What follows belongs to an exercise in optimizing a design on an open flow for small area, a short achievable clock period and few clock cycles; a production flow would make more cautious choices.
Where RTL was checked, it was by simulation tests only, not by an equivalence proof against the original.
Some runs may be left out. An edit can pass the tests and still lose a function that they never use.
Function not checked in runs 2 to 4: the RTL went through the layout flow alone.

==> design.v <==
`timescale 1ns / 1ps
package lascon_pkg;
    localparam int WORD_WIDTH   = 64;    
    localparam int NUM_WORDS    = 5;     
    localparam int STATE_WIDTH  = 320;   
    localparam int TUSER_WIDTH  = 4;     
    typedef logic [WORD_WIDTH-1:0] ascon_word_t;
    typedef logic [STATE_WIDTH-1:0] ascon_state_t;
    typedef logic [3:0] rnd_t;
    typedef enum logic [TUSER_WIDTH-1:0] {
        TUSER_RESERVED = 4'b0000,
        TUSER_KEY      = 4'b0001,  
        TUSER_NONCE    = 4'b0010,  
        TUSER_AD       = 4'b0011,  
        TUSER_PT       = 4'b0100,  
        TUSER_CT       = 4'b0101,  
        TUSER_TAG      = 4'b0110,  
        TUSER_MSG      = 4'b0111,  
        TUSER_Z        = 4'b1000,  
        TUSER_DIGEST   = 4'b1001   
    } axi_tuser_t;
    typedef enum logic [2:0] {
        MODE_AEAD_ENC   = 3'b000,
        MODE_AEAD_DEC   = 3'b001,
        MODE_HASH256    = 3'b010,
        MODE_XOF        = 3'b011,
        MODE_CXOF       = 3'b100
    } lascon_mode_t;
    typedef enum logic [2:0] {
        DATA_IN_AXI_SEL        = 3'b000,
        DATA_IN_AEAD_SEL       = 3'b001,
        DATA_IN_HASH_SEL       = 3'b010,
        DATA_IN_XOR_AXI_SEL    = 3'b011,
        DATA_IN_XOR_AEAD_SEL   = 3'b100,
        DATA_IN_XOR_HASH_SEL   = 3'b101
    } data_sel_t;
    function automatic ascon_word_t swap_bytes(input ascon_word_t data);
        swap_bytes = {data[7:0],   data[15:8],  data[23:16], data[31:24],
                data[39:32], data[47:40], data[55:48], data[63:56]};
    endfunction
endpackage : lascon_pkg
`timescale 1ns / 1ps
import lascon_pkg::*;
module substitution_layer (
    input   lascon_pkg::ascon_state_t   state_array_i,
    output  lascon_pkg::ascon_state_t   state_array_o
);
    genvar j;
    generate
        for (j = 0; j < 64; j++) begin : gen_sbox_loop
            logic x0, x1, x2, x3, x4;
            logic t0, t1, t2, t3, t4;
            logic y0, y1, y2, y3, y4;
            assign x0 = state_array_i[0*64+j] ^ state_array_i[4*64+j];
            assign x1 = state_array_i[1*64+j];
            assign x2 = state_array_i[2*64+j] ^ state_array_i[1*64+j];
            assign x3 = state_array_i[3*64+j];
            assign x4 = state_array_i[4*64+j] ^ state_array_i[3*64+j];
            assign t0 = ~x0;
            assign t1 = ~x1;
            assign t2 = ~x2;
            assign t3 = ~x3;
            assign t4 = ~x4;
            assign y0 = x0 ^ (t1 & x2);
            assign y1 = x1 ^ (t2 & x3);
            assign y2 = x2 ^ (t3 & x4);
            assign y3 = x3 ^ (t4 & x0);
            assign y4 = x4 ^ (t0 & x1);
            assign state_array_o[0*64+j] = y0 ^ y4;
            assign state_array_o[1*64+j] = y1 ^ y0;
            assign state_array_o[2*64+j] = ~y2;
            assign state_array_o[3*64+j] = y3 ^ y2;
            assign state_array_o[4*64+j] = y4;
        end
    endgenerate
endmodule
`timescale 1ns / 1ps
import lascon_pkg::*;
module linear_diffusion_layer(
    input  lascon_pkg::ascon_state_t state_array_i,
    output lascon_pkg::ascon_state_t state_array_o
);
    lascon_pkg::ascon_word_t s0, s1, s2, s3, s4;
    assign s0 = state_array_i[0*64 +: 64];
    assign s1 = state_array_i[1*64 +: 64];
    assign s2 = state_array_i[2*64 +: 64];
    assign s3 = state_array_i[3*64 +: 64];
    assign s4 = state_array_i[4*64 +: 64];
    lascon_pkg::ascon_word_t s0_d, s1_d, s2_d, s3_d, s4_d;
    always_comb begin
        s0_d = s0 ^ ((s0 >> 19) | (s0 << ( 64 - 19))) ^
                    ((s0 >> 28) | (s0 << ( 64 - 28)));
        s1_d = s1 ^ ((s1 >> 61) | (s1 << ( 64 - 61))) ^
                    ((s1 >> 39) | (s1 << ( 64 - 39)));
        s2_d = s2 ^ ((s2 >> 1 ) | (s2 << ( 64 - 1 ))) ^
                    ((s2 >> 6 ) | (s2 << ( 64 - 6 )));
        s3_d = s3 ^ ((s3 >> 10) | (s3 << ( 64 - 10))) ^
                    ((s3 >> 17) | (s3 << ( 64 - 17)));
        s4_d = s4 ^ ((s4 >> 7 ) | (s4 << ( 64 - 7 ))) ^
                    ((s4 >> 41) | (s4 << ( 64 - 41)));
    end
    assign state_array_o[0*64 +: 64] = s0_d;
    assign state_array_o[1*64 +: 64] = s1_d;
    assign state_array_o[2*64 +: 64] = s2_d;
    assign state_array_o[3*64 +: 64] = s3_d;
    assign state_array_o[4*64 +: 64] = s4_d;
endmodule
`timescale 1ns / 1ps
import lascon_pkg::*;
module constant_addition_layer (
    input   lascon_pkg::rnd_t           rnd_i,
    input   lascon_pkg::ascon_state_t   state_array_i,
    output  lascon_pkg::ascon_state_t   state_array_o
);
    (* keep *) logic [7:0] round_const;
    assign round_const = {~rnd_i, rnd_i};
    always_comb begin
        state_array_o = state_array_i;
        state_array_o[2*64 +: 8] = state_array_i[2*64 +: 8] ^ round_const;
    end
endmodule
`timescale 1ns / 1ps
import lascon_pkg::*;
module lascon_core #(
    parameter int LASCON_VARIANT = 0
)(
    input   logic           clk,
    input   logic           rst,
    input   logic           start_perm_i,
    input   logic           round_config_i,
    input   logic [2:0]     word_sel_i,
    input   lascon_pkg::ascon_word_t    data_i,
    input   logic           write_en_i,
    output  lascon_pkg::ascon_word_t    data_o,
    output  logic           ready_o
);
    typedef enum logic [0:0] {
        STATE_IDLE,
        STATE_PERM
    } state_t;
    state_t state, next_state;
    lascon_pkg::rnd_t rnd_cnt;
    lascon_pkg::ascon_state_t state_array;
    lascon_pkg::ascon_state_t addition_state_array_o, substitution_state_array_o, diffusion_state_array_o;
    constant_addition_layer const_add(
        .rnd_i(rnd_cnt),
        .state_array_i(state_array),
        .state_array_o(addition_state_array_o)
    );
    substitution_layer substitution(
        .state_array_i(addition_state_array_o),
        .state_array_o(substitution_state_array_o)
    );
    linear_diffusion_layer diffusion(
        .state_array_i(substitution_state_array_o),
        .state_array_o(diffusion_state_array_o)
    );
    always_ff @(posedge clk or posedge rst) begin
        if (rst) begin
            state <= STATE_IDLE;
        end else begin
            state <= next_state;
        end
    end
    always_comb begin
        next_state = state;
        case(state)
            STATE_IDLE: begin
                if (start_perm_i) begin
                    next_state = STATE_PERM;
                end else begin
                    next_state = STATE_IDLE;
                end
            end
            STATE_PERM: begin
                if (rnd_cnt < 4'd11) begin
                    next_state = STATE_PERM;
                end else begin
                    next_state = STATE_IDLE;
                end
            end
            default: begin
                next_state = STATE_IDLE;
            end
        endcase
    end
    assign ready_o = (state == STATE_IDLE);
    always_ff @(posedge clk) begin
        unique case (state)
            STATE_IDLE: begin
                if (start_perm_i) rnd_cnt <= round_config_i ? 4'd0 : 4'd4;
                if (write_en_i) begin
                    case (word_sel_i)
                        3'd0: state_array[0*64 +: 64] <= data_i;
                        3'd1: state_array[1*64 +: 64] <= data_i;
                        3'd2: state_array[2*64 +: 64] <= data_i;
                        3'd3: state_array[3*64 +: 64] <= data_i;
                        3'd4: state_array[4*64 +: 64] <= data_i;
                        default: ;
                    endcase
                end
            end
            STATE_PERM: begin
                state_array <= diffusion_state_array_o;
                if (rnd_cnt < 4'd11) rnd_cnt <= rnd_cnt + 4'd1;
            end
        endcase
    end
    always_comb begin
        case (word_sel_i)
            3'd0: data_o = state_array[0*64 +: 64];
            3'd1: data_o = state_array[1*64 +: 64];
            3'd2: data_o = state_array[2*64 +: 64];
            3'd3: data_o = state_array[3*64 +: 64];
            3'd4: data_o = state_array[4*64 +: 64];
            default: data_o = 64'd0;
        endcase
    end
endmodule
`timescale 1ns / 1ps
import lascon_pkg::*;
module lascon_padder (
    input  logic          clk,
    input  logic          rst,
    input  lascon_pkg::lascon_mode_t  mode_i,
    input  lascon_pkg::ascon_word_t   s_axis_tdata_i,
    input  logic [7:0]    s_axis_tkeep_i,
    input  lascon_pkg::axi_tuser_t    s_axis_tuser_i,
    input  logic          s_axis_tlast_i,
    input  logic          s_axis_tvalid_i,
    output logic          s_axis_tready_o,
    output lascon_pkg::ascon_word_t         padded_tdata_o,
    output logic [7:0]          padded_tkeep_raw_o,  
    output lascon_pkg::axi_tuser_t          padded_tuser_o,
    output logic                padded_tlast_o,
    output logic                padded_tvalid_o,
    output logic                padded_is_padding_o,  
    input  logic                padded_tready_i
);
    typedef enum logic [1:0] {
        STATE_IDLE_PASS = 2'b00,
        STATE_PAD_WORD1 = 2'b01,  
        STATE_PAD_WORD2 = 2'b10   
    } padder_state_t;
    padder_state_t state, next_state;
    logic word_count_reg, word_count_next;
    logic is_padding_group;
    assign is_padding_group = (s_axis_tuser_i == TUSER_AD ||
                               s_axis_tuser_i == TUSER_PT ||
                               s_axis_tuser_i == TUSER_MSG ||
                               s_axis_tuser_i == TUSER_Z);
    logic is_aead_mode;
    assign is_aead_mode = ((mode_i == MODE_AEAD_ENC) || (mode_i == MODE_AEAD_DEC));
    logic pad_word2_is_80_reg, pad_word2_data_next;
    lascon_pkg::ascon_word_t masked_data;
    lascon_pkg::axi_tuser_t held_tuser_next, held_tuser_reg;
    function automatic lascon_pkg::ascon_word_t apply_padding(
        input lascon_pkg::ascon_word_t data,
        input logic [7:0]  keep
    );
        case (keep)
            8'h00:   apply_padding = {8'h80, 56'h00_00_00_00_00_00_00};
            8'h01:   apply_padding = {data[7:0], 8'h80, 48'h00_00_00_00_00_00};
            8'h03:   apply_padding = {data[7:0], data[15:8], 8'h80, 40'h00_00_00_00_00};
            8'h07:   apply_padding = {data[7:0], data[15:8], data[23:16], 8'h80, 32'h00_00_00_00};
            8'h0F:   apply_padding = {data[7:0], data[15:8], data[23:16], data[31:24], 8'h80, 24'h00_00_00};
            8'h1F:   apply_padding = {data[7:0], data[15:8], data[23:16], data[31:24], data[39:32], 8'h80, 16'h00_00};
            8'h3F:   apply_padding = {data[7:0], data[15:8], data[23:16], data[31:24], data[39:32], data[47:40], 8'h80, 8'h00};
            8'h7F:   apply_padding = {data[7:0], data[15:8], data[23:16], data[31:24], data[39:32], data[47:40], data[55:48], 8'h80};
            default: apply_padding = lascon_pkg::swap_bytes(data);
        endcase
    endfunction
    always_comb begin
        masked_data = lascon_pkg::swap_bytes(s_axis_tdata_i);
        if (s_axis_tvalid_i && is_padding_group && s_axis_tlast_i && (s_axis_tkeep_i != 8'hFF)) begin
            masked_data = apply_padding(s_axis_tdata_i, s_axis_tkeep_i);
        end
    end
    always_ff @(posedge clk or posedge rst) begin
        if (rst) begin
            state              <= STATE_IDLE_PASS;
            held_tuser_reg     <= TUSER_RESERVED;
            pad_word2_is_80_reg <= '0;
            word_count_reg     <= 1'b0;
        end else begin
            state              <= next_state;
            held_tuser_reg     <= held_tuser_next;
            pad_word2_is_80_reg <= pad_word2_data_next;
            word_count_reg     <= word_count_next;
        end
    end
    always_comb begin
        next_state          = state;
        word_count_next     = word_count_reg;
        held_tuser_next     = held_tuser_reg;
        pad_word2_data_next = pad_word2_is_80_reg;
        s_axis_tready_o = padded_tready_i;
        padded_tvalid_o = s_axis_tvalid_i;
        padded_tdata_o  = masked_data;
        padded_tkeep_raw_o = s_axis_tkeep_i;  
        padded_tuser_o  = s_axis_tuser_i;
        padded_tlast_o  = s_axis_tlast_i;  
        padded_is_padding_o = 1'b0;
        case (state)
            STATE_IDLE_PASS: begin
                if (is_padding_group) begin
                    if (s_axis_tvalid_i && s_axis_tlast_i) begin
                        if (s_axis_tkeep_i == 8'hFF) begin
                            padded_tlast_o = 1'b0;
                        end else begin
                            if (is_aead_mode && word_count_reg == 1'b0) padded_tlast_o = 1'b0;
                            else padded_tlast_o = 1'b1;
                        end
                    end
                    if (s_axis_tvalid_i && padded_tready_i) begin
                        if (s_axis_tlast_i) begin
                            held_tuser_next = s_axis_tuser_i;
                             word_count_next = 1'b0;
                            if (s_axis_tkeep_i == 8'hFF) begin
                                if (is_aead_mode) begin
                                    if (word_count_reg == 1'b0) begin
                                        pad_word2_data_next = 1'b1;
                                        next_state          = STATE_PAD_WORD2;
                                    end else begin
                                        pad_word2_data_next = 1'b0;
                                        next_state          = STATE_PAD_WORD1;
                                    end
                                end else begin
                                    pad_word2_data_next = 1'b1;
                                    next_state          = STATE_PAD_WORD2;
                                end
                            end else begin
                                if (is_aead_mode && (word_count_reg == 1'b0)) begin
                                    pad_word2_data_next = 1'b0;
                                    next_state          = STATE_PAD_WORD2;
                                end
                            end
                        end else begin
                            word_count_next = is_aead_mode ? ~word_count_reg : 1'b0;
                        end
                    end
                end
            end
            STATE_PAD_WORD1: begin
                s_axis_tready_o = 1'b0;
                padded_tvalid_o = 1'b1;
                padded_tdata_o  = 64'h8000_0000_0000_0000;
                padded_tkeep_raw_o = 8'h00;  
                padded_tuser_o  = held_tuser_reg;
                padded_tlast_o  = 1'b0;
                padded_is_padding_o = 1'b1;
                if (padded_tready_i) begin
                    next_state = STATE_PAD_WORD2;
                end
            end
           STATE_PAD_WORD2: begin
                s_axis_tready_o = 1'b0;
                padded_tvalid_o = 1'b1;
                padded_tdata_o  = {pad_word2_is_80_reg, 63'b0};
                padded_tkeep_raw_o = 8'h00;  
                padded_tuser_o  = held_tuser_reg;
                padded_tlast_o  = 1'b1;
                padded_is_padding_o = 1'b1;
                if (padded_tready_i) begin
                    next_state      = STATE_IDLE_PASS;
                    word_count_next = 1'b0;
                end
            end
            default: next_state = STATE_IDLE_PASS;
        endcase
    end
endmodule
`timescale 1ns / 1ps
import lascon_pkg::*;
module hash_fsm (
    input  logic           clk,
    input  logic           rst,
    input  lascon_pkg::lascon_mode_t   mode_i,
    input  logic [31:0]    xof_len_i,      
    input  logic           start_i,
    input  logic           abort_i,        
    output logic           busy_o,
    output logic           done_o,
    input  logic           lascon_ready_i,
    output logic           start_perm_o,
    output logic           round_config_o,  
    output logic [2:0]     word_sel_o,
    output lascon_pkg::ascon_word_t    data_o,          
    output logic           write_en_o,
    output lascon_pkg::data_sel_t      core_in_data_sel_o,
    input  lascon_pkg::axi_tuser_t     padded_tuser_i,
    input  logic           padded_tlast_i,
    input  logic           padded_tvalid_i,
    output logic           padded_tready_o,
    output logic [7:0]     m_axis_tkeep_o,
    output lascon_pkg::axi_tuser_t     m_axis_tuser_o,
    output logic           m_axis_tlast_o,
    output logic           m_axis_tvalid_o,
    input  logic           m_axis_tready_i
);
    typedef enum logic [2:0] {
        STATE_IDLE,
        STATE_INIT,
        STATE_PERM_START,
        STATE_PERM_WAIT,
        STATE_ABSORB,
        STATE_SQUEEZE,
        STATE_DONE
    } state_t;
    typedef enum logic {
        PHASE_ABSORB  = 1'b0,
        PHASE_SQUEEZE = 1'b1
    } phase_t;
    state_t state, next_state;
    phase_t phase_reg, next_phase;
    logic [2:0]  word_cnt, next_word_cnt;
    logic [31:0] words_remaining_r, next_words_remaining;
    logic        abort_latch;
    logic [31:0] target_squeeze_words;
    assign target_squeeze_words = (mode_i == MODE_HASH256) ? 32'd4 : ((xof_len_i + 32'd7) >> 3);
    localparam lascon_pkg::ascon_word_t ASCON_HASH_IV_WORD0  = 64'h0000080100cc0002;
    localparam lascon_pkg::ascon_word_t ASCON_XOF_IV_WORD0   = 64'h0000080000cc0003;
    localparam lascon_pkg::ascon_word_t ASCON_CXOF_IV_WORD0  = 64'h0000080000cc0004;
    always_ff @(posedge clk or posedge rst) begin
        if (rst) begin
            state     <= STATE_IDLE;
            phase_reg <= PHASE_ABSORB;
            word_cnt  <= 3'd0;
            words_remaining_r <= 32'd0;
        end else begin
            state     <= next_state;
            phase_reg <= next_phase;
            word_cnt  <= next_word_cnt;
            words_remaining_r <= next_words_remaining;
            if (state == STATE_IDLE) begin
                abort_latch <= 1'b0;
            end else begin
                abort_latch <= abort_latch | abort_i;
            end
        end
    end
    always_comb begin
        next_state           = state;
        next_word_cnt        = word_cnt;
        next_words_remaining = words_remaining_r;
        next_phase           = phase_reg;
        unique case (state)
            STATE_IDLE: begin
                if (start_i) begin
                    next_state           = STATE_INIT;
                    next_phase           = PHASE_ABSORB;
                    next_word_cnt        = 3'd0;
                    next_words_remaining = target_squeeze_words;
                end
            end
            STATE_INIT: begin
                if (word_cnt == 3'd4) begin
                    next_word_cnt = 3'd0;
                    next_state    = STATE_PERM_START;  
                end else begin
                    next_word_cnt = word_cnt + 3'd1;
                end
            end
            STATE_PERM_START: begin
                next_state = STATE_PERM_WAIT;
            end
            STATE_PERM_WAIT: begin
                if (lascon_ready_i) begin
                    if (phase_reg == PHASE_ABSORB) begin
                        next_state = STATE_ABSORB;
                    end else begin
                        next_state = STATE_SQUEEZE;
                    end
                end
            end
            STATE_ABSORB: begin
                if (padded_tvalid_i && padded_tready_o) begin
                    next_state = STATE_PERM_START;  
                    if (padded_tlast_i && padded_tuser_i != TUSER_Z) begin
                        next_phase    = PHASE_SQUEEZE;
                    end else begin
                        next_phase    = PHASE_ABSORB;
                    end
                end
            end
            STATE_SQUEEZE: begin
                if (m_axis_tready_i) begin
                    next_words_remaining = words_remaining_r - 32'd1;
                    if (abort_i || abort_latch || ((mode_i == MODE_HASH256 || xof_len_i > 0) && words_remaining_r == 32'd1)) begin
                        next_state = STATE_DONE;
                    end else begin
                        next_state = STATE_PERM_START;  
                        next_phase = PHASE_SQUEEZE;
                    end
                end
            end
            STATE_DONE: begin
                next_state = STATE_IDLE;
            end
        endcase
    end
    always_comb begin
        busy_o             = 1'b1;
        done_o             = 1'b0;
        start_perm_o       = 1'b0;
        round_config_o     = 1'b1;  
        write_en_o         = 1'b0;
        word_sel_o         = word_cnt[2:0];
        core_in_data_sel_o = DATA_IN_HASH_SEL;  
        padded_tready_o    = 1'b0;
        m_axis_tvalid_o    = 1'b0;
        m_axis_tlast_o     = 1'b0;
        m_axis_tkeep_o     = 8'hFF;
        m_axis_tuser_o     = TUSER_DIGEST;
        data_o             = 64'b0;
        unique case (state)
            STATE_IDLE: begin
                busy_o = 1'b0;
            end
            STATE_INIT: begin
                write_en_o = 1'b1;
                if (word_cnt == 3'd0) begin
                    unique case (mode_i)
                        MODE_XOF:     data_o = ASCON_XOF_IV_WORD0;
                        MODE_CXOF:    data_o = ASCON_CXOF_IV_WORD0;
                        MODE_HASH256: data_o = ASCON_HASH_IV_WORD0;
                        MODE_AEAD_ENC,
                        MODE_AEAD_DEC: data_o = 64'b0;
                    endcase
                end else begin
                    data_o = 64'b0;
                end
            end
            STATE_PERM_START: begin
                start_perm_o = 1'b1;  
            end
            STATE_PERM_WAIT: begin
            end
            STATE_ABSORB: begin
                padded_tready_o = 1'b1;
                if (padded_tvalid_i) begin
                    write_en_o         = 1'b1;
                    word_sel_o         = 3'd0;  
                    core_in_data_sel_o = DATA_IN_XOR_AXI_SEL;
                end
            end
            STATE_SQUEEZE: begin
                m_axis_tvalid_o = 1'b1;
                word_sel_o      = 3'd0;  
                m_axis_tlast_o = (abort_i || abort_latch || ((mode_i == MODE_HASH256 || xof_len_i > 0) && (words_remaining_r == 32'd1)));
            end
            STATE_DONE: begin
                done_o = 1'b1;
            end
        endcase
    end
endmodule
`timescale 1ns / 1ps
import lascon_pkg::*;
module aead_fsm(
    input logic                 clk,
    input logic                 rst,
    input lascon_pkg::lascon_mode_t         mode_i,   
    input logic                 start_i,
    output logic                busy_o,
    output logic                done_o,
    output logic                tag_fail_o,  
    input  logic                lascon_ready_i,
    input  lascon_pkg::ascon_word_t         core_data_i,    
    output logic                start_perm_o,
    output logic                round_config_o,
    output logic     [2:0]      word_sel_o,   
    output lascon_pkg::ascon_word_t         data_o,
    output logic                write_en_o,
    output lascon_pkg::data_sel_t           in_data_sel_o,   
    input lascon_pkg::ascon_word_t          padded_tdata_i,   
    input logic [7:0]           padded_tkeep_raw_i,  
    input lascon_pkg::axi_tuser_t           padded_tuser_i,   
    input logic                 padded_tlast_i,   
    input logic                 padded_tvalid_i,  
    input logic                 padded_is_padding_i,  
    output logic                padded_tready_o,
    output lascon_pkg::ascon_word_t         m_axis_tdata_o,
    output logic [7:0]          m_axis_tkeep_o,
    output lascon_pkg::axi_tuser_t          m_axis_tuser_o,
    output logic                m_axis_tlast_o,
    output logic                m_axis_tvalid_o,
    input  logic                m_axis_tready_i
);
    localparam lascon_pkg::ascon_word_t AEAD128_IV = 64'h00001000808c0001;  
    localparam lascon_pkg::ascon_word_t DSEP = 64'h0000000000000001;  
    localparam logic ROUND_PA = 1'b1;   
    localparam logic ROUND_PB = 1'b0;   
    typedef enum logic [3:0] {
        ST_IDLE     = 4'd0,
        ST_INIT     = 4'd1,
        ST_PERM     = 4'd2,
        ST_AD       = 4'd3,
        ST_PT_IN    = 4'd4,
        ST_CT_IN    = 4'd5,
        ST_CT_PAD_0 = 4'd6,  
        ST_TAG_INIT = 4'd7,
        ST_ENC_TAG  = 4'd8,
        ST_DEC_TAG  = 4'd9,
        ST_VERIFY   = 4'd10,
        ST_DONE     = 4'd11
    } state_t;
    typedef enum logic [2:0] {
        CTX_INIT   = 3'd0,  
        CTX_AD     = 3'd1,  
        CTX_DATA   = 3'd2,  
        CTX_CT_PAD = 3'd3,  
        CTX_FINAL  = 3'd4   
    } perm_ctx_t;
    state_t    state_r;
    perm_ctx_t perm_ctx_r;
    logic [2:0] shared_cnt_r;
    logic        perm_started_r;
    logic        post_perm_active_r;
    logic    ad_word_r;
    logic    ad_last_seen_r;
    logic    dat_word_r;
    lascon_pkg::ascon_word_t shared_key_tag_r[2];
    logic tag_ok_r;
    function automatic logic [63:0] tkeep_to_mask(input logic [7:0] tkeep);
        logic [63:0] mask;
        mask[63:56] = tkeep[0] ? 8'hFF : 8'h00;
        mask[55:48] = tkeep[1] ? 8'hFF : 8'h00;
        mask[47:40] = tkeep[2] ? 8'hFF : 8'h00;
        mask[39:32] = tkeep[3] ? 8'hFF : 8'h00;
        mask[31:24] = tkeep[4] ? 8'hFF : 8'h00;
        mask[23:16] = tkeep[5] ? 8'hFF : 8'h00;
        mask[15:8]  = tkeep[6] ? 8'hFF : 8'h00;
        mask[7:0]   = tkeep[7] ? 8'hFF : 8'h00;
        tkeep_to_mask = mask;
    endfunction
    function automatic logic [63:0] get_padding_bit(input logic [7:0] tkeep);
        logic [63:0] pad;
        pad = 64'h0;
        casex (tkeep)
            8'bxxxx_xxx0: pad[63] = 1'b1;
            8'bxxxx_xx01: pad[55] = 1'b1;
            8'bxxxx_x011: pad[47] = 1'b1;
            8'bxxxx_0111: pad[39] = 1'b1;
            8'bxxx0_1111: pad[31] = 1'b1;
            8'bxx01_1111: pad[23] = 1'b1;
            8'bx011_1111: pad[15] = 1'b1;
            8'b0111_1111: pad[7]  = 1'b1;
            default:      pad = 64'h0;
        endcase
        get_padding_bit = pad;
    endfunction
    logic is_enc;
    assign is_enc = (mode_i == MODE_AEAD_ENC);
    logic perm_done;
    assign perm_done = perm_started_r && lascon_ready_i;
    logic phs;
    assign phs = padded_tvalid_i && padded_tready_o;
    logic [1:0] pp_max;
    always_comb begin
        case (perm_ctx_r)
            CTX_INIT:   pp_max = 2'd1;
            CTX_AD:     pp_max = 2'd0;
            CTX_DATA:   pp_max = 2'd0;
            CTX_CT_PAD: pp_max = 2'd0;
            CTX_FINAL:  pp_max = 2'd1;
            default:    pp_max = 2'd0;
        endcase
    end
    logic pp_done;
    assign pp_done = post_perm_active_r && (shared_cnt_r == {1'b0, pp_max});
    logic needs_post_perm;
    assign needs_post_perm =    (perm_ctx_r == CTX_INIT)  ||
                                (perm_ctx_r == CTX_FINAL)  ||
                                (perm_ctx_r == CTX_AD && ad_last_seen_r) ||
                                (perm_ctx_r == CTX_CT_PAD);
    state_t next_state;
    always_ff @(posedge clk or posedge rst) begin
        if(rst) state_r <= ST_IDLE;
        else begin
            state_r <= next_state;
        end
    end
    logic init_ack;
    assign init_ack =   (state_r == ST_INIT) &&
                        ((shared_cnt_r == 3'd0 && lascon_ready_i) ||
                        ((shared_cnt_r <= 3'd2) && padded_tvalid_i && padded_tuser_i == TUSER_KEY && padded_tready_o) ||
                        ((shared_cnt_r >= 3'd3 && shared_cnt_r <= 3'd4) && padded_tvalid_i && padded_tuser_i == TUSER_NONCE && padded_tready_o));
    logic ad_word_valid;
    assign ad_word_valid = (state_r == ST_AD && padded_tvalid_i && padded_tuser_i == TUSER_AD && padded_tready_o);
    logic pt_word_valid;
    assign pt_word_valid = (state_r == ST_PT_IN && padded_tvalid_i && padded_tready_o);
    logic ct_word_valid;
    assign ct_word_valid = (state_r == ST_CT_IN && padded_tvalid_i && padded_tready_o);
    always_comb begin
        next_state = state_r;
        case (state_r)
            ST_IDLE: begin
                if (start_i) next_state = ST_INIT;
            end
            ST_INIT: begin
                if (shared_cnt_r == 3'd4 && init_ack) begin
                    next_state = ST_PERM;
                end else begin
                    next_state = ST_INIT;
                end
            end
            ST_PERM: begin
                if ((perm_done && !needs_post_perm) || (post_perm_active_r && pp_done)) begin
                    case (perm_ctx_r)
                        CTX_INIT : next_state = ST_AD;
                        CTX_AD   : next_state = ad_last_seen_r ? (is_enc ? ST_PT_IN : ST_CT_IN) : ST_AD;
                        CTX_DATA : next_state = is_enc ? ST_PT_IN : ST_CT_IN;
                        CTX_CT_PAD: next_state = ST_TAG_INIT;
                        CTX_FINAL: next_state = is_enc ? ST_ENC_TAG : ST_DEC_TAG;
                        default  : next_state = ST_DONE;
                    endcase
                end else begin
                    next_state = ST_PERM;
                end
            end
            ST_AD: begin
                if (padded_tvalid_i && padded_tuser_i != TUSER_AD) begin
                    next_state = is_enc ? ST_PT_IN : ST_CT_IN;
                end else if (ad_word_valid && (padded_tlast_i || ad_word_r == 1'b1)) begin
                    next_state = ST_PERM;
                end else begin
                    next_state = ST_AD;
                end
            end
            ST_PT_IN: begin
                if (pt_word_valid) begin
                    if (padded_tlast_i) next_state = ST_TAG_INIT;
                    else if (dat_word_r == 1'b1) next_state = ST_PERM;
                    else next_state = ST_PT_IN;
                end else begin
                    next_state = ST_PT_IN;
                end
            end
            ST_CT_IN: begin
                if (ct_word_valid) begin
                    if (padded_tlast_i) begin
                        if (padded_tkeep_raw_i == 8'hFF) begin
                            if (dat_word_r == 1'b1) next_state = ST_PERM;
                            else next_state = ST_CT_PAD_0;
                        end else begin
                            next_state = ST_TAG_INIT;
                        end
                    end
                    else if (dat_word_r == 1'b1) next_state = ST_PERM;
                    else next_state = ST_CT_IN;
                end else begin
                    next_state = ST_CT_IN;
                end
            end
            ST_CT_PAD_0: begin
                next_state = ST_TAG_INIT;
            end
            ST_TAG_INIT: begin
                if (shared_cnt_r == 3'd2) begin
                    next_state = ST_PERM;
                end else begin
                    next_state = ST_TAG_INIT;
                end
            end
            ST_ENC_TAG: begin
                if (m_axis_tvalid_o && m_axis_tready_i && shared_cnt_r == 3'd1) begin
                    next_state = ST_DONE;
                end else begin
                    next_state = ST_ENC_TAG;
                end
            end
            ST_DEC_TAG: begin
                if (shared_cnt_r == 3'd1 && padded_tvalid_i && padded_tready_o && padded_tuser_i == TUSER_TAG) begin
                    next_state = ST_VERIFY;
                end else begin
                    next_state = ST_DEC_TAG;
                end
            end
            ST_VERIFY: begin
                if (shared_cnt_r == 3'd2) next_state = ST_DONE;
                else next_state = ST_VERIFY;
            end
            ST_DONE: begin
                if (!start_i) next_state = ST_IDLE;
                else next_state = ST_DONE;
            end
            default: next_state = ST_IDLE;
        endcase
    end
    logic [63:0] ct_mask;
    logic [63:0] pad_bit;
    assign ct_mask = tkeep_to_mask(padded_tkeep_raw_i);
    assign pad_bit = get_padding_bit(padded_tkeep_raw_i);
    always_comb begin
        busy_o             = 1'b1;
        done_o             = 1'b0;
        tag_fail_o         = 1'b0;
        start_perm_o       = 1'b0;
        round_config_o     = ROUND_PB;
        word_sel_o         = 3'd0;
        data_o             = 64'd0;
        write_en_o         = 1'b0;
        in_data_sel_o      = DATA_IN_AXI_SEL;
        padded_tready_o    = 1'b0;
        m_axis_tdata_o  = 64'd0;
        m_axis_tkeep_o  = 8'd0;
        m_axis_tuser_o  = TUSER_RESERVED;
        m_axis_tlast_o  = 1'b0;
        m_axis_tvalid_o = 1'b0;
        case (state_r)
            ST_IDLE: begin
                busy_o = 1'b0;
            end
            ST_INIT: begin
                if (shared_cnt_r == 3'd0) begin
                    write_en_o     = lascon_ready_i;
                    in_data_sel_o  = DATA_IN_AEAD_SEL;
                    word_sel_o     = 3'd0;
                    data_o         = AEAD128_IV;
                end else if (shared_cnt_r <= 3'd2) begin
                    padded_tready_o = 1'b1;
                    if (padded_tvalid_i && padded_tuser_i == TUSER_KEY) begin
                        write_en_o     = 1'b1;
                        in_data_sel_o  = DATA_IN_AXI_SEL;
                        word_sel_o     = shared_cnt_r[2:0];
                    end
                end else begin
                    padded_tready_o = 1'b1;
                    if (padded_tvalid_i && padded_tuser_i == TUSER_NONCE) begin
                        write_en_o     = 1'b1;
                        in_data_sel_o  = DATA_IN_AXI_SEL;
                        word_sel_o     = shared_cnt_r[2:0];
                    end
                end
            end
            ST_PERM: begin
                if (!perm_started_r && !post_perm_active_r) begin
                    start_perm_o   = 1'b1;
                    round_config_o = (perm_ctx_r == CTX_INIT || perm_ctx_r == CTX_FINAL)
                                        ? ROUND_PA : ROUND_PB;
                end else if (post_perm_active_r) begin
                    write_en_o    = 1'b1;
                    in_data_sel_o = DATA_IN_XOR_AEAD_SEL;
                    case (perm_ctx_r)
                        CTX_INIT, CTX_FINAL: begin
                            word_sel_o = (shared_cnt_r == 3'd0) ? 3'd3 : 3'd4;
                            data_o     = (shared_cnt_r == 3'd0) ? shared_key_tag_r[0] : shared_key_tag_r[1];
                        end
                        CTX_AD: begin
                            word_sel_o = 3'd4;
                            data_o     = DSEP;
                        end
                        CTX_CT_PAD: begin
                            word_sel_o = 3'd0;
                            data_o     = 64'h80000000_00000000;
                        end
                        CTX_DATA: ;  
                        default: ;
                    endcase
                end
            end
            ST_AD: begin
                padded_tready_o = 1'b1;
                if (padded_tvalid_i && padded_tuser_i != TUSER_AD) begin
                    padded_tready_o = 1'b0;
                    write_en_o    = 1'b1;
                    in_data_sel_o = DATA_IN_XOR_AEAD_SEL;
                    word_sel_o    = 3'd4;
                    data_o        = DSEP;
                end else if (padded_tvalid_i && padded_tuser_i == TUSER_AD) begin
                    write_en_o    = 1'b1;
                    in_data_sel_o = DATA_IN_XOR_AXI_SEL;
                    word_sel_o    = {2'b00, ad_word_r};  
                end
            end
            ST_PT_IN: begin
                padded_tready_o = padded_is_padding_i ? 1'b1 : m_axis_tready_i;
                if (padded_tvalid_i && padded_tready_o) begin
                    write_en_o      = 1'b1;
                    in_data_sel_o   = DATA_IN_XOR_AXI_SEL;
                    word_sel_o      = {2'b00, dat_word_r};
                    m_axis_tdata_o  = core_data_i ^ padded_tdata_i;
                    m_axis_tvalid_o = ~padded_is_padding_i;
                    m_axis_tkeep_o  = padded_tkeep_raw_i;  
                    m_axis_tuser_o  = TUSER_CT;
                    m_axis_tlast_o  = padded_tlast_i;
                end
            end
            ST_CT_IN: begin
                padded_tready_o = m_axis_tready_i;
                if (padded_tvalid_i && m_axis_tready_i) begin
                    write_en_o      = 1'b1;
                    in_data_sel_o   = DATA_IN_AEAD_SEL;  
                    word_sel_o      = {2'b00, dat_word_r};
                    data_o          = (padded_tdata_i & ct_mask) | ((core_data_i ^ pad_bit) & ~ct_mask);
                    m_axis_tdata_o  = core_data_i ^ padded_tdata_i;
                    m_axis_tvalid_o = 1'b1;
                    m_axis_tkeep_o  = padded_tkeep_raw_i;
                    m_axis_tuser_o  = TUSER_PT;
                    m_axis_tlast_o  = padded_tlast_i;
                end
            end
            ST_CT_PAD_0: begin
                write_en_o    = 1'b1;
                in_data_sel_o = DATA_IN_XOR_AEAD_SEL;
                word_sel_o    = 3'd1;
                data_o        = 64'h80000000_00000000;
            end
            ST_TAG_INIT: begin
                if (shared_cnt_r < 3'd2) begin
                    write_en_o    = 1'b1;
                    in_data_sel_o = DATA_IN_XOR_AEAD_SEL;
                    word_sel_o    = (shared_cnt_r == 3'd0) ? 3'd3 : 3'd4;
                    data_o        = (shared_cnt_r == 3'd0) ? shared_key_tag_r[0] : shared_key_tag_r[1];
                end
            end
            ST_ENC_TAG: begin
                m_axis_tvalid_o = 1'b1;
                m_axis_tkeep_o  = 8'hFF;
                m_axis_tuser_o  = TUSER_TAG;
                m_axis_tlast_o  = (shared_cnt_r == 3'd1);
                word_sel_o      = (shared_cnt_r == 3'd0) ? 3'd3 : 3'd4;
                m_axis_tdata_o  = core_data_i;
            end
            ST_DEC_TAG: begin
                padded_tready_o = 1'b1;
            end
            ST_VERIFY: begin
                word_sel_o = (shared_cnt_r == 3'd0) ? 3'd3 : 3'd4;
            end
            ST_DONE: begin
                busy_o     = 1'b0;
                done_o     = 1'b1;
                tag_fail_o = (is_enc ? 1'b0 : ~tag_ok_r);
            end
            default: ;
        endcase
    end
    always_ff @(posedge clk or posedge rst) begin
        if (rst) begin
            perm_ctx_r         <= CTX_INIT;
            shared_cnt_r       <= 3'd0;
            perm_started_r     <= 1'b0;
            post_perm_active_r <= 1'b0;
            ad_word_r          <= 1'b0;
            ad_last_seen_r     <= 1'b0;
            dat_word_r         <= 1'b0;
            shared_key_tag_r[0]<= 64'd0;
            shared_key_tag_r[1]<= 64'd0;
            tag_ok_r           <= 1'b1;
        end else begin
            case (state_r)
                ST_IDLE: begin
                    if (start_i) begin
                        shared_cnt_r       <= 3'd0;
                        perm_ctx_r         <= CTX_INIT;
                        ad_word_r          <= 1'b0;
                        ad_last_seen_r     <= 1'b0;
                        dat_word_r         <= 1'b0;
                        tag_ok_r           <= 1'b1;
                        perm_started_r     <= 1'b0;
                        post_perm_active_r <= 1'b0;
                    end
                end
            ST_INIT: begin
                    case (shared_cnt_r)
                        3'd0: begin
                            if (lascon_ready_i) shared_cnt_r <= 3'd1;
                        end
                        3'd1: begin
                            if (phs && padded_tuser_i == TUSER_KEY) begin
                                shared_key_tag_r[0] <= padded_tdata_i;  
                                shared_cnt_r <= 3'd2;
                            end
                        end
                        3'd2: begin
                            if (phs && padded_tuser_i == TUSER_KEY) begin
                                shared_key_tag_r[1] <= padded_tdata_i;  
                                shared_cnt_r <= 3'd3;
                            end
                        end
                        3'd3: begin
                            if (phs && padded_tuser_i == TUSER_NONCE)
                                shared_cnt_r <= 3'd4;
                        end
                        3'd4: begin
                            if (init_ack) shared_cnt_r <= 3'd0;
                        end
                        default: ;
                    endcase
                end
                ST_PERM: begin
                    if (!perm_started_r && !post_perm_active_r)
                        perm_started_r <= 1'b1;
                    if (perm_done) begin
                        perm_started_r <= 1'b0;
                        if (needs_post_perm) begin
                            post_perm_active_r <= 1'b1;
                            shared_cnt_r <= 3'd0;
                        end
                    end
                    if (post_perm_active_r) begin
                        if (pp_done) begin
                            post_perm_active_r <= 1'b0;
                            shared_cnt_r <= 3'd0;
                        end else begin
                            shared_cnt_r <= shared_cnt_r + 3'd1;
                        end
                    end
                end
                ST_AD: begin
                    if (padded_tvalid_i && padded_tuser_i != TUSER_AD) begin
                        ad_last_seen_r <= 1'b1;
                    end else if (phs && padded_tuser_i == TUSER_AD) begin
                        if (padded_tlast_i) begin
                            ad_last_seen_r <= 1'b1;
                            perm_ctx_r     <= CTX_AD;  
                            ad_word_r      <= 1'b0;
                        end else if (ad_word_r == 1'b1) begin
                            perm_ctx_r <= CTX_AD;
                            ad_word_r  <= 1'b0;
                        end else begin
                            ad_word_r <= 1'b1;  
                        end
                    end
                end
                ST_PT_IN: begin
                    if (phs) begin
                        if (padded_tlast_i) begin
                            dat_word_r      <= 1'b0;
                        end else if (dat_word_r == 1'b1) begin
                            perm_ctx_r <= CTX_DATA;
                            dat_word_r <= 1'b0;
                        end else begin
                            dat_word_r <= 1'b1;
                        end
                    end
                end
                ST_CT_IN: begin
                    if (phs) begin
                        if (padded_tlast_i) begin
                            dat_word_r      <= 1'b0;
                            if (padded_tkeep_raw_i == 8'hFF && dat_word_r == 1'b1) begin
                                perm_ctx_r <= CTX_CT_PAD;
                            end
                        end else if (dat_word_r == 1'b1) begin
                            perm_ctx_r <= CTX_DATA;
                            dat_word_r <= 1'b0;
                        end else begin
                            dat_word_r <= 1'b1;
                        end
                    end
                end
                ST_TAG_INIT: begin
                    if (shared_cnt_r < 3'd2)
                        shared_cnt_r <= shared_cnt_r + 3'd1;
                    if (shared_cnt_r == 3'd1)
                        perm_ctx_r <= CTX_FINAL;
                    if (shared_cnt_r == 3'd2)
                        shared_cnt_r <= 3'd0;
                end
                ST_ENC_TAG: begin
                    if (m_axis_tvalid_o && m_axis_tready_i) begin
                        if (shared_cnt_r == 3'd1) shared_cnt_r <= 3'd0;
                        else shared_cnt_r <= shared_cnt_r + 3'd1;
                    end
                end
                ST_DEC_TAG: begin
                    if (phs && padded_tuser_i == TUSER_TAG) begin
                        shared_key_tag_r[shared_cnt_r[0]] <= padded_tdata_i;
                        if (shared_cnt_r == 3'd1) shared_cnt_r <= 3'd0;
                        else shared_cnt_r <= shared_cnt_r + 3'd1;
                    end
                end
                ST_VERIFY: begin
                    case (shared_cnt_r)
                        3'd0: begin
                            if (core_data_i != shared_key_tag_r[0]) tag_ok_r <= 1'b0;
                            shared_cnt_r <= 3'd1;
                        end
                        3'd1: begin
                            if (core_data_i != shared_key_tag_r[1]) tag_ok_r <= 1'b0;
                            shared_cnt_r <= 3'd2;
                        end
                        default: ;  
                    endcase
                end
                ST_CT_PAD_0,
                ST_DONE: begin
                end
                default: ;
            endcase
            end
        end
endmodule
`timescale 1ns / 1ps
import lascon_pkg::*;
module lascon_top #(
    parameter int LASCON_VARIANT = 0
)(
    input  logic                                clk,
    input  logic                                rst,
    input  logic [2:0]                          mode_i,      
    input  logic [31:0]                         xof_len_i,   
    input  logic                                start_i,     
    input  logic                                abort_i,     
    output logic                                busy_o,      
    output logic                                done_o,      
    output logic                                tag_fail_o,  
    input  logic [63:0]                         s_axis_tdata,   
    input  logic [7:0]                          s_axis_tkeep,   
    input  logic [3:0]                          s_axis_tuser,   
    input  logic                                s_axis_tlast,   
    input  logic                                s_axis_tvalid,  
    output logic                                s_axis_tready,  
    output logic [63:0]                         m_axis_tdata,   
    output logic [7:0]                          m_axis_tkeep,   
    output logic [3:0]                          m_axis_tuser,   
    output logic                                m_axis_tlast,   
    output logic                                m_axis_tvalid,  
    input  logic                                m_axis_tready   
);
    logic           is_aead_mode;
    assign is_aead_mode = (mode_i == lascon_pkg::MODE_AEAD_ENC) || (mode_i == lascon_pkg::MODE_AEAD_DEC);
    logic           core_start_perm_i;
    logic           core_round_config_i;
    logic   [2:0]   core_word_sel_i;
    lascon_pkg::ascon_word_t    core_data_i;
    logic           core_write_en_i;
    lascon_pkg::ascon_word_t    core_data_o;
    logic           core_ready_o;
    lascon_pkg::data_sel_t      core_in_data_sel;
    logic           aead_write_en, hash_write_en;
    logic [2:0]     aead_word_sel, hash_word_sel;
    logic           aead_start_perm, hash_start_perm;
    logic           aead_round_config, hash_round_config;
    lascon_pkg::ascon_word_t    aead_data_o, hash_data_o;
    lascon_pkg::data_sel_t      aead_in_data_sel, hash_in_data_sel;
    lascon_pkg::ascon_word_t    padded_tdata;
    lascon_pkg::axi_tuser_t     padded_tuser;
    logic           padded_tlast;
    logic           padded_tvalid;
    logic           padded_is_padding;
    logic [7:0]     padded_tkeep_raw;
    logic           padded_tready;  
    logic           aead_busy, aead_done, aead_tag_fail;
    logic           aead_s_axis_tready;
    logic [63:0]    aead_m_axis_tdata;
    logic [7:0]     aead_m_axis_tkeep;
    lascon_pkg::axi_tuser_t     aead_m_axis_tuser;
    logic           aead_m_axis_tlast;
    logic           aead_m_axis_tvalid;
    logic           hash_busy, hash_done;
    logic           hash_s_axis_tready;
    logic [63:0]    hash_m_axis_tdata;
    logic [7:0]     hash_m_axis_tkeep;
    lascon_pkg::axi_tuser_t     hash_m_axis_tuser;
    logic           hash_m_axis_tlast;
    logic           hash_m_axis_tvalid;
    lascon_padder u_padder (
        .clk            (clk),
        .rst            (rst),
        .mode_i         (lascon_pkg::lascon_mode_t'(mode_i)),
        .s_axis_tdata_i     (s_axis_tdata),
        .s_axis_tkeep_i     (s_axis_tkeep),
        .s_axis_tuser_i     (lascon_pkg::axi_tuser_t'(s_axis_tuser)),
        .s_axis_tlast_i     (s_axis_tlast),
        .s_axis_tvalid_i    (s_axis_tvalid),
        .s_axis_tready_o    (s_axis_tready),  
        .padded_tdata_o     (padded_tdata),
        .padded_tuser_o     (padded_tuser),
        .padded_tlast_o     (padded_tlast),
        .padded_tvalid_o    (padded_tvalid),
        .padded_is_padding_o(padded_is_padding),
        .padded_tkeep_raw_o (padded_tkeep_raw),
        .padded_tready_i    (padded_tready)   
    );
    always_comb begin
        if (mode_i == MODE_AEAD_ENC || mode_i == MODE_AEAD_DEC) begin
            core_start_perm_i   = aead_start_perm;
            core_round_config_i = aead_round_config;
            core_word_sel_i     = aead_word_sel;
            core_write_en_i     = aead_write_en;
            core_in_data_sel    = aead_in_data_sel;
            padded_tready       = aead_s_axis_tready;
            m_axis_tdata        = aead_m_axis_tvalid ? lascon_pkg::swap_bytes(aead_m_axis_tdata) : 64'b0;
            m_axis_tvalid       = aead_m_axis_tvalid;
            m_axis_tlast        = aead_m_axis_tlast;
            m_axis_tuser        = aead_m_axis_tuser;
            m_axis_tkeep        = aead_m_axis_tkeep;
        end else begin
            core_start_perm_i   = hash_start_perm;
            core_round_config_i = hash_round_config;
            core_word_sel_i     = hash_word_sel;
            core_write_en_i     = hash_write_en;
            core_in_data_sel    = hash_in_data_sel;
            padded_tready       = hash_s_axis_tready;
            m_axis_tdata        = hash_m_axis_tvalid ? lascon_pkg::swap_bytes(core_data_o) : 64'b0;
            m_axis_tvalid       = hash_m_axis_tvalid;
            m_axis_tlast        = hash_m_axis_tlast;
            m_axis_tuser        = hash_m_axis_tuser;
            m_axis_tkeep        = hash_m_axis_tkeep;
        end
    end
    aead_fsm u_aead_fsm (
        .clk             (clk),
        .rst             (rst),
        .mode_i          (lascon_pkg::lascon_mode_t'(mode_i)),
        .start_i         (start_i && is_aead_mode),  
        .busy_o          (aead_busy),          
        .done_o          (aead_done),          
        .tag_fail_o      (aead_tag_fail),      
        .lascon_ready_i  (core_ready_o),
        .start_perm_o    (aead_start_perm),
        .round_config_o  (aead_round_config),
        .word_sel_o      (aead_word_sel),
        .data_o          (aead_data_o),
        .write_en_o      (aead_write_en),
        .in_data_sel_o   (aead_in_data_sel),
        .core_data_i     (core_data_o),        
        .padded_tdata_i  (padded_tdata),      
        .padded_tuser_i  (padded_tuser),      
        .padded_tlast_i  (padded_tlast),      
        .padded_tvalid_i (padded_tvalid),     
        .padded_is_padding_i(padded_is_padding),  
        .padded_tkeep_raw_i (padded_tkeep_raw),   
        .padded_tready_o (aead_s_axis_tready),  
        .m_axis_tdata_o  (aead_m_axis_tdata),   
        .m_axis_tkeep_o  (aead_m_axis_tkeep),   
        .m_axis_tuser_o  (aead_m_axis_tuser),   
        .m_axis_tlast_o  (aead_m_axis_tlast),   
        .m_axis_tvalid_o (aead_m_axis_tvalid),  
        .m_axis_tready_i (m_axis_tready)        
    );
    hash_fsm u_hash_fsm (
        .clk                    (clk),
        .rst                    (rst),
        .mode_i                 (lascon_pkg::lascon_mode_t'(mode_i)),
        .xof_len_i              (xof_len_i),          
        .start_i                (start_i && !is_aead_mode),  
        .abort_i                (abort_i),            
        .busy_o                 (hash_busy),          
        .done_o                 (hash_done),          
        .lascon_ready_i         (core_ready_o),
        .start_perm_o           (hash_start_perm),
        .round_config_o         (hash_round_config),
        .word_sel_o             (hash_word_sel),
        .data_o                 (hash_data_o),        
        .write_en_o             (hash_write_en),
        .core_in_data_sel_o     (hash_in_data_sel),
        .padded_tuser_i         (padded_tuser),      
        .padded_tlast_i         (padded_tlast),      
        .padded_tvalid_i        (padded_tvalid),
        .padded_tready_o        (hash_s_axis_tready),
        .m_axis_tkeep_o         (hash_m_axis_tkeep),   
        .m_axis_tuser_o         (hash_m_axis_tuser),   
        .m_axis_tlast_o         (hash_m_axis_tlast),   
        .m_axis_tvalid_o        (hash_m_axis_tvalid),  
        .m_axis_tready_i        (m_axis_tready)        
    );
    lascon_core #(
        .LASCON_VARIANT(LASCON_VARIANT)
    ) u_core (
        .clk            (clk),
        .rst            (rst),
        .start_perm_i   (core_start_perm_i),
        .round_config_i (core_round_config_i),
        .word_sel_i     (core_word_sel_i),
        .data_i         (core_data_i),
        .write_en_i     (core_write_en_i),
        .data_o         (core_data_o),
        .ready_o        (core_ready_o)
    );
    always_comb begin
        case(core_in_data_sel)
            DATA_IN_AEAD_SEL     : core_data_i = aead_data_o;
            DATA_IN_HASH_SEL     : core_data_i = hash_data_o;
            DATA_IN_AXI_SEL      : core_data_i = padded_tdata;
            DATA_IN_XOR_AXI_SEL  : core_data_i = core_data_o ^ padded_tdata;
            DATA_IN_XOR_AEAD_SEL : core_data_i = core_data_o ^ aead_data_o;
            DATA_IN_XOR_HASH_SEL : core_data_i = core_data_o ^ hash_data_o;
            default              : core_data_i = 64'd0;
        endcase
    end
    always_comb begin
        if (mode_i == MODE_AEAD_ENC || mode_i == MODE_AEAD_DEC) begin
            busy_o     = aead_busy;
            done_o     = aead_done;
            tag_fail_o = aead_tag_fail;
        end else begin
            busy_o     = hash_busy;
            done_o     = hash_done;
            tag_fail_o = 1'b0;  
        end
    end
endmodule
==> run.sh <==
#!/bin/bash
# synth_recipe.tcl (not shown) runs the flow's synth.tcl, then flattens the netlist and writes it again
# the make line also repeats each setting of config.mk as NAME=value (left out here)
make -C /OpenROAD-flow-scripts/flow DESIGN_CONFIG=/design/flow/config.mk WORK_HOME=/design/flow/orfs CLKGATE_MAP_FILE= SYNTH_SCRIPT=/design/flow/synth_recipe.tcl finish
==> config.mk <==
export PLATFORM = sky130hd
export DESIGN_NAME = lascon_top
export DESIGN_NICKNAME = lascon_top
export VERILOG_FILES = /design/flow/design.v
export SDC_FILE = /design/flow/constraint.sdc
export NUM_CORES = 4
export LEC_CHECK = 0
export CAP_MARGIN = 20
export CORE_MARGIN = 2
export CORE_UTILIZATION = 40
export SETUP_SLACK_MARGIN = 0.3
export SLEW_MARGIN = 20
==> constraint.sdc <==
create_clock -name core_clock -period 7.0 [get_ports {clk}]
set_input_delay 1.4000 -clock core_clock [delete_from_list [all_inputs] [get_ports {clk}]]
set_output_delay 1.4000 -clock core_clock [all_outputs]
set_load 0.01 [all_outputs]
==> flow_summary.yaml, run 1 <==
synthesis:
  syn_area_um2: 50330
  synthCells: 5940
  synth_nets: 6199
  yosysWarnings: 8
  syn_area_per_cell_um2: 8.473
cts:
  ctsHoldBuffers: 0
  numCtsBuffers: 72
  clk_latency_ns: 0.71
  cts_sinks: 517
  clkTransAtPathRegs_ns: 0.06
  htreeDepth: 3
  cts_tree: "done"
  clockBufferDepth: 3
  cts-root-buf: "clkbuf_16"
status:
  outcome: "no timing/DRC/antenna violations"
timing:
  tightest_slew_ns: 1.395
  min_period_ns: 6.909
  finClkSkew_ns: 0.03160
  maxSlewViolCount: 0
  post-route-period-util: 0.9871
  setup_viol: 0
  max_freq_ghz: 0.1447
  rsz0062_at_grt: "true"
  hold_viol: 0
  slew_headroom: 0.06393
  tns_ns: 0
global_route:
  first_global_vias: 48660
  grt_overflow: 0
  grt_max_degree: 145
  grt_pass1_wl_um: 427200
  antenna_found_initial: 10
  grtUsageMet3: 0.1617
layout:
  layout_commonest_cell: "xnor2_1"
  stdcell_area_um2: 61690
  final_cells: 8204
  final_cell_mix: "860 x xnor2_1, 626 x nand2_1, 575 x buf_4"
  final_nets: 6751
  top_regs: "u_core.state_array (320), u_aead_fsm.shared_key_tag_r (128), u_hash_fsm.words_remaining_r (32)"
  largest_register_ffs: 320
  regMostFlops: "u_core.state_array"
  syn2layout_area_growth_pct: 22.57
  drive_above_1_share: 0.1570
setup_path:
  end_kind: "primary output"
  reg2reg_slack_ns: 0.99
  start_kind: "input pin"
  crit_fanout: 16
  path_class: "input pin to primary output"
  arrival_ns: 5.51
  cp.required_ns: 5.60
routing:
  drcViolationCount: 0
  initialDrtViolationCount: 9091
  ant_nets: 0
  drt_pass1_iterations: 7
  via_per_inst: 6.631
placed_design:
  dp.cells: 8024
  placed_area_um2: 58180
  dp_hpwl_um: 258500
  gp_congestion: 1.112
hold_path:
  hold_class: "flop to flop"
floorplan:
  die_x_um: 358.7
  dieHeight_um: 358.7
  dieArea_um2: 128700
  rows: 130
job:
  maxCapViolCount: 0
Testbench counts for the RTL of run 1, summed over its fixed seeds: cycles 53,000.
## run 1: stage by stage
| stage | setup WS (ns) | hold WS (ns) |
|---|---|---|
| after floorplan | 0.3479 | 0.4498 |
| after CTS | 0.2138 | 0.4837 |
| after detailed placement | -0.1585 | 0.4703 |
| after global placement | -0.2213 | 0.4691 |
| final | 0.09062 | 0.4911 |
| after global routing | 0.03509 | 0.5070 |
## run 1: timing repair
action                     4_1_cts  5_1_grt
resized for setup               75      126
pin swaps                       19       48
buffers inserted                21       20
setup endpoints to repair       59       60
gates cloned                     1        1
## run 1: critical path, cell delays in order
cell	delay, ns
clkdlybuf4s50_1	0.49
nor4b_4	0.21
buf_4	0.17
o21ai_2	0.09
a2111o_2	0.55
nand3_4	0.14
buf_12	0.17
buf_6	0.18
buf_12	0.18
a221o_1	0.24
a31oi_4	0.17
and2_1	0.19
o32a_1	0.32
o22ai_1	0.32
clkdlybuf4s50_1	0.64
## run 1: routing by layer
layer | part of all wire | vias to the layer above
met2 | 0.39 | 4525
met3 | 0.14 | 962
met5 | 0.00012 | -
met4 | 0.092 | 6
li1 | - | 22500
met1 | 0.38 | 26410
## run 1: worst paths after layout
kind                       depth (start not counted)                                    startpoint                                       endpoint
min in group asynchronous                          2                                           rst  u_aead_fsm.shared_key_tag_r[1][4]$_DFFE_PP0P_
hold reg to reg                                    1  u_hash_fsm.words_remaining_r[31]$_DFFE_PP0P_   u_hash_fsm.words_remaining_r[31]$_DFFE_PP0P_
max in group asynchronous                          3                                           rst    u_hash_fsm.words_remaining_r[3]$_DFFE_PP0P_
hold / removal                                     1  u_hash_fsm.words_remaining_r[31]$_DFFE_PP0P_   u_hash_fsm.words_remaining_r[31]$_DFFE_PP0P_
setup reg to reg                                  14             u_aead_fsm.state_r[1]$_DFFE_PP0N_              u_core.state_array[228]$_DFFE_PP_
setup / recovery                                  15                               s_axis_tuser[1]                               m_axis_tdata[48]
## run 1: final cells by class
cell class,count,area [um^2]
clock inverters,33,309.0
diodes,5,12.51
clock buffers,98,1939
well taps,1650,2064
multi-input cells,4860,34520
fillers,12130,63560
flip-flops and latches,517,14570
inverters,210,795.8
repair buffers,831,7475
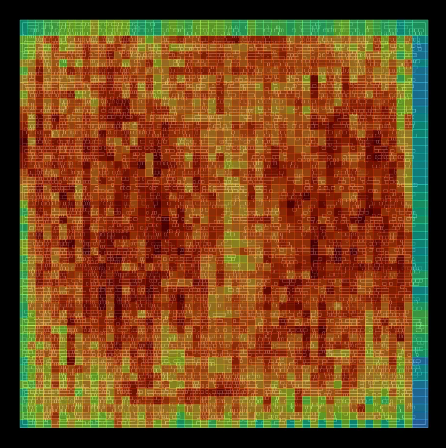
Run 1: routing congestion map
fin util: 0.4925
most crowded layer after global routing: met2
GR Util All Layers: 0.4894
wire per inst: 39.55 um
grt met1 use: 0.6407

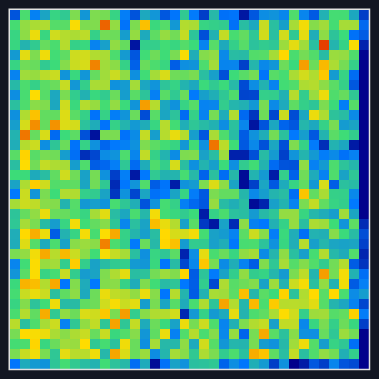
Run 1: cell area per tile
Scale: 1 px per um. The die is cut into 36 by 36 equal tiles; dark blue is low, red is high, 0 to 100% covered.
nearly empty tiles: 1.7%
tiles over 75% full: 4.1%
emptiest ninth of the die: middle right
mean over tiles: 46%
core area: 125200 um^2
initial core utilization: 0.4018

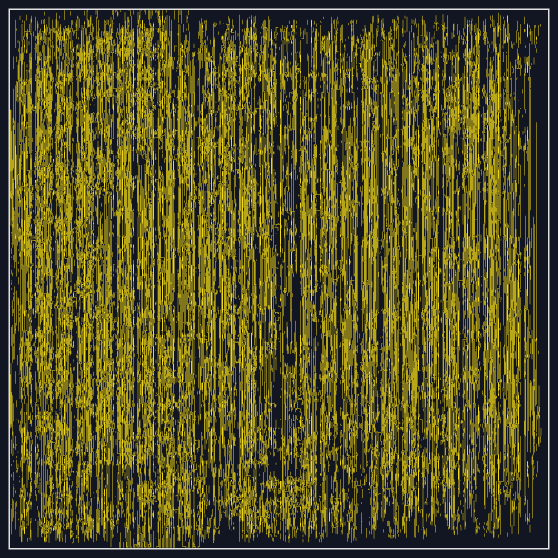
Run 1: the metal 2 layer
Scale: 1.5 px per um.
wire length on this layer: 126 mm
main direction: vertical
share of all routed wire: 39%
nets with wire on the layer: 5595
longest straight run: 188 um
via count: 54400
met2 Use GR: 0.6723
routed wire length: 324500 um

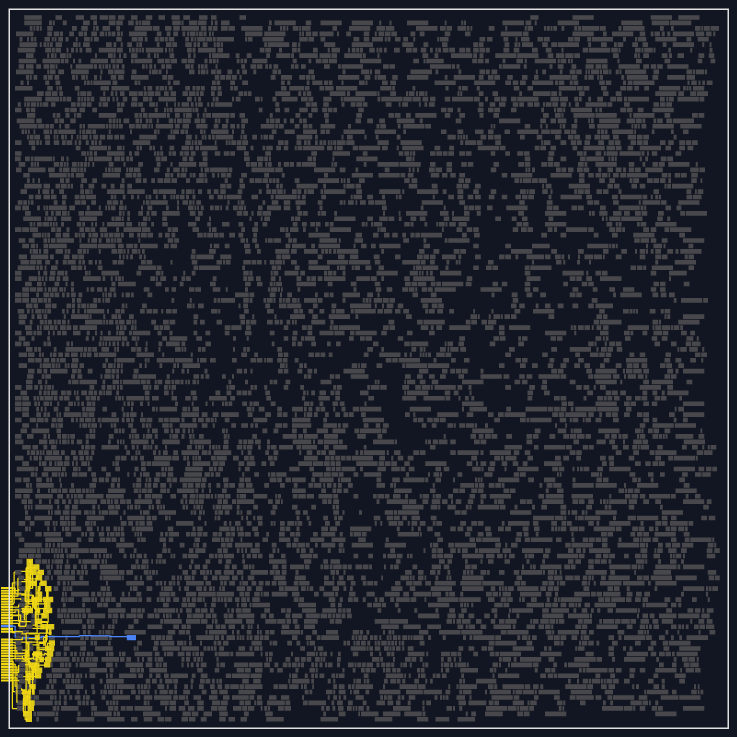
Run 1: nets reached from selected ports
Scale: 2 px per um.
| color | port | bits | direction | end cells | buffers | wire |
|---|---|---|---|---|---|---|
| yellow | `xof_len_i` | 32 | input | 66 | 32 | 940 um |
| blue | `abort_i` | 1 | input | 2 | 1 | 66.2 um |
Port Buffer Count: 199
# IOs: 200

--- run 2 (changed files replaced; the others as in run 1) ---
==> design.v <==
`timescale 1ns / 1ps
module lascon_top #(
    parameter int LASCON_VARIANT = 0
)(
    input  logic        clk,
    input  logic        rst,
    input  logic [2:0]  mode_i,
    input  logic [31:0] xof_len_i,
    input  logic        start_i,
    input  logic        abort_i,
    output logic        busy_o,
    output logic        done_o,
    output logic        tag_fail_o,
    input  logic [63:0] s_axis_tdata,
    input  logic [7:0]  s_axis_tkeep,
    input  logic [3:0]  s_axis_tuser,
    input  logic        s_axis_tlast,
    input  logic        s_axis_tvalid,
    output logic        s_axis_tready,
    output logic [63:0] m_axis_tdata,
    output logic [7:0]  m_axis_tkeep,
    output logic [3:0]  m_axis_tuser,
    output logic        m_axis_tlast,
    output logic        m_axis_tvalid,
    input  logic        m_axis_tready
);
    localparam int NR = 1;    
    localparam logic [63:0] AEAD_IV = 64'h00001000808c0001;
    localparam logic [319:0] HIV_HASH = {64'h1a5c464906c5976d, 64'h3c7fd4a4d56a4db3,
        64'hae65396c6b34b81a, 64'h4bc3a01e333751d2, 64'h9b1e5494e934d681};
    localparam logic [319:0] HIV_XOF  = {64'he0547524db6f0bde, 64'h0ee0ea53416b58cc,
        64'he7508fd780085631, 64'hcc7ce6c75f1ef969, 64'hda82ce768d9447eb};
    localparam logic [319:0] HIV_CXOF = {64'h8f3f1d02d432bc46, 64'h2ab14907720780b6,
        64'he9901dec426e81b5, 64'h43d12d7dc0377bbc, 64'h675527c2a0e8de03};
    localparam logic [3:0] U_AD = 4'd3, U_PT = 4'd4, U_CT = 4'd5, U_TAG = 4'd6,
                           U_Z = 4'd8, U_DIG = 4'd9;
    localparam logic [3:0] P_IDLE = 4'd0, P_LOAD = 4'd1, P_AD0 = 4'd2, P_AD1 = 4'd3,
                           P_D0 = 4'd4, P_D1 = 4'd5, P_TOUT = 4'd6, P_TIN = 4'd7,
                           P_HABS = 4'd8, P_SQZ = 4'd9, P_FIN = 4'd10, P_DONE = 4'd11;
    function automatic logic [319:0] ascon_round(input logic [319:0] s, input logic [3:0] r);
        logic [63:0] x0, x1, x2, x3, x4, t0, t1, t2, t3, t4;
        x0 = s[0*64 +: 64]; x1 = s[1*64 +: 64]; x2 = s[2*64 +: 64];
        x3 = s[3*64 +: 64]; x4 = s[4*64 +: 64];
        x2[7:0] = x2[7:0] ^ {~r, r};
        x0 = x0 ^ x4; x4 = x4 ^ x3; x2 = x2 ^ x1;
        t0 = ~x0 & x1; t1 = ~x1 & x2; t2 = ~x2 & x3; t3 = ~x3 & x4; t4 = ~x4 & x0;
        x0 = x0 ^ t1; x1 = x1 ^ t2; x2 = x2 ^ t3; x3 = x3 ^ t4; x4 = x4 ^ t0;
        x1 = x1 ^ x0; x0 = x0 ^ x4; x3 = x3 ^ x2; x2 = ~x2;
        x0 = x0 ^ {x0[18:0], x0[63:19]} ^ {x0[27:0], x0[63:28]};
        x1 = x1 ^ {x1[60:0], x1[63:61]} ^ {x1[38:0], x1[63:39]};
        x2 = x2 ^ {x2[0],    x2[63:1]}  ^ {x2[5:0],  x2[63:6]};
        x3 = x3 ^ {x3[9:0],  x3[63:10]} ^ {x3[16:0], x3[63:17]};
        x4 = x4 ^ {x4[6:0],  x4[63:7]}  ^ {x4[40:0], x4[63:41]};
        ascon_round = {x4, x3, x2, x1, x0};
    endfunction
    function automatic logic [63:0] swap64(input logic [63:0] d);
        swap64 = {d[7:0], d[15:8], d[23:16], d[31:24], d[39:32], d[47:40], d[55:48], d[63:56]};
    endfunction
    logic [63:0] s0, s1, s2, s3, s4;
    logic [63:0] k0, k1;
    logic [3:0]  ph;
    logic        pa;           
    logic [3:0]  rc;           
    logic        post_k, post_d, post_p0, chain;
    logic [1:0]  cnt2;         
    logic [28:0] wcnt;         
    logic        abort_l;
    logic [63:0] obuf;
    logic        o_valid, o_last, o_dig;
    logic [3:0]  o_user;
    logic [7:0]  o_keep;
    logic [63:0] in_sw, bmask, padv, pin;
    always_comb begin
        in_sw = swap64(s_axis_tdata);
        for (int i = 0; i < 8; i++) bmask[63-8*i -: 8] = {8{s_axis_tkeep[i]}};
        padv = 64'd0;
        casez (s_axis_tkeep)
            8'b???????0: padv[63] = 1'b1;
            8'b??????01: padv[55] = 1'b1;
            8'b?????011: padv[47] = 1'b1;
            8'b????0111: padv[39] = 1'b1;
            8'b???01111: padv[31] = 1'b1;
            8'b??011111: padv[23] = 1'b1;
            8'b?0111111: padv[15] = 1'b1;
            8'b01111111: padv[7]  = 1'b1;
            default:     padv = 64'd0;
        endcase
        pin = (in_sw & bmask) | padv;
    end
    logic is_aead, is_enc, is_hash256, in_full, in_z;
    assign is_aead    = (mode_i == 3'd0) || (mode_i == 3'd1);
    assign is_enc     = (mode_i == 3'd0);
    assign is_hash256 = (mode_i == 3'd2);
    assign in_full    = (s_axis_tkeep == 8'hFF);
    assign in_z       = (s_axis_tuser == U_Z);
    logic [319:0] st, rout;
    assign st = {s4, s3, s2, s1, s0};
    always_comb begin
        rout = st;
        for (int i = 0; i < NR; i++) rout = ascon_round(rout, rc + 4'(i));
    end
    logic last;
    assign last = pa && (rc == 4'(12 - NR));
    logic or_free;
    assign or_free = !o_valid || m_axis_tready;
    logic tlast_out;
    assign tlast_out = o_last || (o_dig && (abort_i || abort_l));
    logic [319:0] base;
    logic [63:0] m0, m1, m2, m3, m4;       
    logic        dm0, dm1;                 
    logic        ld_k0, ld_k1;
    logic        o_ld;
    logic [2:0]  o_src;                    
    logic        o_ld_last, o_ld_dig;
    logic [3:0]  o_ld_user;
    logic [7:0]  o_ld_keep;
    logic        rdy;
    logic [3:0]  ph_n;
    logic        pa_n, post_k_n, post_d_n, post_p0_n, chain_n;
    logic [3:0]  rc_n;
    logic [1:0]  cnt2_n;
    logic [28:0] wcnt_n;
    logic        act, sq_last;
    logic        hsel;                     
    logic        asel;                     
    logic        zero0, zero1, zero2, zero3, zero4;
    logic        xk3, xk4;
    logic xr;
    assign xr = !is_hash256 && (xof_len_i[2:0] != 3'd0);
    assign sq_last = (is_hash256 || (xof_len_i != 32'd0)) && (xr ? (wcnt == 29'd0) : (wcnt == 29'd1));
    task automatic start_perm(input logic p12, input logic pk, input logic pd, input logic pp0, input logic ch);
        pa_n = 1'b1;
        rc_n = p12 ? 4'd0 : 4'd4;
        post_k_n = pk; post_d_n = pd; post_p0_n = pp0; chain_n = ch;
    endtask
    always_comb begin
        ph_n = ph; pa_n = pa; rc_n = rc + 4'(NR);
        post_k_n = post_k; post_d_n = post_d; post_p0_n = post_p0; chain_n = chain;
        cnt2_n = cnt2; wcnt_n = wcnt;
        m0 = '0; m1 = '0; m2 = '0; m3 = '0; m4 = '0;
        dm0 = 1'b0; dm1 = 1'b0;
        ld_k0 = 1'b0; ld_k1 = 1'b0;
        o_ld = 1'b0; o_src = 3'd0; o_ld_last = 1'b0; o_ld_dig = 1'b0;
        o_ld_user = U_DIG; o_ld_keep = 8'hFF;
        rdy = 1'b0;
        hsel = 1'b0; asel = 1'b0;
        zero0 = 1'b0; zero1 = 1'b0; zero2 = 1'b0; zero3 = 1'b0; zero4 = 1'b0;
        xk3 = 1'b0; xk4 = 1'b0;
        act = !pa || last;
        if (pa && last) begin
            pa_n = 1'b0;
            if (post_p0) m0[63] = 1'b1;
            if (post_k) begin xk3 = 1'b1; xk4 = 1'b1; end
            if (post_d) m4[0] = 1'b1;
            if (chain) begin
                act = 1'b0;
                if (ph == P_AD0 || ph == P_D0) start_perm(1'b0, 1'b0, 1'b1, 1'b0, 1'b0);    
                else if (ph == P_TOUT || ph == P_TIN) start_perm(1'b1, 1'b1, 1'b0, 1'b0, 1'b0);  
                else start_perm(1'b1, 1'b0, 1'b0, 1'b0, 1'b0);                                 
            end
        end
        if (act) begin
            case (ph)
                P_IDLE: begin
                    rdy = 1'b1;
                    if (start_i) begin
                        cnt2_n = 2'd0;
                        wcnt_n = is_hash256 ? 29'd4 : xof_len_i[31:3];
                        if (is_aead) begin
                            asel = 1'b1;
                            ph_n = P_LOAD;
                            if (s_axis_tvalid) begin
                                zero1 = 1'b1; m1 = pin; ld_k0 = 1'b1; cnt2_n = 2'd1;
                            end
                        end else begin
                            hsel = 1'b1;
                            ph_n = P_HABS;
                            if (s_axis_tvalid) begin
                                m0 = pin;
                                if (s_axis_tlast) begin
                                    start_perm(1'b1, 1'b0, 1'b0, in_full, in_full);
                                    ph_n = in_z ? P_HABS : P_SQZ;
                                end else start_perm(1'b1, 1'b0, 1'b0, 1'b0, 1'b0);
                            end
                        end
                    end
                end
                P_LOAD: begin
                    rdy = 1'b1;
                    if (s_axis_tvalid) begin
                        cnt2_n = cnt2 + 2'd1;
                        case (cnt2)
                            2'd0: begin zero1 = 1'b1; m1 = pin; ld_k0 = 1'b1; end
                            2'd1: begin zero2 = 1'b1; m2 = pin; ld_k1 = 1'b1; end
                            2'd2: begin zero3 = 1'b1; m3 = pin; end
                            default: begin
                                zero4 = 1'b1; m4 = pin;
                                start_perm(1'b1, 1'b1, 1'b0, 1'b0, 1'b0);
                                ph_n = P_AD0;
                            end
                        endcase
                    end
                end
                P_AD1: begin
                    rdy = 1'b1;
                    if (s_axis_tvalid) begin
                        m1 = pin;
                        if (s_axis_tlast) begin
                            if (in_full) start_perm(1'b0, 1'b0, 1'b0, 1'b1, 1'b1);
                            else         start_perm(1'b0, 1'b0, 1'b1, 1'b0, 1'b0);
                            ph_n = P_D0;
                        end else begin
                            start_perm(1'b0, 1'b0, 1'b0, 1'b0, 1'b0);
                            ph_n = P_AD0;
                        end
                    end
                end
                P_AD0, P_D0, P_D1: begin
                    rdy = or_free;
                    if (s_axis_tvalid && or_free) begin
                        if (ph == P_AD0 && s_axis_tuser == U_AD) begin
                            m0 = pin;
                            if (s_axis_tlast) begin
                                if (in_full) m1[63] = 1'b1;
                                start_perm(1'b0, 1'b0, 1'b1, 1'b0, 1'b0);
                                ph_n = P_D0;
                            end else ph_n = P_AD1;
                        end else begin
                            if (ph == P_AD0) m4[0] = ~m4[0];    
                            o_ld = 1'b1;
                            o_ld_user = is_enc ? U_CT : U_PT;
                            o_ld_keep = s_axis_tkeep;
                            if (ph == P_D1) begin
                                m1 = pin; dm1 = !is_enc; o_src = 3'd1;
                                o_ld_last = is_enc ? (s_axis_tlast && !in_full) : s_axis_tlast;
                            end else begin
                                m0 = pin; dm0 = !is_enc; o_src = 3'd0;
                                o_ld_last = is_enc ? 1'b0 : s_axis_tlast;
                            end
                            cnt2_n = 2'd0;
                            if (s_axis_tlast) begin
                                if (ph == P_D1 && in_full) begin
                                    start_perm(1'b0, 1'b1, 1'b0, 1'b1, 1'b1);
                                end else begin
                                    if (ph != P_D1 && in_full) m1[63] = 1'b1;
                                    xk3 = ~xk3; xk4 = ~xk4;
                                    start_perm(1'b1, 1'b1, 1'b0, 1'b0, 1'b0);
                                end
                                ph_n = is_enc ? P_TOUT : P_TIN;
                            end else if (ph == P_D1) begin
                                start_perm(1'b0, 1'b0, 1'b0, 1'b0, 1'b0);
                                ph_n = P_D0;
                            end else ph_n = P_D1;
                        end
                    end
                end
                P_TOUT: begin
                    if (or_free) begin
                        o_ld = 1'b1; o_ld_user = 4'd6; o_ld_keep = 8'hFF;
                        if (cnt2 == 2'd0) begin
                            o_src = 3'd3; cnt2_n = 2'd1;
                        end else begin
                            o_src = 3'd4; o_ld_last = 1'b1; ph_n = P_FIN;
                        end
                    end
                end
                P_TIN: begin
                    rdy = !pa;
                    if (!pa && s_axis_tvalid) begin
                        cnt2_n = cnt2 + 2'd1;
                        if (cnt2 == 2'd0) m3 = pin;
                        else begin m4 = pin; ph_n = P_DONE; end
                    end
                end
                P_HABS: begin
                    rdy = 1'b1;
                    if (s_axis_tvalid) begin
                        m0 = pin;
                        if (s_axis_tlast) begin
                            start_perm(1'b1, 1'b0, 1'b0, in_full, in_full);
                            ph_n = in_z ? P_HABS : P_SQZ;
                        end else start_perm(1'b1, 1'b0, 1'b0, 1'b0, 1'b0);
                    end
                end
                P_SQZ: begin
                    if (or_free) begin
                        o_ld = 1'b1; o_src = 3'd0; o_ld_dig = 1'b1;
                        o_ld_last = sq_last || abort_i || abort_l;
                        wcnt_n = wcnt - 29'd1;
                        if (sq_last || abort_i || abort_l) ph_n = P_FIN;
                        else start_perm(1'b1, 1'b0, 1'b0, 1'b0, 1'b0);
                    end
                end
                P_FIN: begin
                    if (or_free) ph_n = P_DONE;
                end
                P_DONE: begin
                    ph_n = P_IDLE;
                end
                default: ph_n = P_IDLE;
            endcase
        end
        if (o_valid && o_dig && m_axis_tready && tlast_out) begin
            ph_n = P_DONE; pa_n = 1'b0; o_ld = 1'b0;
        end
    end
    logic [319:0] basev;
    logic [63:0] x0, x1, n0, n1, n3, n4;
    always_comb begin
        basev = pa ? rout : st;
        if (hsel) begin
            case (mode_i)
                3'd2:    basev = HIV_HASH;
                3'd3:    basev = HIV_XOF;
                default: basev = HIV_CXOF;
            endcase
        end
        if (asel)  basev[0*64 +: 64] = AEAD_IV;
        if (zero1) basev[1*64 +: 64] = 64'd0;
        if (zero2) basev[2*64 +: 64] = 64'd0;
        if (zero3) basev[3*64 +: 64] = 64'd0;
        if (zero4) basev[4*64 +: 64] = 64'd0;
        x0 = basev[0*64 +: 64] ^ m0;
        x1 = basev[1*64 +: 64] ^ m1;
        n0 = x0;
        n1 = x1;
        for (int b = 0; b < 64; b++) begin
            if (dm0 && bmask[b]) n0[b] = pin[b];
            if (dm1 && bmask[b]) n1[b] = pin[b];
        end
        n3 = basev[3*64 +: 64] ^ m3 ^ (xk3 ? k0 : 64'd0);
        n4 = basev[4*64 +: 64] ^ m4 ^ (xk4 ? k1 : 64'd0);
    end
    always_ff @(posedge clk) begin
        s0 <= n0;
        s1 <= n1;
        s2 <= basev[2*64 +: 64] ^ m2;
        s3 <= n3;
        s4 <= n4;
        if (ld_k0) k0 <= pin;
        if (ld_k1) k1 <= pin;
        rc <= rc_n;
        post_k <= post_k_n; post_d <= post_d_n; post_p0 <= post_p0_n; chain <= chain_n;
        cnt2 <= cnt2_n;
        wcnt <= wcnt_n;
        if (o_ld) begin
            case (o_src)
                3'd0:    obuf <= x0;
                3'd1:    obuf <= x1;
                3'd3:    obuf <= n3;
                default: obuf <= s4;
            endcase
            o_last <= o_ld_last; o_dig <= o_ld_dig; o_user <= o_ld_user; o_keep <= o_ld_keep;
        end
    end
    always_ff @(posedge clk or posedge rst) begin
        if (rst) begin
            ph <= P_IDLE;
            pa <= 1'b0;
            o_valid <= 1'b0;
            abort_l <= 1'b0;
        end else begin
            ph <= ph_n;
            pa <= pa_n;
            o_valid <= o_ld || (o_valid && !m_axis_tready);
            abort_l <= (ph == P_IDLE) ? 1'b0 : (abort_l || abort_i);
        end
    end
    assign s_axis_tready = rdy;
    assign m_axis_tvalid = o_valid;
    assign m_axis_tdata  = o_valid ? swap64(obuf) : 64'd0;
    assign m_axis_tkeep  = o_keep;
    assign m_axis_tuser  = o_user;
    assign m_axis_tlast  = tlast_out;
    assign busy_o        = (ph != P_IDLE) && (ph != P_DONE);
    assign done_o        = (ph == P_DONE);
    assign tag_fail_o    = (ph == P_DONE) && (mode_i == 3'd1) && ((s3 | s4) != 64'd0);
endmodule
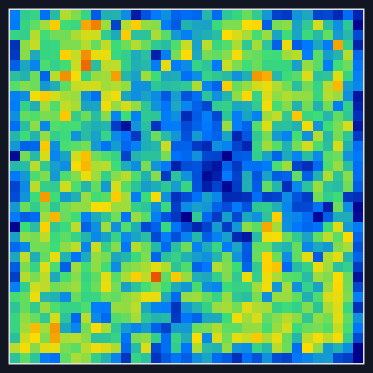
Run 2: cell area per tile
Scale: 1 px per um. The die is cut into 35 by 35 equal tiles; dark blue is low, red is high, 0 to 100% covered.
emptiest ninth of the die: center
tiles over 75% full: 3.7%
fullest tile: 90%
mean over tiles: 44%
core area: 121200 um^2
fin util: 0.4708
initial core utilization: 0.4018

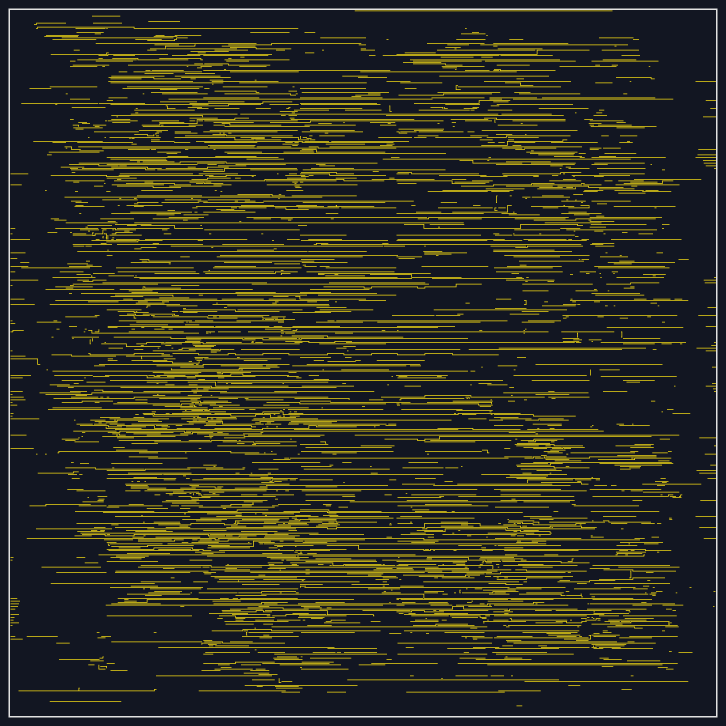
Run 2: signal wires on met3
Scale: 2 px per um.
share of all routed wire: 14%
longest straight run: 209 um
nets with wire on the layer: 1021
main direction: horizontal
wire length on this layer: 43.7 mm
via count: 48860
routed wire length: 313800 um
M3 GR Usage: 0.1733

==> flow_summary.yaml, run 2 <==
status:
  outcome: "no timing/DRC/antenna violations"
timing:
  finClkSkew_ns: 0.03978
  hold_viol: 0
  tns_ns: 0
  setup_viol: 0
  maxSlewViolCount: 0
  post-route-period-util: 0.8527
  max_freq_ghz: 0.1675
  min_period_ns: 5.969
  tightest_slew_ns: 1.334
  slew_headroom: 0.1057
  worst_hold_slack_ns: 0.5709
  rsz0062_at_grt: "false"
synthesis:
  muxShareOfSynthArea: 0.02214
  synth_area_leaders: "edfxtp_1 15%, xnor2_1 15%, dfxtp_1 13%, xor2_1 7.0%, xnor3_1 6.1%"
  synth_nets: 5879
  yosysWarnings: 1
  synthDistinctLibCells: 98
  ys_ff_latch: 572
  synth_most_common_cell: "xnor2_1"
  synthAdderAreaFrac: 0.06478
  synth_xor_area_frac: 0.2869
  yosys-top-cells-count: "812 x xnor2_1, 568 x nand2_1, 527 x nor2_1"
  syn_area_per_cell_um2: 8.762
  yosys.area.top_type_share: 0.1461
  synth-edff-count: 237
  synth.yosys.seq_area_share: 0.2845
  yosysTopAreaCell: "edfxtp_1"
  synthCells: 5560
  synth-async-reset-ratio: 0.01224
  synth_top_family_by_area: "XOR/XNOR gates"
  syn_area_um2: 48710
  synth_flop_cell: "dfxtp_1"
  synth_compound_area_frac: 0.1665
  synthSimpleGateAreaFrac: 0.1300
setup_path:
  end_kind: "primary output"
  path_class: "flop to primary output"
  cp_top_family: "simple AND/OR/NAND/NOR gates"
  path_buf_inv: 2
  crit_slowest_cell: "nor4_1"
  worst_path_most_repeated_cell: "nand4_1"
  worstPathCellList: "inv_1 -> ha_1 -> nand4_1 -> nor4_1 -> nand4_1 -> and4_1 -> clkdlybuf4s50_1"
  crit_fanout: 4
  start_kind: "flop"
  arrival_ns: 4.57
  slowest_delay_ns: 0.79
  cp.required_ns: 5.60
layout:
  final_cells: 7514
  stdcell_area_um2: 57070
  final_cell_mix: "777 x xnor2_1, 561 x nand2_1, 518 x nor2_1"
  final_nets: 6120
  layout_commonest_cell: "xnor2_1"
  syn2layout_area_growth_pct: 17.16
  drive_above_1_share: 0.09804
cts:
  clockBufferDepth: 3
  cts_sinks: 572
  numCtsBuffers: 77
  cts_tree: "done"
  cts_resized: 0
  ctsHoldBuffers: 0
  htreeDepth: 3
  postCtsSetupBuffers: 0
  clkTransAtPathRegs_ns: 0.06
  cts-root-buf: "clkbuf_16"
  clk_latency_ns: 0.71
routing:
  routedWlPerCell_um: 41.76
  via_per_inst: 6.503
  drt_pass1_iterations: 9
  drcViolationCount: 0
  ant_nets: 0
  initialDrtViolationCount: 8667
global_route:
  grt_usage: 0.4873
  grt_overflow: 0
  grt_max_degree: 118
  first_global_vias: 44070
  grt_pass1_wl_um: 409600
  antenna_found_initial: 39
job:
  maxCapViolCount: 0
floorplan:
  dieHeight_um: 353.0
  io_pins: 200
  rows: 128
  dieArea_um2: 124600
  die_x_um: 353.0
placed_design:
  io_buffers: 199
  gp_congestion: 1.133
  dp_hpwl_um: 236400
  placed_area_um2: 54320
  dp.cells: 7344
hold_path:
  hold_class: "flop to flop"
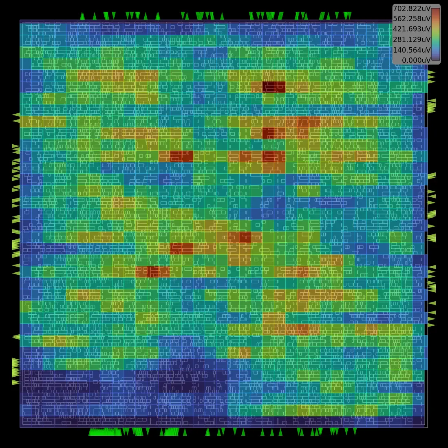
Run 2: IR drop over the die

-- run 2: logic make-up after synthesis --
logic type / after synthesis
simple gates: 1457
xor+xnor: 1354
compound gates: 1251
flops: 572
buf+inv: 556
fa+ha+maj: 265
mux: 105
-- run 2: path summary, 6_finish.rpt --
kind,from,end,slack (ns),depth (start not counted)
worst max-delay path,s3[59]$_DFF_P_,tag_fail_o,1.03,7
worst min-delay path,post_p0$_DFF_P_,post_p0$_DFF_P_,0.57,1
worst max register to register,rc[0]$_DFF_P_,obuf[63]$_DFFE_PP_,1.23,9
worst min register to register,post_p0$_DFF_P_,post_p0$_DFF_P_,0.57,1
max in group asynchronous,rst,o_valid$_DFF_PP0_,5.79,2
min in group asynchronous,rst,pa$_DFF_PP0_,0.96,2
-- run 2: area by class of cell --
type / count / area [um^2]
Clock inverter: 38 / 493.0
Inverter: 268 / 1011
Antenna cell: 24 / 60.06
Tap cell: 1625 / 2033
Sequential cell: 572 / 13860
Clock buffer: 105 / 2113
Multi-Input combinational cell: 4432 / 33330
Timing Repair Buffer: 450 / 4165
Fill cell: 11790 / 64160
-- run 2: per-layer routing --
metal | vias up | wire, um | global-route usage
li1 | 19800 | - | -
met5 | - | 143 | 0
met4 | 24 | 28130 | 0.3699
met2 | 4133 | 124700 | 0.6751
met1 | 23860 | 117100 | 0.6160
met3 | 1040 | 43660 | 0.1733
-- run 2: stage by stage --
step,setup slack (ns)
2_1_floorplan,0.9076
3_3_place_gp,1.447
3_5_place_dp,1.432
4_1_cts,1.338
5_1_grt,1.185
6_report,1.031
## Run 3: what changed since run 2
--- a/design.v
+++ b/design.v
@@ -26,3 +26,3 @@
 );
-    localparam int NR = 1;    
+    localparam int NR = 2;    
     localparam logic [63:0] AEAD_IV = 64'h00001000808c0001;
@@ -67,2 +67,3 @@
     logic        abort_l;
+    logic        tfail;        
     logic [63:0] obuf;
@@ -361,2 +362,3 @@
             abort_l <= 1'b0;
+            tfail   <= 1'b0;
         end else begin
@@ -366,2 +368,3 @@
             abort_l <= (ph == P_IDLE) ? 1'b0 : (abort_l || abort_i);
+            tfail   <= (ph == P_TIN) && (s3 != 64'd0 || n4 != 64'd0);
         end
@@ -376,3 +379,3 @@
     assign done_o        = (ph == P_DONE);
-    assign tag_fail_o    = (ph == P_DONE) && (mode_i == 3'd1) && ((s3 | s4) != 64'd0);
+    assign tag_fail_o    = (ph == P_DONE) && tfail;
 endmodule
--- a/config.mk
+++ b/config.mk
@@ -9,4 +9,4 @@
 export CORE_MARGIN = 2
-export CORE_UTILIZATION = 40
-export SETUP_SLACK_MARGIN = 0.3
+export CORE_UTILIZATION = 55
+export SETUP_SLACK_MARGIN = 3.6
 export SLEW_MARGIN = 20
==> flow_summary.yaml, run 3 <==
cts:
  clockBufferDepth: 3
  cts_sinks: 573
  numCtsBuffers: 67
  htreeDepth: 3
  ctsHoldBuffers: 0
  cts-root-buf: "clkbuf_16"
floorplan:
  die_x_um: 337.9
  initial_core_util: 0.5540
  rows: 122
  dieHeight_um: 337.9
  io_pins: 200
synthesis:
  muxShareOfSynthArea: 0.03288
  synthAdderAreaFrac: 0.06979
  synth_nets: 7058
  synthCells: 6674
  synth_most_common_cell: "xnor2_1"
  synth.yosys.seq_area_share: 0.2264
  ys_ff_latch: 573
  synth-async-reset-ratio: 0.01396
  synth-edff-count: 237
  synthDistinctLibCells: 82
  yosysWarnings: 1
  yosys.area.top_type_share: 0.2057
  synth_flop_cell: "dfxtp_1"
  yosys-top-cells-count: "1440 x xnor2_1, 640 x nor2_1, 598 x nand2_1"
  syn_area_per_cell_um2: 9.187
  synth_area_leaders: "xnor2_1 21%, edfxtp_1 12%, dfxtp_1 11%, xor2_1 8.5%, xnor3_1 8.1%"
  synthSimpleGateAreaFrac: 0.1056
  syn_area_um2: 61310
  yosysTopAreaCell: "xnor2_1"
  synth_top_family_by_area: "XOR/XNOR gates"
  synth_xor_area_frac: 0.4315
  synth_compound_area_frac: 0.09528
status:
  lastStage: "5_1_grt"
  outcome: "aborted with a tool error"
  tool.error: "[ERROR GRT-0116] Global routing finished with congestion. Check the congestion regions in the DRC Viewer."
placed_design:
  dp_hpwl_um: 316800
  io_buffers: 199
  gp_congestion: 1.392
global_route:
  grt_pass1_wl_um: 770600
  grt_overflow: 3699
  first_global_vias: 86980
  grt_usage: 0.9525
  grt_max_degree: 127
-- run 3: cell count changes after synthesis, moves of 41 or more --
cell,before,now
o22ai_1,74,28
xor2_1,390,595
mux2_2,22,75
ha_1,201,266
xnor2_2,0,110
xnor2_1,812,1440
inv_1,264,384
buf_2,53,12
xnor3_1,133,221
nor2_1,527,640
-- run 3: timing repair --
item,4_1_cts
pin swaps,959
cloned,18
setup buffers,1145
gates resized for setup,2958
setup endpoints to repair,677
-- run 3: per-stage QoR --
step	setup slack, ns	util	std cells	instance area, um^2
after floorplan	3.057	-	6674	64270
after global placement	0.06997	0.6345	8497	70210
after detailed placement	-0.006405	0.6351	8499	70280
after CTS	2.356	0.9155	9784	101300
-- run 3: routing by layer --
layer	overflow	track usage
met4	878	0.9671
met1	341	0.9167
met5	34	0.7957
met2	2139	1.064
met3	307	0.8732
-- run 3: logic make-up after synthesis --
kind of cell,Yosys count
buf+inv,618
fa+ha+maj,361
simple gates,1524
mux,192
compound gates,958
xor+xnor,2448
flops,573
-- run 3: worst min path at each step --
| stage | startpoint | end | cells past startpoint |
|---|---|---|---|
| after floorplan | rc[1]$_DFF_P_ | rc[1]$_DFF_P_ | 1 |
| after global placement | rc[1]$_DFF_P_ | rc[1]$_DFF_P_ | 1 |
| after detailed placement | rc[1]$_DFF_P_ | rc[1]$_DFF_P_ | 1 |
| after CTS | s2[60]$_DFF_P_ | s2[60]$_DFF_P_ | 2 |
==> run 4: a larger rewrite; changed files in full <==
==> design.v <==
`timescale 1ns / 1ps
module lascon_top #(
    parameter int LASCON_VARIANT = 0
)(
    input  logic        clk,
    input  logic        rst,
    input  logic [2:0]  mode_i,
    input  logic [31:0] xof_len_i,
    input  logic        start_i,
    input  logic        abort_i,
    output logic        busy_o,
    output logic        done_o,
    output logic        tag_fail_o,
    input  logic [63:0] s_axis_tdata,
    input  logic [7:0]  s_axis_tkeep,
    input  logic [3:0]  s_axis_tuser,
    input  logic        s_axis_tlast,
    input  logic        s_axis_tvalid,
    output logic        s_axis_tready,
    output logic [63:0] m_axis_tdata,
    output logic [7:0]  m_axis_tkeep,
    output logic [3:0]  m_axis_tuser,
    output logic        m_axis_tlast,
    output logic        m_axis_tvalid,
    input  logic        m_axis_tready
);
    localparam int NR = 2;    
    localparam logic [63:0] AEAD_IV = 64'h00001000808c0001;
    localparam logic [319:0] HIV_HASH = {64'h1a5c464906c5976d, 64'h3c7fd4a4d56a4db3,
        64'hae65396c6b34b81a, 64'h4bc3a01e333751d2, 64'h9b1e5494e934d681};
    localparam logic [319:0] HIV_XOF  = {64'he0547524db6f0bde, 64'h0ee0ea53416b58cc,
        64'he7508fd780085631, 64'hcc7ce6c75f1ef969, 64'hda82ce768d9447eb};
    localparam logic [319:0] HIV_CXOF = {64'h8f3f1d02d432bc46, 64'h2ab14907720780b6,
        64'he9901dec426e81b5, 64'h43d12d7dc0377bbc, 64'h675527c2a0e8de03};
    localparam logic [3:0] U_AD = 4'd3, U_PT = 4'd4, U_CT = 4'd5, U_TAG = 4'd6,
                           U_Z = 4'd8, U_DIG = 4'd9;
    localparam logic [11:0] P_IDLE = 12'd1, P_LOAD = 12'd2, P_AD0 = 12'd4, P_AD1 = 12'd8,
                            P_D0 = 12'd16, P_D1 = 12'd32, P_TOUT = 12'd64, P_TIN = 12'd128,
                            P_HABS = 12'd256, P_SQZ = 12'd512, P_FIN = 12'd1024, P_DONE = 12'd2048;
    function automatic logic [319:0] ascon_round(input logic [319:0] s, input logic [3:0] r);
        logic [63:0] x0, x1, x2, x3, x4, t0, t1, t2, t3, t4;
        x0 = s[0*64 +: 64]; x1 = s[1*64 +: 64]; x2 = s[2*64 +: 64];
        x3 = s[3*64 +: 64]; x4 = s[4*64 +: 64];
        x2[7:0] = x2[7:0] ^ {~r, r};
        x0 = x0 ^ x4; x4 = x4 ^ x3; x2 = x2 ^ x1;
        t0 = ~x0 & x1; t1 = ~x1 & x2; t2 = ~x2 & x3; t3 = ~x3 & x4; t4 = ~x4 & x0;
        x0 = x0 ^ t1; x1 = x1 ^ t2; x2 = x2 ^ t3; x3 = x3 ^ t4; x4 = x4 ^ t0;
        x1 = x1 ^ x0; x0 = x0 ^ x4; x3 = x3 ^ x2; x2 = ~x2;
        x0 = x0 ^ {x0[18:0], x0[63:19]} ^ {x0[27:0], x0[63:28]};
        x1 = x1 ^ {x1[60:0], x1[63:61]} ^ {x1[38:0], x1[63:39]};
        x2 = x2 ^ {x2[0],    x2[63:1]}  ^ {x2[5:0],  x2[63:6]};
        x3 = x3 ^ {x3[9:0],  x3[63:10]} ^ {x3[16:0], x3[63:17]};
        x4 = x4 ^ {x4[6:0],  x4[63:7]}  ^ {x4[40:0], x4[63:41]};
        ascon_round = {x4, x3, x2, x1, x0};
    endfunction
    function automatic logic [63:0] swap64(input logic [63:0] d);
        swap64 = {d[7:0], d[15:8], d[23:16], d[31:24], d[39:32], d[47:40], d[55:48], d[63:56]};
    endfunction
    logic [63:0] s0, s1, s2, s3, s4;
    logic [63:0] k0, k1;
    logic [11:0] ph;           
    logic        lastq;        
    logic        pa;           
    logic [3:0]  rc;           
    logic        post_k, post_d, post_p0, chain;
    logic [1:0]  cnt2;         
    logic [28:0] wcnt;         
    logic        abort_l;
    logic        tfail;        
    logic [63:0] obuf;
    logic        o_valid, o_last, o_dig;
    logic [3:0]  o_user;
    logic [7:0]  o_keep;
    logic [63:0] in_sw, bmask, padv, pin;
    always_comb begin
        in_sw = swap64(s_axis_tdata);
        for (int i = 0; i < 8; i++) bmask[63-8*i -: 8] = {8{s_axis_tkeep[i]}};
        padv = 64'd0;
        casez (s_axis_tkeep)
            8'b???????0: padv[63] = 1'b1;
            8'b??????01: padv[55] = 1'b1;
            8'b?????011: padv[47] = 1'b1;
            8'b????0111: padv[39] = 1'b1;
            8'b???01111: padv[31] = 1'b1;
            8'b??011111: padv[23] = 1'b1;
            8'b?0111111: padv[15] = 1'b1;
            8'b01111111: padv[7]  = 1'b1;
            default:     padv = 64'd0;
        endcase
        pin = (in_sw & bmask) | padv;
    end
    logic is_aead, is_enc, is_hash256, in_full, in_z;
    assign is_aead    = (mode_i == 3'd0) || (mode_i == 3'd1);
    assign is_enc     = (mode_i == 3'd0);
    assign is_hash256 = (mode_i == 3'd2);
    assign in_full    = (s_axis_tkeep == 8'hFF);
    assign in_z       = (s_axis_tuser == U_Z);
    logic [319:0] st, rout;
    assign st = {s4, s3, s2, s1, s0};
    always_comb begin
        rout = st;
        for (int i = 0; i < NR; i++) rout = ascon_round(rout, rc + 4'(i));
    end
    logic last;
    assign last = pa && lastq;
    logic or_free;
    assign or_free = !o_valid || m_axis_tready;
    logic tlast_out;
    assign tlast_out = o_last || (o_dig && (abort_i || abort_l));
    logic [319:0] base;
    logic [63:0] m0, m1, m2, m3, m4;       
    logic        dm0, dm1;                 
    logic        ld_k0, ld_k1;
    logic        o_ld;
    logic [2:0]  o_src;                    
    logic        o_ld_last, o_ld_dig;
    logic [3:0]  o_ld_user;
    logic [7:0]  o_ld_keep;
    logic        rdy;
    logic [11:0] ph_n;
    logic        pa_n, post_k_n, post_d_n, post_p0_n, chain_n;
    logic [3:0]  rc_n;
    logic [1:0]  cnt2_n;
    logic [28:0] wcnt_n;
    logic        act, sq_last;
    logic        hsel;                     
    logic        xk3, xk4;
    logic xr;
    assign xr = !is_hash256 && (xof_len_i[2:0] != 3'd0);
    assign sq_last = (is_hash256 || (xof_len_i != 32'd0)) && (xr ? (wcnt == 29'd0) : (wcnt == 29'd1));
    task automatic start_perm(input logic p12, input logic pk, input logic pd, input logic pp0, input logic ch);
        pa_n = 1'b1;
        rc_n = p12 ? 4'd0 : 4'd4;
        post_k_n = pk; post_d_n = pd; post_p0_n = pp0; chain_n = ch;
    endtask
    always_comb begin
        ph_n = ph; pa_n = pa; rc_n = rc + 4'(NR);
        post_k_n = post_k; post_d_n = post_d; post_p0_n = post_p0; chain_n = chain;
        cnt2_n = cnt2; wcnt_n = wcnt;
        m0 = '0; m1 = '0; m2 = '0; m3 = '0; m4 = '0;
        dm0 = 1'b0; dm1 = 1'b0;
        ld_k0 = 1'b0; ld_k1 = 1'b0;
        o_ld = 1'b0; o_src = 3'd0; o_ld_last = 1'b0; o_ld_dig = 1'b0;
        o_ld_user = U_DIG; o_ld_keep = 8'hFF;
        rdy = 1'b0;
        hsel = 1'b0;
        xk3 = 1'b0; xk4 = 1'b0;
        act = !pa || last;
        if (pa && last) begin
            pa_n = 1'b0;
            if (post_p0) m0[63] = 1'b1;
            if (post_k) begin xk3 = 1'b1; xk4 = 1'b1; end
            if (post_d) m4[0] = 1'b1;
            if (chain) begin
                act = 1'b0;
                if (ph[$clog2(P_AD0)] || ph[$clog2(P_D0)]) start_perm(1'b0, 1'b0, 1'b1, 1'b0, 1'b0);    
                else if (ph[$clog2(P_TOUT)] || ph[$clog2(P_TIN)]) start_perm(1'b1, 1'b1, 1'b0, 1'b0, 1'b0);  
                else start_perm(1'b1, 1'b0, 1'b0, 1'b0, 1'b0);                                 
            end
        end
        if (act) begin
            unique case (1'b1)
                ph[$clog2(P_IDLE)]: begin
                    rdy = 1'b1;
                    if (start_i) begin
                        cnt2_n = 2'd0;
                        wcnt_n = is_hash256 ? 29'd4 : xof_len_i[31:3];
                        if (is_aead) begin
                            hsel = 1'b1;
                            ph_n = P_LOAD;
                            if (s_axis_tvalid) begin
                                m1 = pin; ld_k0 = 1'b1; cnt2_n = 2'd1;
                            end
                        end else begin
                            hsel = 1'b1;
                            ph_n = P_HABS;
                            if (s_axis_tvalid) begin
                                m0 = pin;
                                if (s_axis_tlast) begin
                                    start_perm(1'b1, 1'b0, 1'b0, in_full, in_full);
                                    ph_n = in_z ? P_HABS : P_SQZ;
                                end else start_perm(1'b1, 1'b0, 1'b0, 1'b0, 1'b0);
                            end
                        end
                    end
                end
                ph[$clog2(P_LOAD)]: begin
                    rdy = 1'b1;
                    if (s_axis_tvalid) begin
                        cnt2_n = cnt2 + 2'd1;
                        case (cnt2)
                            2'd0: begin m1 = pin; ld_k0 = 1'b1; end
                            2'd1: begin m2 = pin; ld_k1 = 1'b1; end
                            2'd2: begin m3 = pin; end
                            default: begin
                                m4 = pin;
                                start_perm(1'b1, 1'b1, 1'b0, 1'b0, 1'b0);
                                ph_n = P_AD0;
                            end
                        endcase
                    end
                end
                ph[$clog2(P_AD1)]: begin
                    rdy = 1'b1;
                    if (s_axis_tvalid) begin
                        m1 = pin;
                        if (s_axis_tlast) begin
                            if (in_full) start_perm(1'b0, 1'b0, 1'b0, 1'b1, 1'b1);
                            else         start_perm(1'b0, 1'b0, 1'b1, 1'b0, 1'b0);
                            ph_n = P_D0;
                        end else begin
                            start_perm(1'b0, 1'b0, 1'b0, 1'b0, 1'b0);
                            ph_n = P_AD0;
                        end
                    end
                end
                ph[$clog2(P_AD0)], ph[$clog2(P_D0)], ph[$clog2(P_D1)]: begin
                    rdy = or_free;
                    if (s_axis_tvalid && or_free) begin
                        if (ph[$clog2(P_AD0)] && s_axis_tuser == U_AD) begin
                            m0 = pin;
                            if (s_axis_tlast) begin
                                if (in_full) m1[63] = 1'b1;
                                start_perm(1'b0, 1'b0, 1'b1, 1'b0, 1'b0);
                                ph_n = P_D0;
                            end else ph_n = P_AD1;
                        end else begin
                            if (ph[$clog2(P_AD0)]) m4[0] = ~m4[0];    
                            o_ld = 1'b1;
                            o_ld_user = is_enc ? U_CT : U_PT;
                            o_ld_keep = s_axis_tkeep;
                            if (ph[$clog2(P_D1)]) begin
                                m1 = pin; dm1 = !is_enc; o_src = 3'd1;
                                o_ld_last = is_enc ? (s_axis_tlast && !in_full) : s_axis_tlast;
                            end else begin
                                m0 = pin; dm0 = !is_enc; o_src = 3'd0;
                                o_ld_last = is_enc ? 1'b0 : s_axis_tlast;
                            end
                            cnt2_n = 2'd0;
                            if (s_axis_tlast) begin
                                if (ph[$clog2(P_D1)] && in_full) begin
                                    start_perm(1'b0, 1'b1, 1'b0, 1'b1, 1'b1);
                                end else begin
                                    if (!ph[$clog2(P_D1)] && in_full) m1[63] = 1'b1;
                                    xk3 = ~xk3; xk4 = ~xk4;
                                    start_perm(1'b1, 1'b1, 1'b0, 1'b0, 1'b0);
                                end
                                ph_n = is_enc ? P_TOUT : P_TIN;
                            end else if (ph[$clog2(P_D1)]) begin
                                start_perm(1'b0, 1'b0, 1'b0, 1'b0, 1'b0);
                                ph_n = P_D0;
                            end else ph_n = P_D1;
                        end
                    end
                end
                ph[$clog2(P_TOUT)]: begin
                    if (or_free && !pa) begin
                        o_ld = 1'b1; o_ld_user = 4'd6; o_ld_keep = 8'hFF;
                        if (cnt2 == 2'd0) begin
                            o_src = 3'd3; cnt2_n = 2'd1;
                        end else begin
                            o_src = 3'd4; o_ld_last = 1'b1; ph_n = P_FIN;
                        end
                    end
                end
                ph[$clog2(P_TIN)]: begin
                    rdy = !pa;
                    if (!pa && s_axis_tvalid) begin
                        cnt2_n = cnt2 + 2'd1;
                        if (cnt2 == 2'd0) m3 = pin;
                        else begin m4 = pin; ph_n = P_DONE; end
                    end
                end
                ph[$clog2(P_HABS)]: begin
                    rdy = 1'b1;
                    if (s_axis_tvalid) begin
                        m0 = pin;
                        if (s_axis_tlast) begin
                            start_perm(1'b1, 1'b0, 1'b0, in_full, in_full);
                            ph_n = in_z ? P_HABS : P_SQZ;
                        end else start_perm(1'b1, 1'b0, 1'b0, 1'b0, 1'b0);
                    end
                end
                ph[$clog2(P_SQZ)]: begin
                    if (or_free) begin
                        o_ld = 1'b1; o_src = 3'd0; o_ld_dig = 1'b1;
                        o_ld_last = sq_last || abort_i || abort_l;
                        wcnt_n = wcnt - 29'd1;
                        if (sq_last || abort_i || abort_l) ph_n = P_FIN;
                        else start_perm(1'b1, 1'b0, 1'b0, 1'b0, 1'b0);
                    end
                end
                ph[$clog2(P_FIN)]: begin
                    if (or_free) ph_n = P_DONE;
                end
                ph[$clog2(P_DONE)]: begin
                    ph_n = P_IDLE;
                end
                default: ;
            endcase
        end
        if (o_valid && o_dig && m_axis_tready && tlast_out) begin
            ph_n = P_DONE; pa_n = 1'b0; o_ld = 1'b0;
        end
    end
    logic [319:0] cst, hb;
    logic [63:0] y0, y1, y2, y3, y4, u0, u1, n0, n1, n2, n3, n4;
    logic [63:0] ro0, yo, on;
    always_comb begin
        case (mode_i)
            3'd0, 3'd1: cst = {256'd0, AEAD_IV};
            3'd2:       cst = HIV_HASH;
            3'd3:       cst = HIV_XOF;
            default:    cst = HIV_CXOF;
        endcase
        hb = hsel ? cst : ((pa) ? 320'd0 : st);
        y0 = hb[0*64 +: 64] ^ m0;
        y1 = hb[1*64 +: 64] ^ m1;
        y2 = hb[2*64 +: 64] ^ m2;
        y3 = hb[3*64 +: 64] ^ m3 ^ (xk3 ? k0 : 64'd0);
        y4 = hb[4*64 +: 64] ^ m4 ^ (xk4 ? k1 : 64'd0);
        u0 = {64{pa}};
        u1 = {64{pa}};
        for (int b = 0; b < 64; b++) begin
            if (dm0 && bmask[b]) begin u0[b] = 1'b0; y0[b] = pin[b]; end
            if (dm1 && bmask[b]) begin u1[b] = 1'b0; y1[b] = pin[b]; end
        end
        n0 = (rout[0*64 +: 64] & u0) ^ y0;
        n1 = (rout[1*64 +: 64] & u1) ^ y1;
        n2 = (rout[2*64 +: 64] & {64{pa}}) ^ y2;
        n3 = (rout[3*64 +: 64] & {64{pa}}) ^ y3;
        n4 = (rout[4*64 +: 64] & {64{pa}}) ^ y4;
        ro0 = rout[0*64 +: 64] & {64{o_ld && o_src == 3'd0 && pa}};
        if (!o_ld)                yo = obuf;
        else if (o_src == 3'd0)   yo = hb[0*64 +: 64] ^ m0;
        else if (o_src == 3'd1)   yo = s1 ^ m1;
        else if (o_src == 3'd3)   yo = s3;
        else                      yo = s4;
        on = ro0 ^ yo;
    end
    always_ff @(posedge clk) begin
        s0 <= n0;
        s1 <= n1;
        s2 <= n2;
        s3 <= n3;
        s4 <= n4;
        if (ld_k0) k0 <= pin;
        if (ld_k1) k1 <= pin;
        rc <= rc_n;
        lastq <= (rc_n == 4'(12 - NR));
        post_k <= post_k_n; post_d <= post_d_n; post_p0 <= post_p0_n; chain <= chain_n;
        cnt2 <= cnt2_n;
        wcnt <= wcnt_n;
        obuf <= on;
        if (o_ld) begin
            o_last <= o_ld_last; o_dig <= o_ld_dig; o_user <= o_ld_user; o_keep <= o_ld_keep;
        end
    end
    always_ff @(posedge clk or posedge rst) begin
        if (rst) begin
            ph <= P_IDLE;
            pa <= 1'b0;
            o_valid <= 1'b0;
            abort_l <= 1'b0;
            tfail   <= 1'b0;
        end else begin
            ph <= ph_n;
            pa <= pa_n;
            o_valid <= o_ld || (o_valid && !m_axis_tready);
            abort_l <= (ph[$clog2(P_IDLE)]) ? 1'b0 : (abort_l || abort_i);
            tfail   <= ph[$clog2(P_TIN)] && ((s3 != 64'd0) || ((s4 ^ pin) != 64'd0));
        end
    end
    assign s_axis_tready = rdy;
    assign m_axis_tvalid = o_valid;
    assign m_axis_tdata  = o_valid ? swap64(obuf) : 64'd0;
    assign m_axis_tkeep  = o_keep;
    assign m_axis_tuser  = o_user;
    assign m_axis_tlast  = tlast_out;
    assign busy_o        = (!ph[$clog2(P_IDLE)]) && (!ph[$clog2(P_DONE)]);
    assign done_o        = (ph[$clog2(P_DONE)]);
    assign tag_fail_o    = (ph[$clog2(P_DONE)]) && tfail;
endmodule
==> config.mk <==
export PLATFORM = sky130hd
export DESIGN_NAME = lascon_top
export DESIGN_NICKNAME = lascon_top
export VERILOG_FILES = /design/flow/design.v
export SDC_FILE = /design/flow/constraint.sdc
export NUM_CORES = 4
export LEC_CHECK = 0
export CAP_MARGIN = 30
export CORE_MARGIN = 2
export CORE_UTILIZATION = 40
export PLACE_DENSITY = 0.5
export SETUP_SLACK_MARGIN = 2.9
export SLEW_MARGIN = 20
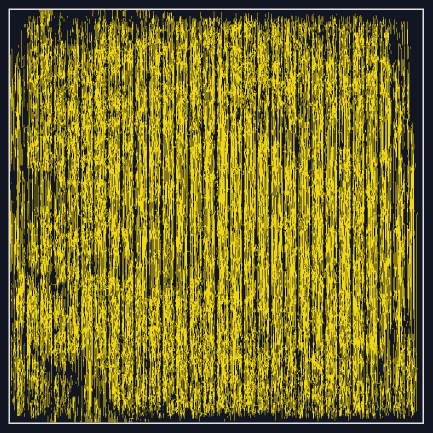
Run 4: the metal 2 layer
Scale: 1 px per um.
share of all routed wire: 37%
wire length on this layer: 180 mm
main direction: vertical
nets with wire on the layer: 7639
longest straight run: 217 um
routed wire length: 490900 um
met2 Use GR: 0.7148

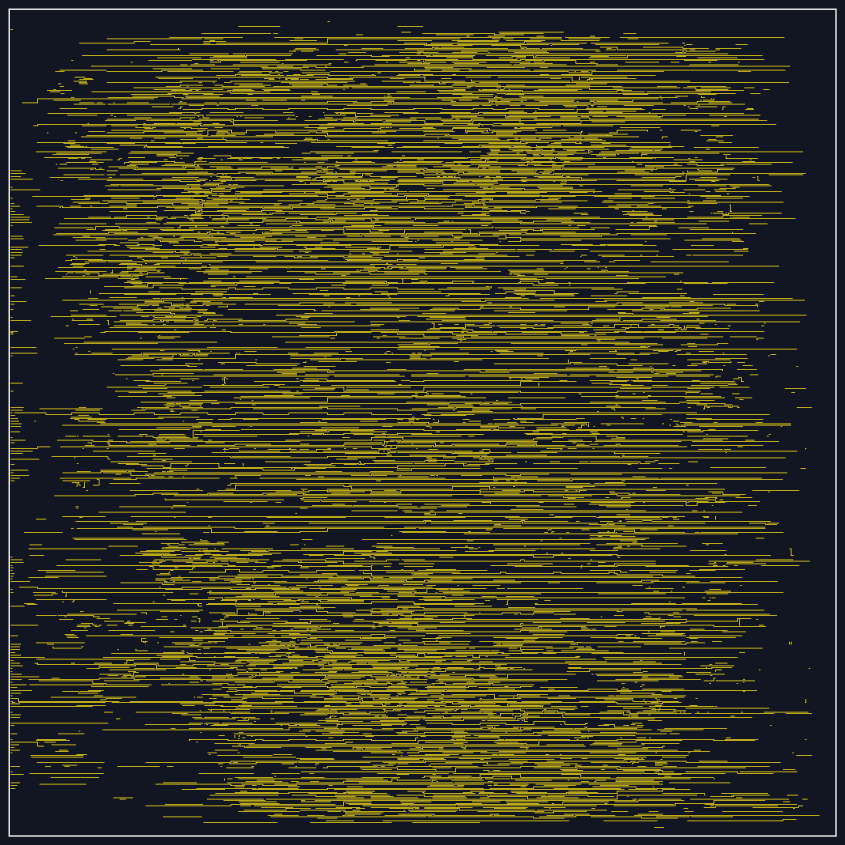
Run 4: signal wires on met3
Scale: 2 px per um.
longest straight run: 317 um
nets with wire on the layer: 1888
main direction: horizontal
via count: 70180
M3 GR Usage: 0.3009

==> flow_summary.yaml, run 4 <==
status:
  outcome: "no timing/DRC/antenna violations"
global_route:
  grt_usage: 0.5555
  grt_max_degree: 114
  first_global_vias: 62010
  antenna_found_initial: 60
  grt_pass1_wl_um: 614100
  grt_overflow: 0
synthesis:
  synth-async-reset-ratio: 0.02749
  yosysTopAreaCell: "xnor2_1"
  synthDistinctLibCells: 78
  synth_flop_cell: "dfxtp_1"
  synth_most_common_cell: "xnor2_1"
  synth_nets: 7999
  yosysWarnings: 1
  yosys.area.top_type_share: 0.2313
  synth.yosys.seq_area_share: 0.2016
  syn_area_um2: 66790
  synthCells: 7616
  synth_area_leaders: "xnor2_1 23%, dfxtp_1 12%, xnor3_1 12%, edfxtp_1 7.8%, xor2_1 7.7%"
  yosys-top-cells-count: "1764 x xnor2_1, 1033 x nand2_1, 627 x nor2_1"
  synth_compound_area_frac: 0.08856
  synthAdderAreaFrac: 0.06012
  synth_xor_area_frac: 0.4576
  synth-edff-count: 173
  synthSimpleGateAreaFrac: 0.1271
  synth_top_family_by_area: "XOR/XNOR gates"
  muxShareOfSynthArea: 0.02793
  ys_ff_latch: 582
  syn_area_per_cell_um2: 8.769
floorplan:
  dieArea_um2: 170200
  dieHeight_um: 412.6
  io_pins: 200
  die_x_um: 412.6
  rows: 149
timing:
  finClkSkew_ns: 0.08019
  min_period_ns: 4.337
  slew_headroom: 0.09376
  hold_viol: 0
  tightest_slew_ns: 1.358
  max_freq_ghz: 0.2306
  post-route-period-util: 0.6195
  maxSlewViolCount: 0
  setup_viol: 0
  tns_ns: 0
  rsz0062_at_grt: "true"
layout:
  syn2layout_area_growth_pct: 37.34
  drive_above_1_share: 0.2835
  final_nets: 8972
  layout_commonest_cell: "xnor2_1"
  fillCellCount: 14640
  final_cell_mix: "1322 x xnor2_1, 1013 x nand2_1, 742 x buf_4"
placed_design:
  dp_hpwl_um: 386600
  io_buffers: 199
  gp_congestion: 1.198
setup_path:
  crit_start: "rc[2]$_DFF_P_"
  reg2reg_from: "rc[2]$_DFF_P_"
  cp.required_ns: 7.64
  arrival_ns: 4.98
  cp_top_family: "XOR/XNOR gates"
  crit_slowest_cell: "xnor3_2"
  path_class: "flop to flop"
  end_kind: "flop"
  crit_fanout: 3
  worstPathCellList: "buf_6 -> xor2_2 -> ha_4 -> xnor2_2 -> buf_6 -> buf_4 -> xor2_1 -> xnor2_1 -> ha_1 -> xnor3_2 -> buf_4 -> xnor3_2 -> o22ai_1 -> a211oi_2 -> nor2_1 -> a311oi_2"
  reg2reg_slack_ns: 2.66
  slowest_delay_ns: 0.56
  start_kind: "flop"
  path_buf_inv: 4
routing:
  via_per_inst: 6.441
  initialDrtViolationCount: 13600
  drcViolationCount: 0
  ant_nets: 0
  drt_pass1_iterations: 10
  routedWlPerCell_um: 45.05
cts:
  htreeDepth: 3
  clk_latency_ns: 0.83
  numCtsBuffers: 80
  cts_sinks: 582
  clkTransAtPathRegs_ns: 0.07
  cts-root-buf: "clkbuf_16"
  clockBufferDepth: 3
  cts_tree: "done"
job:
  maxCapViolCount: 0
hold_path:
  hold_class: "flop to flop"
  worstHoldStart: "post_p0$_DFF_P_"
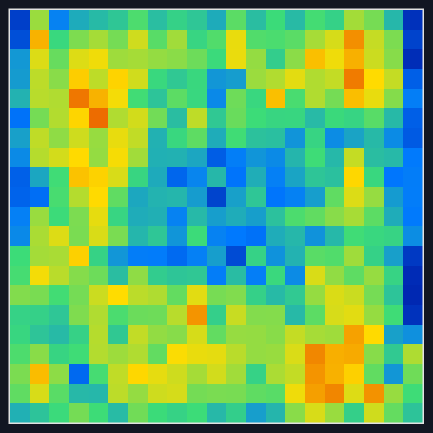
Run 4: cell area per tile
Scale: 1 px per um. The die is cut into 21 by 21 equal tiles; dark blue is low, red is high, 0 to 100% covered.
fullest tile: 88%
mean over tiles: 52%
emptiest ninth of the die: center
tiles over 75% full: 7.7%
initial core utilization: 0.4039
core area: 165400 um^2
fin util: 0.5547

[run 4: per-stage QoR]
stage	setup WS (ns)	util	cells	hold WS, ns	instance area, um^2
6_report	2.663	0.5547	10900	0.5324	91720
5_1_grt	2.716	0.5540	10850	0.5372	91620
4_1_cts	2.695	0.5205	10600	0.5281	86080
3_5_place_dp	1.190	0.4592	10200	0.5257	75930
3_3_place_gp	1.279	0.4540	10140	0.5200	75070
2_1_floorplan	2.928	-	7616	0.4727	66790
[run 4: worst paths after layout]
check	endpoint	depth (start not counted)
worst max-delay path	s1[21]$_DFF_P_	16
worst min-delay path	post_p0$_DFF_P_	2
worst max register to register	s1[21]$_DFF_P_	16
worst min register to register	post_p0$_DFF_P_	2
max in group asynchronous	ph[0]$_DFFE_PP1P_	3
min in group asynchronous	tfail$_DFF_PP0_	2
[run 4: cell type report]
class | count | area [um^2] | area share
clock buffer | 113 | 2236 | 0.02438
clock inverter | 37 | 416.7 | 0.004542
timing repair buffer | 1198 | 11870 | 0.1294
antenna | 50 | 125.1 | 0.001364
inverter | 347 | 1340 | 0.01461
tap | 2189 | 2739 | 0.02986
multi-input combinational | 6380 | 59200 | 0.6454
sequential | 582 | 13790 | 0.1504
[run 4: kinds of logic after synthesis]
family	count (synthesis)
AOI/OAI and AO/OA	1005
xor gates and xnor gates	2815
adders and majority gates	334
buffers and inverters	659
DFF	582
muxes	183
and+or+nand+nor	2038
[run 4: repair_timing]
action,in CTS,in global routing
pin swaps,248,262
buffers inserted,239,247
hold buffers,0,0
gates cloned,5,2
setup endpoints to repair,397,361
resized for setup,804,628
[run 4: worst reg2reg max path: stages, from the launching register on]
cell and delay (ns):
dfxtp_1 0.33, buf_6 0.15, xor2_2 0.22, ha_4 0.24, xnor2_2 0.14, buf_6 0.14, buf_4 0.26, xor2_1 0.14
xnor2_1 0.30, ha_1 0.26, xnor3_2 0.56, buf_4 0.20, xnor3_2 0.33, o22ai_1 0.12, a211oi_2 0.33, nor2_1 0.09
a311oi_2 0.41
[run 4: per-layer routing]
layer	share of wire	global-route usage
met2	0.37	0.7148
met5	0.0016	0.01272
met1	0.35	0.6691
met4	0.11	0.4521
met3	0.18	0.3009
## Run 5: what changed since run 4
--- a/design.v
+++ b/design.v
@@ -39,2 +39,3 @@
                             P_HABS = 12'd256, P_SQZ = 12'd512, P_FIN = 12'd1024, P_DONE = 12'd2048;
+    localparam int I_IDLE = 0, I_LOAD = 1, I_AD0 = 2, I_AD1 = 3, I_D0 = 4, I_D1 = 5, I_TOUT = 6, I_TIN = 7, I_HABS = 8, I_SQZ = 9, I_FIN = 10, I_DONE = 11;
     function automatic logic [319:0] ascon_round(input logic [319:0] s, input logic [3:0] r);
@@ -155,4 +156,4 @@
                 act = 1'b0;
-                if (ph[$clog2(P_AD0)] || ph[$clog2(P_D0)]) start_perm(1'b0, 1'b0, 1'b1, 1'b0, 1'b0);    
-                else if (ph[$clog2(P_TOUT)] || ph[$clog2(P_TIN)]) start_perm(1'b1, 1'b1, 1'b0, 1'b0, 1'b0);  
+                if (ph[I_AD0] || ph[I_D0]) start_perm(1'b0, 1'b0, 1'b1, 1'b0, 1'b0);    
+                else if (ph[I_TOUT] || ph[I_TIN]) start_perm(1'b1, 1'b1, 1'b0, 1'b0, 1'b0);  
                 else start_perm(1'b1, 1'b0, 1'b0, 1'b0, 1'b0);                                 
@@ -161,4 +162,4 @@
         if (act) begin
-            unique case (1'b1)
-                ph[$clog2(P_IDLE)]: begin
+            case (1'b1)
+                ph[I_IDLE]: begin
                     rdy = 1'b1;
@@ -186,3 +187,3 @@
                 end
-                ph[$clog2(P_LOAD)]: begin
+                ph[I_LOAD]: begin
                     rdy = 1'b1;
@@ -202,3 +203,3 @@
                 end
-                ph[$clog2(P_AD1)]: begin
+                ph[I_AD1]: begin
                     rdy = 1'b1;
@@ -216,6 +217,6 @@
                 end
-                ph[$clog2(P_AD0)], ph[$clog2(P_D0)], ph[$clog2(P_D1)]: begin
+                ph[I_AD0], ph[I_D0], ph[I_D1]: begin
                     rdy = or_free;
                     if (s_axis_tvalid && or_free) begin
-                        if (ph[$clog2(P_AD0)] && s_axis_tuser == U_AD) begin
+                        if (ph[I_AD0] && s_axis_tuser == U_AD) begin
                             m0 = pin;
@@ -227,3 +228,3 @@
                         end else begin
-                            if (ph[$clog2(P_AD0)]) m4[0] = ~m4[0];    
+                            if (ph[I_AD0]) m4[0] = ~m4[0];    
                             o_ld = 1'b1;
@@ -231,3 +232,3 @@
                             o_ld_keep = s_axis_tkeep;
-                            if (ph[$clog2(P_D1)]) begin
+                            if (ph[I_D1]) begin
                                 m1 = pin; dm1 = !is_enc; o_src = 3'd1;
@@ -240,6 +241,6 @@
                             if (s_axis_tlast) begin
-                                if (ph[$clog2(P_D1)] && in_full) begin
+                                if (ph[I_D1] && in_full) begin
                                     start_perm(1'b0, 1'b1, 1'b0, 1'b1, 1'b1);
                                 end else begin
-                                    if (!ph[$clog2(P_D1)] && in_full) m1[63] = 1'b1;
+                                    if (!ph[I_D1] && in_full) m1[63] = 1'b1;
                                     xk3 = ~xk3; xk4 = ~xk4;
@@ -248,3 +249,3 @@
                                 ph_n = is_enc ? P_TOUT : P_TIN;
-                            end else if (ph[$clog2(P_D1)]) begin
+                            end else if (ph[I_D1]) begin
                                 start_perm(1'b0, 1'b0, 1'b0, 1'b0, 1'b0);
@@ -255,3 +256,3 @@
                 end
-                ph[$clog2(P_TOUT)]: begin
+                ph[I_TOUT]: begin
                     if (or_free && !pa) begin
@@ -265,3 +266,3 @@
                 end
-                ph[$clog2(P_TIN)]: begin
+                ph[I_TIN]: begin
                     rdy = !pa;
@@ -273,3 +274,3 @@
                 end
-                ph[$clog2(P_HABS)]: begin
+                ph[I_HABS]: begin
                     rdy = 1'b1;
@@ -283,3 +284,3 @@
                 end
-                ph[$clog2(P_SQZ)]: begin
+                ph[I_SQZ]: begin
                     if (or_free) begin
@@ -292,6 +293,6 @@
                 end
-                ph[$clog2(P_FIN)]: begin
+                ph[I_FIN]: begin
                     if (or_free) ph_n = P_DONE;
                 end
-                ph[$clog2(P_DONE)]: begin
+                ph[I_DONE]: begin
                     ph_n = P_IDLE;
@@ -369,4 +370,4 @@
             o_valid <= o_ld || (o_valid && !m_axis_tready);
-            abort_l <= (ph[$clog2(P_IDLE)]) ? 1'b0 : (abort_l || abort_i);
-            tfail   <= ph[$clog2(P_TIN)] && ((s3 != 64'd0) || ((s4 ^ pin) != 64'd0));
+            abort_l <= (ph[I_IDLE]) ? 1'b0 : (abort_l || abort_i);
+            tfail   <= ph[I_TIN] && ((s3 != 64'd0) || ((s4 ^ pin) != 64'd0));
         end
@@ -379,5 +380,5 @@
     assign m_axis_tlast  = tlast_out;
-    assign busy_o        = (!ph[$clog2(P_IDLE)]) && (!ph[$clog2(P_DONE)]);
-    assign done_o        = (ph[$clog2(P_DONE)]);
-    assign tag_fail_o    = (ph[$clog2(P_DONE)]) && tfail;
+    assign busy_o        = (!ph[I_IDLE]) && (!ph[I_DONE]);
+    assign done_o        = (ph[I_DONE]);
+    assign tag_fail_o    = (ph[I_DONE]) && tfail;
 endmodule
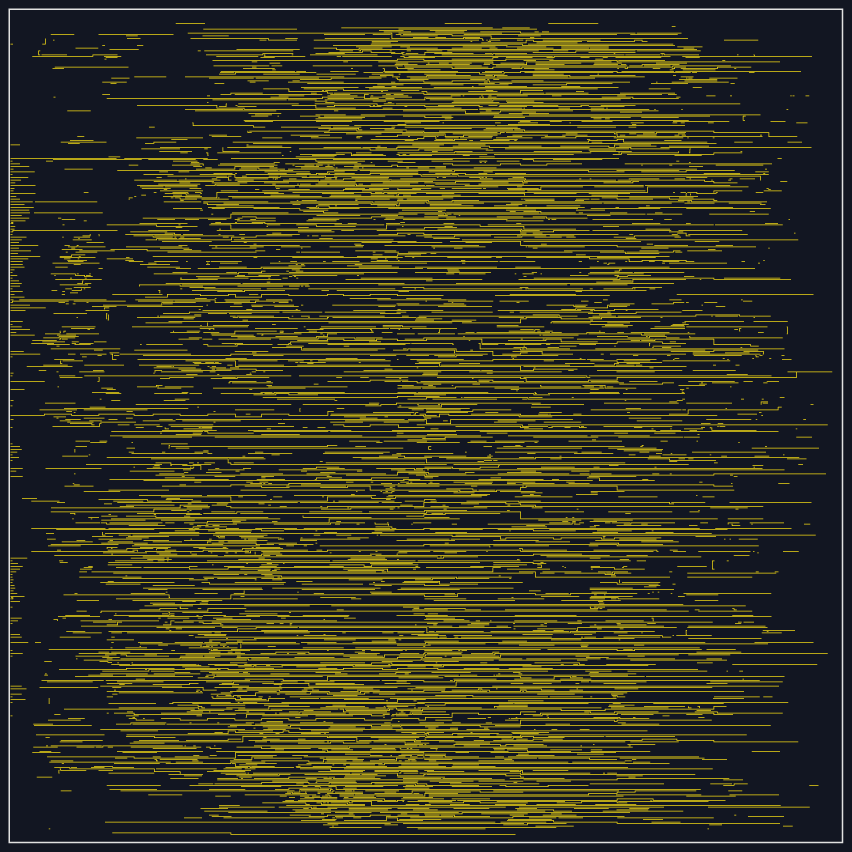
Run 5: signal wires on met3
Scale: 2 px per um.
main direction: horizontal
nets with wire on the layer: 1757
longest straight run: 303 um
wire length on this layer: 81.3 mm
routed wire length: 480400 um
via count: 69190
M3 GR Usage: 0.2808

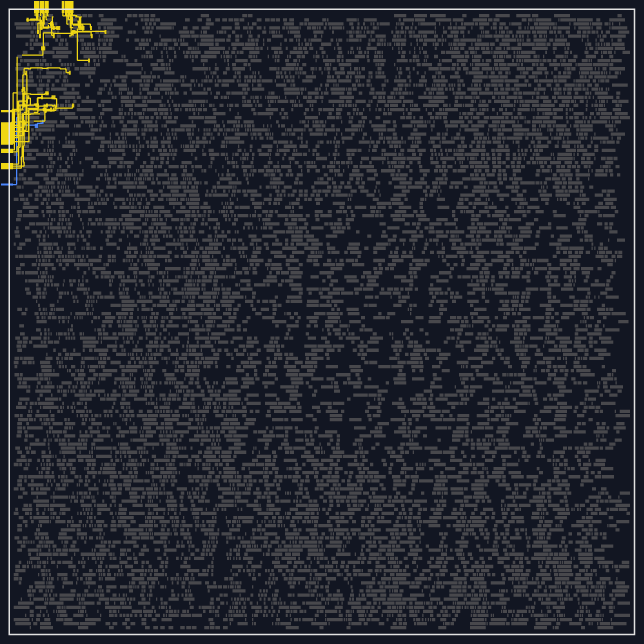
Run 5: nets reached from selected ports
Scale: 1.5 px per um.
| color | port | bits | direction | end cells | buffers | wire |
|---|---|---|---|---|---|---|
| yellow | `xof_len_i` | 32 | input | 38 | 32 | 1190 um |
| blue | `abort_i` | 1 | input | 2 | 1 | 68.5 um |

==> flow_summary.yaml, run 5 <==
status:
  outcome: "no timing/DRC/antenna violations"
timing:
  setup_viol: 0
  tns_ns: 0
  max_freq_ghz: 0.2307
  tightest_slew_ns: 1.148
  worst_hold_slack_ns: 0.5213
  post-route-period-util: 0.6193
  rsz0062_at_grt: "true"
  min_period_ns: 4.335
  finClkSkew_ns: 0.05926
  slew_headroom: 0.2316
layout:
  drive_above_1_share: 0.2837
  multi_input_area_um2: 60460
  syn2layout_area_growth_pct: 36.34
  final_nets: 9004
  layout_commonest_cell: "xnor2_1"
  stdcell_area_um2: 92520
  final_cell_mix: "1335 x xnor2_1, 1044 x nand2_1, 712 x buf_4"
  fillCellCount: 15420
setup_path:
  reg2regPathDepth: 12
  crit_fanout: 6
  slowest_delay_ns: 0.67
  reg2reg_from: "s3[60]$_DFF_P_"
  cp.required_ns: 7.55
  worst_path_most_repeated_cell: "xnor3_2"
  start_kind: "flop"
  crit_slowest_cell: "xnor3_2"
  end_kind: "flop"
  worstPathCellList: "inv_1 -> ha_1 -> xor2_1 -> buf_4 -> xnor3_2 -> xor2_2 -> xnor3_2 -> xnor3_2 -> o221ai_1 -> o21ai_2 -> xor2_1 -> a21oi_1"
  timing.rr.end: "s1[21]$_DFF_P_"
  arrival_ns: 4.89
hold_path:
  hold_path_depth: 2
  worstHoldStart: "obuf[63]$_DFF_P_"
  hold_class: "flop to flop"
  min_to: "obuf[63]$_DFF_P_"
synthesis:
  synthCells: 7694
  synth_flop_cell: "dfxtp_1"
  synth_area_leaders: "xnor2_1 23%, xnor3_1 13%, dfxtp_1 12%, edfxtp_1 7.7%, xor2_1 6.3%"
  synth_xor_area_frac: 0.4613
  synth-async-reset-ratio: 0.02749
  muxShareOfSynthArea: 0.02244
  syn_area_um2: 67860
  synth_compound_area_frac: 0.09061
  ys_ff_latch: 582
  synth.yosys.seq_area_share: 0.1984
  synth-edff-count: 173
  yosysTopAreaCell: "xnor2_1"
  synthDistinctLibCells: 79
  synth_top_family_by_area: "XOR/XNOR gates"
  syn_area_per_cell_um2: 8.820
  yosysWarnings: 1
  synthAdderAreaFrac: 0.05915
floorplan:
  rows: 151
  die_x_um: 415.9
  dieHeight_um: 415.9
  dieArea_um2: 173000
cts:
  ctsHoldBuffers: 0
  clk_latency_ns: 0.77
  clockBufferDepth: 3
  clkTransAtPathRegs_ns: 0.06
  cts-root-buf: "clkbuf_16"
  numCtsBuffers: 80
  cts_sinks: 582
  htreeDepth: 3
  cts_tree: "done"
global_route:
  first_global_vias: 61530
  grt_pass1_wl_um: 608000
  grt_overflow: 0
  grt_max_degree: 75
  grt_usage: 0.5359
  antenna_found_initial: 46
placed_design:
  placed_area_um2: 75970
  dp_hpwl_um: 384000
  gp_congestion: 1.210
  io_buffers: 199
routing:
  drcViolationCount: 0
  initialDrtViolationCount: 11930
  via_per_inst: 6.327
  ant_nets: 0
  routedWlPerCell_um: 43.93
  drt_pass1_iterations: 9
Testbench counts for the RTL of run 5, summed over its fixed seeds: cycles 20,321.
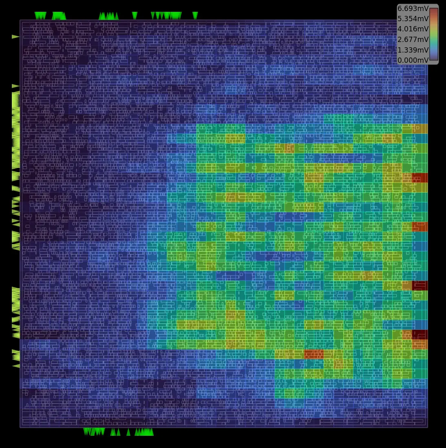
Run 5: IR drop over the die

[run 5: cell count changes in the layout (fill, tap and decap cells not counted), moves of 31 or more]
cell      before   now
a21oi_1      416   547
xor2_1       432   359
o22ai_1       28    78
nor2_1       609   493
a222oi_1      56     0
o21ai_0      295   234
mux2i_1      152   113
xnor3_2      194   238
nor2b_1       74   122
nand2_1     1013  1044
o221ai_1       4    41
nor3_1        17    59
[run 5: worst max-delay path by stage]
stage	start	to	slack, ns	depth (start not counted)
4_1_cts	s3[30]$_DFF_P_	s1[30]$_DFF_P_	2.72	13
3_5_place_dp	start_i	s3[44]$_DFF_P_	1.16	10
5_1_grt	s3[60]$_DFF_P_	s1[21]$_DFF_P_	2.75	12
3_3_place_gp	s1[59]$_DFF_P_	s1[20]$_DFF_P_	0.90	12
6_report	s3[60]$_DFF_P_	s1[21]$_DFF_P_	2.66	12
2_1_floorplan	s_axis_tvalid	k1[0]$_DFFE_PP_	2.92	7
[run 5: cell families (layout without fill, tap and decap cells)]
family	Yosys count	count (layout)
xor gates and xnor gates	2801	2801
and+or+nand+nor	2091	2095
AOI/OAI and AO/OA	1088	1089
buffers and inverters	648	1638
DFF	582	582
adders and majority gates	334	334
muxes	150	150
other	0	28
[run 5: per-stage QoR]
| stage | util | worst slack, ns | std cells |
|---|---|---|---|
| floorplan | - | 2.922 | 7694 |
| global placement | 0.4468 | 0.8978 | 10210 |
| detailed placement | 0.4498 | 1.158 | 10250 |
| CTS | 0.5167 | 2.725 | 10670 |
| global route | 0.5474 | 2.746 | 10910 |
| finish | 0.5478 | 2.665 | 10940 |
[run 5: layer usage]
metal | vias up | share of wire | routed length, um | global-route usage
met5 | - | 0.0019 | 895 | 0.01584
met3 | 1619 | 0.17 | 81250 | 0.2808
met2 | 6320 | 0.37 | 178400 | 0.6996
met1 | 33850 | 0.35 | 169300 | 0.6475
met4 | 26 | 0.11 | 50590 | 0.4246
li1 | 27370 | - | - | -
[run 5: critical path, delay by kind of cell (launching register included)]
kind | cells | cell delay, ns
XOR/XNOR | 6 | 2.48
flip-flops | 1 | 0.48
AO/OA/AOI/OAI | 3 | 0.42
adder cells (fa/ha/maj) | 1 | 0.35
buffers and inverters | 2 | 0.41
[run 5: area by class of cell]
| class | count | area share |
|---|---|---|
| repair buffers | 1148 | 0.1225 |
| inverters | 340 | 0.01436 |
| multi-input cells | 6469 | 0.6535 |
| flip-flops and latches | 582 | 0.1494 |
| clock inverters | 40 | 0.004625 |
| diodes | 28 | 0.0007573 |
| well taps | 2218 | 0.03000 |
| clock buffers | 110 | 0.02484 |
[run 5: repair_timing]
item | in CTS | in global routing
gates resized for setup | 905 | 652
pin swaps | 263 | 251
cloned | 4 | 1
buffers inserted | 265 | 231
endpoints found under the setup margin | 412 | 349
## Run 6: what changed since run 5
--- a/design.v
+++ b/design.v
@@ -1,2 +1,46 @@
 `timescale 1ns / 1ps
+module state_merge #(
+    parameter int W = 384
+)(
+    input  logic [W-1:0] r_i,
+    input  logic [W-1:0] u_i,
+    input  logic [W-1:0] y_i,
+    output logic [W-1:0] n_o
+);
+    assign n_o = (r_i & u_i) ^ y_i;
+endmodule
+`timescale 1ns / 1ps
+module ascon_rounds #(
+    parameter int NR = 2
+)(
+    input  logic [319:0] st_i,
+    input  logic [3:0]   rc_i,
+    output logic [319:0] st_o
+);
+    function automatic logic [319:0] ascon_round(input logic [319:0] s, input logic [7:0] c);
+        logic [63:0] x0, x1, x2, x3, x4, t0, t1, t2, t3, t4;
+        x0 = s[0*64 +: 64]; x1 = s[1*64 +: 64]; x2 = s[2*64 +: 64];
+        x3 = s[3*64 +: 64]; x4 = s[4*64 +: 64];
+        x2[7:0] = x2[7:0] ^ c;
+        x0 = x0 ^ x4; x4 = x4 ^ x3; x2 = x2 ^ x1;
+        t0 = ~x0 & x1; t1 = ~x1 & x2; t2 = ~x2 & x3; t3 = ~x3 & x4; t4 = ~x4 & x0;
+        x0 = x0 ^ t1; x1 = x1 ^ t2; x2 = x2 ^ t3; x3 = x3 ^ t4; x4 = x4 ^ t0;
+        x1 = x1 ^ x0; x0 = x0 ^ x4; x3 = x3 ^ x2; x2 = ~x2;
+        x0 = x0 ^ {x0[18:0], x0[63:19]} ^ {x0[27:0], x0[63:28]};
+        x1 = x1 ^ {x1[60:0], x1[63:61]} ^ {x1[38:0], x1[63:39]};
+        x2 = x2 ^ {x2[0],    x2[63:1]}  ^ {x2[5:0],  x2[63:6]};
+        x3 = x3 ^ {x3[9:0],  x3[63:10]} ^ {x3[16:0], x3[63:17]};
+        x4 = x4 ^ {x4[6:0],  x4[63:7]}  ^ {x4[40:0], x4[63:41]};
+        ascon_round = {x4, x3, x2, x1, x0};
+    endfunction
+    always_comb begin
+        logic [3:0] r;
+        st_o = st_i;
+        for (int i = 0; i < NR; i++) begin
+            r = rc_i + 4'(i);
+            st_o = ascon_round(st_o, (i == 0) ? 8'd0 : {~r, r});
+        end
+    end
+endmodule
+`timescale 1ns / 1ps
 module lascon_top #(
@@ -40,18 +84,2 @@
     localparam int I_IDLE = 0, I_LOAD = 1, I_AD0 = 2, I_AD1 = 3, I_D0 = 4, I_D1 = 5, I_TOUT = 6, I_TIN = 7, I_HABS = 8, I_SQZ = 9, I_FIN = 10, I_DONE = 11;
-    function automatic logic [319:0] ascon_round(input logic [319:0] s, input logic [3:0] r);
-        logic [63:0] x0, x1, x2, x3, x4, t0, t1, t2, t3, t4;
-        x0 = s[0*64 +: 64]; x1 = s[1*64 +: 64]; x2 = s[2*64 +: 64];
-        x3 = s[3*64 +: 64]; x4 = s[4*64 +: 64];
-        x2[7:0] = x2[7:0] ^ {~r, r};
-        x0 = x0 ^ x4; x4 = x4 ^ x3; x2 = x2 ^ x1;
-        t0 = ~x0 & x1; t1 = ~x1 & x2; t2 = ~x2 & x3; t3 = ~x3 & x4; t4 = ~x4 & x0;
-        x0 = x0 ^ t1; x1 = x1 ^ t2; x2 = x2 ^ t3; x3 = x3 ^ t4; x4 = x4 ^ t0;
-        x1 = x1 ^ x0; x0 = x0 ^ x4; x3 = x3 ^ x2; x2 = ~x2;
-        x0 = x0 ^ {x0[18:0], x0[63:19]} ^ {x0[27:0], x0[63:28]};
-        x1 = x1 ^ {x1[60:0], x1[63:61]} ^ {x1[38:0], x1[63:39]};
-        x2 = x2 ^ {x2[0],    x2[63:1]}  ^ {x2[5:0],  x2[63:6]};
-        x3 = x3 ^ {x3[9:0],  x3[63:10]} ^ {x3[16:0], x3[63:17]};
-        x4 = x4 ^ {x4[6:0],  x4[63:7]}  ^ {x4[40:0], x4[63:41]};
-        ascon_round = {x4, x3, x2, x1, x0};
-    endfunction
     function automatic logic [63:0] swap64(input logic [63:0] d);
@@ -100,6 +128,9 @@
     assign st = {s4, s3, s2, s1, s0};
-    always_comb begin
-        rout = st;
-        for (int i = 0; i < NR; i++) rout = ascon_round(rout, rc + 4'(i));
-    end
+    ascon_rounds #(.NR(NR)) u_rounds (.st_i(st), .rc_i(rc), .st_o(rout));
+    state_merge #(.W(384)) u_merge (
+        .r_i ({rout[0*64 +: 64], rout}),
+        .u_i ({uo, {64{pa}}, {64{pa}}, {64{pa}}, u1, u0}),
+        .y_i ({yo, y4, y3, y2c, y1, y0}),
+        .n_o ({on, n4, n3, n2, n1, n0})
+    );
     logic last;
@@ -307,4 +338,4 @@
     logic [319:0] cst, hb;
-    logic [63:0] y0, y1, y2, y3, y4, u0, u1, n0, n1, n2, n3, n4;
-    logic [63:0] ro0, yo, on;
+    logic [63:0] x0, x1, y0, y1, y2, y3, y4, u0, u1, n0, n1, n2, n3, n4;
+    logic [63:0] uo, yo, y2c, on;
     always_comb begin
@@ -317,4 +348,6 @@
         hb = hsel ? cst : ((pa) ? 320'd0 : st);
-        y0 = hb[0*64 +: 64] ^ m0;
-        y1 = hb[1*64 +: 64] ^ m1;
+        x0 = hb[0*64 +: 64] ^ m0;
+        x1 = hb[1*64 +: 64] ^ m1;
+        y0 = x0;
+        y1 = x1;
         y2 = hb[2*64 +: 64] ^ m2;
@@ -328,14 +361,9 @@
         end
-        n0 = (rout[0*64 +: 64] & u0) ^ y0;
-        n1 = (rout[1*64 +: 64] & u1) ^ y1;
-        n2 = (rout[2*64 +: 64] & {64{pa}}) ^ y2;
-        n3 = (rout[3*64 +: 64] & {64{pa}}) ^ y3;
-        n4 = (rout[4*64 +: 64] & {64{pa}}) ^ y4;
-        ro0 = rout[0*64 +: 64] & {64{o_ld && o_src == 3'd0 && pa}};
+        uo = {64{o_ld && o_src == 3'd0 && pa}};
         if (!o_ld)                yo = obuf;
-        else if (o_src == 3'd0)   yo = hb[0*64 +: 64] ^ m0;
-        else if (o_src == 3'd1)   yo = s1 ^ m1;
+        else if (o_src == 3'd0)   yo = x0;
+        else if (o_src == 3'd1)   yo = x1;
         else if (o_src == 3'd3)   yo = s3;
         else                      yo = s4;
-        on = ro0 ^ yo;
+        y2c = y2 ^ {56'd0, pa_n ? {~rc_n, rc_n} : 8'd0};
     end
@@ -371,3 +399,3 @@
             abort_l <= (ph[I_IDLE]) ? 1'b0 : (abort_l || abort_i);
-            tfail   <= ph[I_TIN] && ((s3 != 64'd0) || ((s4 ^ pin) != 64'd0));
+            tfail   <= ph[I_TIN] && ((s3 != 64'd0) || (y4 != 64'd0));
         end
--- a/config.mk
+++ b/config.mk
@@ -13 +13,2 @@
 export SLEW_MARGIN = 20
+export SYNTH_HIERARCHICAL = 1
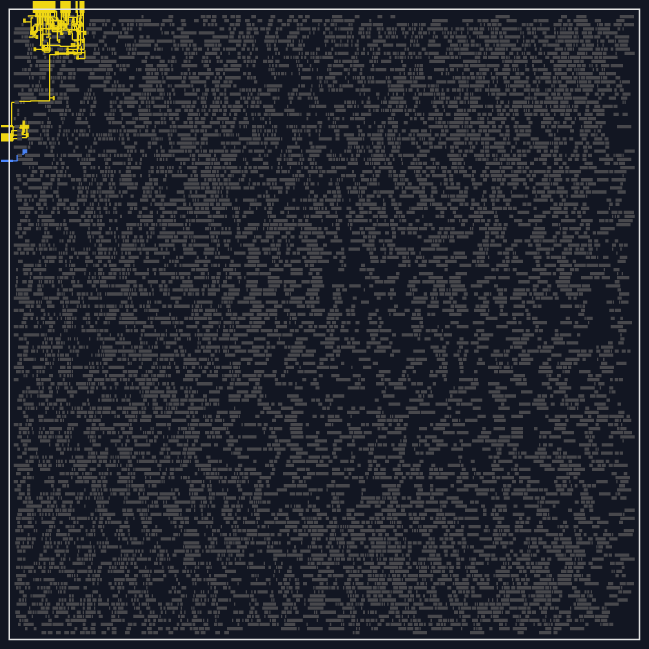
Run 6: nets reached from selected ports
Scale: 1.5 px per um.
| color | port | bits | direction | end cells | buffers | wire |
|---|---|---|---|---|---|---|
| blue | `abort_i` | 1 | input | 1 | 1 | 11.4 um |
| yellow | `xof_len_i` | 32 | input | 38 | 32 | 935 um |

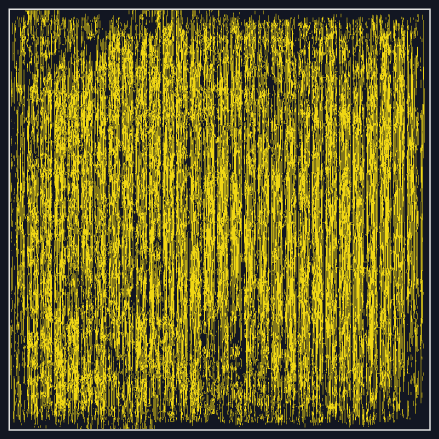
Run 6: the metal 2 layer
Scale: 1 px per um.
nets with wire on the layer: 7300
wire length on this layer: 174 mm
main direction: vertical
longest straight run: 158 um
via count: 65770
routed wire length: 458800 um

==> flow_summary.yaml, run 6 <==
timing:
  tightest_slew_ns: 1.038
  finClkSkew_ns: 0.03595
  slew_headroom: 0.3024
  maxSlewViolCount: 0
  tns_ns: 0
  rsz0062_at_grt: "true"
  worst_hold_slack_ns: 0.5651
  setup_viol: 0
  post-route-period-util: 0.6242
  max_freq_ghz: 0.2289
  setup_ws_ns: 2.631
  min_period_ns: 4.369
  hold_viol: 0
job:
  maxCapViolCount: 0
status:
  outcome: "no timing/DRC/antenna violations"
routing:
  via_per_inst: 6.203
  ant_nets: 0
  drt_pass1_iterations: 6
  routedWlPerCell_um: 43.27
  drcViolationCount: 0
  initialDrtViolationCount: 10970
floorplan:
  core_um2: 171400
  initial_core_util: 0.4024
  io_pins: 200
  die_x_um: 419.2
  rows: 152
  dieHeight_um: 419.2
  dieArea_um2: 175700
cts:
  cts-root-buf: "clkbuf_16"
  ctsHoldBuffers: 0
  clk_latency_ns: 0.73
  cts_tree: "done"
  htreeDepth: 3
  clkTransAtPathRegs_ns: 0.07
  clockBufferDepth: 3
  numCtsBuffers: 77
  cts_sinks: 582
synthesis:
  synthCells: 7544
  synth-edff-count: 173
  ys_ff_latch: 582
  synth-async-reset-ratio: 0.02749
  yosys-top-cells-count: "1632 x xnor2_1, 1064 x nand2_1, 450 x a21oi_1"
  synth_area_leaders: "xnor2_1 21%, xnor3_1 14%, dfxtp_1 11%, edfxtp_1 7.5%, nand2_1 5.8%"
  syn_area_per_cell_um2: 9.140
  yosysTopAreaCell: "xnor2_1"
  synthDistinctLibCells: 94
  yosys.area.top_type_share: 0.2073
  synth_nets: 7927
  synth_most_common_cell: "xnor2_1"
  yosysWarnings: 8
  syn_area_um2: 68950
  synth_flop_cell: "dfxtp_1"
  synth.yosys.seq_area_share: 0.1953
setup_path:
  start_kind: "input pin"
  end_kind: "flop"
  reg2reg_slack_ns: 2.67
  worstPathCellList: "clkdlybuf4s50_1 -> nand2_1 -> inv_1 -> nand3_1 -> xnor2_1 -> xor2_1 -> nor4_4 -> nand4_1 -> and4b_2 -> a41oi_2"
  crit_slowest_cell: "clkdlybuf4s50_1"
  crit_fanout: 5
  arrival_ns: 4.94
  path_class: "input pin to flop"
  path_buf_inv: 2
  slowest_delay_ns: 0.68
  cp_top_family: "simple AND/OR/NAND/NOR gates"
  cp.required_ns: 7.57
placed_design:
  placed_area_um2: 76470
  dp_hpwl_um: 378200
  gp_congestion: 1.207
  io_buffers: 199
  dpl_worst_slack_ns: 0.9492
global_route:
  grt_pass1_wl_um: 581800
  antenna_found_initial: 29
  grt_max_degree: 91
  grt_usage: 0.5086
  grt_overflow: 0
  first_global_vias: 58730
layout:
  layout_commonest_cell: "xnor2_1"
  final_nets: 8595
  drive_above_1_share: 0.2342
  final_cell_mix: "1327 x xnor2_1, 1046 x nand2_1, 486 x buf_4"
  stdcell_area_um2: 89240
  syn2layout_area_growth_pct: 29.43
hold_path:
  hold_class: "flop to flop"
Testbench counts for the RTL of run 6, summed over its fixed seeds: cycles 20,321.
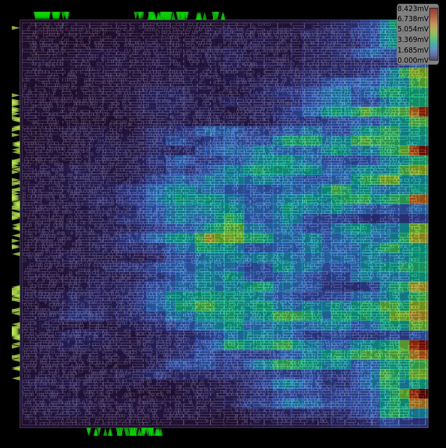
Run 6: IR drop over the die

==> run 6: cell types whose count changed after synthesis, moves of 63 or more <==
| cell | delta |
|---|---|
| xnor2_1 | -140 |
| mux2_2 | +65 |
| o21ai_0 | +69 |
| xnor2_2 | +116 |
| a21oi_1 | -107 |
| o22ai_1 | -63 |
| inv_1 | +83 |
| nor2_1 | -135 |
| nor2b_1 | -94 |
==> run 6: timing repair <==
item                                    4_1_cts  5_1_grt
gates cloned                                 10        2
pin swaps                                   184      141
endpoints found under the setup margin      418      288
gates resized for setup                     730      341
setup buffers                               200      100
==> run 6: cell families (layout without fill, tap and decap cells) <==
| family | count (synthesis) | count (layout) | synth area share |
|---|---|---|---|
| buffers and inverters | 702 | 1428 | 0.03873 |
| AO/OA/AOI/OAI | 1035 | 1038 | 0.08660 |
| XOR/XNOR | 2744 | 2744 | 0.4643 |
| other | 0 | 17 | 0 |
| AND/OR/NAND/NOR | 1895 | 1898 | 0.1181 |
| adder cells (fa/ha/maj) | 373 | 373 | 0.06464 |
| flip-flops | 582 | 582 | 0.1953 |
| multiplexers | 213 | 213 | 0.03232 |
==> run 6: tightest hold or removal path: stages, from the launching register on <==
cell,delay (ns)
dfxtp_1,0.32
nand2_1,0.05
o21ai_0,0.09
xnor2_1,0.07
==> run 6: final timing paths <==
check / depth (start not counted) / end / from
setup reg to reg: 11 / obuf[12]$_DFF_P_ / s3[47]$_DFF_P_
max in group asynchronous: 3 / ph[0]$_DFFE_PP1P_ / rst
hold / removal: 3 / obuf[44]$_DFF_P_ / obuf[44]$_DFF_P_
min in group asynchronous: 2 / tfail$_DFF_PP0_ / rst
setup / recovery: 10 / tfail$_DFF_PP0_ / s_axis_tdata[14]
hold reg to reg: 3 / obuf[44]$_DFF_P_ / obuf[44]$_DFF_P_
==> run 6: area by class of cell <==
cell class | count | area [um^2]
Inverter | 412 | 1565
Antenna cell | 17 | 42.54
Tap cell | 2310 | 2890
Fill cell | 15800 | 82110
Timing Repair Buffer | 873 | 8971
Clock buffer | 101 | 2141
Clock inverter | 42 | 409.1
Sequential cell | 582 | 13660
Multi-Input combinational cell | 6266 | 59560
==> run 6: through the flow <==
stage          utilization  cells
6_report            0.5208  10600
3_5_place_dp        0.4463  10130
3_3_place_gp        0.4432  10080
2_1_floorplan            -   7544
4_1_cts             0.5051  10480
5_1_grt             0.5206  10590
==> run 6: per-layer routing <==
| metal | track usage | wire [um] | share of wire |
|---|---|---|---|
| met5 | 0.006391 | 675 | 0.0015 |
| met2 | 0.6752 | 173600 | 0.38 |
| met4 | 0.3481 | 40830 | 0.089 |
| met1 | 0.6479 | 171100 | 0.37 |
| met3 | 0.2319 | 72600 | 0.16 |
## Run 7: what changed since run 6
--- a/config.mk
+++ b/config.mk
@@ -9,4 +9,4 @@
 export CORE_MARGIN = 2
-export CORE_UTILIZATION = 40
-export PLACE_DENSITY = 0.5
+export CORE_UTILIZATION = 45
+export PLACE_DENSITY = 0.65
 export SETUP_SLACK_MARGIN = 2.9
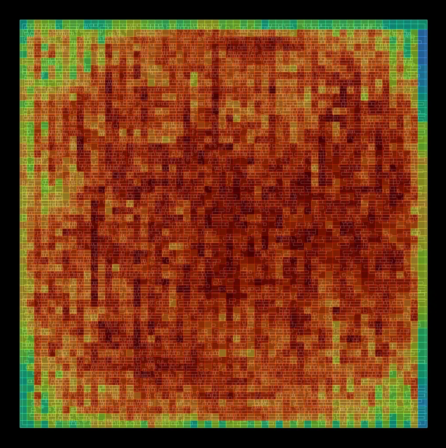
Run 7: routing congestion map
fin util: 0.5849
grt met1 use: 0.6456
met2 Use GR: 0.7340
GR Util All Layers: 0.5619

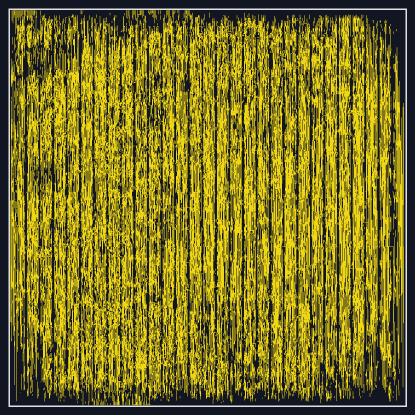
Run 7: the metal 2 layer
Scale: 1 px per um.
share of all routed wire: 37%
nets with wire on the layer: 7312
via count: 67580
routed wire length: 453800 um

==> flow_summary.yaml, run 7 <==
timing:
  min_period_ns: 4.429
  post-route-period-util: 0.6327
  rsz0062_at_grt: "true"
  slew_headroom: 0.2726
  setup_viol: 0
  maxSlewViolCount: 0
  hold_viol: 0
  tns_ns: 0
synthesis:
  yosys-top-cells-count: "1632 x xnor2_1, 1064 x nand2_1, 450 x a21oi_1"
  synth-async-reset-ratio: 0.02749
  yosys.area.top_type_share: 0.2073
  synth_flop_cell: "dfxtp_1"
  synthCells: 7544
  synth_area_leaders: "xnor2_1 21%, xnor3_1 14%, dfxtp_1 11%, edfxtp_1 7.5%, nand2_1 5.8%"
  yosysTopAreaCell: "xnor2_1"
  synth-edff-count: 173
setup_path:
  worstPathCellList: "xnor2_1 -> xor2_1 -> xnor2_1 -> buf_4 -> xnor3_1 -> ha_1 -> xnor3_2 -> xor2_1 -> xnor2_2 -> nand2_1 -> xnor2_1"
  cp_top_family: "XOR/XNOR gates"
  reg2reg_slack_ns: 2.57
  crit_slowest_cell: "dfxtp_1"
  cp.required_ns: 7.60
  path_class: "flop to flop"
floorplan:
  die_x_um: 395.4
  dieArea_um2: 156400
  core_um2: 152100
  rows: 143
  io_pins: 200
cts:
  ctsHoldBuffers: 0
  cts-root-buf: "clkbuf_16"
  cts_tree: "done"
  clkTransAtPathRegs_ns: 0.06
  htreeDepth: 3
  numCtsBuffers: 75
layout:
  final_cell_mix: "1313 x xnor2_1, 1052 x nand2_1, 445 x buf_4"
  layout_commonest_cell: "xnor2_1"
  stdcell_area_um2: 88950
  syn2layout_area_growth_pct: 29.00
  drive_above_1_share: 0.2245
status:
  outcome: "no timing/DRC/antenna violations"
job:
  maxCapViolCount: 0
routing:
  routedWlPerCell_um: 44.11
  initialDrtViolationCount: 13040
  ant_nets: 0
  drt_pass1_iterations: 9
  drcViolationCount: 0
placed_design:
  dp.cells: 9816
  dp_hpwl_um: 362000
  placed_area_um2: 76040
hold_path:
  hold_class: "flop to flop"
global_route:
  first_global_vias: 61170
  grt_pass1_wl_um: 580200
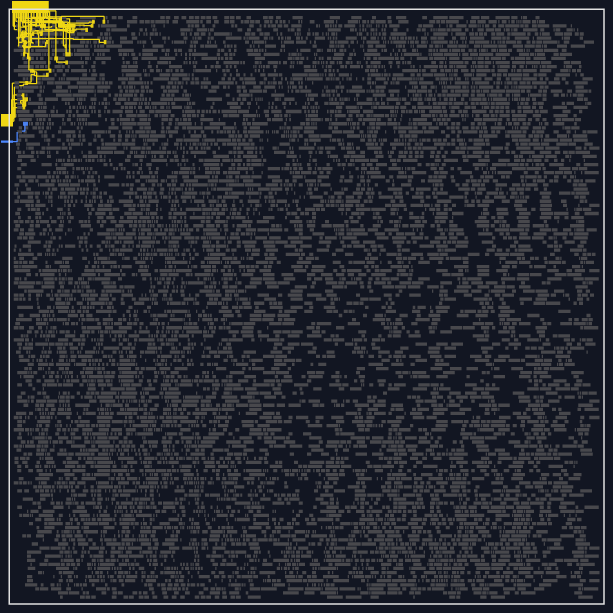
Run 7: nets reached from selected ports
Scale: 1.5 px per um.
| color | port | bits | direction | end cells | buffers | wire |
|---|---|---|---|---|---|---|
| yellow | `xof_len_i` | 32 | input | 38 | 32 | 1260 um |
| blue | `abort_i` | 1 | input | 1 | 1 | 17.3 um |

[run 7: cell counts after synthesis]
Identical to the previous run, type by type.
[run 7: repair_timing]
item                       CTS  global route
pin swaps                  144           139
buffers inserted           157           134
gates cloned                 8             1
resized for setup          719           310
setup endpoints to repair  459           303
[run 7: worst reg2reg max path: stages (launching register included)]
cell and delay (ns):
dfxtp_1 0.66, xnor2_1 0.27, xor2_1 0.20, xnor2_1 0.15, buf_4 0.27, xnor3_1 0.60, ha_1 0.31, xnor3_2 0.63
xor2_1 0.20, xnor2_2 0.57, nand2_1 0.26, xnor2_1 0.20
[run 7: routing by layer]
metal / wire (um) / part of all wire / vias to the layer above / GRT usage
li1: - / - / 26390 / -
met1: 152200 / 0.34 / 32670 / 0.6456
met2: 167700 / 0.37 / 6662 / 0.7340
met3: 83940 / 0.18 / 1813 / 0.3483
met4: 48540 / 0.11 / 42 / 0.4403
met5: 1376 / 0.0030 / - / 0.02956
[run 7: through the flow]
| stage | hold slack [ns] | setup WS [ns] | util |
|---|---|---|---|
| after floorplan | 0.5115 | 2.676 | - |
| after global placement | 0.5499 | 0.8791 | 0.4961 |
| after detailed placement | 0.5574 | 0.8901 | 0.5000 |
| after CTS | 0.5732 | 2.752 | 0.5628 |
| after global routing | 0.5922 | 2.697 | 0.5845 |
| final | 0.5738 | 2.571 | 0.5849 |
[run 7: area by class of cell]
| type | count | area (um^2) |
|---|---|---|
| clock buffers | 110 | 2150 |
| repair buffers | 834 | 8707 |
| fillers | 13110 | 63140 |
| clock inverters | 29 | 422.9 |
| diodes | 27 | 67.56 |
| multi-input cells | 6264 | 59870 |
| flip-flops and latches | 582 | 13620 |
| inverters | 412 | 1562 |
| well taps | 2030 | 2540 |
[run 7: worst paths after layout]
| path | cells past startpoint | end | start |
|---|---|---|---|
| hold reg to reg | 3 | obuf[9]$_DFF_P_ | obuf[9]$_DFF_P_ |
| max in group asynchronous | 3 | ph[0]$_DFFE_PP1P_ | rst |
| setup reg to reg | 11 | s1[53]$_DFF_P_ | s4[50]$_DFF_P_ |
| min in group asynchronous | 2 | tfail$_DFF_PP0_ | rst |
| hold / removal | 3 | obuf[9]$_DFF_P_ | obuf[9]$_DFF_P_ |
| setup / recovery | 11 | s1[53]$_DFF_P_ | s4[50]$_DFF_P_ |
[run 7: cell families after synthesis]
logic type | synth area share
buffers and inverters | 0.03873
adders and majority gates | 0.06464
xor gates and xnor gates | 0.4643
DFF | 0.1953
muxes | 0.03232
AOI/OAI and AO/OA | 0.08660
and+or+nand+nor | 0.1181
## Run 8: what changed since run 7
--- a/design.v
+++ b/design.v
@@ -107,13 +107,4 @@
         padv = 64'd0;
-        casez (s_axis_tkeep)
-            8'b???????0: padv[63] = 1'b1;
-            8'b??????01: padv[55] = 1'b1;
-            8'b?????011: padv[47] = 1'b1;
-            8'b????0111: padv[39] = 1'b1;
-            8'b???01111: padv[31] = 1'b1;
-            8'b??011111: padv[23] = 1'b1;
-            8'b?0111111: padv[15] = 1'b1;
-            8'b01111111: padv[7]  = 1'b1;
-            default:     padv = 64'd0;
-        endcase
+        padv[63] = !s_axis_tkeep[0];
+        for (int i = 1; i < 8; i++) padv[63-8*i] = s_axis_tkeep[i-1] && !s_axis_tkeep[i];
         pin = (in_sw & bmask) | padv;
@@ -147,3 +138,3 @@
     logic [2:0]  o_src;                    
-    logic        o_ld_last, o_ld_dig;
+    logic        o_ld_last, o_ld_dig, o_dat;
     logic [3:0]  o_ld_user;
@@ -174,3 +165,3 @@
         ld_k0 = 1'b0; ld_k1 = 1'b0;
-        o_ld = 1'b0; o_src = 3'd0; o_ld_last = 1'b0; o_ld_dig = 1'b0;
+        o_ld = 1'b0; o_src = 3'd0; o_ld_last = 1'b0; o_ld_dig = 1'b0; o_dat = 1'b0;
         o_ld_user = U_DIG; o_ld_keep = 8'hFF;
@@ -203,3 +194,3 @@
                             if (s_axis_tvalid) begin
-                                m1 = pin; ld_k0 = 1'b1; cnt2_n = 2'd1;
+                                m1 = in_sw; ld_k0 = 1'b1; cnt2_n = 2'd1;
                             end
@@ -223,7 +214,7 @@
                         case (cnt2)
-                            2'd0: begin m1 = pin; ld_k0 = 1'b1; end
-                            2'd1: begin m2 = pin; ld_k1 = 1'b1; end
-                            2'd2: begin m3 = pin; end
+                            2'd0: begin m1 = in_sw; ld_k0 = 1'b1; end
+                            2'd1: begin m2 = in_sw; ld_k1 = 1'b1; end
+                            2'd2: begin m3 = in_sw; end
                             default: begin
-                                m4 = pin;
+                                m4 = in_sw;
                                 start_perm(1'b1, 1'b1, 1'b0, 1'b0, 1'b0);
@@ -260,3 +251,3 @@
                             if (ph[I_AD0]) m4[0] = ~m4[0];    
-                            o_ld = 1'b1;
+                            o_ld = 1'b1; o_dat = 1'b1;
                             o_ld_user = is_enc ? U_CT : U_PT;
@@ -301,4 +292,4 @@
                         cnt2_n = cnt2 + 2'd1;
-                        if (cnt2 == 2'd0) m3 = pin;
-                        else begin m4 = pin; ph_n = P_DONE; end
+                        if (cnt2 == 2'd0) m3 = in_sw;
+                        else begin m4 = in_sw; ph_n = P_DONE; end
                     end
@@ -358,4 +349,4 @@
         for (int b = 0; b < 64; b++) begin
-            if (dm0 && bmask[b]) begin u0[b] = 1'b0; y0[b] = pin[b]; end
-            if (dm1 && bmask[b]) begin u1[b] = 1'b0; y1[b] = pin[b]; end
+            if (dm0 && bmask[b]) begin u0[b] = 1'b0; y0[b] = in_sw[b]; end
+            if (dm1 && bmask[b]) begin u1[b] = 1'b0; y1[b] = in_sw[b]; end
         end
@@ -375,4 +366,4 @@
         s4 <= n4;
-        if (ld_k0) k0 <= pin;
-        if (ld_k1) k1 <= pin;
+        if (ld_k0) k0 <= in_sw;
+        if (ld_k1) k1 <= in_sw;
         rc <= rc_n;
--- a/config.mk
+++ b/config.mk
@@ -9,4 +9,4 @@
 export CORE_MARGIN = 2
-export CORE_UTILIZATION = 45
-export PLACE_DENSITY = 0.65
+export CORE_UTILIZATION = 40
+export PLACE_DENSITY = 0.5
 export SETUP_SLACK_MARGIN = 2.9
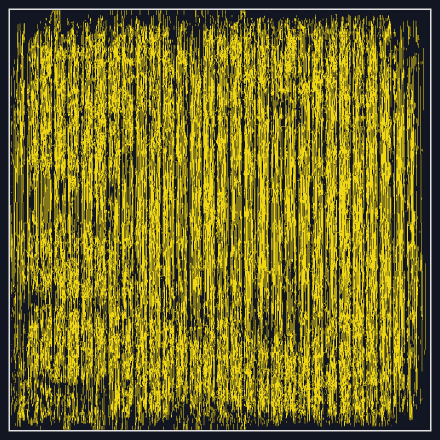
Run 8: the metal 2 layer
Scale: 1 px per um.
wire length on this layer: 178 mm
longest straight run: 182 um
share of all routed wire: 38%
nets with wire on the layer: 7154
via count: 66620
met2 Use GR: 0.6928

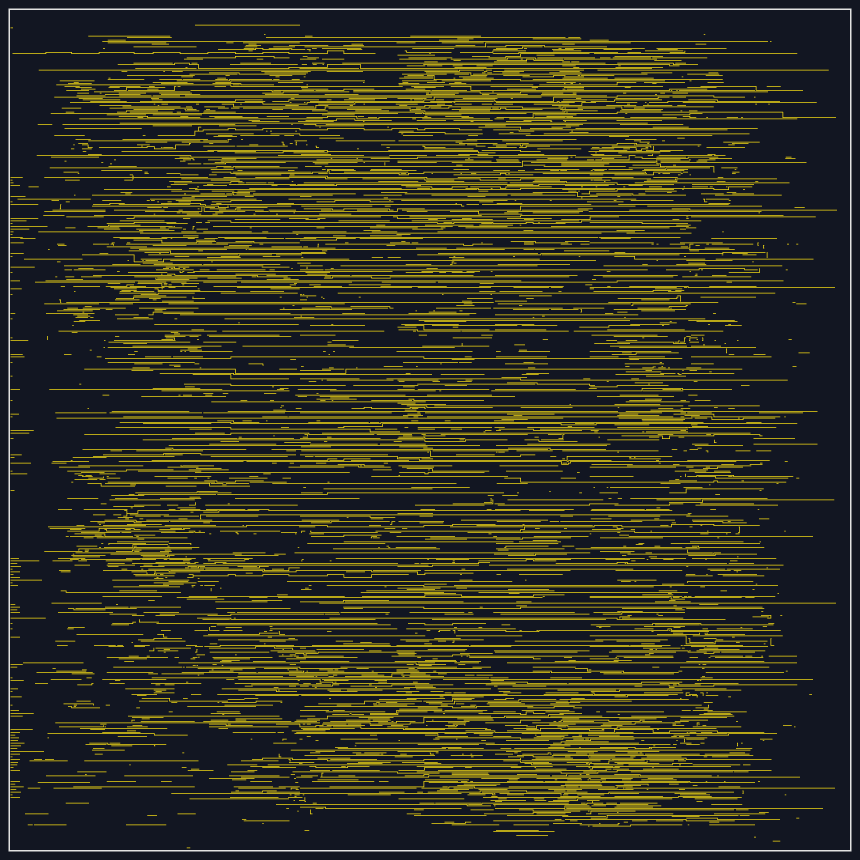
Run 8: signal wires on met3
Scale: 2 px per um.
nets with wire on the layer: 1583
longest straight run: 333 um
share of all routed wire: 16%
routed wire length: 464700 um
M3 GR Usage: 0.2313

==> flow_summary.yaml, run 8 <==
global_route:
  grt_pass1_wl_um: 590100
  grt_max_degree: 102
  grt_overflow: 0
  first_global_vias: 60630
  antenna_found_initial: 36
  grt_usage: 0.5122
layout:
  fillCellCount: 15550
  final_cell_mix: "1205 x xnor2_1, 1164 x nand2_1, 540 x a21oi_1"
  final_nets: 8559
  syn2layout_area_growth_pct: 29.54
  layout_commonest_cell: "xnor2_1"
  drive_above_1_share: 0.2346
  stdcell_area_um2: 89670
timing:
  post-route-period-util: 0.6095
  hold_viol: 0
  maxSlewViolCount: 0
  slew_headroom: 0.2407
  tightest_slew_ns: 1.139
  setup_viol: 0
  tns_ns: 0
  setup_ws_ns: 2.734
  max_freq_ghz: 0.2344
  rsz0062_at_grt: "true"
  min_period_ns: 4.266
  finClkSkew_ns: 0.04025
  worst_hold_slack_ns: 0.5589
cts:
  numCtsBuffers: 79
  cts_sinks: 582
  clockBufferDepth: 3
  ctsHoldBuffers: 0
  cts_tree: "done"
  clk_latency_ns: 0.74
  cts-root-buf: "clkbuf_16"
  clkTransAtPathRegs_ns: 0.06
  htreeDepth: 3
floorplan:
  dieArea_um2: 176400
  dieHeight_um: 420
  die_x_um: 420
  io_pins: 200
  rows: 152
setup_path:
  path_class: "flop to flop"
  end_kind: "flop"
  crit_slowest_cell: "dfxtp_1"
  worst_path_most_repeated_cell: "xnor2_1"
  slowest_delay_ns: 0.59
  arrival_ns: 4.88
  cp.required_ns: 7.61
  start_kind: "flop"
  crit_fanout: 5
  worstPathCellList: "inv_1 -> ha_1 -> xnor2_1 -> xnor2_2 -> buf_4 -> xnor3_1 -> xor2_1 -> xnor3_2 -> xor2_1 -> xnor2_1 -> buf_4 -> nand2_1 -> xnor2_1"
synthesis:
  ys_ff_latch: 582
  synth-async-reset-ratio: 0.02749
  synth_nets: 7935
  synth_flop_cell: "dfxtp_1"
  synth-edff-count: 173
  synth_area_leaders: "xnor2_1 19%, xnor3_1 13%, dfxtp_1 11%, edfxtp_1 7.5%, xor2_1 7.2%"
  syn_area_per_cell_um2: 9.166
  yosysTopAreaCell: "xnor2_1"
  synth.yosys.seq_area_share: 0.1945
  syn_area_um2: 69220
  yosys.area.top_type_share: 0.1905
  synth_most_common_cell: "xnor2_1"
  synthDistinctLibCells: 103
  yosys-top-cells-count: "1506 x xnor2_1, 1171 x nand2_1, 567 x xor2_1"
  synthCells: 7552
  yosysWarnings: 8
routing:
  drcViolationCount: 0
  via_per_inst: 6.299
  drt_pass1_iterations: 9
  routedWlPerCell_um: 43.94
  ant_nets: 0
  initialDrtViolationCount: 11020
placed_design:
  dpl_worst_slack_ns: 0.9707
  io_buffers: 199
  dp_hpwl_um: 370400
  gp_congestion: 1.175
  placed_area_um2: 77060
status:
  outcome: "no timing/DRC/antenna violations"
job:
  maxCapViolCount: 0
hold_path:
  hold_class: "flop to flop"
Testbench counts for the RTL of run 8, summed over its fixed seeds: cycles 20,321.
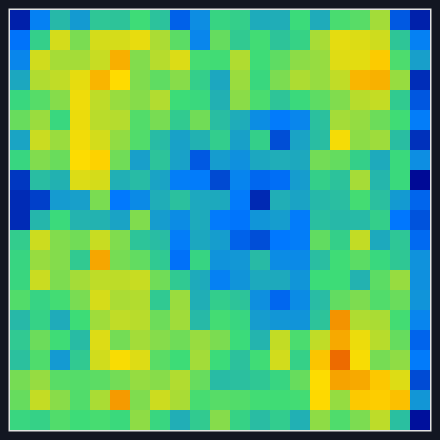
Run 8: cell area per tile
Scale: 1 px per um. The die is cut into 21 by 21 equal tiles; dark blue is low, red is high, 0 to 100% covered.
emptiest ninth of the die: center
fullest tile: 88%
mean over tiles: 49%
tiles over 75% full: 4.5%
core area: 171700 um^2
initial core utilization: 0.4031
fin util: 0.5222

==> run 8: cell count changes after synthesis, moves of 42 or more <==
cell,change
a21oi_1,+94
inv_1,-68
mux2i_1,-42
nand2_1,+107
nand3_1,+170
nor2_1,-243
o211ai_1,-52
o21ai_0,-139
xnor2_1,-126
xor2_1,+135
==> run 8: per-layer routing <==
metal / vias to the layer above / part of all wire / track usage
met4: 21 / 0.10 / 0.3889
met3: 1454 / 0.16 / 0.2313
met5: - / 0.00089 / 0
met1: 32860 / 0.36 / 0.6289
li1: 26540 / - / -
met2: 5750 / 0.38 / 0.6928
==> run 8: worst paths after layout <==
kind / start / to / slack (ns) / cells after the start
max in group asynchronous: rst / ph[0]$_DFFE_PP1P_ / 5.68 / 3
min: rc[1]$_DFF_P_ / rc[1]$_DFF_P_ / 0.56 / 1
min in group asynchronous: rst / ph[9]$_DFFE_PP0P_ / 1.02 / 3
max reg2reg: s3[37]$_DFF_P_ / s1[18]$_DFF_P_ / 2.73 / 13
min reg2reg: rc[1]$_DFF_P_ / rc[1]$_DFF_P_ / 0.56 / 1
max: s3[37]$_DFF_P_ / s1[18]$_DFF_P_ / 2.73 / 13
==> run 8: worst max-delay path, delay by kind of cell (launching register included) <==
family,cells,cell delay (ns)
flops,1,0.59
simple gates,1,0.12
buf+inv,3,0.63
fa+ha+maj,1,0.36
xor+xnor,8,2.47
==> run 8: final cells by class <==
class                           instances  area, um^2  share of cell area
Inverter                              343        1287             0.01436
Tap cell                             2310        2890             0.03223
Antenna cell                           23       57.56           0.0006418
Sequential cell                       582       13590              0.1516
Multi-Input combinational cell       6274       59300              0.6613
Clock buffer                          117        2410             0.02687
Timing Repair Buffer                  896        9734              0.1086
Clock inverter                         31       404.1            0.004507
==> run 8: per-stage QoR <==
stage               cells
finish              10580
floorplan            7552
CTS                 10420
detailed placement  10100
global placement    10040
global route        10550
==> run 8: logic make-up (layout without fill, tap and decap cells) <==
| family | Yosys count | after routing | synth area share |
|---|---|---|---|
| compound gates | 946 | 947 | 0.07798 |
| xor+xnor | 2728 | 2728 | 0.4583 |
| fa+ha+maj | 376 | 376 | 0.06518 |
| buf+inv | 698 | 1387 | 0.03911 |
| flops | 582 | 582 | 0.1945 |
| mux | 196 | 196 | 0.03024 |
| other cells | 0 | 23 | 0 |
| simple gates | 2026 | 2027 | 0.1347 |
==> run 8: timing repair <==
item	CTS	global route
gates cloned	7	6
pin swaps	147	135
resized for setup	621	242
setup endpoints to repair	500	265
setup buffers	169	126
## Run 9: what changed since run 8
--- a/config.mk
+++ b/config.mk
@@ -11,3 +11,3 @@
 export PLACE_DENSITY = 0.5
-export SETUP_SLACK_MARGIN = 2.9
+export SETUP_SLACK_MARGIN = 2.7
 export SLEW_MARGIN = 20
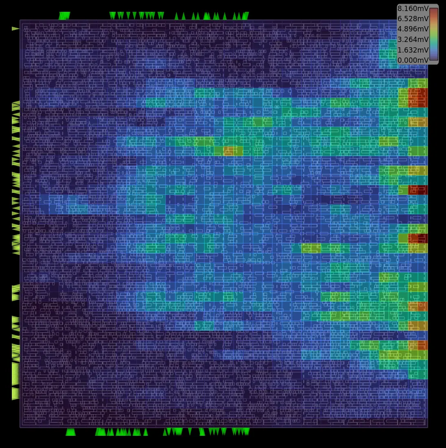
Run 9: IR drop over the die

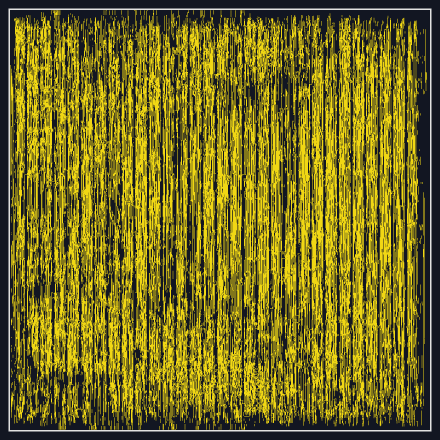
Run 9: the metal 2 layer
Scale: 1 px per um.
wire length on this layer: 175 mm
main direction: vertical
longest straight run: 189 um
share of all routed wire: 39%
nets with wire on the layer: 6975
via count: 65220
met2 Use GR: 0.6770

==> flow_summary.yaml, run 9 <==
cts:
  htreeDepth: 3
  clockBufferDepth: 3
  cts_sinks: 582
  clkTransAtPathRegs_ns: 0.07
  clk_latency_ns: 0.76
  cts-root-buf: "clkbuf_16"
  ctsHoldBuffers: 0
  cts_tree: "done"
  numCtsBuffers: 79
layout:
  final_cells: 10380
  layout_commonest_cell: "xnor2_1"
  final_nets: 8365
  ff_latch_area_um2: 13530
  drive_above_1_share: 0.1943
  syn2layout_area_growth_pct: 23.67
  fillCellCount: 16070
  final_cell_mix: "1250 x xnor2_1, 1162 x nand2_1, 538 x a21oi_1"
  stdcell_area_um2: 85610
  multi_input_area_um2: 57980
hold_path:
  hold_class: "flop to flop"
  worstHoldStart: "obuf[53]$_DFF_P_"
  hold_path_depth: 3
  min_to: "obuf[53]$_DFF_P_"
job:
  maxCapViolCount: 0
timing:
  slew_headroom: 0.1737
  tns_ns: 0
  finClkSkew_ns: 0.06040
  min_period_ns: 4.482
  tightest_slew_ns: 1.228
  hold_viol: 0
  max_freq_ghz: 0.2231
  maxSlewViolCount: 0
  post-route-period-util: 0.6403
  setup_viol: 0
  rsz0062_at_grt: "true"
routing:
  drt_pass1_iterations: 9
  drcViolationCount: 0
  wirelength_um: 449300
  via_per_inst: 6.282
  ant_nets: 0
  initialDrtViolationCount: 11090
placed_design:
  io_buffers: 199
  dp_hpwl_um: 364200
  dp.cells: 10060
  placed_area_um2: 76530
  gp_congestion: 1.151
floorplan:
  core_um2: 171700
  dieHeight_um: 420
  io_pins: 200
  die_x_um: 420
  initial_core_util: 0.4031
  dieArea_um2: 176400
  rows: 152
setup_path:
  crit_fanout: 5
  timing.rr.end: "s3[4]$_DFF_P_"
  crit_start: "s4[43]$_DFF_P_"
  reg2reg_from: "s4[43]$_DFF_P_"
  arrival_ns: 5.10
  reg2reg_slack_ns: 2.52
  path_class: "flop to flop"
  reg2regPathDepth: 11
  start_kind: "flop"
  end_kind: "flop"
  cp.required_ns: 7.62
synthesis:
  synth.yosys.seq_area_share: 0.1945
  synth_nets: 7935
  yosys-top-cells-count: "1506 x xnor2_1, 1171 x nand2_1, 567 x xor2_1"
  yosysWarnings: 8
  synth_most_common_cell: "xnor2_1"
  synth-async-reset-ratio: 0.02749
  ys_ff_latch: 582
  synthDistinctLibCells: 103
  synth-edff-count: 173
  yosys.area.top_type_share: 0.1905
  syn_area_um2: 69220
  synth_flop_cell: "dfxtp_1"
  yosysTopAreaCell: "xnor2_1"
  syn_area_per_cell_um2: 9.166
  synth_area_leaders: "xnor2_1 19%, xnor3_1 13%, dfxtp_1 11%, edfxtp_1 7.5%, xor2_1 7.2%"
  synthCells: 7552
global_route:
  grt_overflow: 0
  first_global_vias: 59080
  antenna_found_initial: 42
  grt_max_degree: 129
  grt_pass1_wl_um: 572200
status:
  outcome: "no timing/DRC/antenna violations"
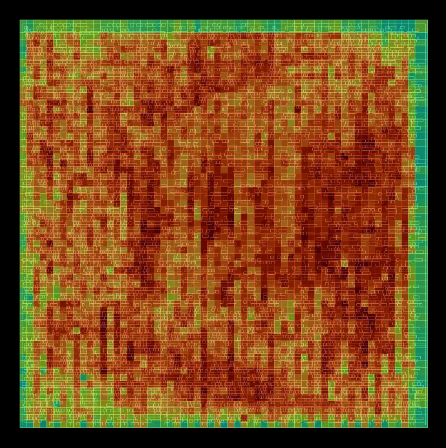
Run 9: routing congestion map
wire per inst: 43.27 um
fin util: 0.4985
GR Util All Layers: 0.4955

==> run 9: metal layers <==
layer / track usage / routed length [um] / up-vias
li1: - / - / 26160
met1: 0.6384 / 170100 / 32400
met2: 0.6770 / 175000 / 5413
met3: 0.1971 / 66160 / 1221
met4: 0.3253 / 37690 / 26
met5: 0.006113 / 302 / -
==> run 9: area by class of cell <==
type,instances,area share
clock inverters,27,0.004355
diodes,28,0.0008185
well taps,2310,0.03376
multi-input cells,6276,0.6773
inverters,343,0.01504
flip-flops and latches,582,0.1580
repair buffers,700,0.08354
clock buffers,116,0.02721
==> run 9: cell families (layout without fill, tap and decap cells) <==
family | after synthesis | in the layout | share of synthesized area
adders and majority gates | 376 | 376 | 0.06518
buffers and inverters | 698 | 1186 | 0.03911
and+or+nand+nor | 2026 | 2029 | 0.1347
AOI/OAI and AO/OA | 946 | 947 | 0.07798
DFF | 582 | 582 | 0.1945
other | 0 | 28 | 0
muxes | 196 | 196 | 0.03024
xor gates and xnor gates | 2728 | 2728 | 0.4583
==> run 9: worst max path at each step <==
stage | end
floorplan | obuf[0]$_DFF_P_
global placement | s2[2]$_DFF_P_
detailed placement | obuf[38]$_DFF_P_
CTS | obuf[20]$_DFF_P_
global route | obuf[30]$_DFF_P_
finish | s3[4]$_DFF_P_
==> run 9: critical path, cell delays in order (launching register included) <==
cell and delay [ns]:
dfxtp_1 0.76, xnor2_1 0.23, xnor2_1 0.21, xnor2_2 0.41, xor3_1 0.70, ha_1 0.44, xnor2_4 0.22, xnor2_4 0.43
xnor2_1 0.16, xnor2_1 0.46, nand2_1 0.15, xnor2_1 0.16
==> run 9: stage by stage <==
stage / worst slack (ns) / hold WS (ns)
after floorplan: 2.444 / 0.4775
after global placement: 0.5775 / 0.5544
after detailed placement: 1.205 / 0.5495
after CTS: 2.633 / 0.5649
after global routing: 2.641 / 0.6128
final: 2.518 / 0.5772
==> run 9: timing repair <==
| action | CTS | global route |
|---|---|---|
| gates resized for setup | 444 | 174 |
| setup buffers | 74 | 62 |
| endpoints found under the setup margin | 356 | 229 |
| pin swaps | 56 | 68 |
| cloned | 8 | 4 |
## Run 10: what changed since run 9
--- a/config.mk
+++ b/config.mk
@@ -11,3 +11,3 @@
 export PLACE_DENSITY = 0.5
-export SETUP_SLACK_MARGIN = 2.7
+export SETUP_SLACK_MARGIN = 2.5
 export SLEW_MARGIN = 20
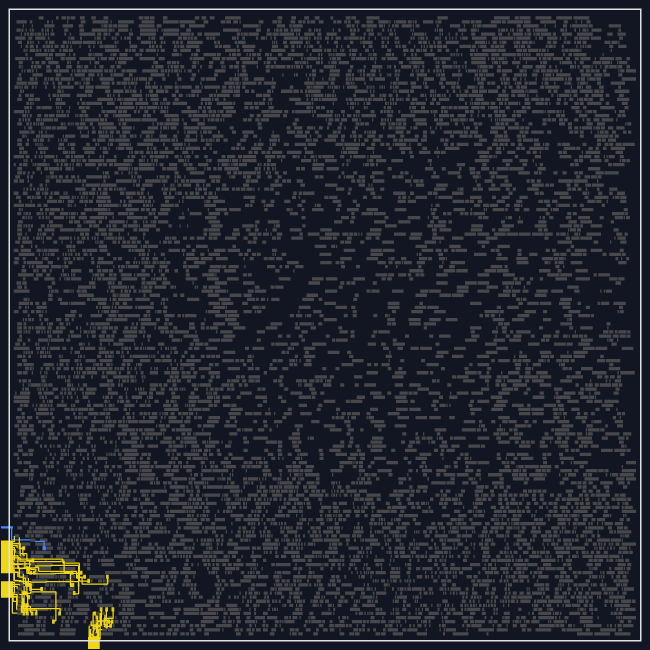
Run 10: nets reached from selected ports
Scale: 1.5 px per um.
| color | port | bits | direction | end cells | buffers | wire |
|---|---|---|---|---|---|---|
| yellow | `xof_len_i` | 32 | input | 38 | 32 | 1060 um |
| blue | `abort_i` | 1 | input | 1 | 1 | 31.8 um |

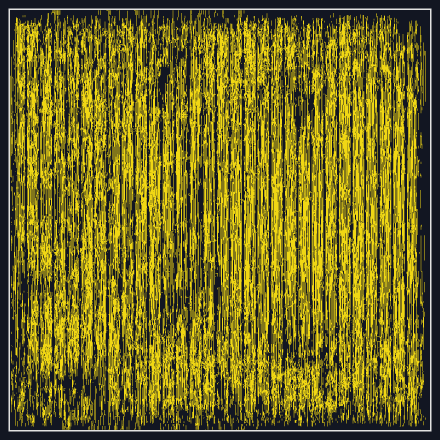
Run 10: the metal 2 layer
Scale: 1 px per um.
share of all routed wire: 39%
nets with wire on the layer: 6944
main direction: vertical
wire length on this layer: 174 mm
via count: 64390
routed wire length: 441800 um

==> flow_summary.yaml, run 10 <==
routing:
  initialDrtViolationCount: 10700
  drcViolationCount: 0
  via_per_inst: 6.251
floorplan:
  dieArea_um2: 176400
  core_um2: 171700
  rows: 152
synthesis:
  synth_most_common_cell: "xnor2_1"
  synth_area_leaders: "xnor2_1 19%, xnor3_1 13%, dfxtp_1 11%, edfxtp_1 7.5%, xor2_1 7.2%"
  synth.yosys.seq_area_share: 0.1945
  synthDistinctLibCells: 103
  yosys-top-cells-count: "1506 x xnor2_1, 1171 x nand2_1, 567 x xor2_1"
  synthCells: 7552
  synth_flop_cell: "dfxtp_1"
  yosysTopAreaCell: "xnor2_1"
  synth-async-reset-ratio: 0.02749
  syn_area_per_cell_um2: 9.166
  yosysWarnings: 8
layout:
  final_cell_mix: "1316 x xnor2_1, 1166 x nand2_1, 540 x a21oi_1"
  drive_above_1_share: 0.1696
  layout_commonest_cell: "xnor2_1"
  syn2layout_area_growth_pct: 19.71
timing:
  post-route-period-util: 0.6775
  rsz0062_at_grt: "true"
  setup_ws_ns: 2.257
  max_freq_ghz: 0.2108
  slew_headroom: 0.1868
cts:
  ctsHoldBuffers: 0
  cts-root-buf: "clkbuf_16"
  htreeDepth: 3
  clk_latency_ns: 0.76
  clockBufferDepth: 3
global_route:
  grt_pass1_wl_um: 565000
  first_global_vias: 58050
  grt_overflow: 0
  antenna_found_initial: 38
hold_path:
  hold_class: "flop to flop"
  min_to: "rc[1]$_DFF_P_"
setup_path:
  cp.required_ns: 7.61
  timing.rr.end: "obuf[9]$_DFF_P_"
  crit_fanout: 4
  crit_slowest_cell: "xnor3_1"
  start_kind: "flop"
  slowest_delay_ns: 0.75
status:
  outcome: "no timing/DRC/antenna violations"
placed_design:
  dp_hpwl_um: 364100
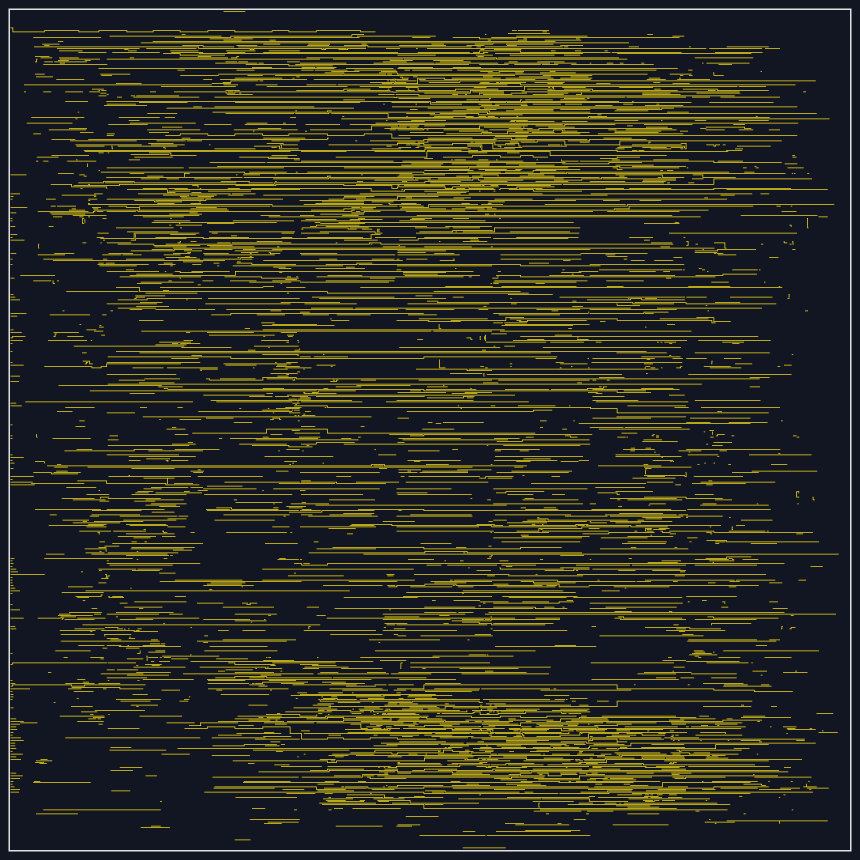
Run 10: signal wires on met3
Scale: 2 px per um.
longest straight run: 297 um
wire length on this layer: 62.4 mm
nets with wire on the layer: 1502
share of all routed wire: 14%
main direction: horizontal
M3 GR Usage: 0.1885

[run 10: cell type report]
type	count	area [um^2]
clock inverters	38	429.2
repair buffers	624	5769
flip-flops and latches	582	13500
multi-input cells	6273	56630
inverters	343	1287
diodes	24	60.06
fillers	16310	88870
well taps	2310	2890
clock buffers	108	2288
[run 10: through the flow]
stage          hold WS, ns  std cells    util  area (um^2)
6_report            0.5601      10300  0.4825        82860
5_1_grt             0.5834      10280  0.4822        82810
4_1_cts             0.5581      10240  0.4749        81560
3_5_place_dp        0.5500      10080  0.4466        76700
3_3_place_gp        0.5395      10030  0.4429        76060
2_1_floorplan       0.4775       7552       -        69260
[run 10: worst max path at each step]
stage,from,to,slack [ns]
6_report,s4[50]$_DFF_P_,obuf[9]$_DFF_P_,2.26
5_1_grt,s3[6]$_DFF_P_,s0[34]$_DFF_P_,2.46
4_1_cts,s3[5]$_DFF_P_,s0[31]$_DFF_P_,2.48
3_5_place_dp,s_axis_tvalid,tfail$_DFF_PP0_,0.96
3_3_place_gp,s_axis_tvalid,tfail$_DFF_PP0_,0.99
2_1_floorplan,pa$_DFF_PP0_,obuf[0]$_DFF_P_,2.44
[run 10: timing repair]
action / 4_1_cts / 5_1_grt
gates resized for setup: 244 / 118
pin swaps: 12 / 33
setup buffers: 12 / 33
hold endpoints to repair: 0 / 0
endpoints found under the setup margin: 310 / 185
cloned: 2 / 0
[run 10: routing by layer]
layer	GRT usage	up-vias	wire [um]
met4	0.3023	18	34580
met1	0.6362	32120	171100
li1	-	25970	-
met5	0.009169	-	128
met3	0.1885	1078	62390
met2	0.6738	5200	173600
[run 10: worst reg2reg max path: cells and delay by family, from the launching register on]
family | cells | cell delay [ns]
and+or+nand+nor | 1 | 0.15
adders and majority gates | 2 | 0.68
buffers and inverters | 2 | 0.35
xor gates and xnor gates | 6 | 2.86
DFF | 1 | 0.57
[run 10: cell families (layout without fill, tap and decap cells)]
logic type      Yosys count  in the layout  share of synthesized area
fa+ha+maj               376            376                    0.06518
other cells               0             24                          0
mux                     196            196                    0.03024
xor+xnor               2728           2728                     0.4583
simple gates           2026           2027                     0.1347
compound gates          946            946                    0.07798
buf+inv                 698           1113                    0.03911
flops                   582            582                     0.1945
## Run 11: what changed since run 10
--- a/config.mk
+++ b/config.mk
@@ -11,4 +11,5 @@
 export PLACE_DENSITY = 0.5
-export SETUP_SLACK_MARGIN = 2.5
+export SETUP_SLACK_MARGIN = 2.9
 export SLEW_MARGIN = 20
 export SYNTH_HIERARCHICAL = 1
+export TNS_END_PERCENT = 30
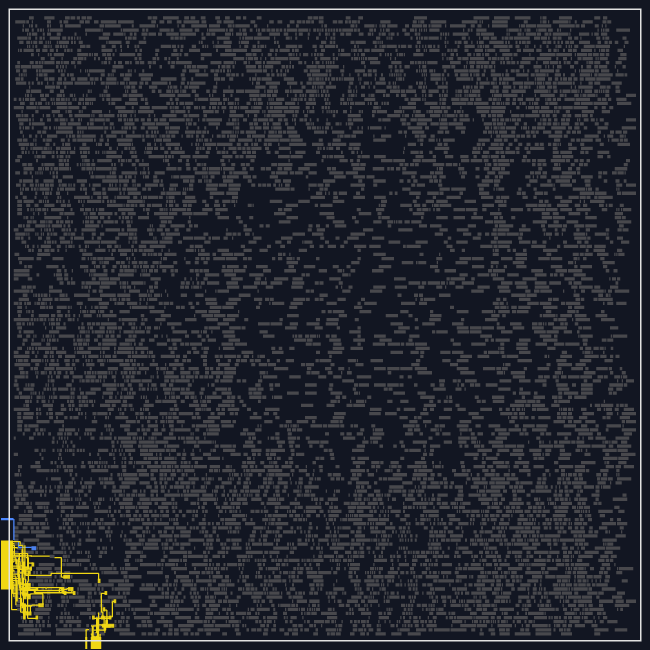
Run 11: nets reached from selected ports
Scale: 1.5 px per um.
| color | port | bits | direction | end cells | buffers | wire |
|---|---|---|---|---|---|---|
| blue | `abort_i` | 1 | input | 1 | 1 | 28.7 um |
| yellow | `xof_len_i` | 32 | input | 38 | 32 | 1060 um |

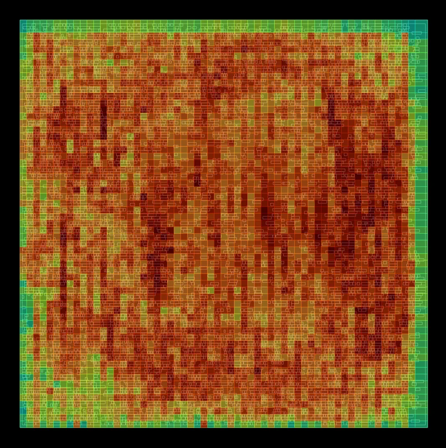
Run 11: routing congestion map
fin util: 0.5129
M3 GR Usage: 0.1903
wire per inst: 42.57 um
grt met1 use: 0.6367
GR Util All Layers: 0.4941

==> flow_summary.yaml, run 11 <==
global_route:
  first_global_vias: 59160
  antenna_found_initial: 38
  grt_max_degree: 90
  grt_overflow: 0
  grt.busiest_layer: "met2"
  grt_pass1_wl_um: 571700
timing:
  slew_headroom: 0.2187
  max_freq_ghz: 0.2276
  setup_viol: 0
  post-route-period-util: 0.6276
  tightest_slew_ns: 1.172
  hold_viol: 0
  finClkSkew_ns: 0.06859
  min_period_ns: 4.393
  tns_ns: 0
  rsz0062_at_grt: "true"
  maxSlewViolCount: 0
floorplan:
  core_um2: 171700
  dieHeight_um: 420
  io_pins: 200
  rows: 152
  die_x_um: 420
  initial_core_util: 0.4031
  dieArea_um2: 176400
routing:
  initialDrtViolationCount: 10450
  ant_nets: 0
  num_vias: 65240
  drt_pass1_iterations: 7
  via_per_inst: 6.207
  drcViolationCount: 0
synthesis:
  yosys-top-cells-count: "1506 x xnor2_1, 1171 x nand2_1, 567 x xor2_1"
  synthAdderAreaFrac: 0.06518
  synthDistinctLibCells: 103
  muxShareOfSynthArea: 0.03024
  synth_xor_area_frac: 0.4583
  syn_area_um2: 69220
  synth_nets: 7935
  synth_compound_area_frac: 0.07798
  yosysWarnings: 8
  yosys.area.top_type_share: 0.1905
  synth_flop_cell: "dfxtp_1"
  synthSimpleGateAreaFrac: 0.1347
  synth_most_common_cell: "xnor2_1"
  synth.yosys.seq_area_share: 0.1945
  synth-edff-count: 173
  synth-async-reset-ratio: 0.02749
  ys_ff_latch: 582
  synthCells: 7552
  synth_area_leaders: "xnor2_1 19%, xnor3_1 13%, dfxtp_1 11%, edfxtp_1 7.5%, xor2_1 7.2%"
  yosysTopAreaCell: "xnor2_1"
  synth_top_family_by_area: "XOR/XNOR gates"
  syn_area_per_cell_um2: 9.166
setup_path:
  crit_slowest_cell: "dfxtp_1"
  worstPathCellList: "xnor2_2 -> xnor2_1 -> xnor2_2 -> xnor3_1 -> ha_1 -> xnor2_1 -> buf_4 -> xnor2_4 -> xnor2_1 -> xnor2_1 -> nand2_1 -> xnor2_1"
  worst_path_most_repeated_cell: "xnor2_1"
  reg2regPathDepth: 12
  start_kind: "flop"
  crit_fanout: 5
  path_class: "flop to flop"
  reg2reg_from: "s4[47]$_DFF_P_"
  reg2reg_slack_ns: 2.61
  end_kind: "flop"
  timing.rr.end: "s3[47]$_DFF_P_"
  arrival_ns: 5.01
  slowest_delay_ns: 0.75
  cp.required_ns: 7.62
layout:
  syn2layout_area_growth_pct: 27.26
  layout_commonest_cell: "xnor2_1"
  drive_above_1_share: 0.2189
  final_cell_mix: "1230 x xnor2_1, 1163 x nand2_1, 539 x a21oi_1"
  stdcell_area_um2: 88090
  final_nets: 8501
  fillCellCount: 15710
hold_path:
  min_to: "rc[1]$_DFF_P_"
  worstHoldStart: "rc[1]$_DFF_P_"
  hold_path_depth: 1
  hold_class: "flop to flop"
status:
  outcome: "no timing/DRC/antenna violations"
cts:
  cts_tree: "done"
  ctsHoldBuffers: 0
  cts-root-buf: "clkbuf_16"
  clkTransAtPathRegs_ns: 0.06
  clockBufferDepth: 3
  cts_sinks: 582
  clk_latency_ns: 0.75
  numCtsBuffers: 75
  htreeDepth: 3
placed_design:
  placed_area_um2: 76760
  dp_hpwl_um: 363700
  io_buffers: 199
  gp_congestion: 1.155
job:
  maxCapViolCount: 0
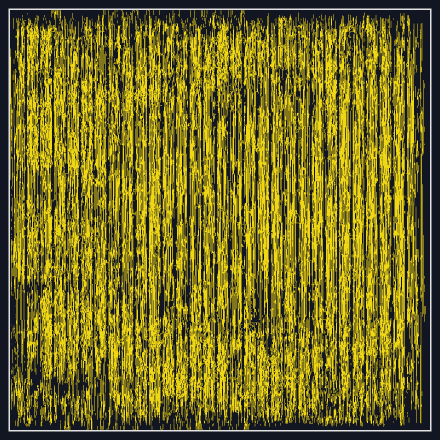
Run 11: the metal 2 layer
Scale: 1 px per um.
main direction: vertical
share of all routed wire: 39%
nets with wire on the layer: 7121
met2 Use GR: 0.6839
routed wire length: 447400 um

run 11: changes by cell type in the layout (fill, tap and decap cells not counted), moves of 21 or more:
cell     delta
xnor3_2    +56
xor2_1     -21
xnor3_1    -63
buf_4     +105
xnor2_1    -86
dfxtp_1    -38
dfxtp_2    +34
buf_12    +109
xnor2_4    +95
run 11: layer usage:
| metal | vias up | share of wire |
|---|---|---|
| met5 | - | 0.00083 |
| met4 | 34 | 0.081 |
| met1 | 32510 | 0.38 |
| met2 | 5132 | 0.39 |
| met3 | 1139 | 0.15 |
| li1 | 26420 | - |
run 11: worst max path at each step:
stage	start	endpoint	slack, ns	cells past startpoint
4_1_cts	s4[41]$_DFF_P_	s3[56]$_DFF_P_	2.72	11
3_3_place_gp	s_axis_tlast	tfail$_DFF_PP0_	1.15	12
5_1_grt	s4[21]$_DFF_P_	s1[21]$_DFF_P_	2.74	13
3_5_place_dp	s_axis_tlast	tfail$_DFF_PP0_	1.12	12
2_1_floorplan	pa$_DFF_PP0_	wcnt[0]$_DFFE_PP_	2.89	8
6_report	s4[47]$_DFF_P_	s3[47]$_DFF_P_	2.61	12
run 11: per-stage QoR:
stage | instances | hold WS (ns) | setup slack, ns
after global placement | 10040 | 0.5158 | 1.155
final | 10510 | 0.5565 | 2.607
after floorplan | 7552 | 0.4775 | 2.892
after global routing | 10490 | 0.5738 | 2.743
after CTS | 10380 | 0.5415 | 2.719
after detailed placement | 10090 | 0.5329 | 1.119
run 11: kinds of logic (layout without fill, tap and decap cells):
logic type	after synthesis	count (layout)
AOI/OAI and AO/OA	946	946
adders and majority gates	376	376
other	0	21
muxes	196	196
DFF	582	582
buffers and inverters	698	1324
xor gates and xnor gates	2728	2728
and+or+nand+nor	2026	2027
run 11: critical path, delay by kind of cell, from the launching register on:
family,cells,cell delay [ns]
xor gates and xnor gates,9,2.82
adders and majority gates,1,0.35
buffers and inverters,1,0.20
DFF,1,0.75
and+or+nand+nor,1,0.15
run 11: final cells by class:
| cell class | count | area, um^2 | share of cell area |
|---|---|---|---|
| multi-input combinational | 6273 | 58850 | 0.6681 |
| antenna | 21 | 52.55 | 0.0005965 |
| clock inverter | 22 | 237.7 | 0.002699 |
| tap | 2310 | 2890 | 0.03281 |
| clock buffer | 116 | 2233 | 0.02535 |
| inverter | 343 | 1287 | 0.01462 |
| sequential | 582 | 13570 | 0.1540 |
| timing repair buffer | 843 | 8970 | 0.1018 |
run 11: what timing repair did:
| item | CTS | global route |
|---|---|---|
| pin swaps | 129 | 97 |
| cloned | 9 | 2 |
| resized for setup | 576 | 217 |
| setup endpoints to repair | 425 | 317 |
| setup buffers | 140 | 108 |
## Run 12: what changed since run 11
--- a/config.mk
+++ b/config.mk
@@ -7,3 +7,3 @@
 export LEC_CHECK = 0
-export CAP_MARGIN = 30
+export CAP_MARGIN = 20
 export CORE_MARGIN = 2
@@ -12,4 +12,3 @@
 export SETUP_SLACK_MARGIN = 2.9
-export SLEW_MARGIN = 20
+export SLEW_MARGIN = 10
 export SYNTH_HIERARCHICAL = 1
-export TNS_END_PERCENT = 30
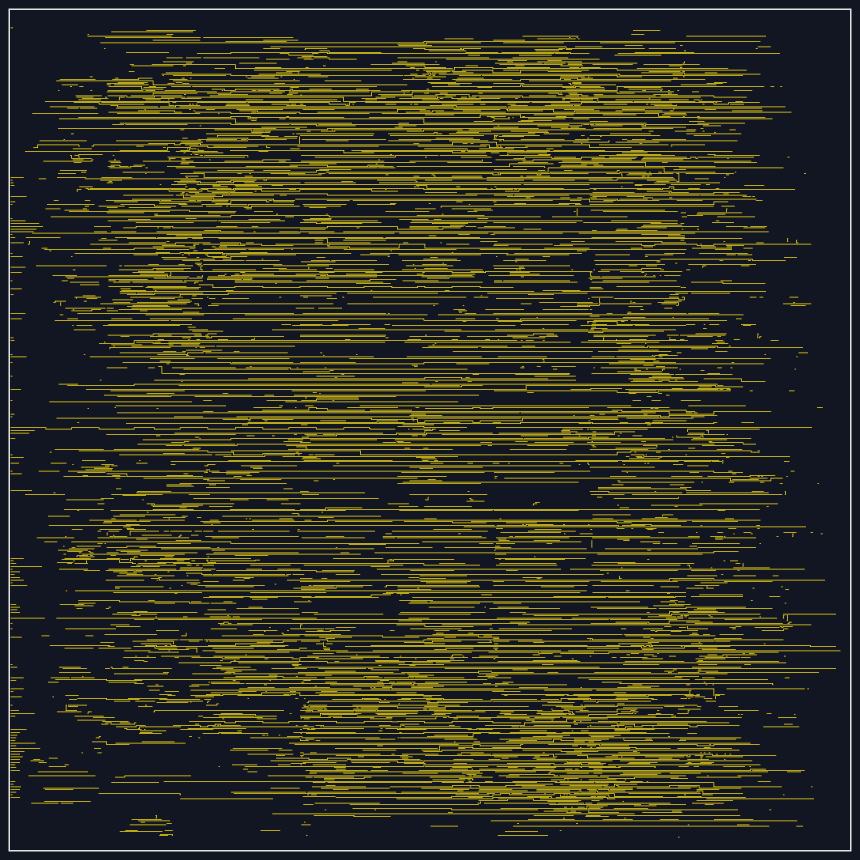
Run 12: signal wires on met3
Scale: 2 px per um.
share of all routed wire: 16%
wire length on this layer: 72.7 mm
nets with wire on the layer: 1652
routed wire length: 462500 um
M3 GR Usage: 0.2331
via count: 66630

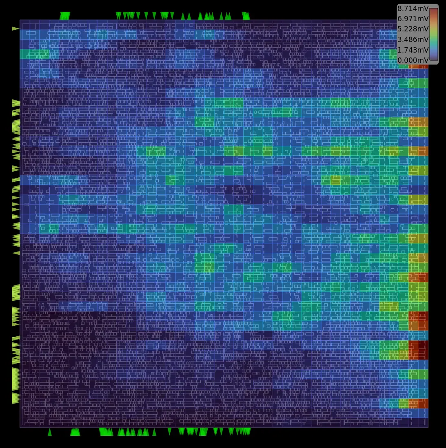
Run 12: IR drop over the die

==> flow_summary.yaml, run 12 <==
synthesis:
  yosys-top-cells-count: "1506 x xnor2_1, 1171 x nand2_1, 567 x xor2_1"
  yosysWarnings: 8
  synth_area_leaders: "xnor2_1 19%, xnor3_1 13%, dfxtp_1 11%, edfxtp_1 7.5%, xor2_1 7.2%"
  synth-async-reset-ratio: 0.02749
  synth_flop_cell: "dfxtp_1"
  syn_area_um2: 69220
  yosysTopAreaCell: "xnor2_1"
  synthCells: 7552
  synth-edff-count: 173
  syn_area_per_cell_um2: 9.166
  synth_nets: 7935
  yosys.area.top_type_share: 0.1905
  synth_most_common_cell: "xnor2_1"
  ys_ff_latch: 582
  synthDistinctLibCells: 103
  synth.yosys.seq_area_share: 0.1945
timing:
  tightest_slew_ns: 1.184
  post-route-period-util: 0.6274
  finClkSkew_ns: 0.05538
  worst_hold_slack_ns: 0.5583
  maxSlewViolCount: 0
  slew_headroom: 0.2109
  rsz0062_at_grt: "true"
  tns_ns: 0
  setup_ws_ns: 2.608
  setup_viol: 0
  hold_viol: 0
  max_freq_ghz: 0.2277
  min_period_ns: 4.392
layout:
  syn2layout_area_growth_pct: 29.94
  final_nets: 8524
  multi_input_area_um2: 60080
  fillCellCount: 15460
  ff_latch_area_um2: 13580
  drive_above_1_share: 0.2321
  layout_commonest_cell: "xnor2_1"
  final_cell_mix: "1184 x xnor2_1, 1163 x nand2_1, 539 x a21oi_1"
routing:
  ant_nets: 0
  via_per_inst: 6.319
  drt_pass1_iterations: 11
  drcViolationCount: 0
  initialDrtViolationCount: 11710
setup_path:
  crit_slowest_cell: "clkdlybuf4s50_1"
  end_kind: "flop"
  arrival_ns: 4.96
  path_class: "input pin to flop"
  start_kind: "input pin"
  worstPathCellList: "clkdlybuf4s50_1 -> and4_1 -> nand3_1 -> nand4_4 -> buf_12 -> xnor2_4 -> buf_4 -> nor3b_1 -> nor4b_1 -> nand4_1 -> nor3_1 -> a41oi_2"
  cp.required_ns: 7.57
  slowest_delay_ns: 0.63
  crit_fanout: 8
hold_path:
  hold_class: "flop to flop"
floorplan:
  initial_core_util: 0.4031
  rows: 152
  core_um2: 171700
  io_pins: 200
  die_x_um: 420
  dieHeight_um: 420
  dieArea_um2: 176400
status:
  outcome: "no timing/DRC/antenna violations"
global_route:
  grt_overflow: 0
  antenna_found_initial: 44
  grt_pass1_wl_um: 588800
  grt_max_degree: 102
  first_global_vias: 60220
placed_design:
  gp_congestion: 1.175
  dpl_worst_slack_ns: 0.7015
  dp_hpwl_um: 369900
  io_buffers: 199
cts:
  numCtsBuffers: 76
  cts_sinks: 582
  clkTransAtPathRegs_ns: 0.06
  cts-root-buf: "clkbuf_16"
  clk_latency_ns: 0.74
  clockBufferDepth: 3
  htreeDepth: 3
  ctsHoldBuffers: 0
  cts_tree: "done"
job:
  maxCapViolCount: 0
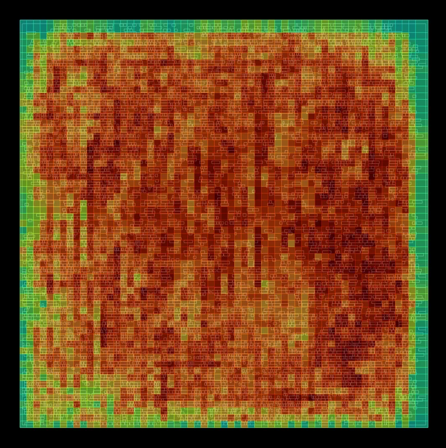
Run 12: routing congestion map
GR Util All Layers: 0.5117
wire per inst: 43.86 um
fin util: 0.5238
grt met1 use: 0.6291

==> run 12: area by class of cell <==
type / count / area share
multi-input cells: 6274 / 0.6679
repair buffers: 864 / 0.1053
flip-flops and latches: 582 / 0.1509
inverters: 343 / 0.01431
clock buffers: 94 / 0.02292
clock inverters: 48 / 0.005634
well taps: 2310 / 0.03213
diodes: 30 / 0.0008346
==> run 12: cell families (layout without fill, tap and decap cells) <==
family          after synthesis  in the layout  synth area share
fa+ha+maj                   376            376           0.06518
mux                         196            196           0.03024
other cells                   0             30                 0
flops                       582            582            0.1945
buf+inv                     698           1349           0.03911
simple gates               2026           2027            0.1347
xor+xnor                   2728           2728            0.4583
compound gates              946            947           0.07798
==> run 12: critical path, delay by kind of cell <==
| kind | cells | cell delay [ns] |
|---|---|---|
| and+or+nand+nor | 7 | 2.07 |
| buffers and inverters | 3 | 1.12 |
| xor gates and xnor gates | 1 | 0.19 |
| AOI/OAI and AO/OA | 1 | 0.15 |
==> run 12: worst paths after layout <==
path | startpoint | to | slack [ns] | depth (start not counted)
max | s_axis_tkeep[3] | tfail$_DFF_PP0_ | 2.61 | 12
min | ph[10]$_DFFE_PP0P_ | ph[10]$_DFFE_PP0P_ | 0.56 | 2
max reg2reg | s4[44]$_DFF_P_ | s1[47]$_DFF_P_ | 2.73 | 10
min reg2reg | ph[10]$_DFFE_PP0P_ | ph[10]$_DFFE_PP0P_ | 0.56 | 2
max in group asynchronous | rst | ph[0]$_DFFE_PP1P_ | 5.68 | 3
min in group asynchronous | rst | pa$_DFF_PP0_ | 1.03 | 3
==> run 12: through the flow <==
stage	area [um^2]	std cells	util
final	89950	10550	0.5238
after global routing	89880	10520	0.5234
after detailed placement	76520	10060	0.4456
after CTS	86950	10400	0.5063
after floorplan	69370	7552	-
after global placement	76330	10040	0.4445
==> run 12: per-layer routing <==
metal / track usage / share of wire
met5: 0 / 0.00065
met4: 0.3762 / 0.095
met3: 0.2331 / 0.16
met2: 0.6953 / 0.39
met1: 0.6291 / 0.36
==> run 12: repair_timing <==
action,in CTS,in global routing
buffers inserted,192,118
gates cloned,7,1
pin swaps,163,143
gates resized for setup,684,230
endpoints found under the setup margin,483,278
hold endpoints to repair,0,0
## Run 13: what changed since run 12
--- a/design.v
+++ b/design.v
@@ -344,4 +344,4 @@
         y2 = hb[2*64 +: 64] ^ m2;
-        y3 = hb[3*64 +: 64] ^ m3 ^ (xk3 ? k0 : 64'd0);
-        y4 = hb[4*64 +: 64] ^ m4 ^ (xk4 ? k1 : 64'd0);
+        y3 = hb[3*64 +: 64] ^ (m3 | (xk3 ? k0 : 64'd0));
+        y4 = hb[4*64 +: 64] ^ {m4[63:1] | (xk4 ? k1[63:1] : 63'd0), m4[0] ^ (xk4 && k1[0])};
         u0 = {64{pa}};
--- a/config.mk
+++ b/config.mk
@@ -7,3 +7,3 @@
 export LEC_CHECK = 0
-export CAP_MARGIN = 20
+export CAP_MARGIN = 30
 export CORE_MARGIN = 2
@@ -12,3 +12,3 @@
 export SETUP_SLACK_MARGIN = 2.9
-export SLEW_MARGIN = 10
+export SLEW_MARGIN = 20
 export SYNTH_HIERARCHICAL = 1
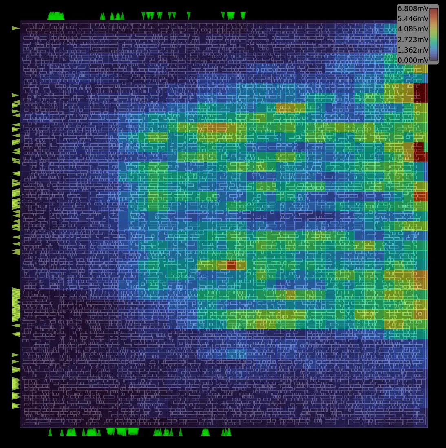
Run 13: IR drop over the die

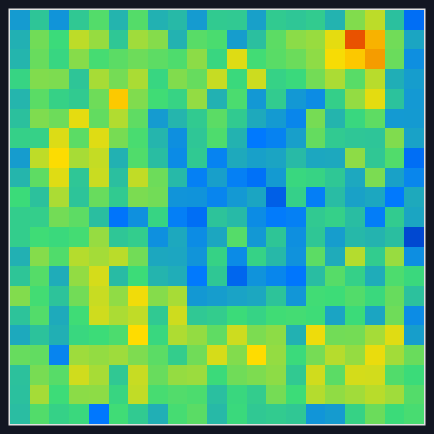
Run 13: cell area per tile
Scale: 1 px per um. The die is cut into 21 by 21 equal tiles; dark blue is low, red is high, 0 to 100% covered.
emptiest ninth of the die: center
mean over tiles: 49%
tiles over 75% full: 1.1%
core area: 167000 um^2
initial core utilization: 0.4026
fin util: 0.5178

==> flow_summary.yaml, run 13 <==
floorplan:
  dieHeight_um: 414.0
  rows: 150
  dieArea_um2: 171400
  io_pins: 200
global_route:
  first_global_vias: 56660
  antenna_found_initial: 33
  grt_overflow: 0
  grt_usage: 0.4855
  grt_pass1_wl_um: 551500
routing:
  drcViolationCount: 0
  ant_nets: 0
  drt_pass1_iterations: 6
placed_design:
  dpl_worst_slack_ns: 0.7615
  dp_hpwl_um: 357500
  placed_area_um2: 74690
timing:
  worst_hold_slack_ns: 0.5594
  min_period_ns: 4.331
  finClkSkew_ns: 0.05268
  hold_viol: 0
  post-route-period-util: 0.6187
  slew_headroom: 0.2091
  setup_viol: 0
  setup_ws_ns: 2.669
  max_freq_ghz: 0.2309
  maxSlewViolCount: 0
layout:
  drive_above_1_share: 0.2292
  final_nets: 8178
  ff_latch_area_um2: 13600
  fillCellCount: 15420
  final_cell_mix: "1068 x xnor2_1, 916 x nand2_1, 530 x buf_4"
  multi_input_area_um2: 57590
  syn2layout_area_growth_pct: 28.63
synthesis:
  synthCells: 7155
  synth_flop_cell: "dfxtp_1"
  synth_area_leaders: "xnor2_1 18%, xnor3_1 13%, dfxtp_1 12%, edfxtp_1 7.7%, xor2_1 7.6%"
  synth.yosys.seq_area_share: 0.2002
  yosysTopAreaCell: "xnor2_1"
  synth_most_common_cell: "xnor2_1"
  yosysWarnings: 8
  syn_area_per_cell_um2: 9.399
  synthDistinctLibCells: 90
  synth-async-reset-ratio: 0.02749
setup_path:
  slowest_delay_ns: 0.58
  crit_fanout: 5
  worst_path_most_repeated_cell: "xnor2_1"
  cp.required_ns: 7.60
  end_kind: "flop"
  start_kind: "flop"
status:
  outcome: "no timing/DRC/antenna violations"
cts:
  numCtsBuffers: 76
  clkTransAtPathRegs_ns: 0.06
  htreeDepth: 3
hold_path:
  hold_class: "flop to flop"
Testbench counts for the RTL of run 13, summed over its fixed seeds: cycles 20,321.
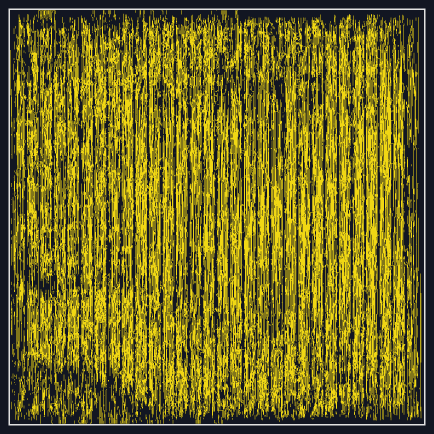
Run 13: the metal 2 layer
Scale: 1 px per um.
nets with wire on the layer: 7050
share of all routed wire: 39%
met2 Use GR: 0.6630
routed wire length: 434200 um

## run 13: per-layer routing
metal / GRT usage / vias up / share of wire
li1: - / 25620 / -
met4: 0.2985 / 16 / 0.078
met1: 0.6397 / 32040 / 0.38
met2: 0.6630 / 4783 / 0.39
met3: 0.1855 / 1012 / 0.15
met5: 0.006669 / - / 0.00062
## run 13: timing repair
action,CTS,global route
gates resized for setup,618,303
cloned,3,7
buffers inserted,132,121
setup endpoints to repair,391,292
pin swaps,134,145
## run 13: cell families after synthesis
kind of cell,after synthesis,share of synthesized area
xor gates and xnor gates,2584,0.4522
DFF,582,0.2002
and+or+nand+nor,1805,0.1214
AOI/OAI and AO/OA,976,0.09417
buffers and inverters,647,0.03658
muxes,185,0.02837
adders and majority gates,376,0.06709
## run 13: cell type report
cell class | count | share of cell area
well taps | 2204 | 0.03188
inverters | 329 | 0.01433
diodes | 17 | 0.0004918
flip-flops and latches | 582 | 0.1572
repair buffers | 879 | 0.1013
clock inverters | 36 | 0.003934
clock buffers | 106 | 0.02505
multi-input cells | 5927 | 0.6658
## run 13: worst paths after layout
kind | startpoint | to | slack (ns) | cells past startpoint
max in group asynchronous | rst | pa$_DFF_PP0_ | 5.62 | 3
min in group asynchronous | rst | abort_l$_DFF_PP0_ | 0.95 | 2
hold / removal | chain$_DFF_P_ | chain$_DFF_P_ | 0.56 | 2
hold reg to reg | chain$_DFF_P_ | chain$_DFF_P_ | 0.56 | 2
setup reg to reg | s3[32]$_DFF_P_ | s1[7]$_DFF_P_ | 2.67 | 12
setup / recovery | s3[32]$_DFF_P_ | s1[7]$_DFF_P_ | 2.67 | 12
## run 13: metrics by stage
stage | cells | util
4_1_cts | 9934 | 0.4985
6_report | 10080 | 0.5178
3_3_place_gp | 9606 | 0.4441
3_5_place_dp | 9657 | 0.4471
2_1_floorplan | 7155 | -
5_1_grt | 10060 | 0.5176
## run 13: worst min-delay path, cell delays in order (launching register included)
cell and delay (ns):
dfxtp_1 0.36, nand2_1 0.07, o21ai_0 0.07
## Run 14: what changed since run 13
--- a/config.mk
+++ b/config.mk
@@ -10,2 +10,3 @@
 export CORE_UTILIZATION = 40
+export GPL_TIMING_DRIVEN = 0
 export PLACE_DENSITY = 0.5
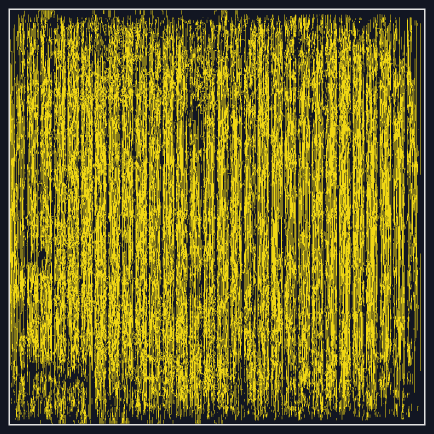
Run 14: the metal 2 layer
Scale: 1 px per um.
longest straight run: 302 um
wire length on this layer: 182 mm
via count: 67240
routed wire length: 488600 um
met2 Use GR: 0.7149

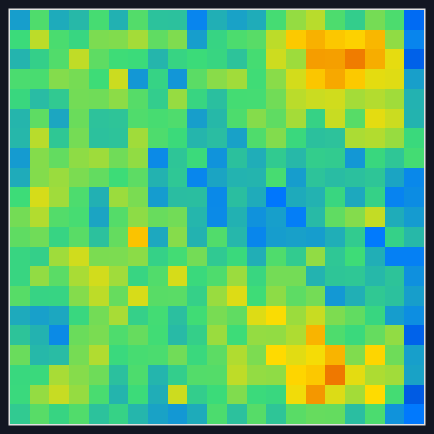
Run 14: cell area per tile
Scale: 1 px per um. The die is cut into 21 by 21 equal tiles; dark blue is low, red is high, 0 to 100% covered.
densest ninth of the die: upper right
fullest tile: 86%
mean over tiles: 51%
tiles over 75% full: 5.0%
fin util: 0.5443

==> flow_summary.yaml, run 14 <==
synthesis:
  synth.yosys.seq_area_share: 0.2002
  synth_area_leaders: "xnor2_1 18%, xnor3_1 13%, dfxtp_1 12%, edfxtp_1 7.7%, xor2_1 7.6%"
  synth-edff-count: 173
  synthDistinctLibCells: 90
  synth-async-reset-ratio: 0.02749
  synth_flop_cell: "dfxtp_1"
  yosys.area.top_type_share: 0.1758
  yosysWarnings: 8
  yosys-top-cells-count: "1350 x xnor2_1, 920 x nand2_1, 583 x xor2_1"
  syn_area_um2: 67250
  syn_area_per_cell_um2: 9.399
  synth_most_common_cell: "xnor2_1"
floorplan:
  dieArea_um2: 171400
  core_um2: 167000
  dieHeight_um: 414.0
  initial_core_util: 0.4026
  die_x_um: 414.0
  io_pins: 200
global_route:
  first_global_vias: 59960
  grt_overflow: 0
  antenna_found_initial: 43
  grt_usage: 0.5509
cts:
  cts_sinks: 582
  htreeDepth: 3
  cts-root-buf: "clkbuf_16"
  numCtsBuffers: 75
  cts_tree: "done"
  clk_latency_ns: 0.77
  clockBufferDepth: 3
timing:
  tightest_slew_ns: 1.172
  finClkSkew_ns: 0.07579
  setup_ws_ns: 2.383
  worst_hold_slack_ns: 0.5565
  post-route-period-util: 0.6596
  rsz0062_at_grt: "true"
  max_freq_ghz: 0.2166
  slew_headroom: 0.2189
  setup_viol: 0
layout:
  syn2layout_area_growth_pct: 35.20
  drive_above_1_share: 0.2591
  final_nets: 8376
  fillCellCount: 14930
setup_path:
  crit_fanout: 10
  arrival_ns: 5.17
  crit_slowest_cell: "o41a_1"
  slowest_delay_ns: 0.78
  cp.required_ns: 7.55
  worstPathCellList: "clkdlybuf4s50_1 -> clkbuf_1 -> and3_1 -> a31o_2 -> a21oi_2 -> xor2_1 -> nor4_2 -> nand4b_1 -> o41a_1"
  start_kind: "input pin"
  cp_top_family: "buffers and inverters"
job:
  maxCapViolCount: 0
hold_path:
  hold_class: "flop to flop"
routing:
  via_per_inst: 6.528
  ant_nets: 0
  initialDrtViolationCount: 12420
placed_design:
  io_buffers: 196
  gp_congestion: 1.213
status:
  outcome: "no timing/DRC/antenna violations"
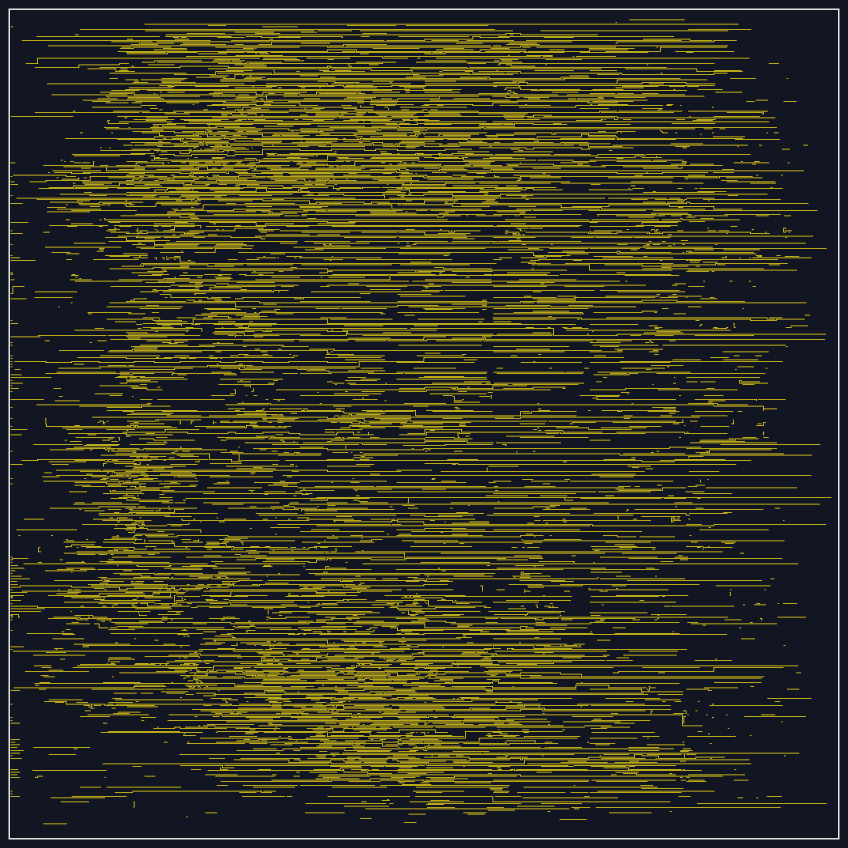
Run 14: signal wires on met3
Scale: 2 px per um.
nets with wire on the layer: 1822
share of all routed wire: 16%
longest straight run: 297 um
M3 GR Usage: 0.2872

run 14: layout make-up:
class                           instances  area (um^2)  share of cell area
Tap cell                             2204         2758             0.03033
Multi-Input combinational cell       5927        60010              0.6600
Clock buffer                           97         2102             0.02312
Antenna cell                           41        102.6            0.001128
Sequential cell                       582        13630              0.1499
Clock inverter                         42        450.4            0.004954
Timing Repair Buffer                  760         8685             0.09552
Inverter                              329         1245             0.01369
Buffer                                318         1944             0.02139
run 14: cells by family (layout without fill, tap and decap cells):
logic type	after synthesis	after routing	synth area share
muxes	185	185	0.02837
other	0	41	0
xor gates and xnor gates	2584	2584	0.4522
adders and majority gates	376	376	0.06709
buffers and inverters	647	1546	0.03658
and+or+nand+nor	1805	1806	0.1214
AOI/OAI and AO/OA	976	976	0.09417
DFF	582	582	0.2002
run 14: worst register-to-register path, cell delays in order, from the launching register on:
cell and delay (ns):
dfrtp_4 0.50, clkbuf_4 0.22, nand2_1 0.33, clkbuf_4 0.40, buf_2 0.72, a32oi_2 0.27, xor2_2 0.25, nor4_2 0.25
nand4b_1 0.72, o41a_1 0.79
run 14: timing repair:
action	CTS	global route
buffers inserted	191	159
hold buffers	0	0
setup endpoints to repair	569	347
pin swaps	170	133
gates cloned	2	0
gates resized for setup	1028	373
run 14: through the flow:
step / instance area [um^2] / instances
2_1_floorplan: 67300 / 7155
3_3_place_gp: 72020 / 9555
3_5_place_dp: 75930 / 9761
4_1_cts: 87310 / 10090
5_1_grt: 90840 / 10270
6_report: 90920 / 10300
run 14: final timing paths:
kind | end | slack, ns | cells after the start | from
min in group asynchronous | abort_l$_DFF_PP0_ | 1.14 | 2 | rst
setup / recovery | tfail$_DFF_PP0_ | 2.38 | 9 | s_axis_tdata[32]
max in group asynchronous | pa$_DFF_PP0_ | 5.26 | 2 | rst
hold reg to reg | obuf[36]$_DFF_P_ | 0.56 | 2 | obuf[36]$_DFF_P_
hold / removal | obuf[36]$_DFF_P_ | 0.56 | 2 | obuf[36]$_DFF_P_
setup reg to reg | tfail$_DFF_PP0_ | 2.38 | 9 | pa$_DFF_PP0_
run 14: metal layers:
metal	up-vias	wire length, um	global-route usage
li1	26070	-	-
met1	32950	169600	0.6428
met2	6381	181500	0.7149
met3	1814	79690	0.2872
met4	30	56730	0.5049
met5	-	1104	0.04084
## Run 15: what changed since run 14
--- a/config.mk
+++ b/config.mk
@@ -10,5 +10,4 @@
 export CORE_UTILIZATION = 40
-export GPL_TIMING_DRIVEN = 0
 export PLACE_DENSITY = 0.5
-export SETUP_SLACK_MARGIN = 2.9
+export SETUP_SLACK_MARGIN = 3.0
 export SLEW_MARGIN = 20
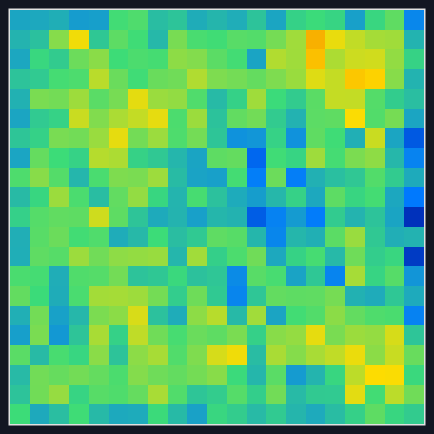
Run 15: cell area per tile
Scale: 1 px per um. The die is cut into 21 by 21 equal tiles; dark blue is low, red is high, 0 to 100% covered.
fullest tile: 80%
tiles over 75% full: 0.90%
mean over tiles: 50%
fin util: 0.5338

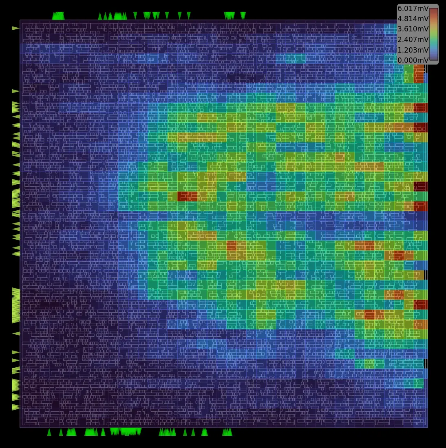
Run 15: IR drop over the die

==> flow_summary.yaml, run 15 <==
routing:
  drt_pass1_iterations: 7
  wirelength_um: 437300
  initialDrtViolationCount: 10220
  drcViolationCount: 0
  via_per_inst: 6.307
  ant_nets: 0
  num_vias: 64080
timing:
  setup_ws_ns: 2.822
  finClkSkew_ns: 0.04213
  post-route-period-util: 0.5968
  hold_viol: 0
  worst_hold_slack_ns: 0.5706
  slew_headroom: 0.2038
  setup_viol: 0
  min_period_ns: 4.178
  maxSlewViolCount: 0
  tns_ns: 0
  tightest_slew_ns: 1.187
  max_freq_ghz: 0.2394
  rsz0062_at_grt: "true"
placed_design:
  io_buffers: 199
  dp.cells: 9616
  dp_hpwl_um: 356300
  placed_area_um2: 74710
  dpl_worst_slack_ns: 1.251
  gp_congestion: 1.140
cts:
  clk_latency_ns: 0.74
  htreeDepth: 3
  cts-root-buf: "clkbuf_16"
  cts_sinks: 582
  cts_tree: "done"
  clockBufferDepth: 3
  numCtsBuffers: 79
  clkTransAtPathRegs_ns: 0.06
setup_path:
  start_kind: "input pin"
  crit_fanout: 11
  cp.required_ns: 7.56
  reg2reg_slack_ns: 2.85
  path_class: "input pin to flop"
  arrival_ns: 4.74
  timing.rr.end: "s1[41]$_DFF_P_"
  reg2reg_from: "s3[23]$_DFF_P_"
  reg2regPathDepth: 10
  end_kind: "flop"
synthesis:
  muxShareOfSynthArea: 0.02837
  yosysTopAreaCell: "xnor2_1"
  syn_area_um2: 67250
  synth_area_leaders: "xnor2_1 18%, xnor3_1 13%, dfxtp_1 12%, edfxtp_1 7.7%, xor2_1 7.6%"
  synthAdderAreaFrac: 0.06709
  synth_nets: 7538
  synth_top_family_by_area: "XOR/XNOR gates"
  synth_flop_cell: "dfxtp_1"
  yosysWarnings: 8
  synth_xor_area_frac: 0.4522
  synthSimpleGateAreaFrac: 0.1214
  yosys.area.top_type_share: 0.1758
  yosys-top-cells-count: "1350 x xnor2_1, 920 x nand2_1, 583 x xor2_1"
  synth_most_common_cell: "xnor2_1"
  synth.yosys.seq_area_share: 0.2002
  synth-async-reset-ratio: 0.02749
  synthCells: 7155
  synth_compound_area_frac: 0.09417
  synthDistinctLibCells: 90
  synth-edff-count: 173
  ys_ff_latch: 582
  syn_area_per_cell_um2: 9.399
layout:
  fillCellCount: 15110
  final_cell_mix: "982 x xnor2_1, 916 x nand2_1, 535 x buf_4"
  final_nets: 8249
  final_cells: 10160
  drive_above_1_share: 0.2566
  layout_commonest_cell: "xnor2_1"
  syn2layout_area_growth_pct: 32.58
  stdcell_area_um2: 89160
global_route:
  first_global_vias: 57110
  grt_pass1_wl_um: 556100
  grt_max_degree: 93
  antenna_found_initial: 39
  grt_overflow: 0
hold_path:
  worstHoldStart: "obuf[63]$_DFF_P_"
  min_to: "obuf[63]$_DFF_P_"
  hold_class: "flop to flop"
  hold_path_depth: 2
status:
  outcome: "no timing/DRC/antenna violations"
floorplan:
  initial_core_util: 0.4026
  die_x_um: 414.0
  io_pins: 200
  core_um2: 167000
  dieArea_um2: 171400
  dieHeight_um: 414.0
  rows: 150
job:
  maxCapViolCount: 0
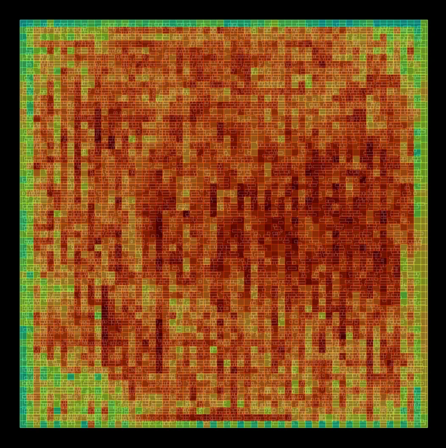
Run 15: routing congestion map
GR Util All Layers: 0.4900
met2 Use GR: 0.6745
M3 GR Usage: 0.1911
wire per inst: 43.04 um

## run 15: cell counts after synthesis
No cell type changed its count.
## run 15: routing by layer
| layer | share of wire | wire length, um | global-route usage | vias up |
|---|---|---|---|---|
| met2 | 0.39 | 171000 | 0.6745 | 5055 |
| met1 | 0.38 | 166100 | 0.6363 | 32110 |
| met5 | 0.00033 | 146 | 0 | - |
| met3 | 0.15 | 64560 | 0.1911 | 1127 |
| met4 | 0.081 | 35570 | 0.3097 | 16 |
| li1 | - | - | - | 25770 |
## run 15: worst max path at each step
stage	startpoint	endpoint
detailed placement	s_axis_tkeep[1]	tfail$_DFF_PP0_
finish	s_axis_tkeep[4]	s1[31]$_DFF_P_
global placement	s_axis_tkeep[1]	tfail$_DFF_PP0_
floorplan	abort_i	obuf[11]$_DFF_P_
global route	s1[11]$_DFF_P_	s3[58]$_DFF_P_
CTS	s3[34]$_DFF_P_	s1[40]$_DFF_P_
## run 15: what timing repair did
item	CTS	global route
hold buffers	0	0
endpoints found under the setup margin	408	301
resized for setup	794	338
pin swaps	199	192
cloned	8	4
buffers inserted	204	155
## run 15: logic make-up after synthesis
family	Yosys count
multiplexers	185
buffers and inverters	647
flip-flops	582
adder cells (fa/ha/maj)	376
AO/OA/AOI/OAI	976
AND/OR/NAND/NOR	1805
XOR/XNOR	2584
## run 15: area by class of cell
cell class	count	area [um^2]	share of cell area
Antenna cell	24	60.06	0.0006736
Tap cell	2204	2758	0.03093
Timing Repair Buffer	946	9913	0.1112
Inverter	329	1242	0.01394
Clock inverter	30	369.1	0.004140
Multi-Input combinational cell	5928	58930	0.6610
Sequential cell	582	13640	0.1530
Clock buffer	117	2243	0.02516
## run 15: through the flow
step	util
floorplan	-
global placement	0.4431
detailed placement	0.4473
CTS	0.5124
global route	0.5335
finish	0.5338
## run 15: critical path: stages
cell,delay [ns]
clkdlybuf4s15_1,0.30
buf_4,0.37
nand2_1,0.09
a211oi_1,0.97
o21ai_0,0.18
a21oi_1,0.22
xor2_1,0.14
o21ai_0,0.91
xnor2_1,0.14
## Run 16: what changed since run 15
--- a/config.mk
+++ b/config.mk
@@ -11,3 +11,3 @@
 export PLACE_DENSITY = 0.5
-export SETUP_SLACK_MARGIN = 3.0
+export SETUP_SLACK_MARGIN = 3.2
 export SLEW_MARGIN = 20
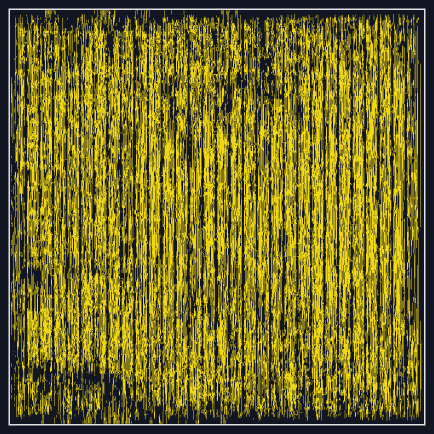
Run 16: the metal 2 layer
Scale: 1 px per um.
nets with wire on the layer: 7501
longest straight run: 164 um
main direction: vertical
share of all routed wire: 39%
wire length on this layer: 169 mm
via count: 65450
met2 Use GR: 0.6644
routed wire length: 438100 um

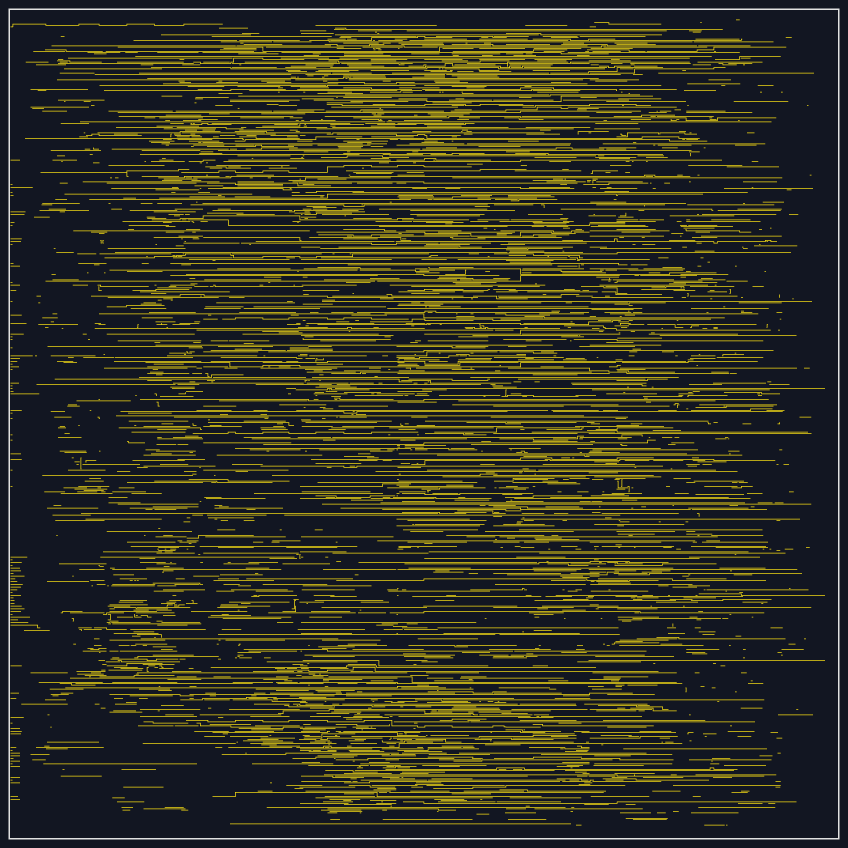
Run 16: signal wires on met3
Scale: 2 px per um.
longest straight run: 288 um
nets with wire on the layer: 1588
main direction: horizontal
wire length on this layer: 69.2 mm
share of all routed wire: 16%
M3 GR Usage: 0.2052

==> flow_summary.yaml, run 16 <==
status:
  outcome: "no timing/DRC/antenna violations"
setup_path:
  end_kind: "flop"
  arrival_ns: 4.56
  start_kind: "input pin"
  path_class: "input pin to flop"
  cp.required_ns: 7.57
  crit_fanout: 8
layout:
  final_cell_mix: "893 x nand2_1, 881 x xnor2_1, 749 x buf_4"
  multi_input_area_um2: 61520
  final_util: 0.5700
  layout_commonest_cell: "nand2_1"
  final_cells: 10470
  stdcell_area_um2: 95210
  ff_latch_area_um2: 13870
  final_nets: 8570
  syn2layout_area_growth_pct: 41.58
  fillCellCount: 14710
  drive_above_1_share: 0.3415
cts:
  htreeDepth: 3
  clk_latency_ns: 0.72
  cts_sinks: 582
  numCtsBuffers: 78
  clkTransAtPathRegs_ns: 0.06
  cts-root-buf: "clkbuf_16"
  ctsHoldBuffers: 0
  clockBufferDepth: 3
  cts_tree: "done"
timing:
  tightest_slew_ns: 1.140
  tns_ns: 0
  post-route-period-util: 0.5699
  max_freq_ghz: 0.2507
  slew_headroom: 0.2400
  maxSlewViolCount: 0
  setup_viol: 0
  min_period_ns: 3.990
  rsz0062_at_grt: "true"
  finClkSkew_ns: 0.04829
  hold_viol: 0
job:
  maxCapViolCount: 0
placed_design:
  gp_congestion: 1.160
  io_buffers: 199
  dp.cells: 9644
  dp_hpwl_um: 352300
  placed_area_um2: 74790
routing:
  initialDrtViolationCount: 9590
  ant_nets: 0
  routedWlPerCell_um: 41.82
  drt_pass1_iterations: 9
  drcViolationCount: 0
  via_per_inst: 6.248
synthesis:
  yosysWarnings: 8
  yosys-top-cells-count: "1350 x xnor2_1, 920 x nand2_1, 583 x xor2_1"
  synth_flop_cell: "dfxtp_1"
  synth-edff-count: 173
  synthDistinctLibCells: 90
  synth_nets: 7538
  synth-async-reset-ratio: 0.02749
  synth.yosys.seq_area_share: 0.2002
  syn_area_um2: 67250
  synth_area_leaders: "xnor2_1 18%, xnor3_1 13%, dfxtp_1 12%, edfxtp_1 7.7%, xor2_1 7.6%"
  synth_most_common_cell: "xnor2_1"
  yosysTopAreaCell: "xnor2_1"
  synthCells: 7155
  ys_ff_latch: 582
  syn_area_per_cell_um2: 9.399
  yosys.area.top_type_share: 0.1758
global_route:
  grt_max_degree: 90
  antenna_found_initial: 32
  grt.busiest_layer: "met2"
  grt_overflow: 0
  first_global_vias: 58760
  met1_usage: 0.6315
  grt_usage: 0.4895
  grt_pass1_wl_um: 557300
floorplan:
  die_x_um: 414.0
  io_pins: 200
  dieHeight_um: 414.0
  core_um2: 167000
  dieArea_um2: 171400
  initial_core_util: 0.4026
  rows: 150
hold_path:
  hold_class: "flop to flop"
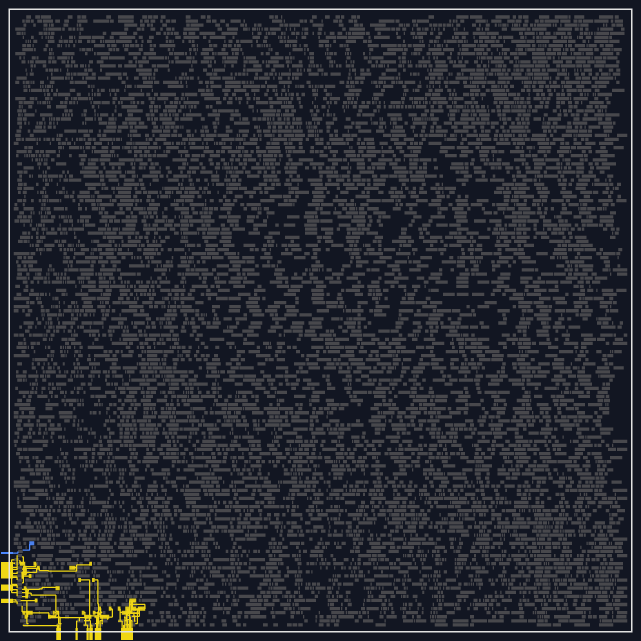
Run 16: nets reached from selected ports
Scale: 1.5 px per um.
| color | port | bits | direction | end cells | buffers | wire |
|---|---|---|---|---|---|---|
| blue | `abort_i` | 1 | input | 1 | 1 | 14.4 um |
| yellow | `xof_len_i` | 32 | input | 38 | 32 | 823 um |

run 16: metrics by stage:
stage               hold slack (ns)  setup slack [ns]
detailed placement           0.5583            0.9583
floorplan                    0.4930             2.944
global placement             0.5454            0.8042
CTS                          0.5725             3.040
finish                       0.5681             3.010
global route                 0.6008             3.077
run 16: what timing repair did:
item	4_1_cts	5_1_grt
pin swaps	417	371
buffers inserted	423	229
resized for setup	1197	654
gates cloned	9	3
endpoints found under the setup margin	421	328
run 16: final cells by class:
type                            count  share of cell area
Multi-Input combinational cell   5929              0.6462
Sequential cell                   582              0.1457
Timing Repair Buffer             1267              0.1384
Tap cell                         2204             0.02896
Clock buffer                      115             0.02367
Inverter                          329             0.01309
Clock inverter                     29            0.003522
Antenna cell                       19           0.0004994
run 16: path summary, 6_finish.rpt:
path	cells after the start	endpoint	startpoint	slack (ns)
min in group asynchronous	2	abort_l$_DFF_PP0_	rst	1.03
min	3	obuf[40]$_DFF_P_	obuf[40]$_DFF_P_	0.57
max	15	tfail$_DFF_PP0_	s_axis_tkeep[0]	3.01
min reg2reg	3	obuf[40]$_DFF_P_	obuf[40]$_DFF_P_	0.57
max in group asynchronous	3	ph[4]$_DFFE_PP0P_	rst	5.49
max reg2reg	14	tfail$_DFF_PP0_	ph[2]$_DFFE_PP0P_	3.07
run 16: logic make-up (layout without fill, tap and decap cells):
kind of cell | after synthesis | count (layout) | synth area share
AND/OR/NAND/NOR | 1805 | 1808 | 0.1214
XOR/XNOR | 2584 | 2584 | 0.4522
flip-flops | 582 | 582 | 0.2002
other | 0 | 19 | 0
adder cells (fa/ha/maj) | 376 | 376 | 0.06709
buffers and inverters | 647 | 1740 | 0.03658
multiplexers | 185 | 185 | 0.02837
AO/OA/AOI/OAI | 976 | 976 | 0.09417
run 16: layer usage:
layer  share of wire  vias to the layer above
met2            0.39                     5184
li1                -                    26430
met5         0.00089                        -
met3            0.16                     1122
met4           0.084                       28
met1            0.37                    32680
run 16: critical path: stages:
cell	delay (ns)
buf_12	0.09
nand4_1	0.13
buf_6	0.16
nor3_4	0.27
buf_6	0.14
nor4_4	0.04
buf_4	0.16
xnor2_4	0.21
buf_12	0.18
buf_12	0.13
a32oi_4	0.05
xor2_2	0.23
nor4_2	0.37
nand4_1	0.47
o41a_1	0.50
## Run 17: what changed since run 16
--- a/config.mk
+++ b/config.mk
@@ -11,3 +11,3 @@
 export PLACE_DENSITY = 0.5
-export SETUP_SLACK_MARGIN = 3.2
+export SETUP_SLACK_MARGIN = 3.1
 export SLEW_MARGIN = 20
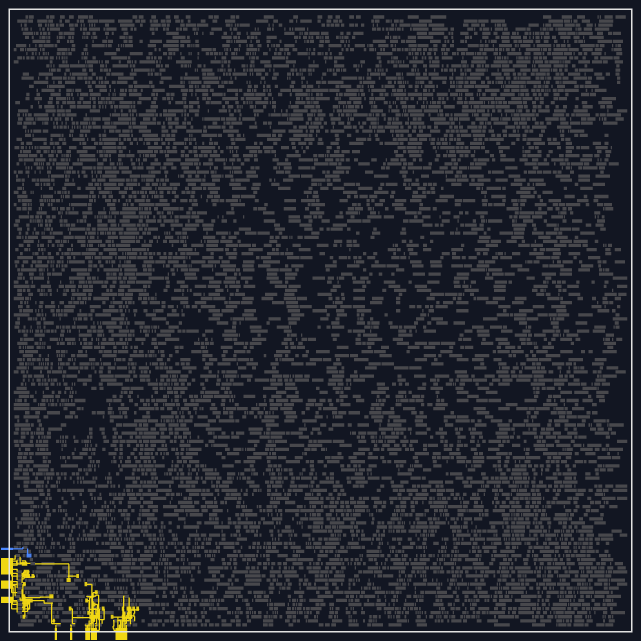
Run 17: nets reached from selected ports
Scale: 1.5 px per um.
| color | port | bits | direction | end cells | buffers | wire |
|---|---|---|---|---|---|---|
| blue | `abort_i` | 1 | input | 1 | 1 | 14.1 um |
| yellow | `xof_len_i` | 32 | input | 38 | 32 | 801 um |

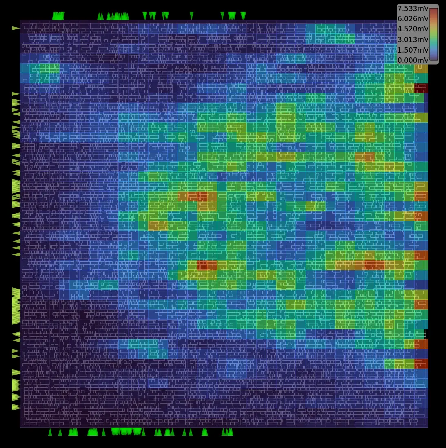
Run 17: IR drop over the die

==> flow_summary.yaml, run 17 <==
floorplan:
  io_pins: 200
  die_x_um: 414.0
  dieArea_um2: 171400
  initial_core_util: 0.4026
  dieHeight_um: 414.0
placed_design:
  dp.cells: 9621
  dp_hpwl_um: 360200
routing:
  drt_pass1_iterations: 6
  via_per_inst: 6.344
  initialDrtViolationCount: 11310
  ant_nets: 0
timing:
  tns_ns: 0
  hold_viol: 0
  tightest_slew_ns: 1.181
  slew_headroom: 0.2114
  min_period_ns: 4.044
  setup_viol: 0
  rsz0062_at_grt: "true"
  post-route-period-util: 0.5778
  maxSlewViolCount: 0
  max_freq_ghz: 0.2473
cts:
  htreeDepth: 3
  numCtsBuffers: 76
  cts_tree: "done"
  clockBufferDepth: 3
  ctsHoldBuffers: 0
  cts_sinks: 582
  clk_latency_ns: 0.77
setup_path:
  path_buf_inv: 3
  worstPathCellList: "buf_4 -> inv_1 -> ha_1 -> xor2_1 -> buf_4 -> xnor3_2 -> xor2_2 -> xnor3_2 -> xor2_1 -> xnor2_2 -> nand2_1 -> xnor2_1"
  reg2reg_from: "s3[37]$_DFF_P_"
  path_depth: 12
  path_class: "flop to flop"
  reg2regPathDepth: 12
  cp_top_family: "XOR/XNOR gates"
  crit_slowest_cell: "xnor3_2"
  arrival_ns: 4.66
layout:
  layout_commonest_cell: "xnor2_1"
  final_cells: 10300
  drive_above_1_share: 0.2939
  syn2layout_area_growth_pct: 36.91
  final_cell_mix: "957 x xnor2_1, 913 x nand2_1, 601 x buf_4"
hold_path:
  hold_class: "flop to flop"
  hold_path_depth: 3
  worstHoldStart: "obuf[45]$_DFF_P_"
status:
  outcome: "no timing/DRC/antenna violations"
synthesis:
  yosys-top-cells-count: "1350 x xnor2_1, 920 x nand2_1, 583 x xor2_1"
  synthDistinctLibCells: 90
  synth_nets: 7538
  syn_area_um2: 67250
  syn_area_per_cell_um2: 9.399
  synth-edff-count: 173
  yosysWarnings: 8
  ys_ff_latch: 582
  synth_flop_cell: "dfxtp_1"
  synth.yosys.seq_area_share: 0.2002
  yosysTopAreaCell: "xnor2_1"
global_route:
  grt.busiest_layer: "met2"
  grtUsageMet3: 0.2104
  grt_usage: 0.5009
  grt_overflow: 0
  grt_pass1_wl_um: 568000
  first_global_vias: 58620
job:
  maxCapViolCount: 0
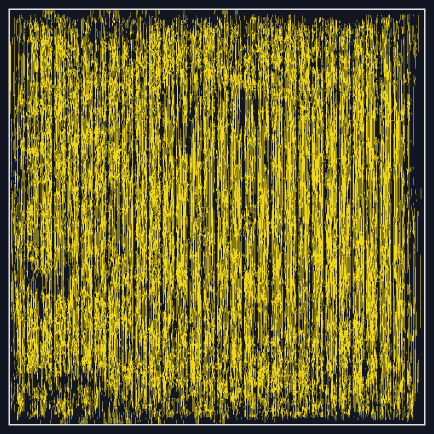
Run 17: the metal 2 layer
Scale: 1 px per um.
wire length on this layer: 172 mm
longest straight run: 203 um
nets with wire on the layer: 7217
via count: 65350
met2 Use GR: 0.6826
routed wire length: 447200 um

run 17: layout make-up:
cell class	count	area (um^2)
antenna	27	67.56
clock buffer	106	2150
clock inverter	34	285.3
fill	14710	74970
inverter	329	1235
multi-input combinational	5930	60130
sequential	582	13730
tap	2204	2758
timing repair buffer	1089	11710
run 17: metal layers:
layer  vias up  wire, um
li1      26060         -
met1     32400    163300
met2      5522    172200
met3      1348     70850
met4        27     40530
met5         -       317
run 17: logic make-up after synthesis:
logic type	Yosys count	share of synthesized area
simple gates	1805	0.1214
flops	582	0.2002
mux	185	0.02837
fa+ha+maj	376	0.06709
xor+xnor	2584	0.4522
compound gates	976	0.09417
buf+inv	647	0.03658
run 17: worst paths after layout:
check                                     endpoint
worst min register to register    obuf[45]$_DFF_P_
worst max-delay path                s1[55]$_DFF_P_
worst max register to register      s1[55]$_DFF_P_
max in group asynchronous             pa$_DFF_PP0_
worst min-delay path              obuf[45]$_DFF_P_
min in group asynchronous       ph[11]$_DFFE_PP0P_
run 17: what timing repair did:
item / 4_1_cts / 5_1_grt
gates resized for setup: 979 / 445
setup endpoints to repair: 422 / 323
buffers inserted: 319 / 175
cloned: 13 / 3
pin swaps: 310 / 257
run 17: through the flow:
stage                     hold WS (ns)  instance area [um^2]  setup slack [ns]    util
after global routing            0.5999                 92000             3.014  0.5508
after global placement          0.5445                 74210            0.1750  0.4443
after CTS                       0.5713                 88100             2.983  0.5275
after detailed placement        0.5583                 74930            0.8567  0.4486
final                           0.5682                 92070             2.956  0.5512
after floorplan                 0.4930                 67370             2.943       -
run 17: worst reg2reg max path, cell delays in order, from the launching register on:
cell	delay, ns
dfxtp_1	0.31
buf_4	0.23
inv_1	0.13
ha_1	0.35
xor2_1	0.17
buf_4	0.27
xnor3_2	0.59
xor2_2	0.29
xnor3_2	0.51
xor2_1	0.22
xnor2_2	0.57
nand2_1	0.16
xnor2_1	0.15
## Run 18: what changed since run 17
--- a/config.mk
+++ b/config.mk
@@ -11,4 +11,4 @@
 export PLACE_DENSITY = 0.5
-export SETUP_SLACK_MARGIN = 3.1
-export SLEW_MARGIN = 20
+export SETUP_SLACK_MARGIN = 3.0
+export SLEW_MARGIN = 65
 export SYNTH_HIERARCHICAL = 1
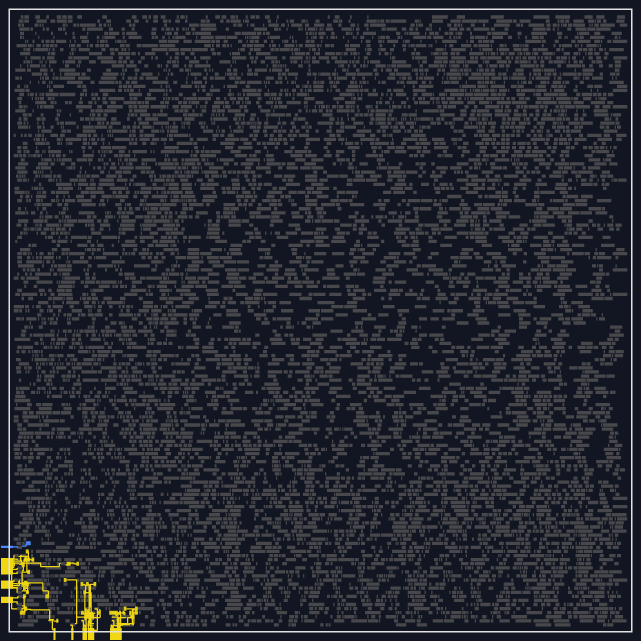
Run 18: nets reached from selected ports
Scale: 1.5 px per um.
| color | port | bits | direction | end cells | buffers | wire |
|---|---|---|---|---|---|---|
| blue | `abort_i` | 1 | input | 1 | 1 | 8.70 um |
| yellow | `xof_len_i` | 32 | input | 38 | 32 | 749 um |

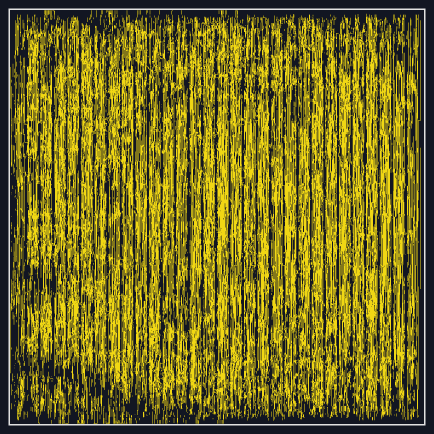
Run 18: the metal 2 layer
Scale: 1 px per um.
nets with wire on the layer: 7160
wire length on this layer: 171 mm
share of all routed wire: 39%
via count: 64460
met2 Use GR: 0.6669
routed wire length: 437000 um

==> flow_summary.yaml, run 18 <==
status:
  outcome: "no timing/DRC/antenna violations"
global_route:
  grt_max_degree: 93
  grt_pass1_wl_um: 556100
  grt_overflow: 0
setup_path:
  start_kind: "flop"
  crit_fanout: 5
  cp.required_ns: 7.62
cts:
  clk_latency_ns: 0.74
  cts_sinks: 582
  ctsHoldBuffers: 0
  htreeDepth: 3
job:
  maxCapViolCount: 0
timing:
  maxSlewViolCount: 0
  setup_ws_ns: 2.840
  rsz0062_at_grt: "true"
  tns_ns: 0
  tightest_slew_ns: 0.6088
  max_freq_ghz: 0.2404
  slew_headroom: 0.5927
  min_period_ns: 4.160
floorplan:
  initial_core_util: 0.4026
  dieHeight_um: 414.0
  io_pins: 200
placed_design:
  io_buffers: 199
  gp_congestion: 1.140
  dpl_worst_slack_ns: 1.398
layout:
  stdcell_area_um2: 89980
  drive_above_1_share: 0.2895
  final_nets: 8318
  layout_commonest_cell: "xnor2_1"
  final_cell_mix: "949 x xnor2_1, 906 x nand2_1, 560 x buf_4"
synthesis:
  yosysWarnings: 8
  syn_area_um2: 67250
  yosys-top-cells-count: "1350 x xnor2_1, 920 x nand2_1, 583 x xor2_1"
  yosys.area.top_type_share: 0.1758
  ys_ff_latch: 582
  synth_flop_cell: "dfxtp_1"
  syn_area_per_cell_um2: 9.399
  synth_nets: 7538
  synth-async-reset-ratio: 0.02749
  synth_most_common_cell: "xnor2_1"
routing:
  via_per_inst: 6.309
  drcViolationCount: 0
  routedWlPerCell_um: 42.77
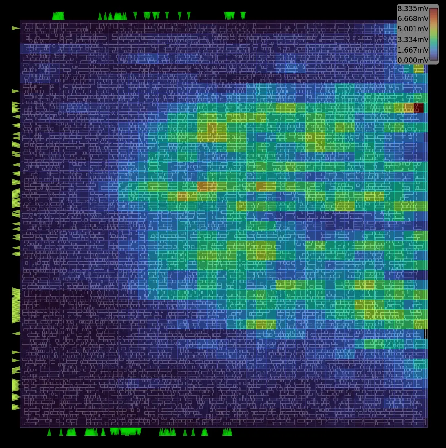
Run 18: IR drop over the die

==> run 18: worst max-delay path, cell delays in order (launching register included) <==
cell	delay [ns]
dfxtp_2	0.47
inv_1	0.12
ha_1	0.37
xnor2_1	0.22
xnor2_1	0.15
buf_4	0.26
xnor3_1	0.64
xor2_2	0.33
xnor3_2	0.51
xor2_1	0.23
xnor2_2	0.43
nand2_1	0.15
xnor2_1	0.15
==> run 18: kinds of logic (layout without fill, tap and decap cells) <==
family                     Yosys count  after routing  share of synthesized area
and+or+nand+nor                   1805           1806                     0.1214
adders and majority gates          376            376                    0.06709
muxes                              185            185                    0.02837
other                                0             14                          0
buffers and inverters              647           1490                    0.03658
AOI/OAI and AO/OA                  976            976                    0.09417
DFF                                582            582                     0.2002
xor gates and xnor gates          2584           2584                     0.4522
==> run 18: layer usage <==
layer / GRT usage / up-vias / wire (um)
li1: - / 25930 / -
met1: 0.6458 / 32240 / 165700
met2: 0.6669 / 5179 / 170700
met3: 0.1811 / 1100 / 65010
met4: 0.3130 / 14 / 35470
met5: 0 / - / 95
==> run 18: metrics by stage <==
stage	util	std cells
floorplan	-	7155
global route	0.5385	10200
CTS	0.5168	10040
global placement	0.4431	9561
detailed placement	0.4834	9784
finish	0.5387	10220
==> run 18: layout make-up <==
cell class	count	area, um^2
clock buffers	99	2153
multi-input cells	5927	59980
well taps	2204	2758
repair buffers	1017	9625
inverters	329	1245
flip-flops and latches	582	13670
clock inverters	45	511.7
fillers	15180	77050
diodes	14	35.03
==> run 18: timing repair <==
| action | 4_1_cts | 5_1_grt |
|---|---|---|
| setup endpoints to repair | 298 | 262 |
| gates cloned | 6 | 6 |
| setup buffers | 107 | 144 |
| pin swaps | 132 | 217 |
| endpoints found under the hold margin | 0 | 0 |
| resized for setup | 368 | 333 |
==> run 18: worst paths after layout <==
| path | from | end | slack (ns) | cells after the start |
|---|---|---|---|---|
| worst min-delay path | obuf[63]$_DFF_P_ | obuf[63]$_DFF_P_ | 0.57 | 2 |
| max in group asynchronous | rst | ph[0]$_DFFE_PP1P_ | 5.69 | 2 |
| worst max-delay path | s3[15]$_DFF_P_ | s1[60]$_DFF_P_ | 2.84 | 12 |
| worst min register to register | obuf[63]$_DFF_P_ | obuf[63]$_DFF_P_ | 0.57 | 2 |
| worst max register to register | s3[15]$_DFF_P_ | s1[60]$_DFF_P_ | 2.84 | 12 |
| min in group asynchronous | rst | ph[5]$_DFFE_PP0P_ | 1.00 | 2 |
## Run 19: what changed since run 18
--- a/config.mk
+++ b/config.mk
@@ -12,3 +12,3 @@
 export SETUP_SLACK_MARGIN = 3.0
-export SLEW_MARGIN = 65
+export SLEW_MARGIN = 50
 export SYNTH_HIERARCHICAL = 1
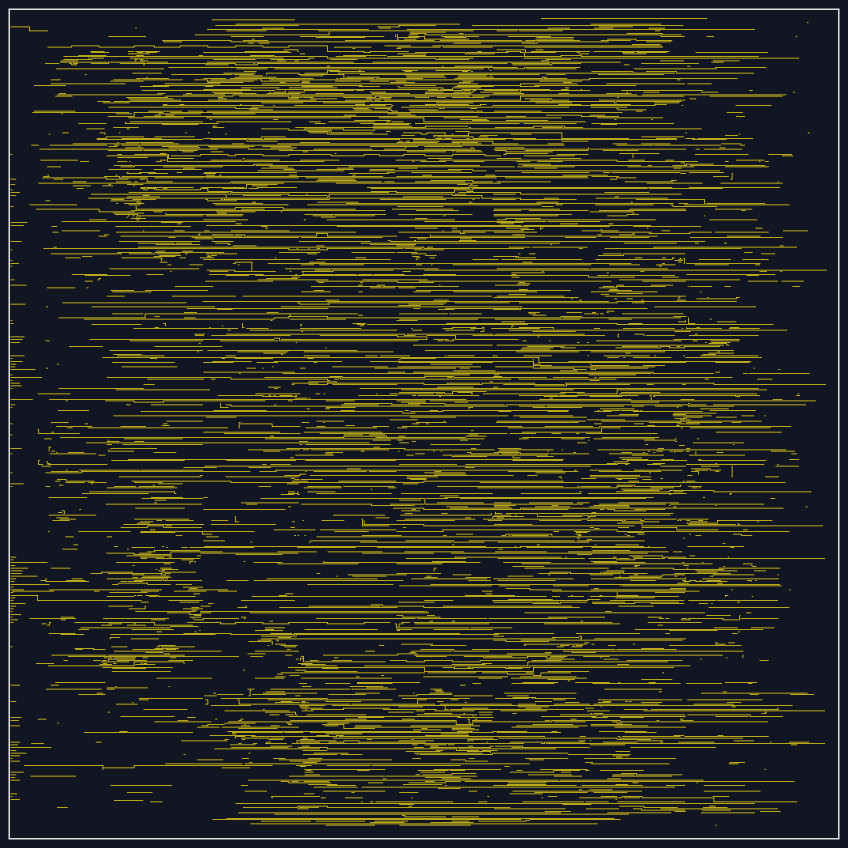
Run 19: signal wires on met3
Scale: 2 px per um.
longest straight run: 259 um
main direction: horizontal
wire length on this layer: 65.0 mm
routed wire length: 436100 um
via count: 63740
M3 GR Usage: 0.1915

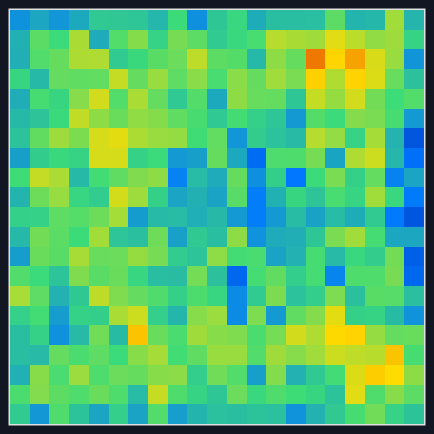
Run 19: cell area per tile
Scale: 1 px per um. The die is cut into 21 by 21 equal tiles; dark blue is low, red is high, 0 to 100% covered.
fullest tile: 86%
tiles over 75% full: 2.3%
mean over tiles: 51%
fin util: 0.5369

==> flow_summary.yaml, run 19 <==
synthesis:
  synth_most_common_cell: "xnor2_1"
  synthCells: 7155
  syn_area_per_cell_um2: 9.399
  synth_nets: 7538
  yosysTopAreaCell: "xnor2_1"
  yosys.area.top_type_share: 0.1758
  ys_ff_latch: 582
  synth_flop_cell: "dfxtp_1"
  synthDistinctLibCells: 90
  synth_area_leaders: "xnor2_1 18%, xnor3_1 13%, dfxtp_1 12%, edfxtp_1 7.7%, xor2_1 7.6%"
  synth.yosys.seq_area_share: 0.2002
routing:
  via_per_inst: 6.288
  drt_pass1_iterations: 6
  initialDrtViolationCount: 10130
  ant_nets: 0
  drcViolationCount: 0
setup_path:
  reg2reg_from: "s1[54]$_DFF_P_"
  worstPathCellList: "inv_1 -> ha_1 -> xnor2_4 -> xnor2_4 -> xnor3_1 -> mux2i_1 -> xnor3_2 -> xnor2_1 -> xnor2_2 -> nand2_1 -> xnor2_1"
  crit_fanout: 4
  reg2regPathDepth: 11
  reg2reg_slack_ns: 2.85
layout:
  seq_cells: 582
  comb.multi_input.count: 5927
  fillCellCount: 15130
  antenna_cells: 26
  seq_area_frac: 0.1520
  nNonClkBuffers: 929
  layout.nonclk_buf_frac: 0.1113
  inverters: 329
  drive_above_1_share: 0.2615
global_route:
  grt_usage: 0.4910
  antenna_found_initial: 26
  first_global_vias: 56990
timing:
  tightest_slew_ns: 0.7905
  max_freq_ghz: 0.2407
  setup_viol: 0
  rsz0062_at_grt: "true"
  finClkSkew_ns: 0.03347
status:
  outcome: "no timing/DRC/antenna violations"
hold_path:
  hold_class: "flop to flop"
cts:
  cts_sinks: 582
  cts_tree: "done"
  clockBufferDepth: 3
  clk_latency_ns: 0.72
  htreeDepth: 3
floorplan:
  dieArea_um2: 171400
  rows: 150
  nWellTaps: 2204
  io_pins: 200
job:
  maxCapViolCount: 0
placed_design:
  dp_hpwl_um: 357600
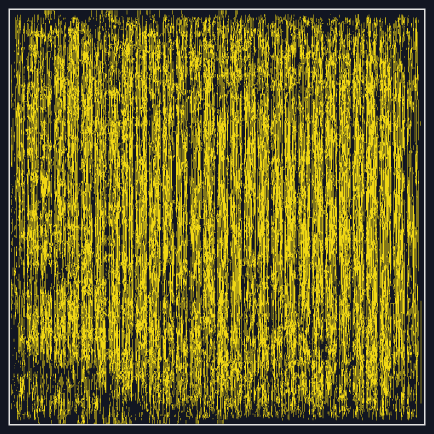
Run 19: the metal 2 layer
Scale: 1 px per um.
main direction: vertical
share of all routed wire: 39%
longest straight run: 200 um
wire length on this layer: 170 mm
nets with wire on the layer: 7061
met2 Use GR: 0.6736

[run 19: changes by cell type in the layout (fill, tap and decap cells not counted), sizes merged]
| cell | change |
|---|---|
| diode | +12 |
| buf | -94 |
| clkdlybuf4s50 | +13 |
| dlymetal6s2s | -3 |
| clkbuf | -1 |
| bufbuf | +3 |
| inv | -7 |
| clkdlybuf4s15 | -3 |
| bufinv | -8 |
| clkinv | +3 |
| dlygate4sd2 | +7 |
| clkdlybuf4s18 | -2 |
[run 19: how the worst max path moves through the flow]
stage	to	cells after the start	startpoint
detailed placement	tfail$_DFF_PP0_	13	s_axis_tkeep[1]
global route	s1[48]$_DFF_P_	12	s3[9]$_DFF_P_
global placement	tfail$_DFF_PP0_	13	s_axis_tkeep[1]
finish	s1[47]$_DFF_P_	11	s1[54]$_DFF_P_
floorplan	obuf[11]$_DFF_P_	9	abort_i
CTS	s0[54]$_DFF_P_	12	s3[37]$_DFF_P_
[run 19: cell families after synthesis]
logic type	count (synthesis)	share of synthesized area
muxes	185	0.02837
and+or+nand+nor	1805	0.1214
DFF	582	0.2002
AOI/OAI and AO/OA	976	0.09417
xor gates and xnor gates	2584	0.4522
buffers and inverters	647	0.03658
adders and majority gates	376	0.06709
[run 19: timing repair]
item                       CTS  global route
hold endpoints to repair     0             0
gates resized for setup    615           294
setup endpoints to repair  364           287
cloned                       9             1
setup buffers              249           132
pin swaps                  215           174
[run 19: layer usage]
layer	wire, um	up-vias
li1	-	25750
met1	165600	31960
met2	170200	4953
met3	64960	1067
met4	35290	8
met5	50	-
[run 19: worst register-to-register path, cell delays in order, from the launching register on]
cell	delay, ns
dfxtp_1	0.41
inv_1	0.11
ha_1	0.37
xnor2_4	0.23
xnor2_4	0.48
xnor3_1	0.53
mux2i_1	0.24
xnor3_2	0.50
xnor2_1	0.21
xnor2_2	0.52
nand2_1	0.25
xnor2_1	0.18

## Gallery

Cell area per tile.
shot_01.png
Scale: 1 px per um. The die is cut into 21 by 21 equal tiles; dark blue is low, red is high, 0 to 100% covered.
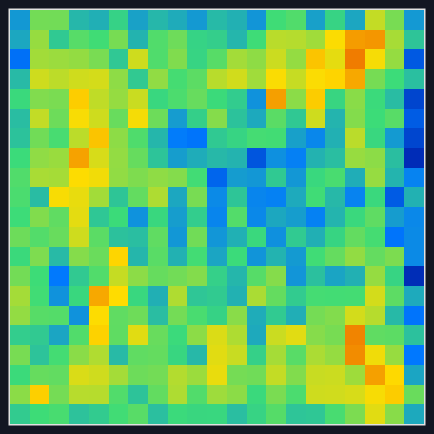
shot_02.png
Scale: 1 px per um. The die is cut into 21 by 21 equal tiles; dark blue is low, red is high, 0 to 100% covered.
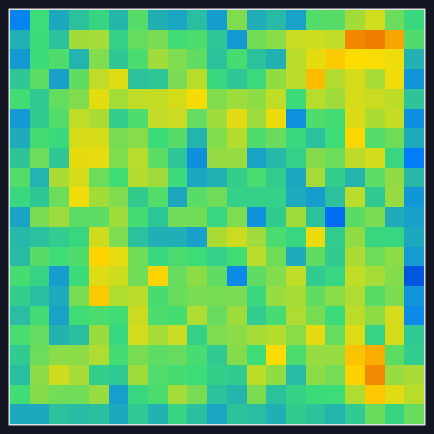
shot_03.png
Scale: 1 px per um. The die is cut into 40 by 40 equal tiles; dark blue is low, red is high, 0 to 100% covered.
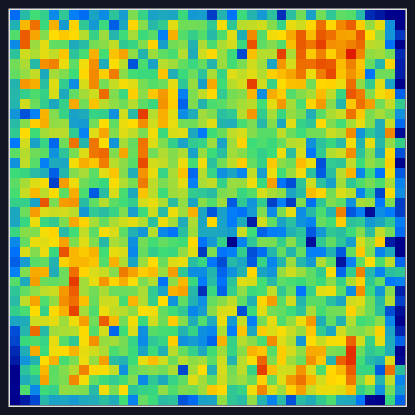
shot_04.png
Scale: 1 px per um. The die is cut into 21 by 21 equal tiles; dark blue is low, red is high, 0 to 100% covered.
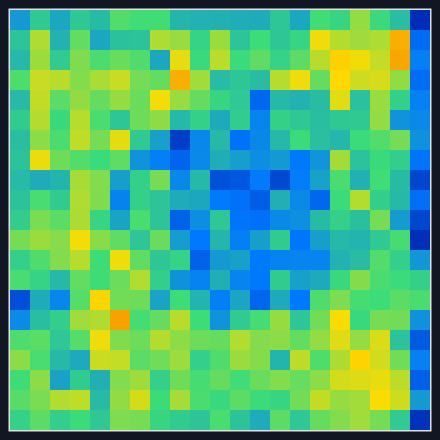
shot_01.png comes from run 17.
shot_04.png comes from run 11.
shot_03.png comes from run 7.
shot_02.png comes from run 16.

## port drivers added, routing unchanged
Ports are ideal in the flow. The routed layouts listed here were re-timed in OpenROAD. Step 1: set_driving_cell puts a clkbuf_16 on clk and a buf_2 on each other input, an assumption about the parent block. Step 2 times the ports against the registers' clock, not the clock port: input delays grow and output delays shrink by t, the midpoint of the rising clock arrivals with the driver on. Three values: no drivers, after step 1, after step 2; two values: the first two.
| run | t, ns | setup slack, ns | latest minus earliest clock arrival (ns) | cell pins on the clock port's net |
|---|---|---|---|---|
| run 1 | 0.782 | 0.091 / 0.059 / 0.059 | 0.036 / 0.036 | 1 |
| run 2 | 0.765 | 1.031 / 0.957 / 1.135 | 0.039 / 0.040 | 1 |
| run 4 | 0.885 | 2.663 / 2.663 / 1.918 | 0.081 / 0.081 | 1 |
| run 5 | 0.836 | 2.665 / 2.665 / 1.974 | 0.059 / 0.060 | 1 |
| run 6 | 0.807 | 2.631 / 2.674 / 1.883 | 0.036 / 0.036 | 1 |
| run 7 | 0.799 | 2.571 / 2.571 / 2.057 | 0.072 / 0.072 | 1 |
| run 8 | 0.820 | 2.734 / 2.734 / 2.132 | 0.041 / 0.040 | 1 |
| run 9 | 0.821 | 2.518 / 2.518 / 1.930 | 0.060 / 0.061 | 1 |
| run 10 | 0.835 | 2.257 / 2.257 / 1.750 | 0.041 / 0.041 | 1 |
| run 11 | 0.806 | 2.607 / 2.607 / 2.056 | 0.068 / 0.068 | 1 |
| run 12 | 0.797 | 2.608 / 2.657 / 1.859 | 0.056 / 0.055 | 1 |
| run 13 | 0.803 | 2.669 / 2.669 / 2.189 | 0.053 / 0.052 | 1 |
| run 14 | 0.824 | 2.383 / 2.385 / 1.614 | 0.077 / 0.077 | 1 |
| run 15 | 0.809 | 2.822 / 2.846 / 2.071 | 0.042 / 0.042 | 1 |
| run 16 | 0.788 | 3.010 / 3.044 / 2.256 | 0.048 / 0.048 | 1 |
| run 17 | 0.824 | 2.956 / 2.956 / 2.252 | 0.058 / 0.057 | 1 |
| run 18 | 0.808 | 2.840 / 2.840 / 2.170 | 0.031 / 0.031 | 1 |
| run 19 | 0.802 | 2.846 / 2.846 / 2.248 | 0.033 / 0.033 | 1 |
After both steps every run listed still meets setup and hold. The setup slack of run 14, which loses most, moves by +0.002 ns with the drivers and by -0.769 ns with both steps.
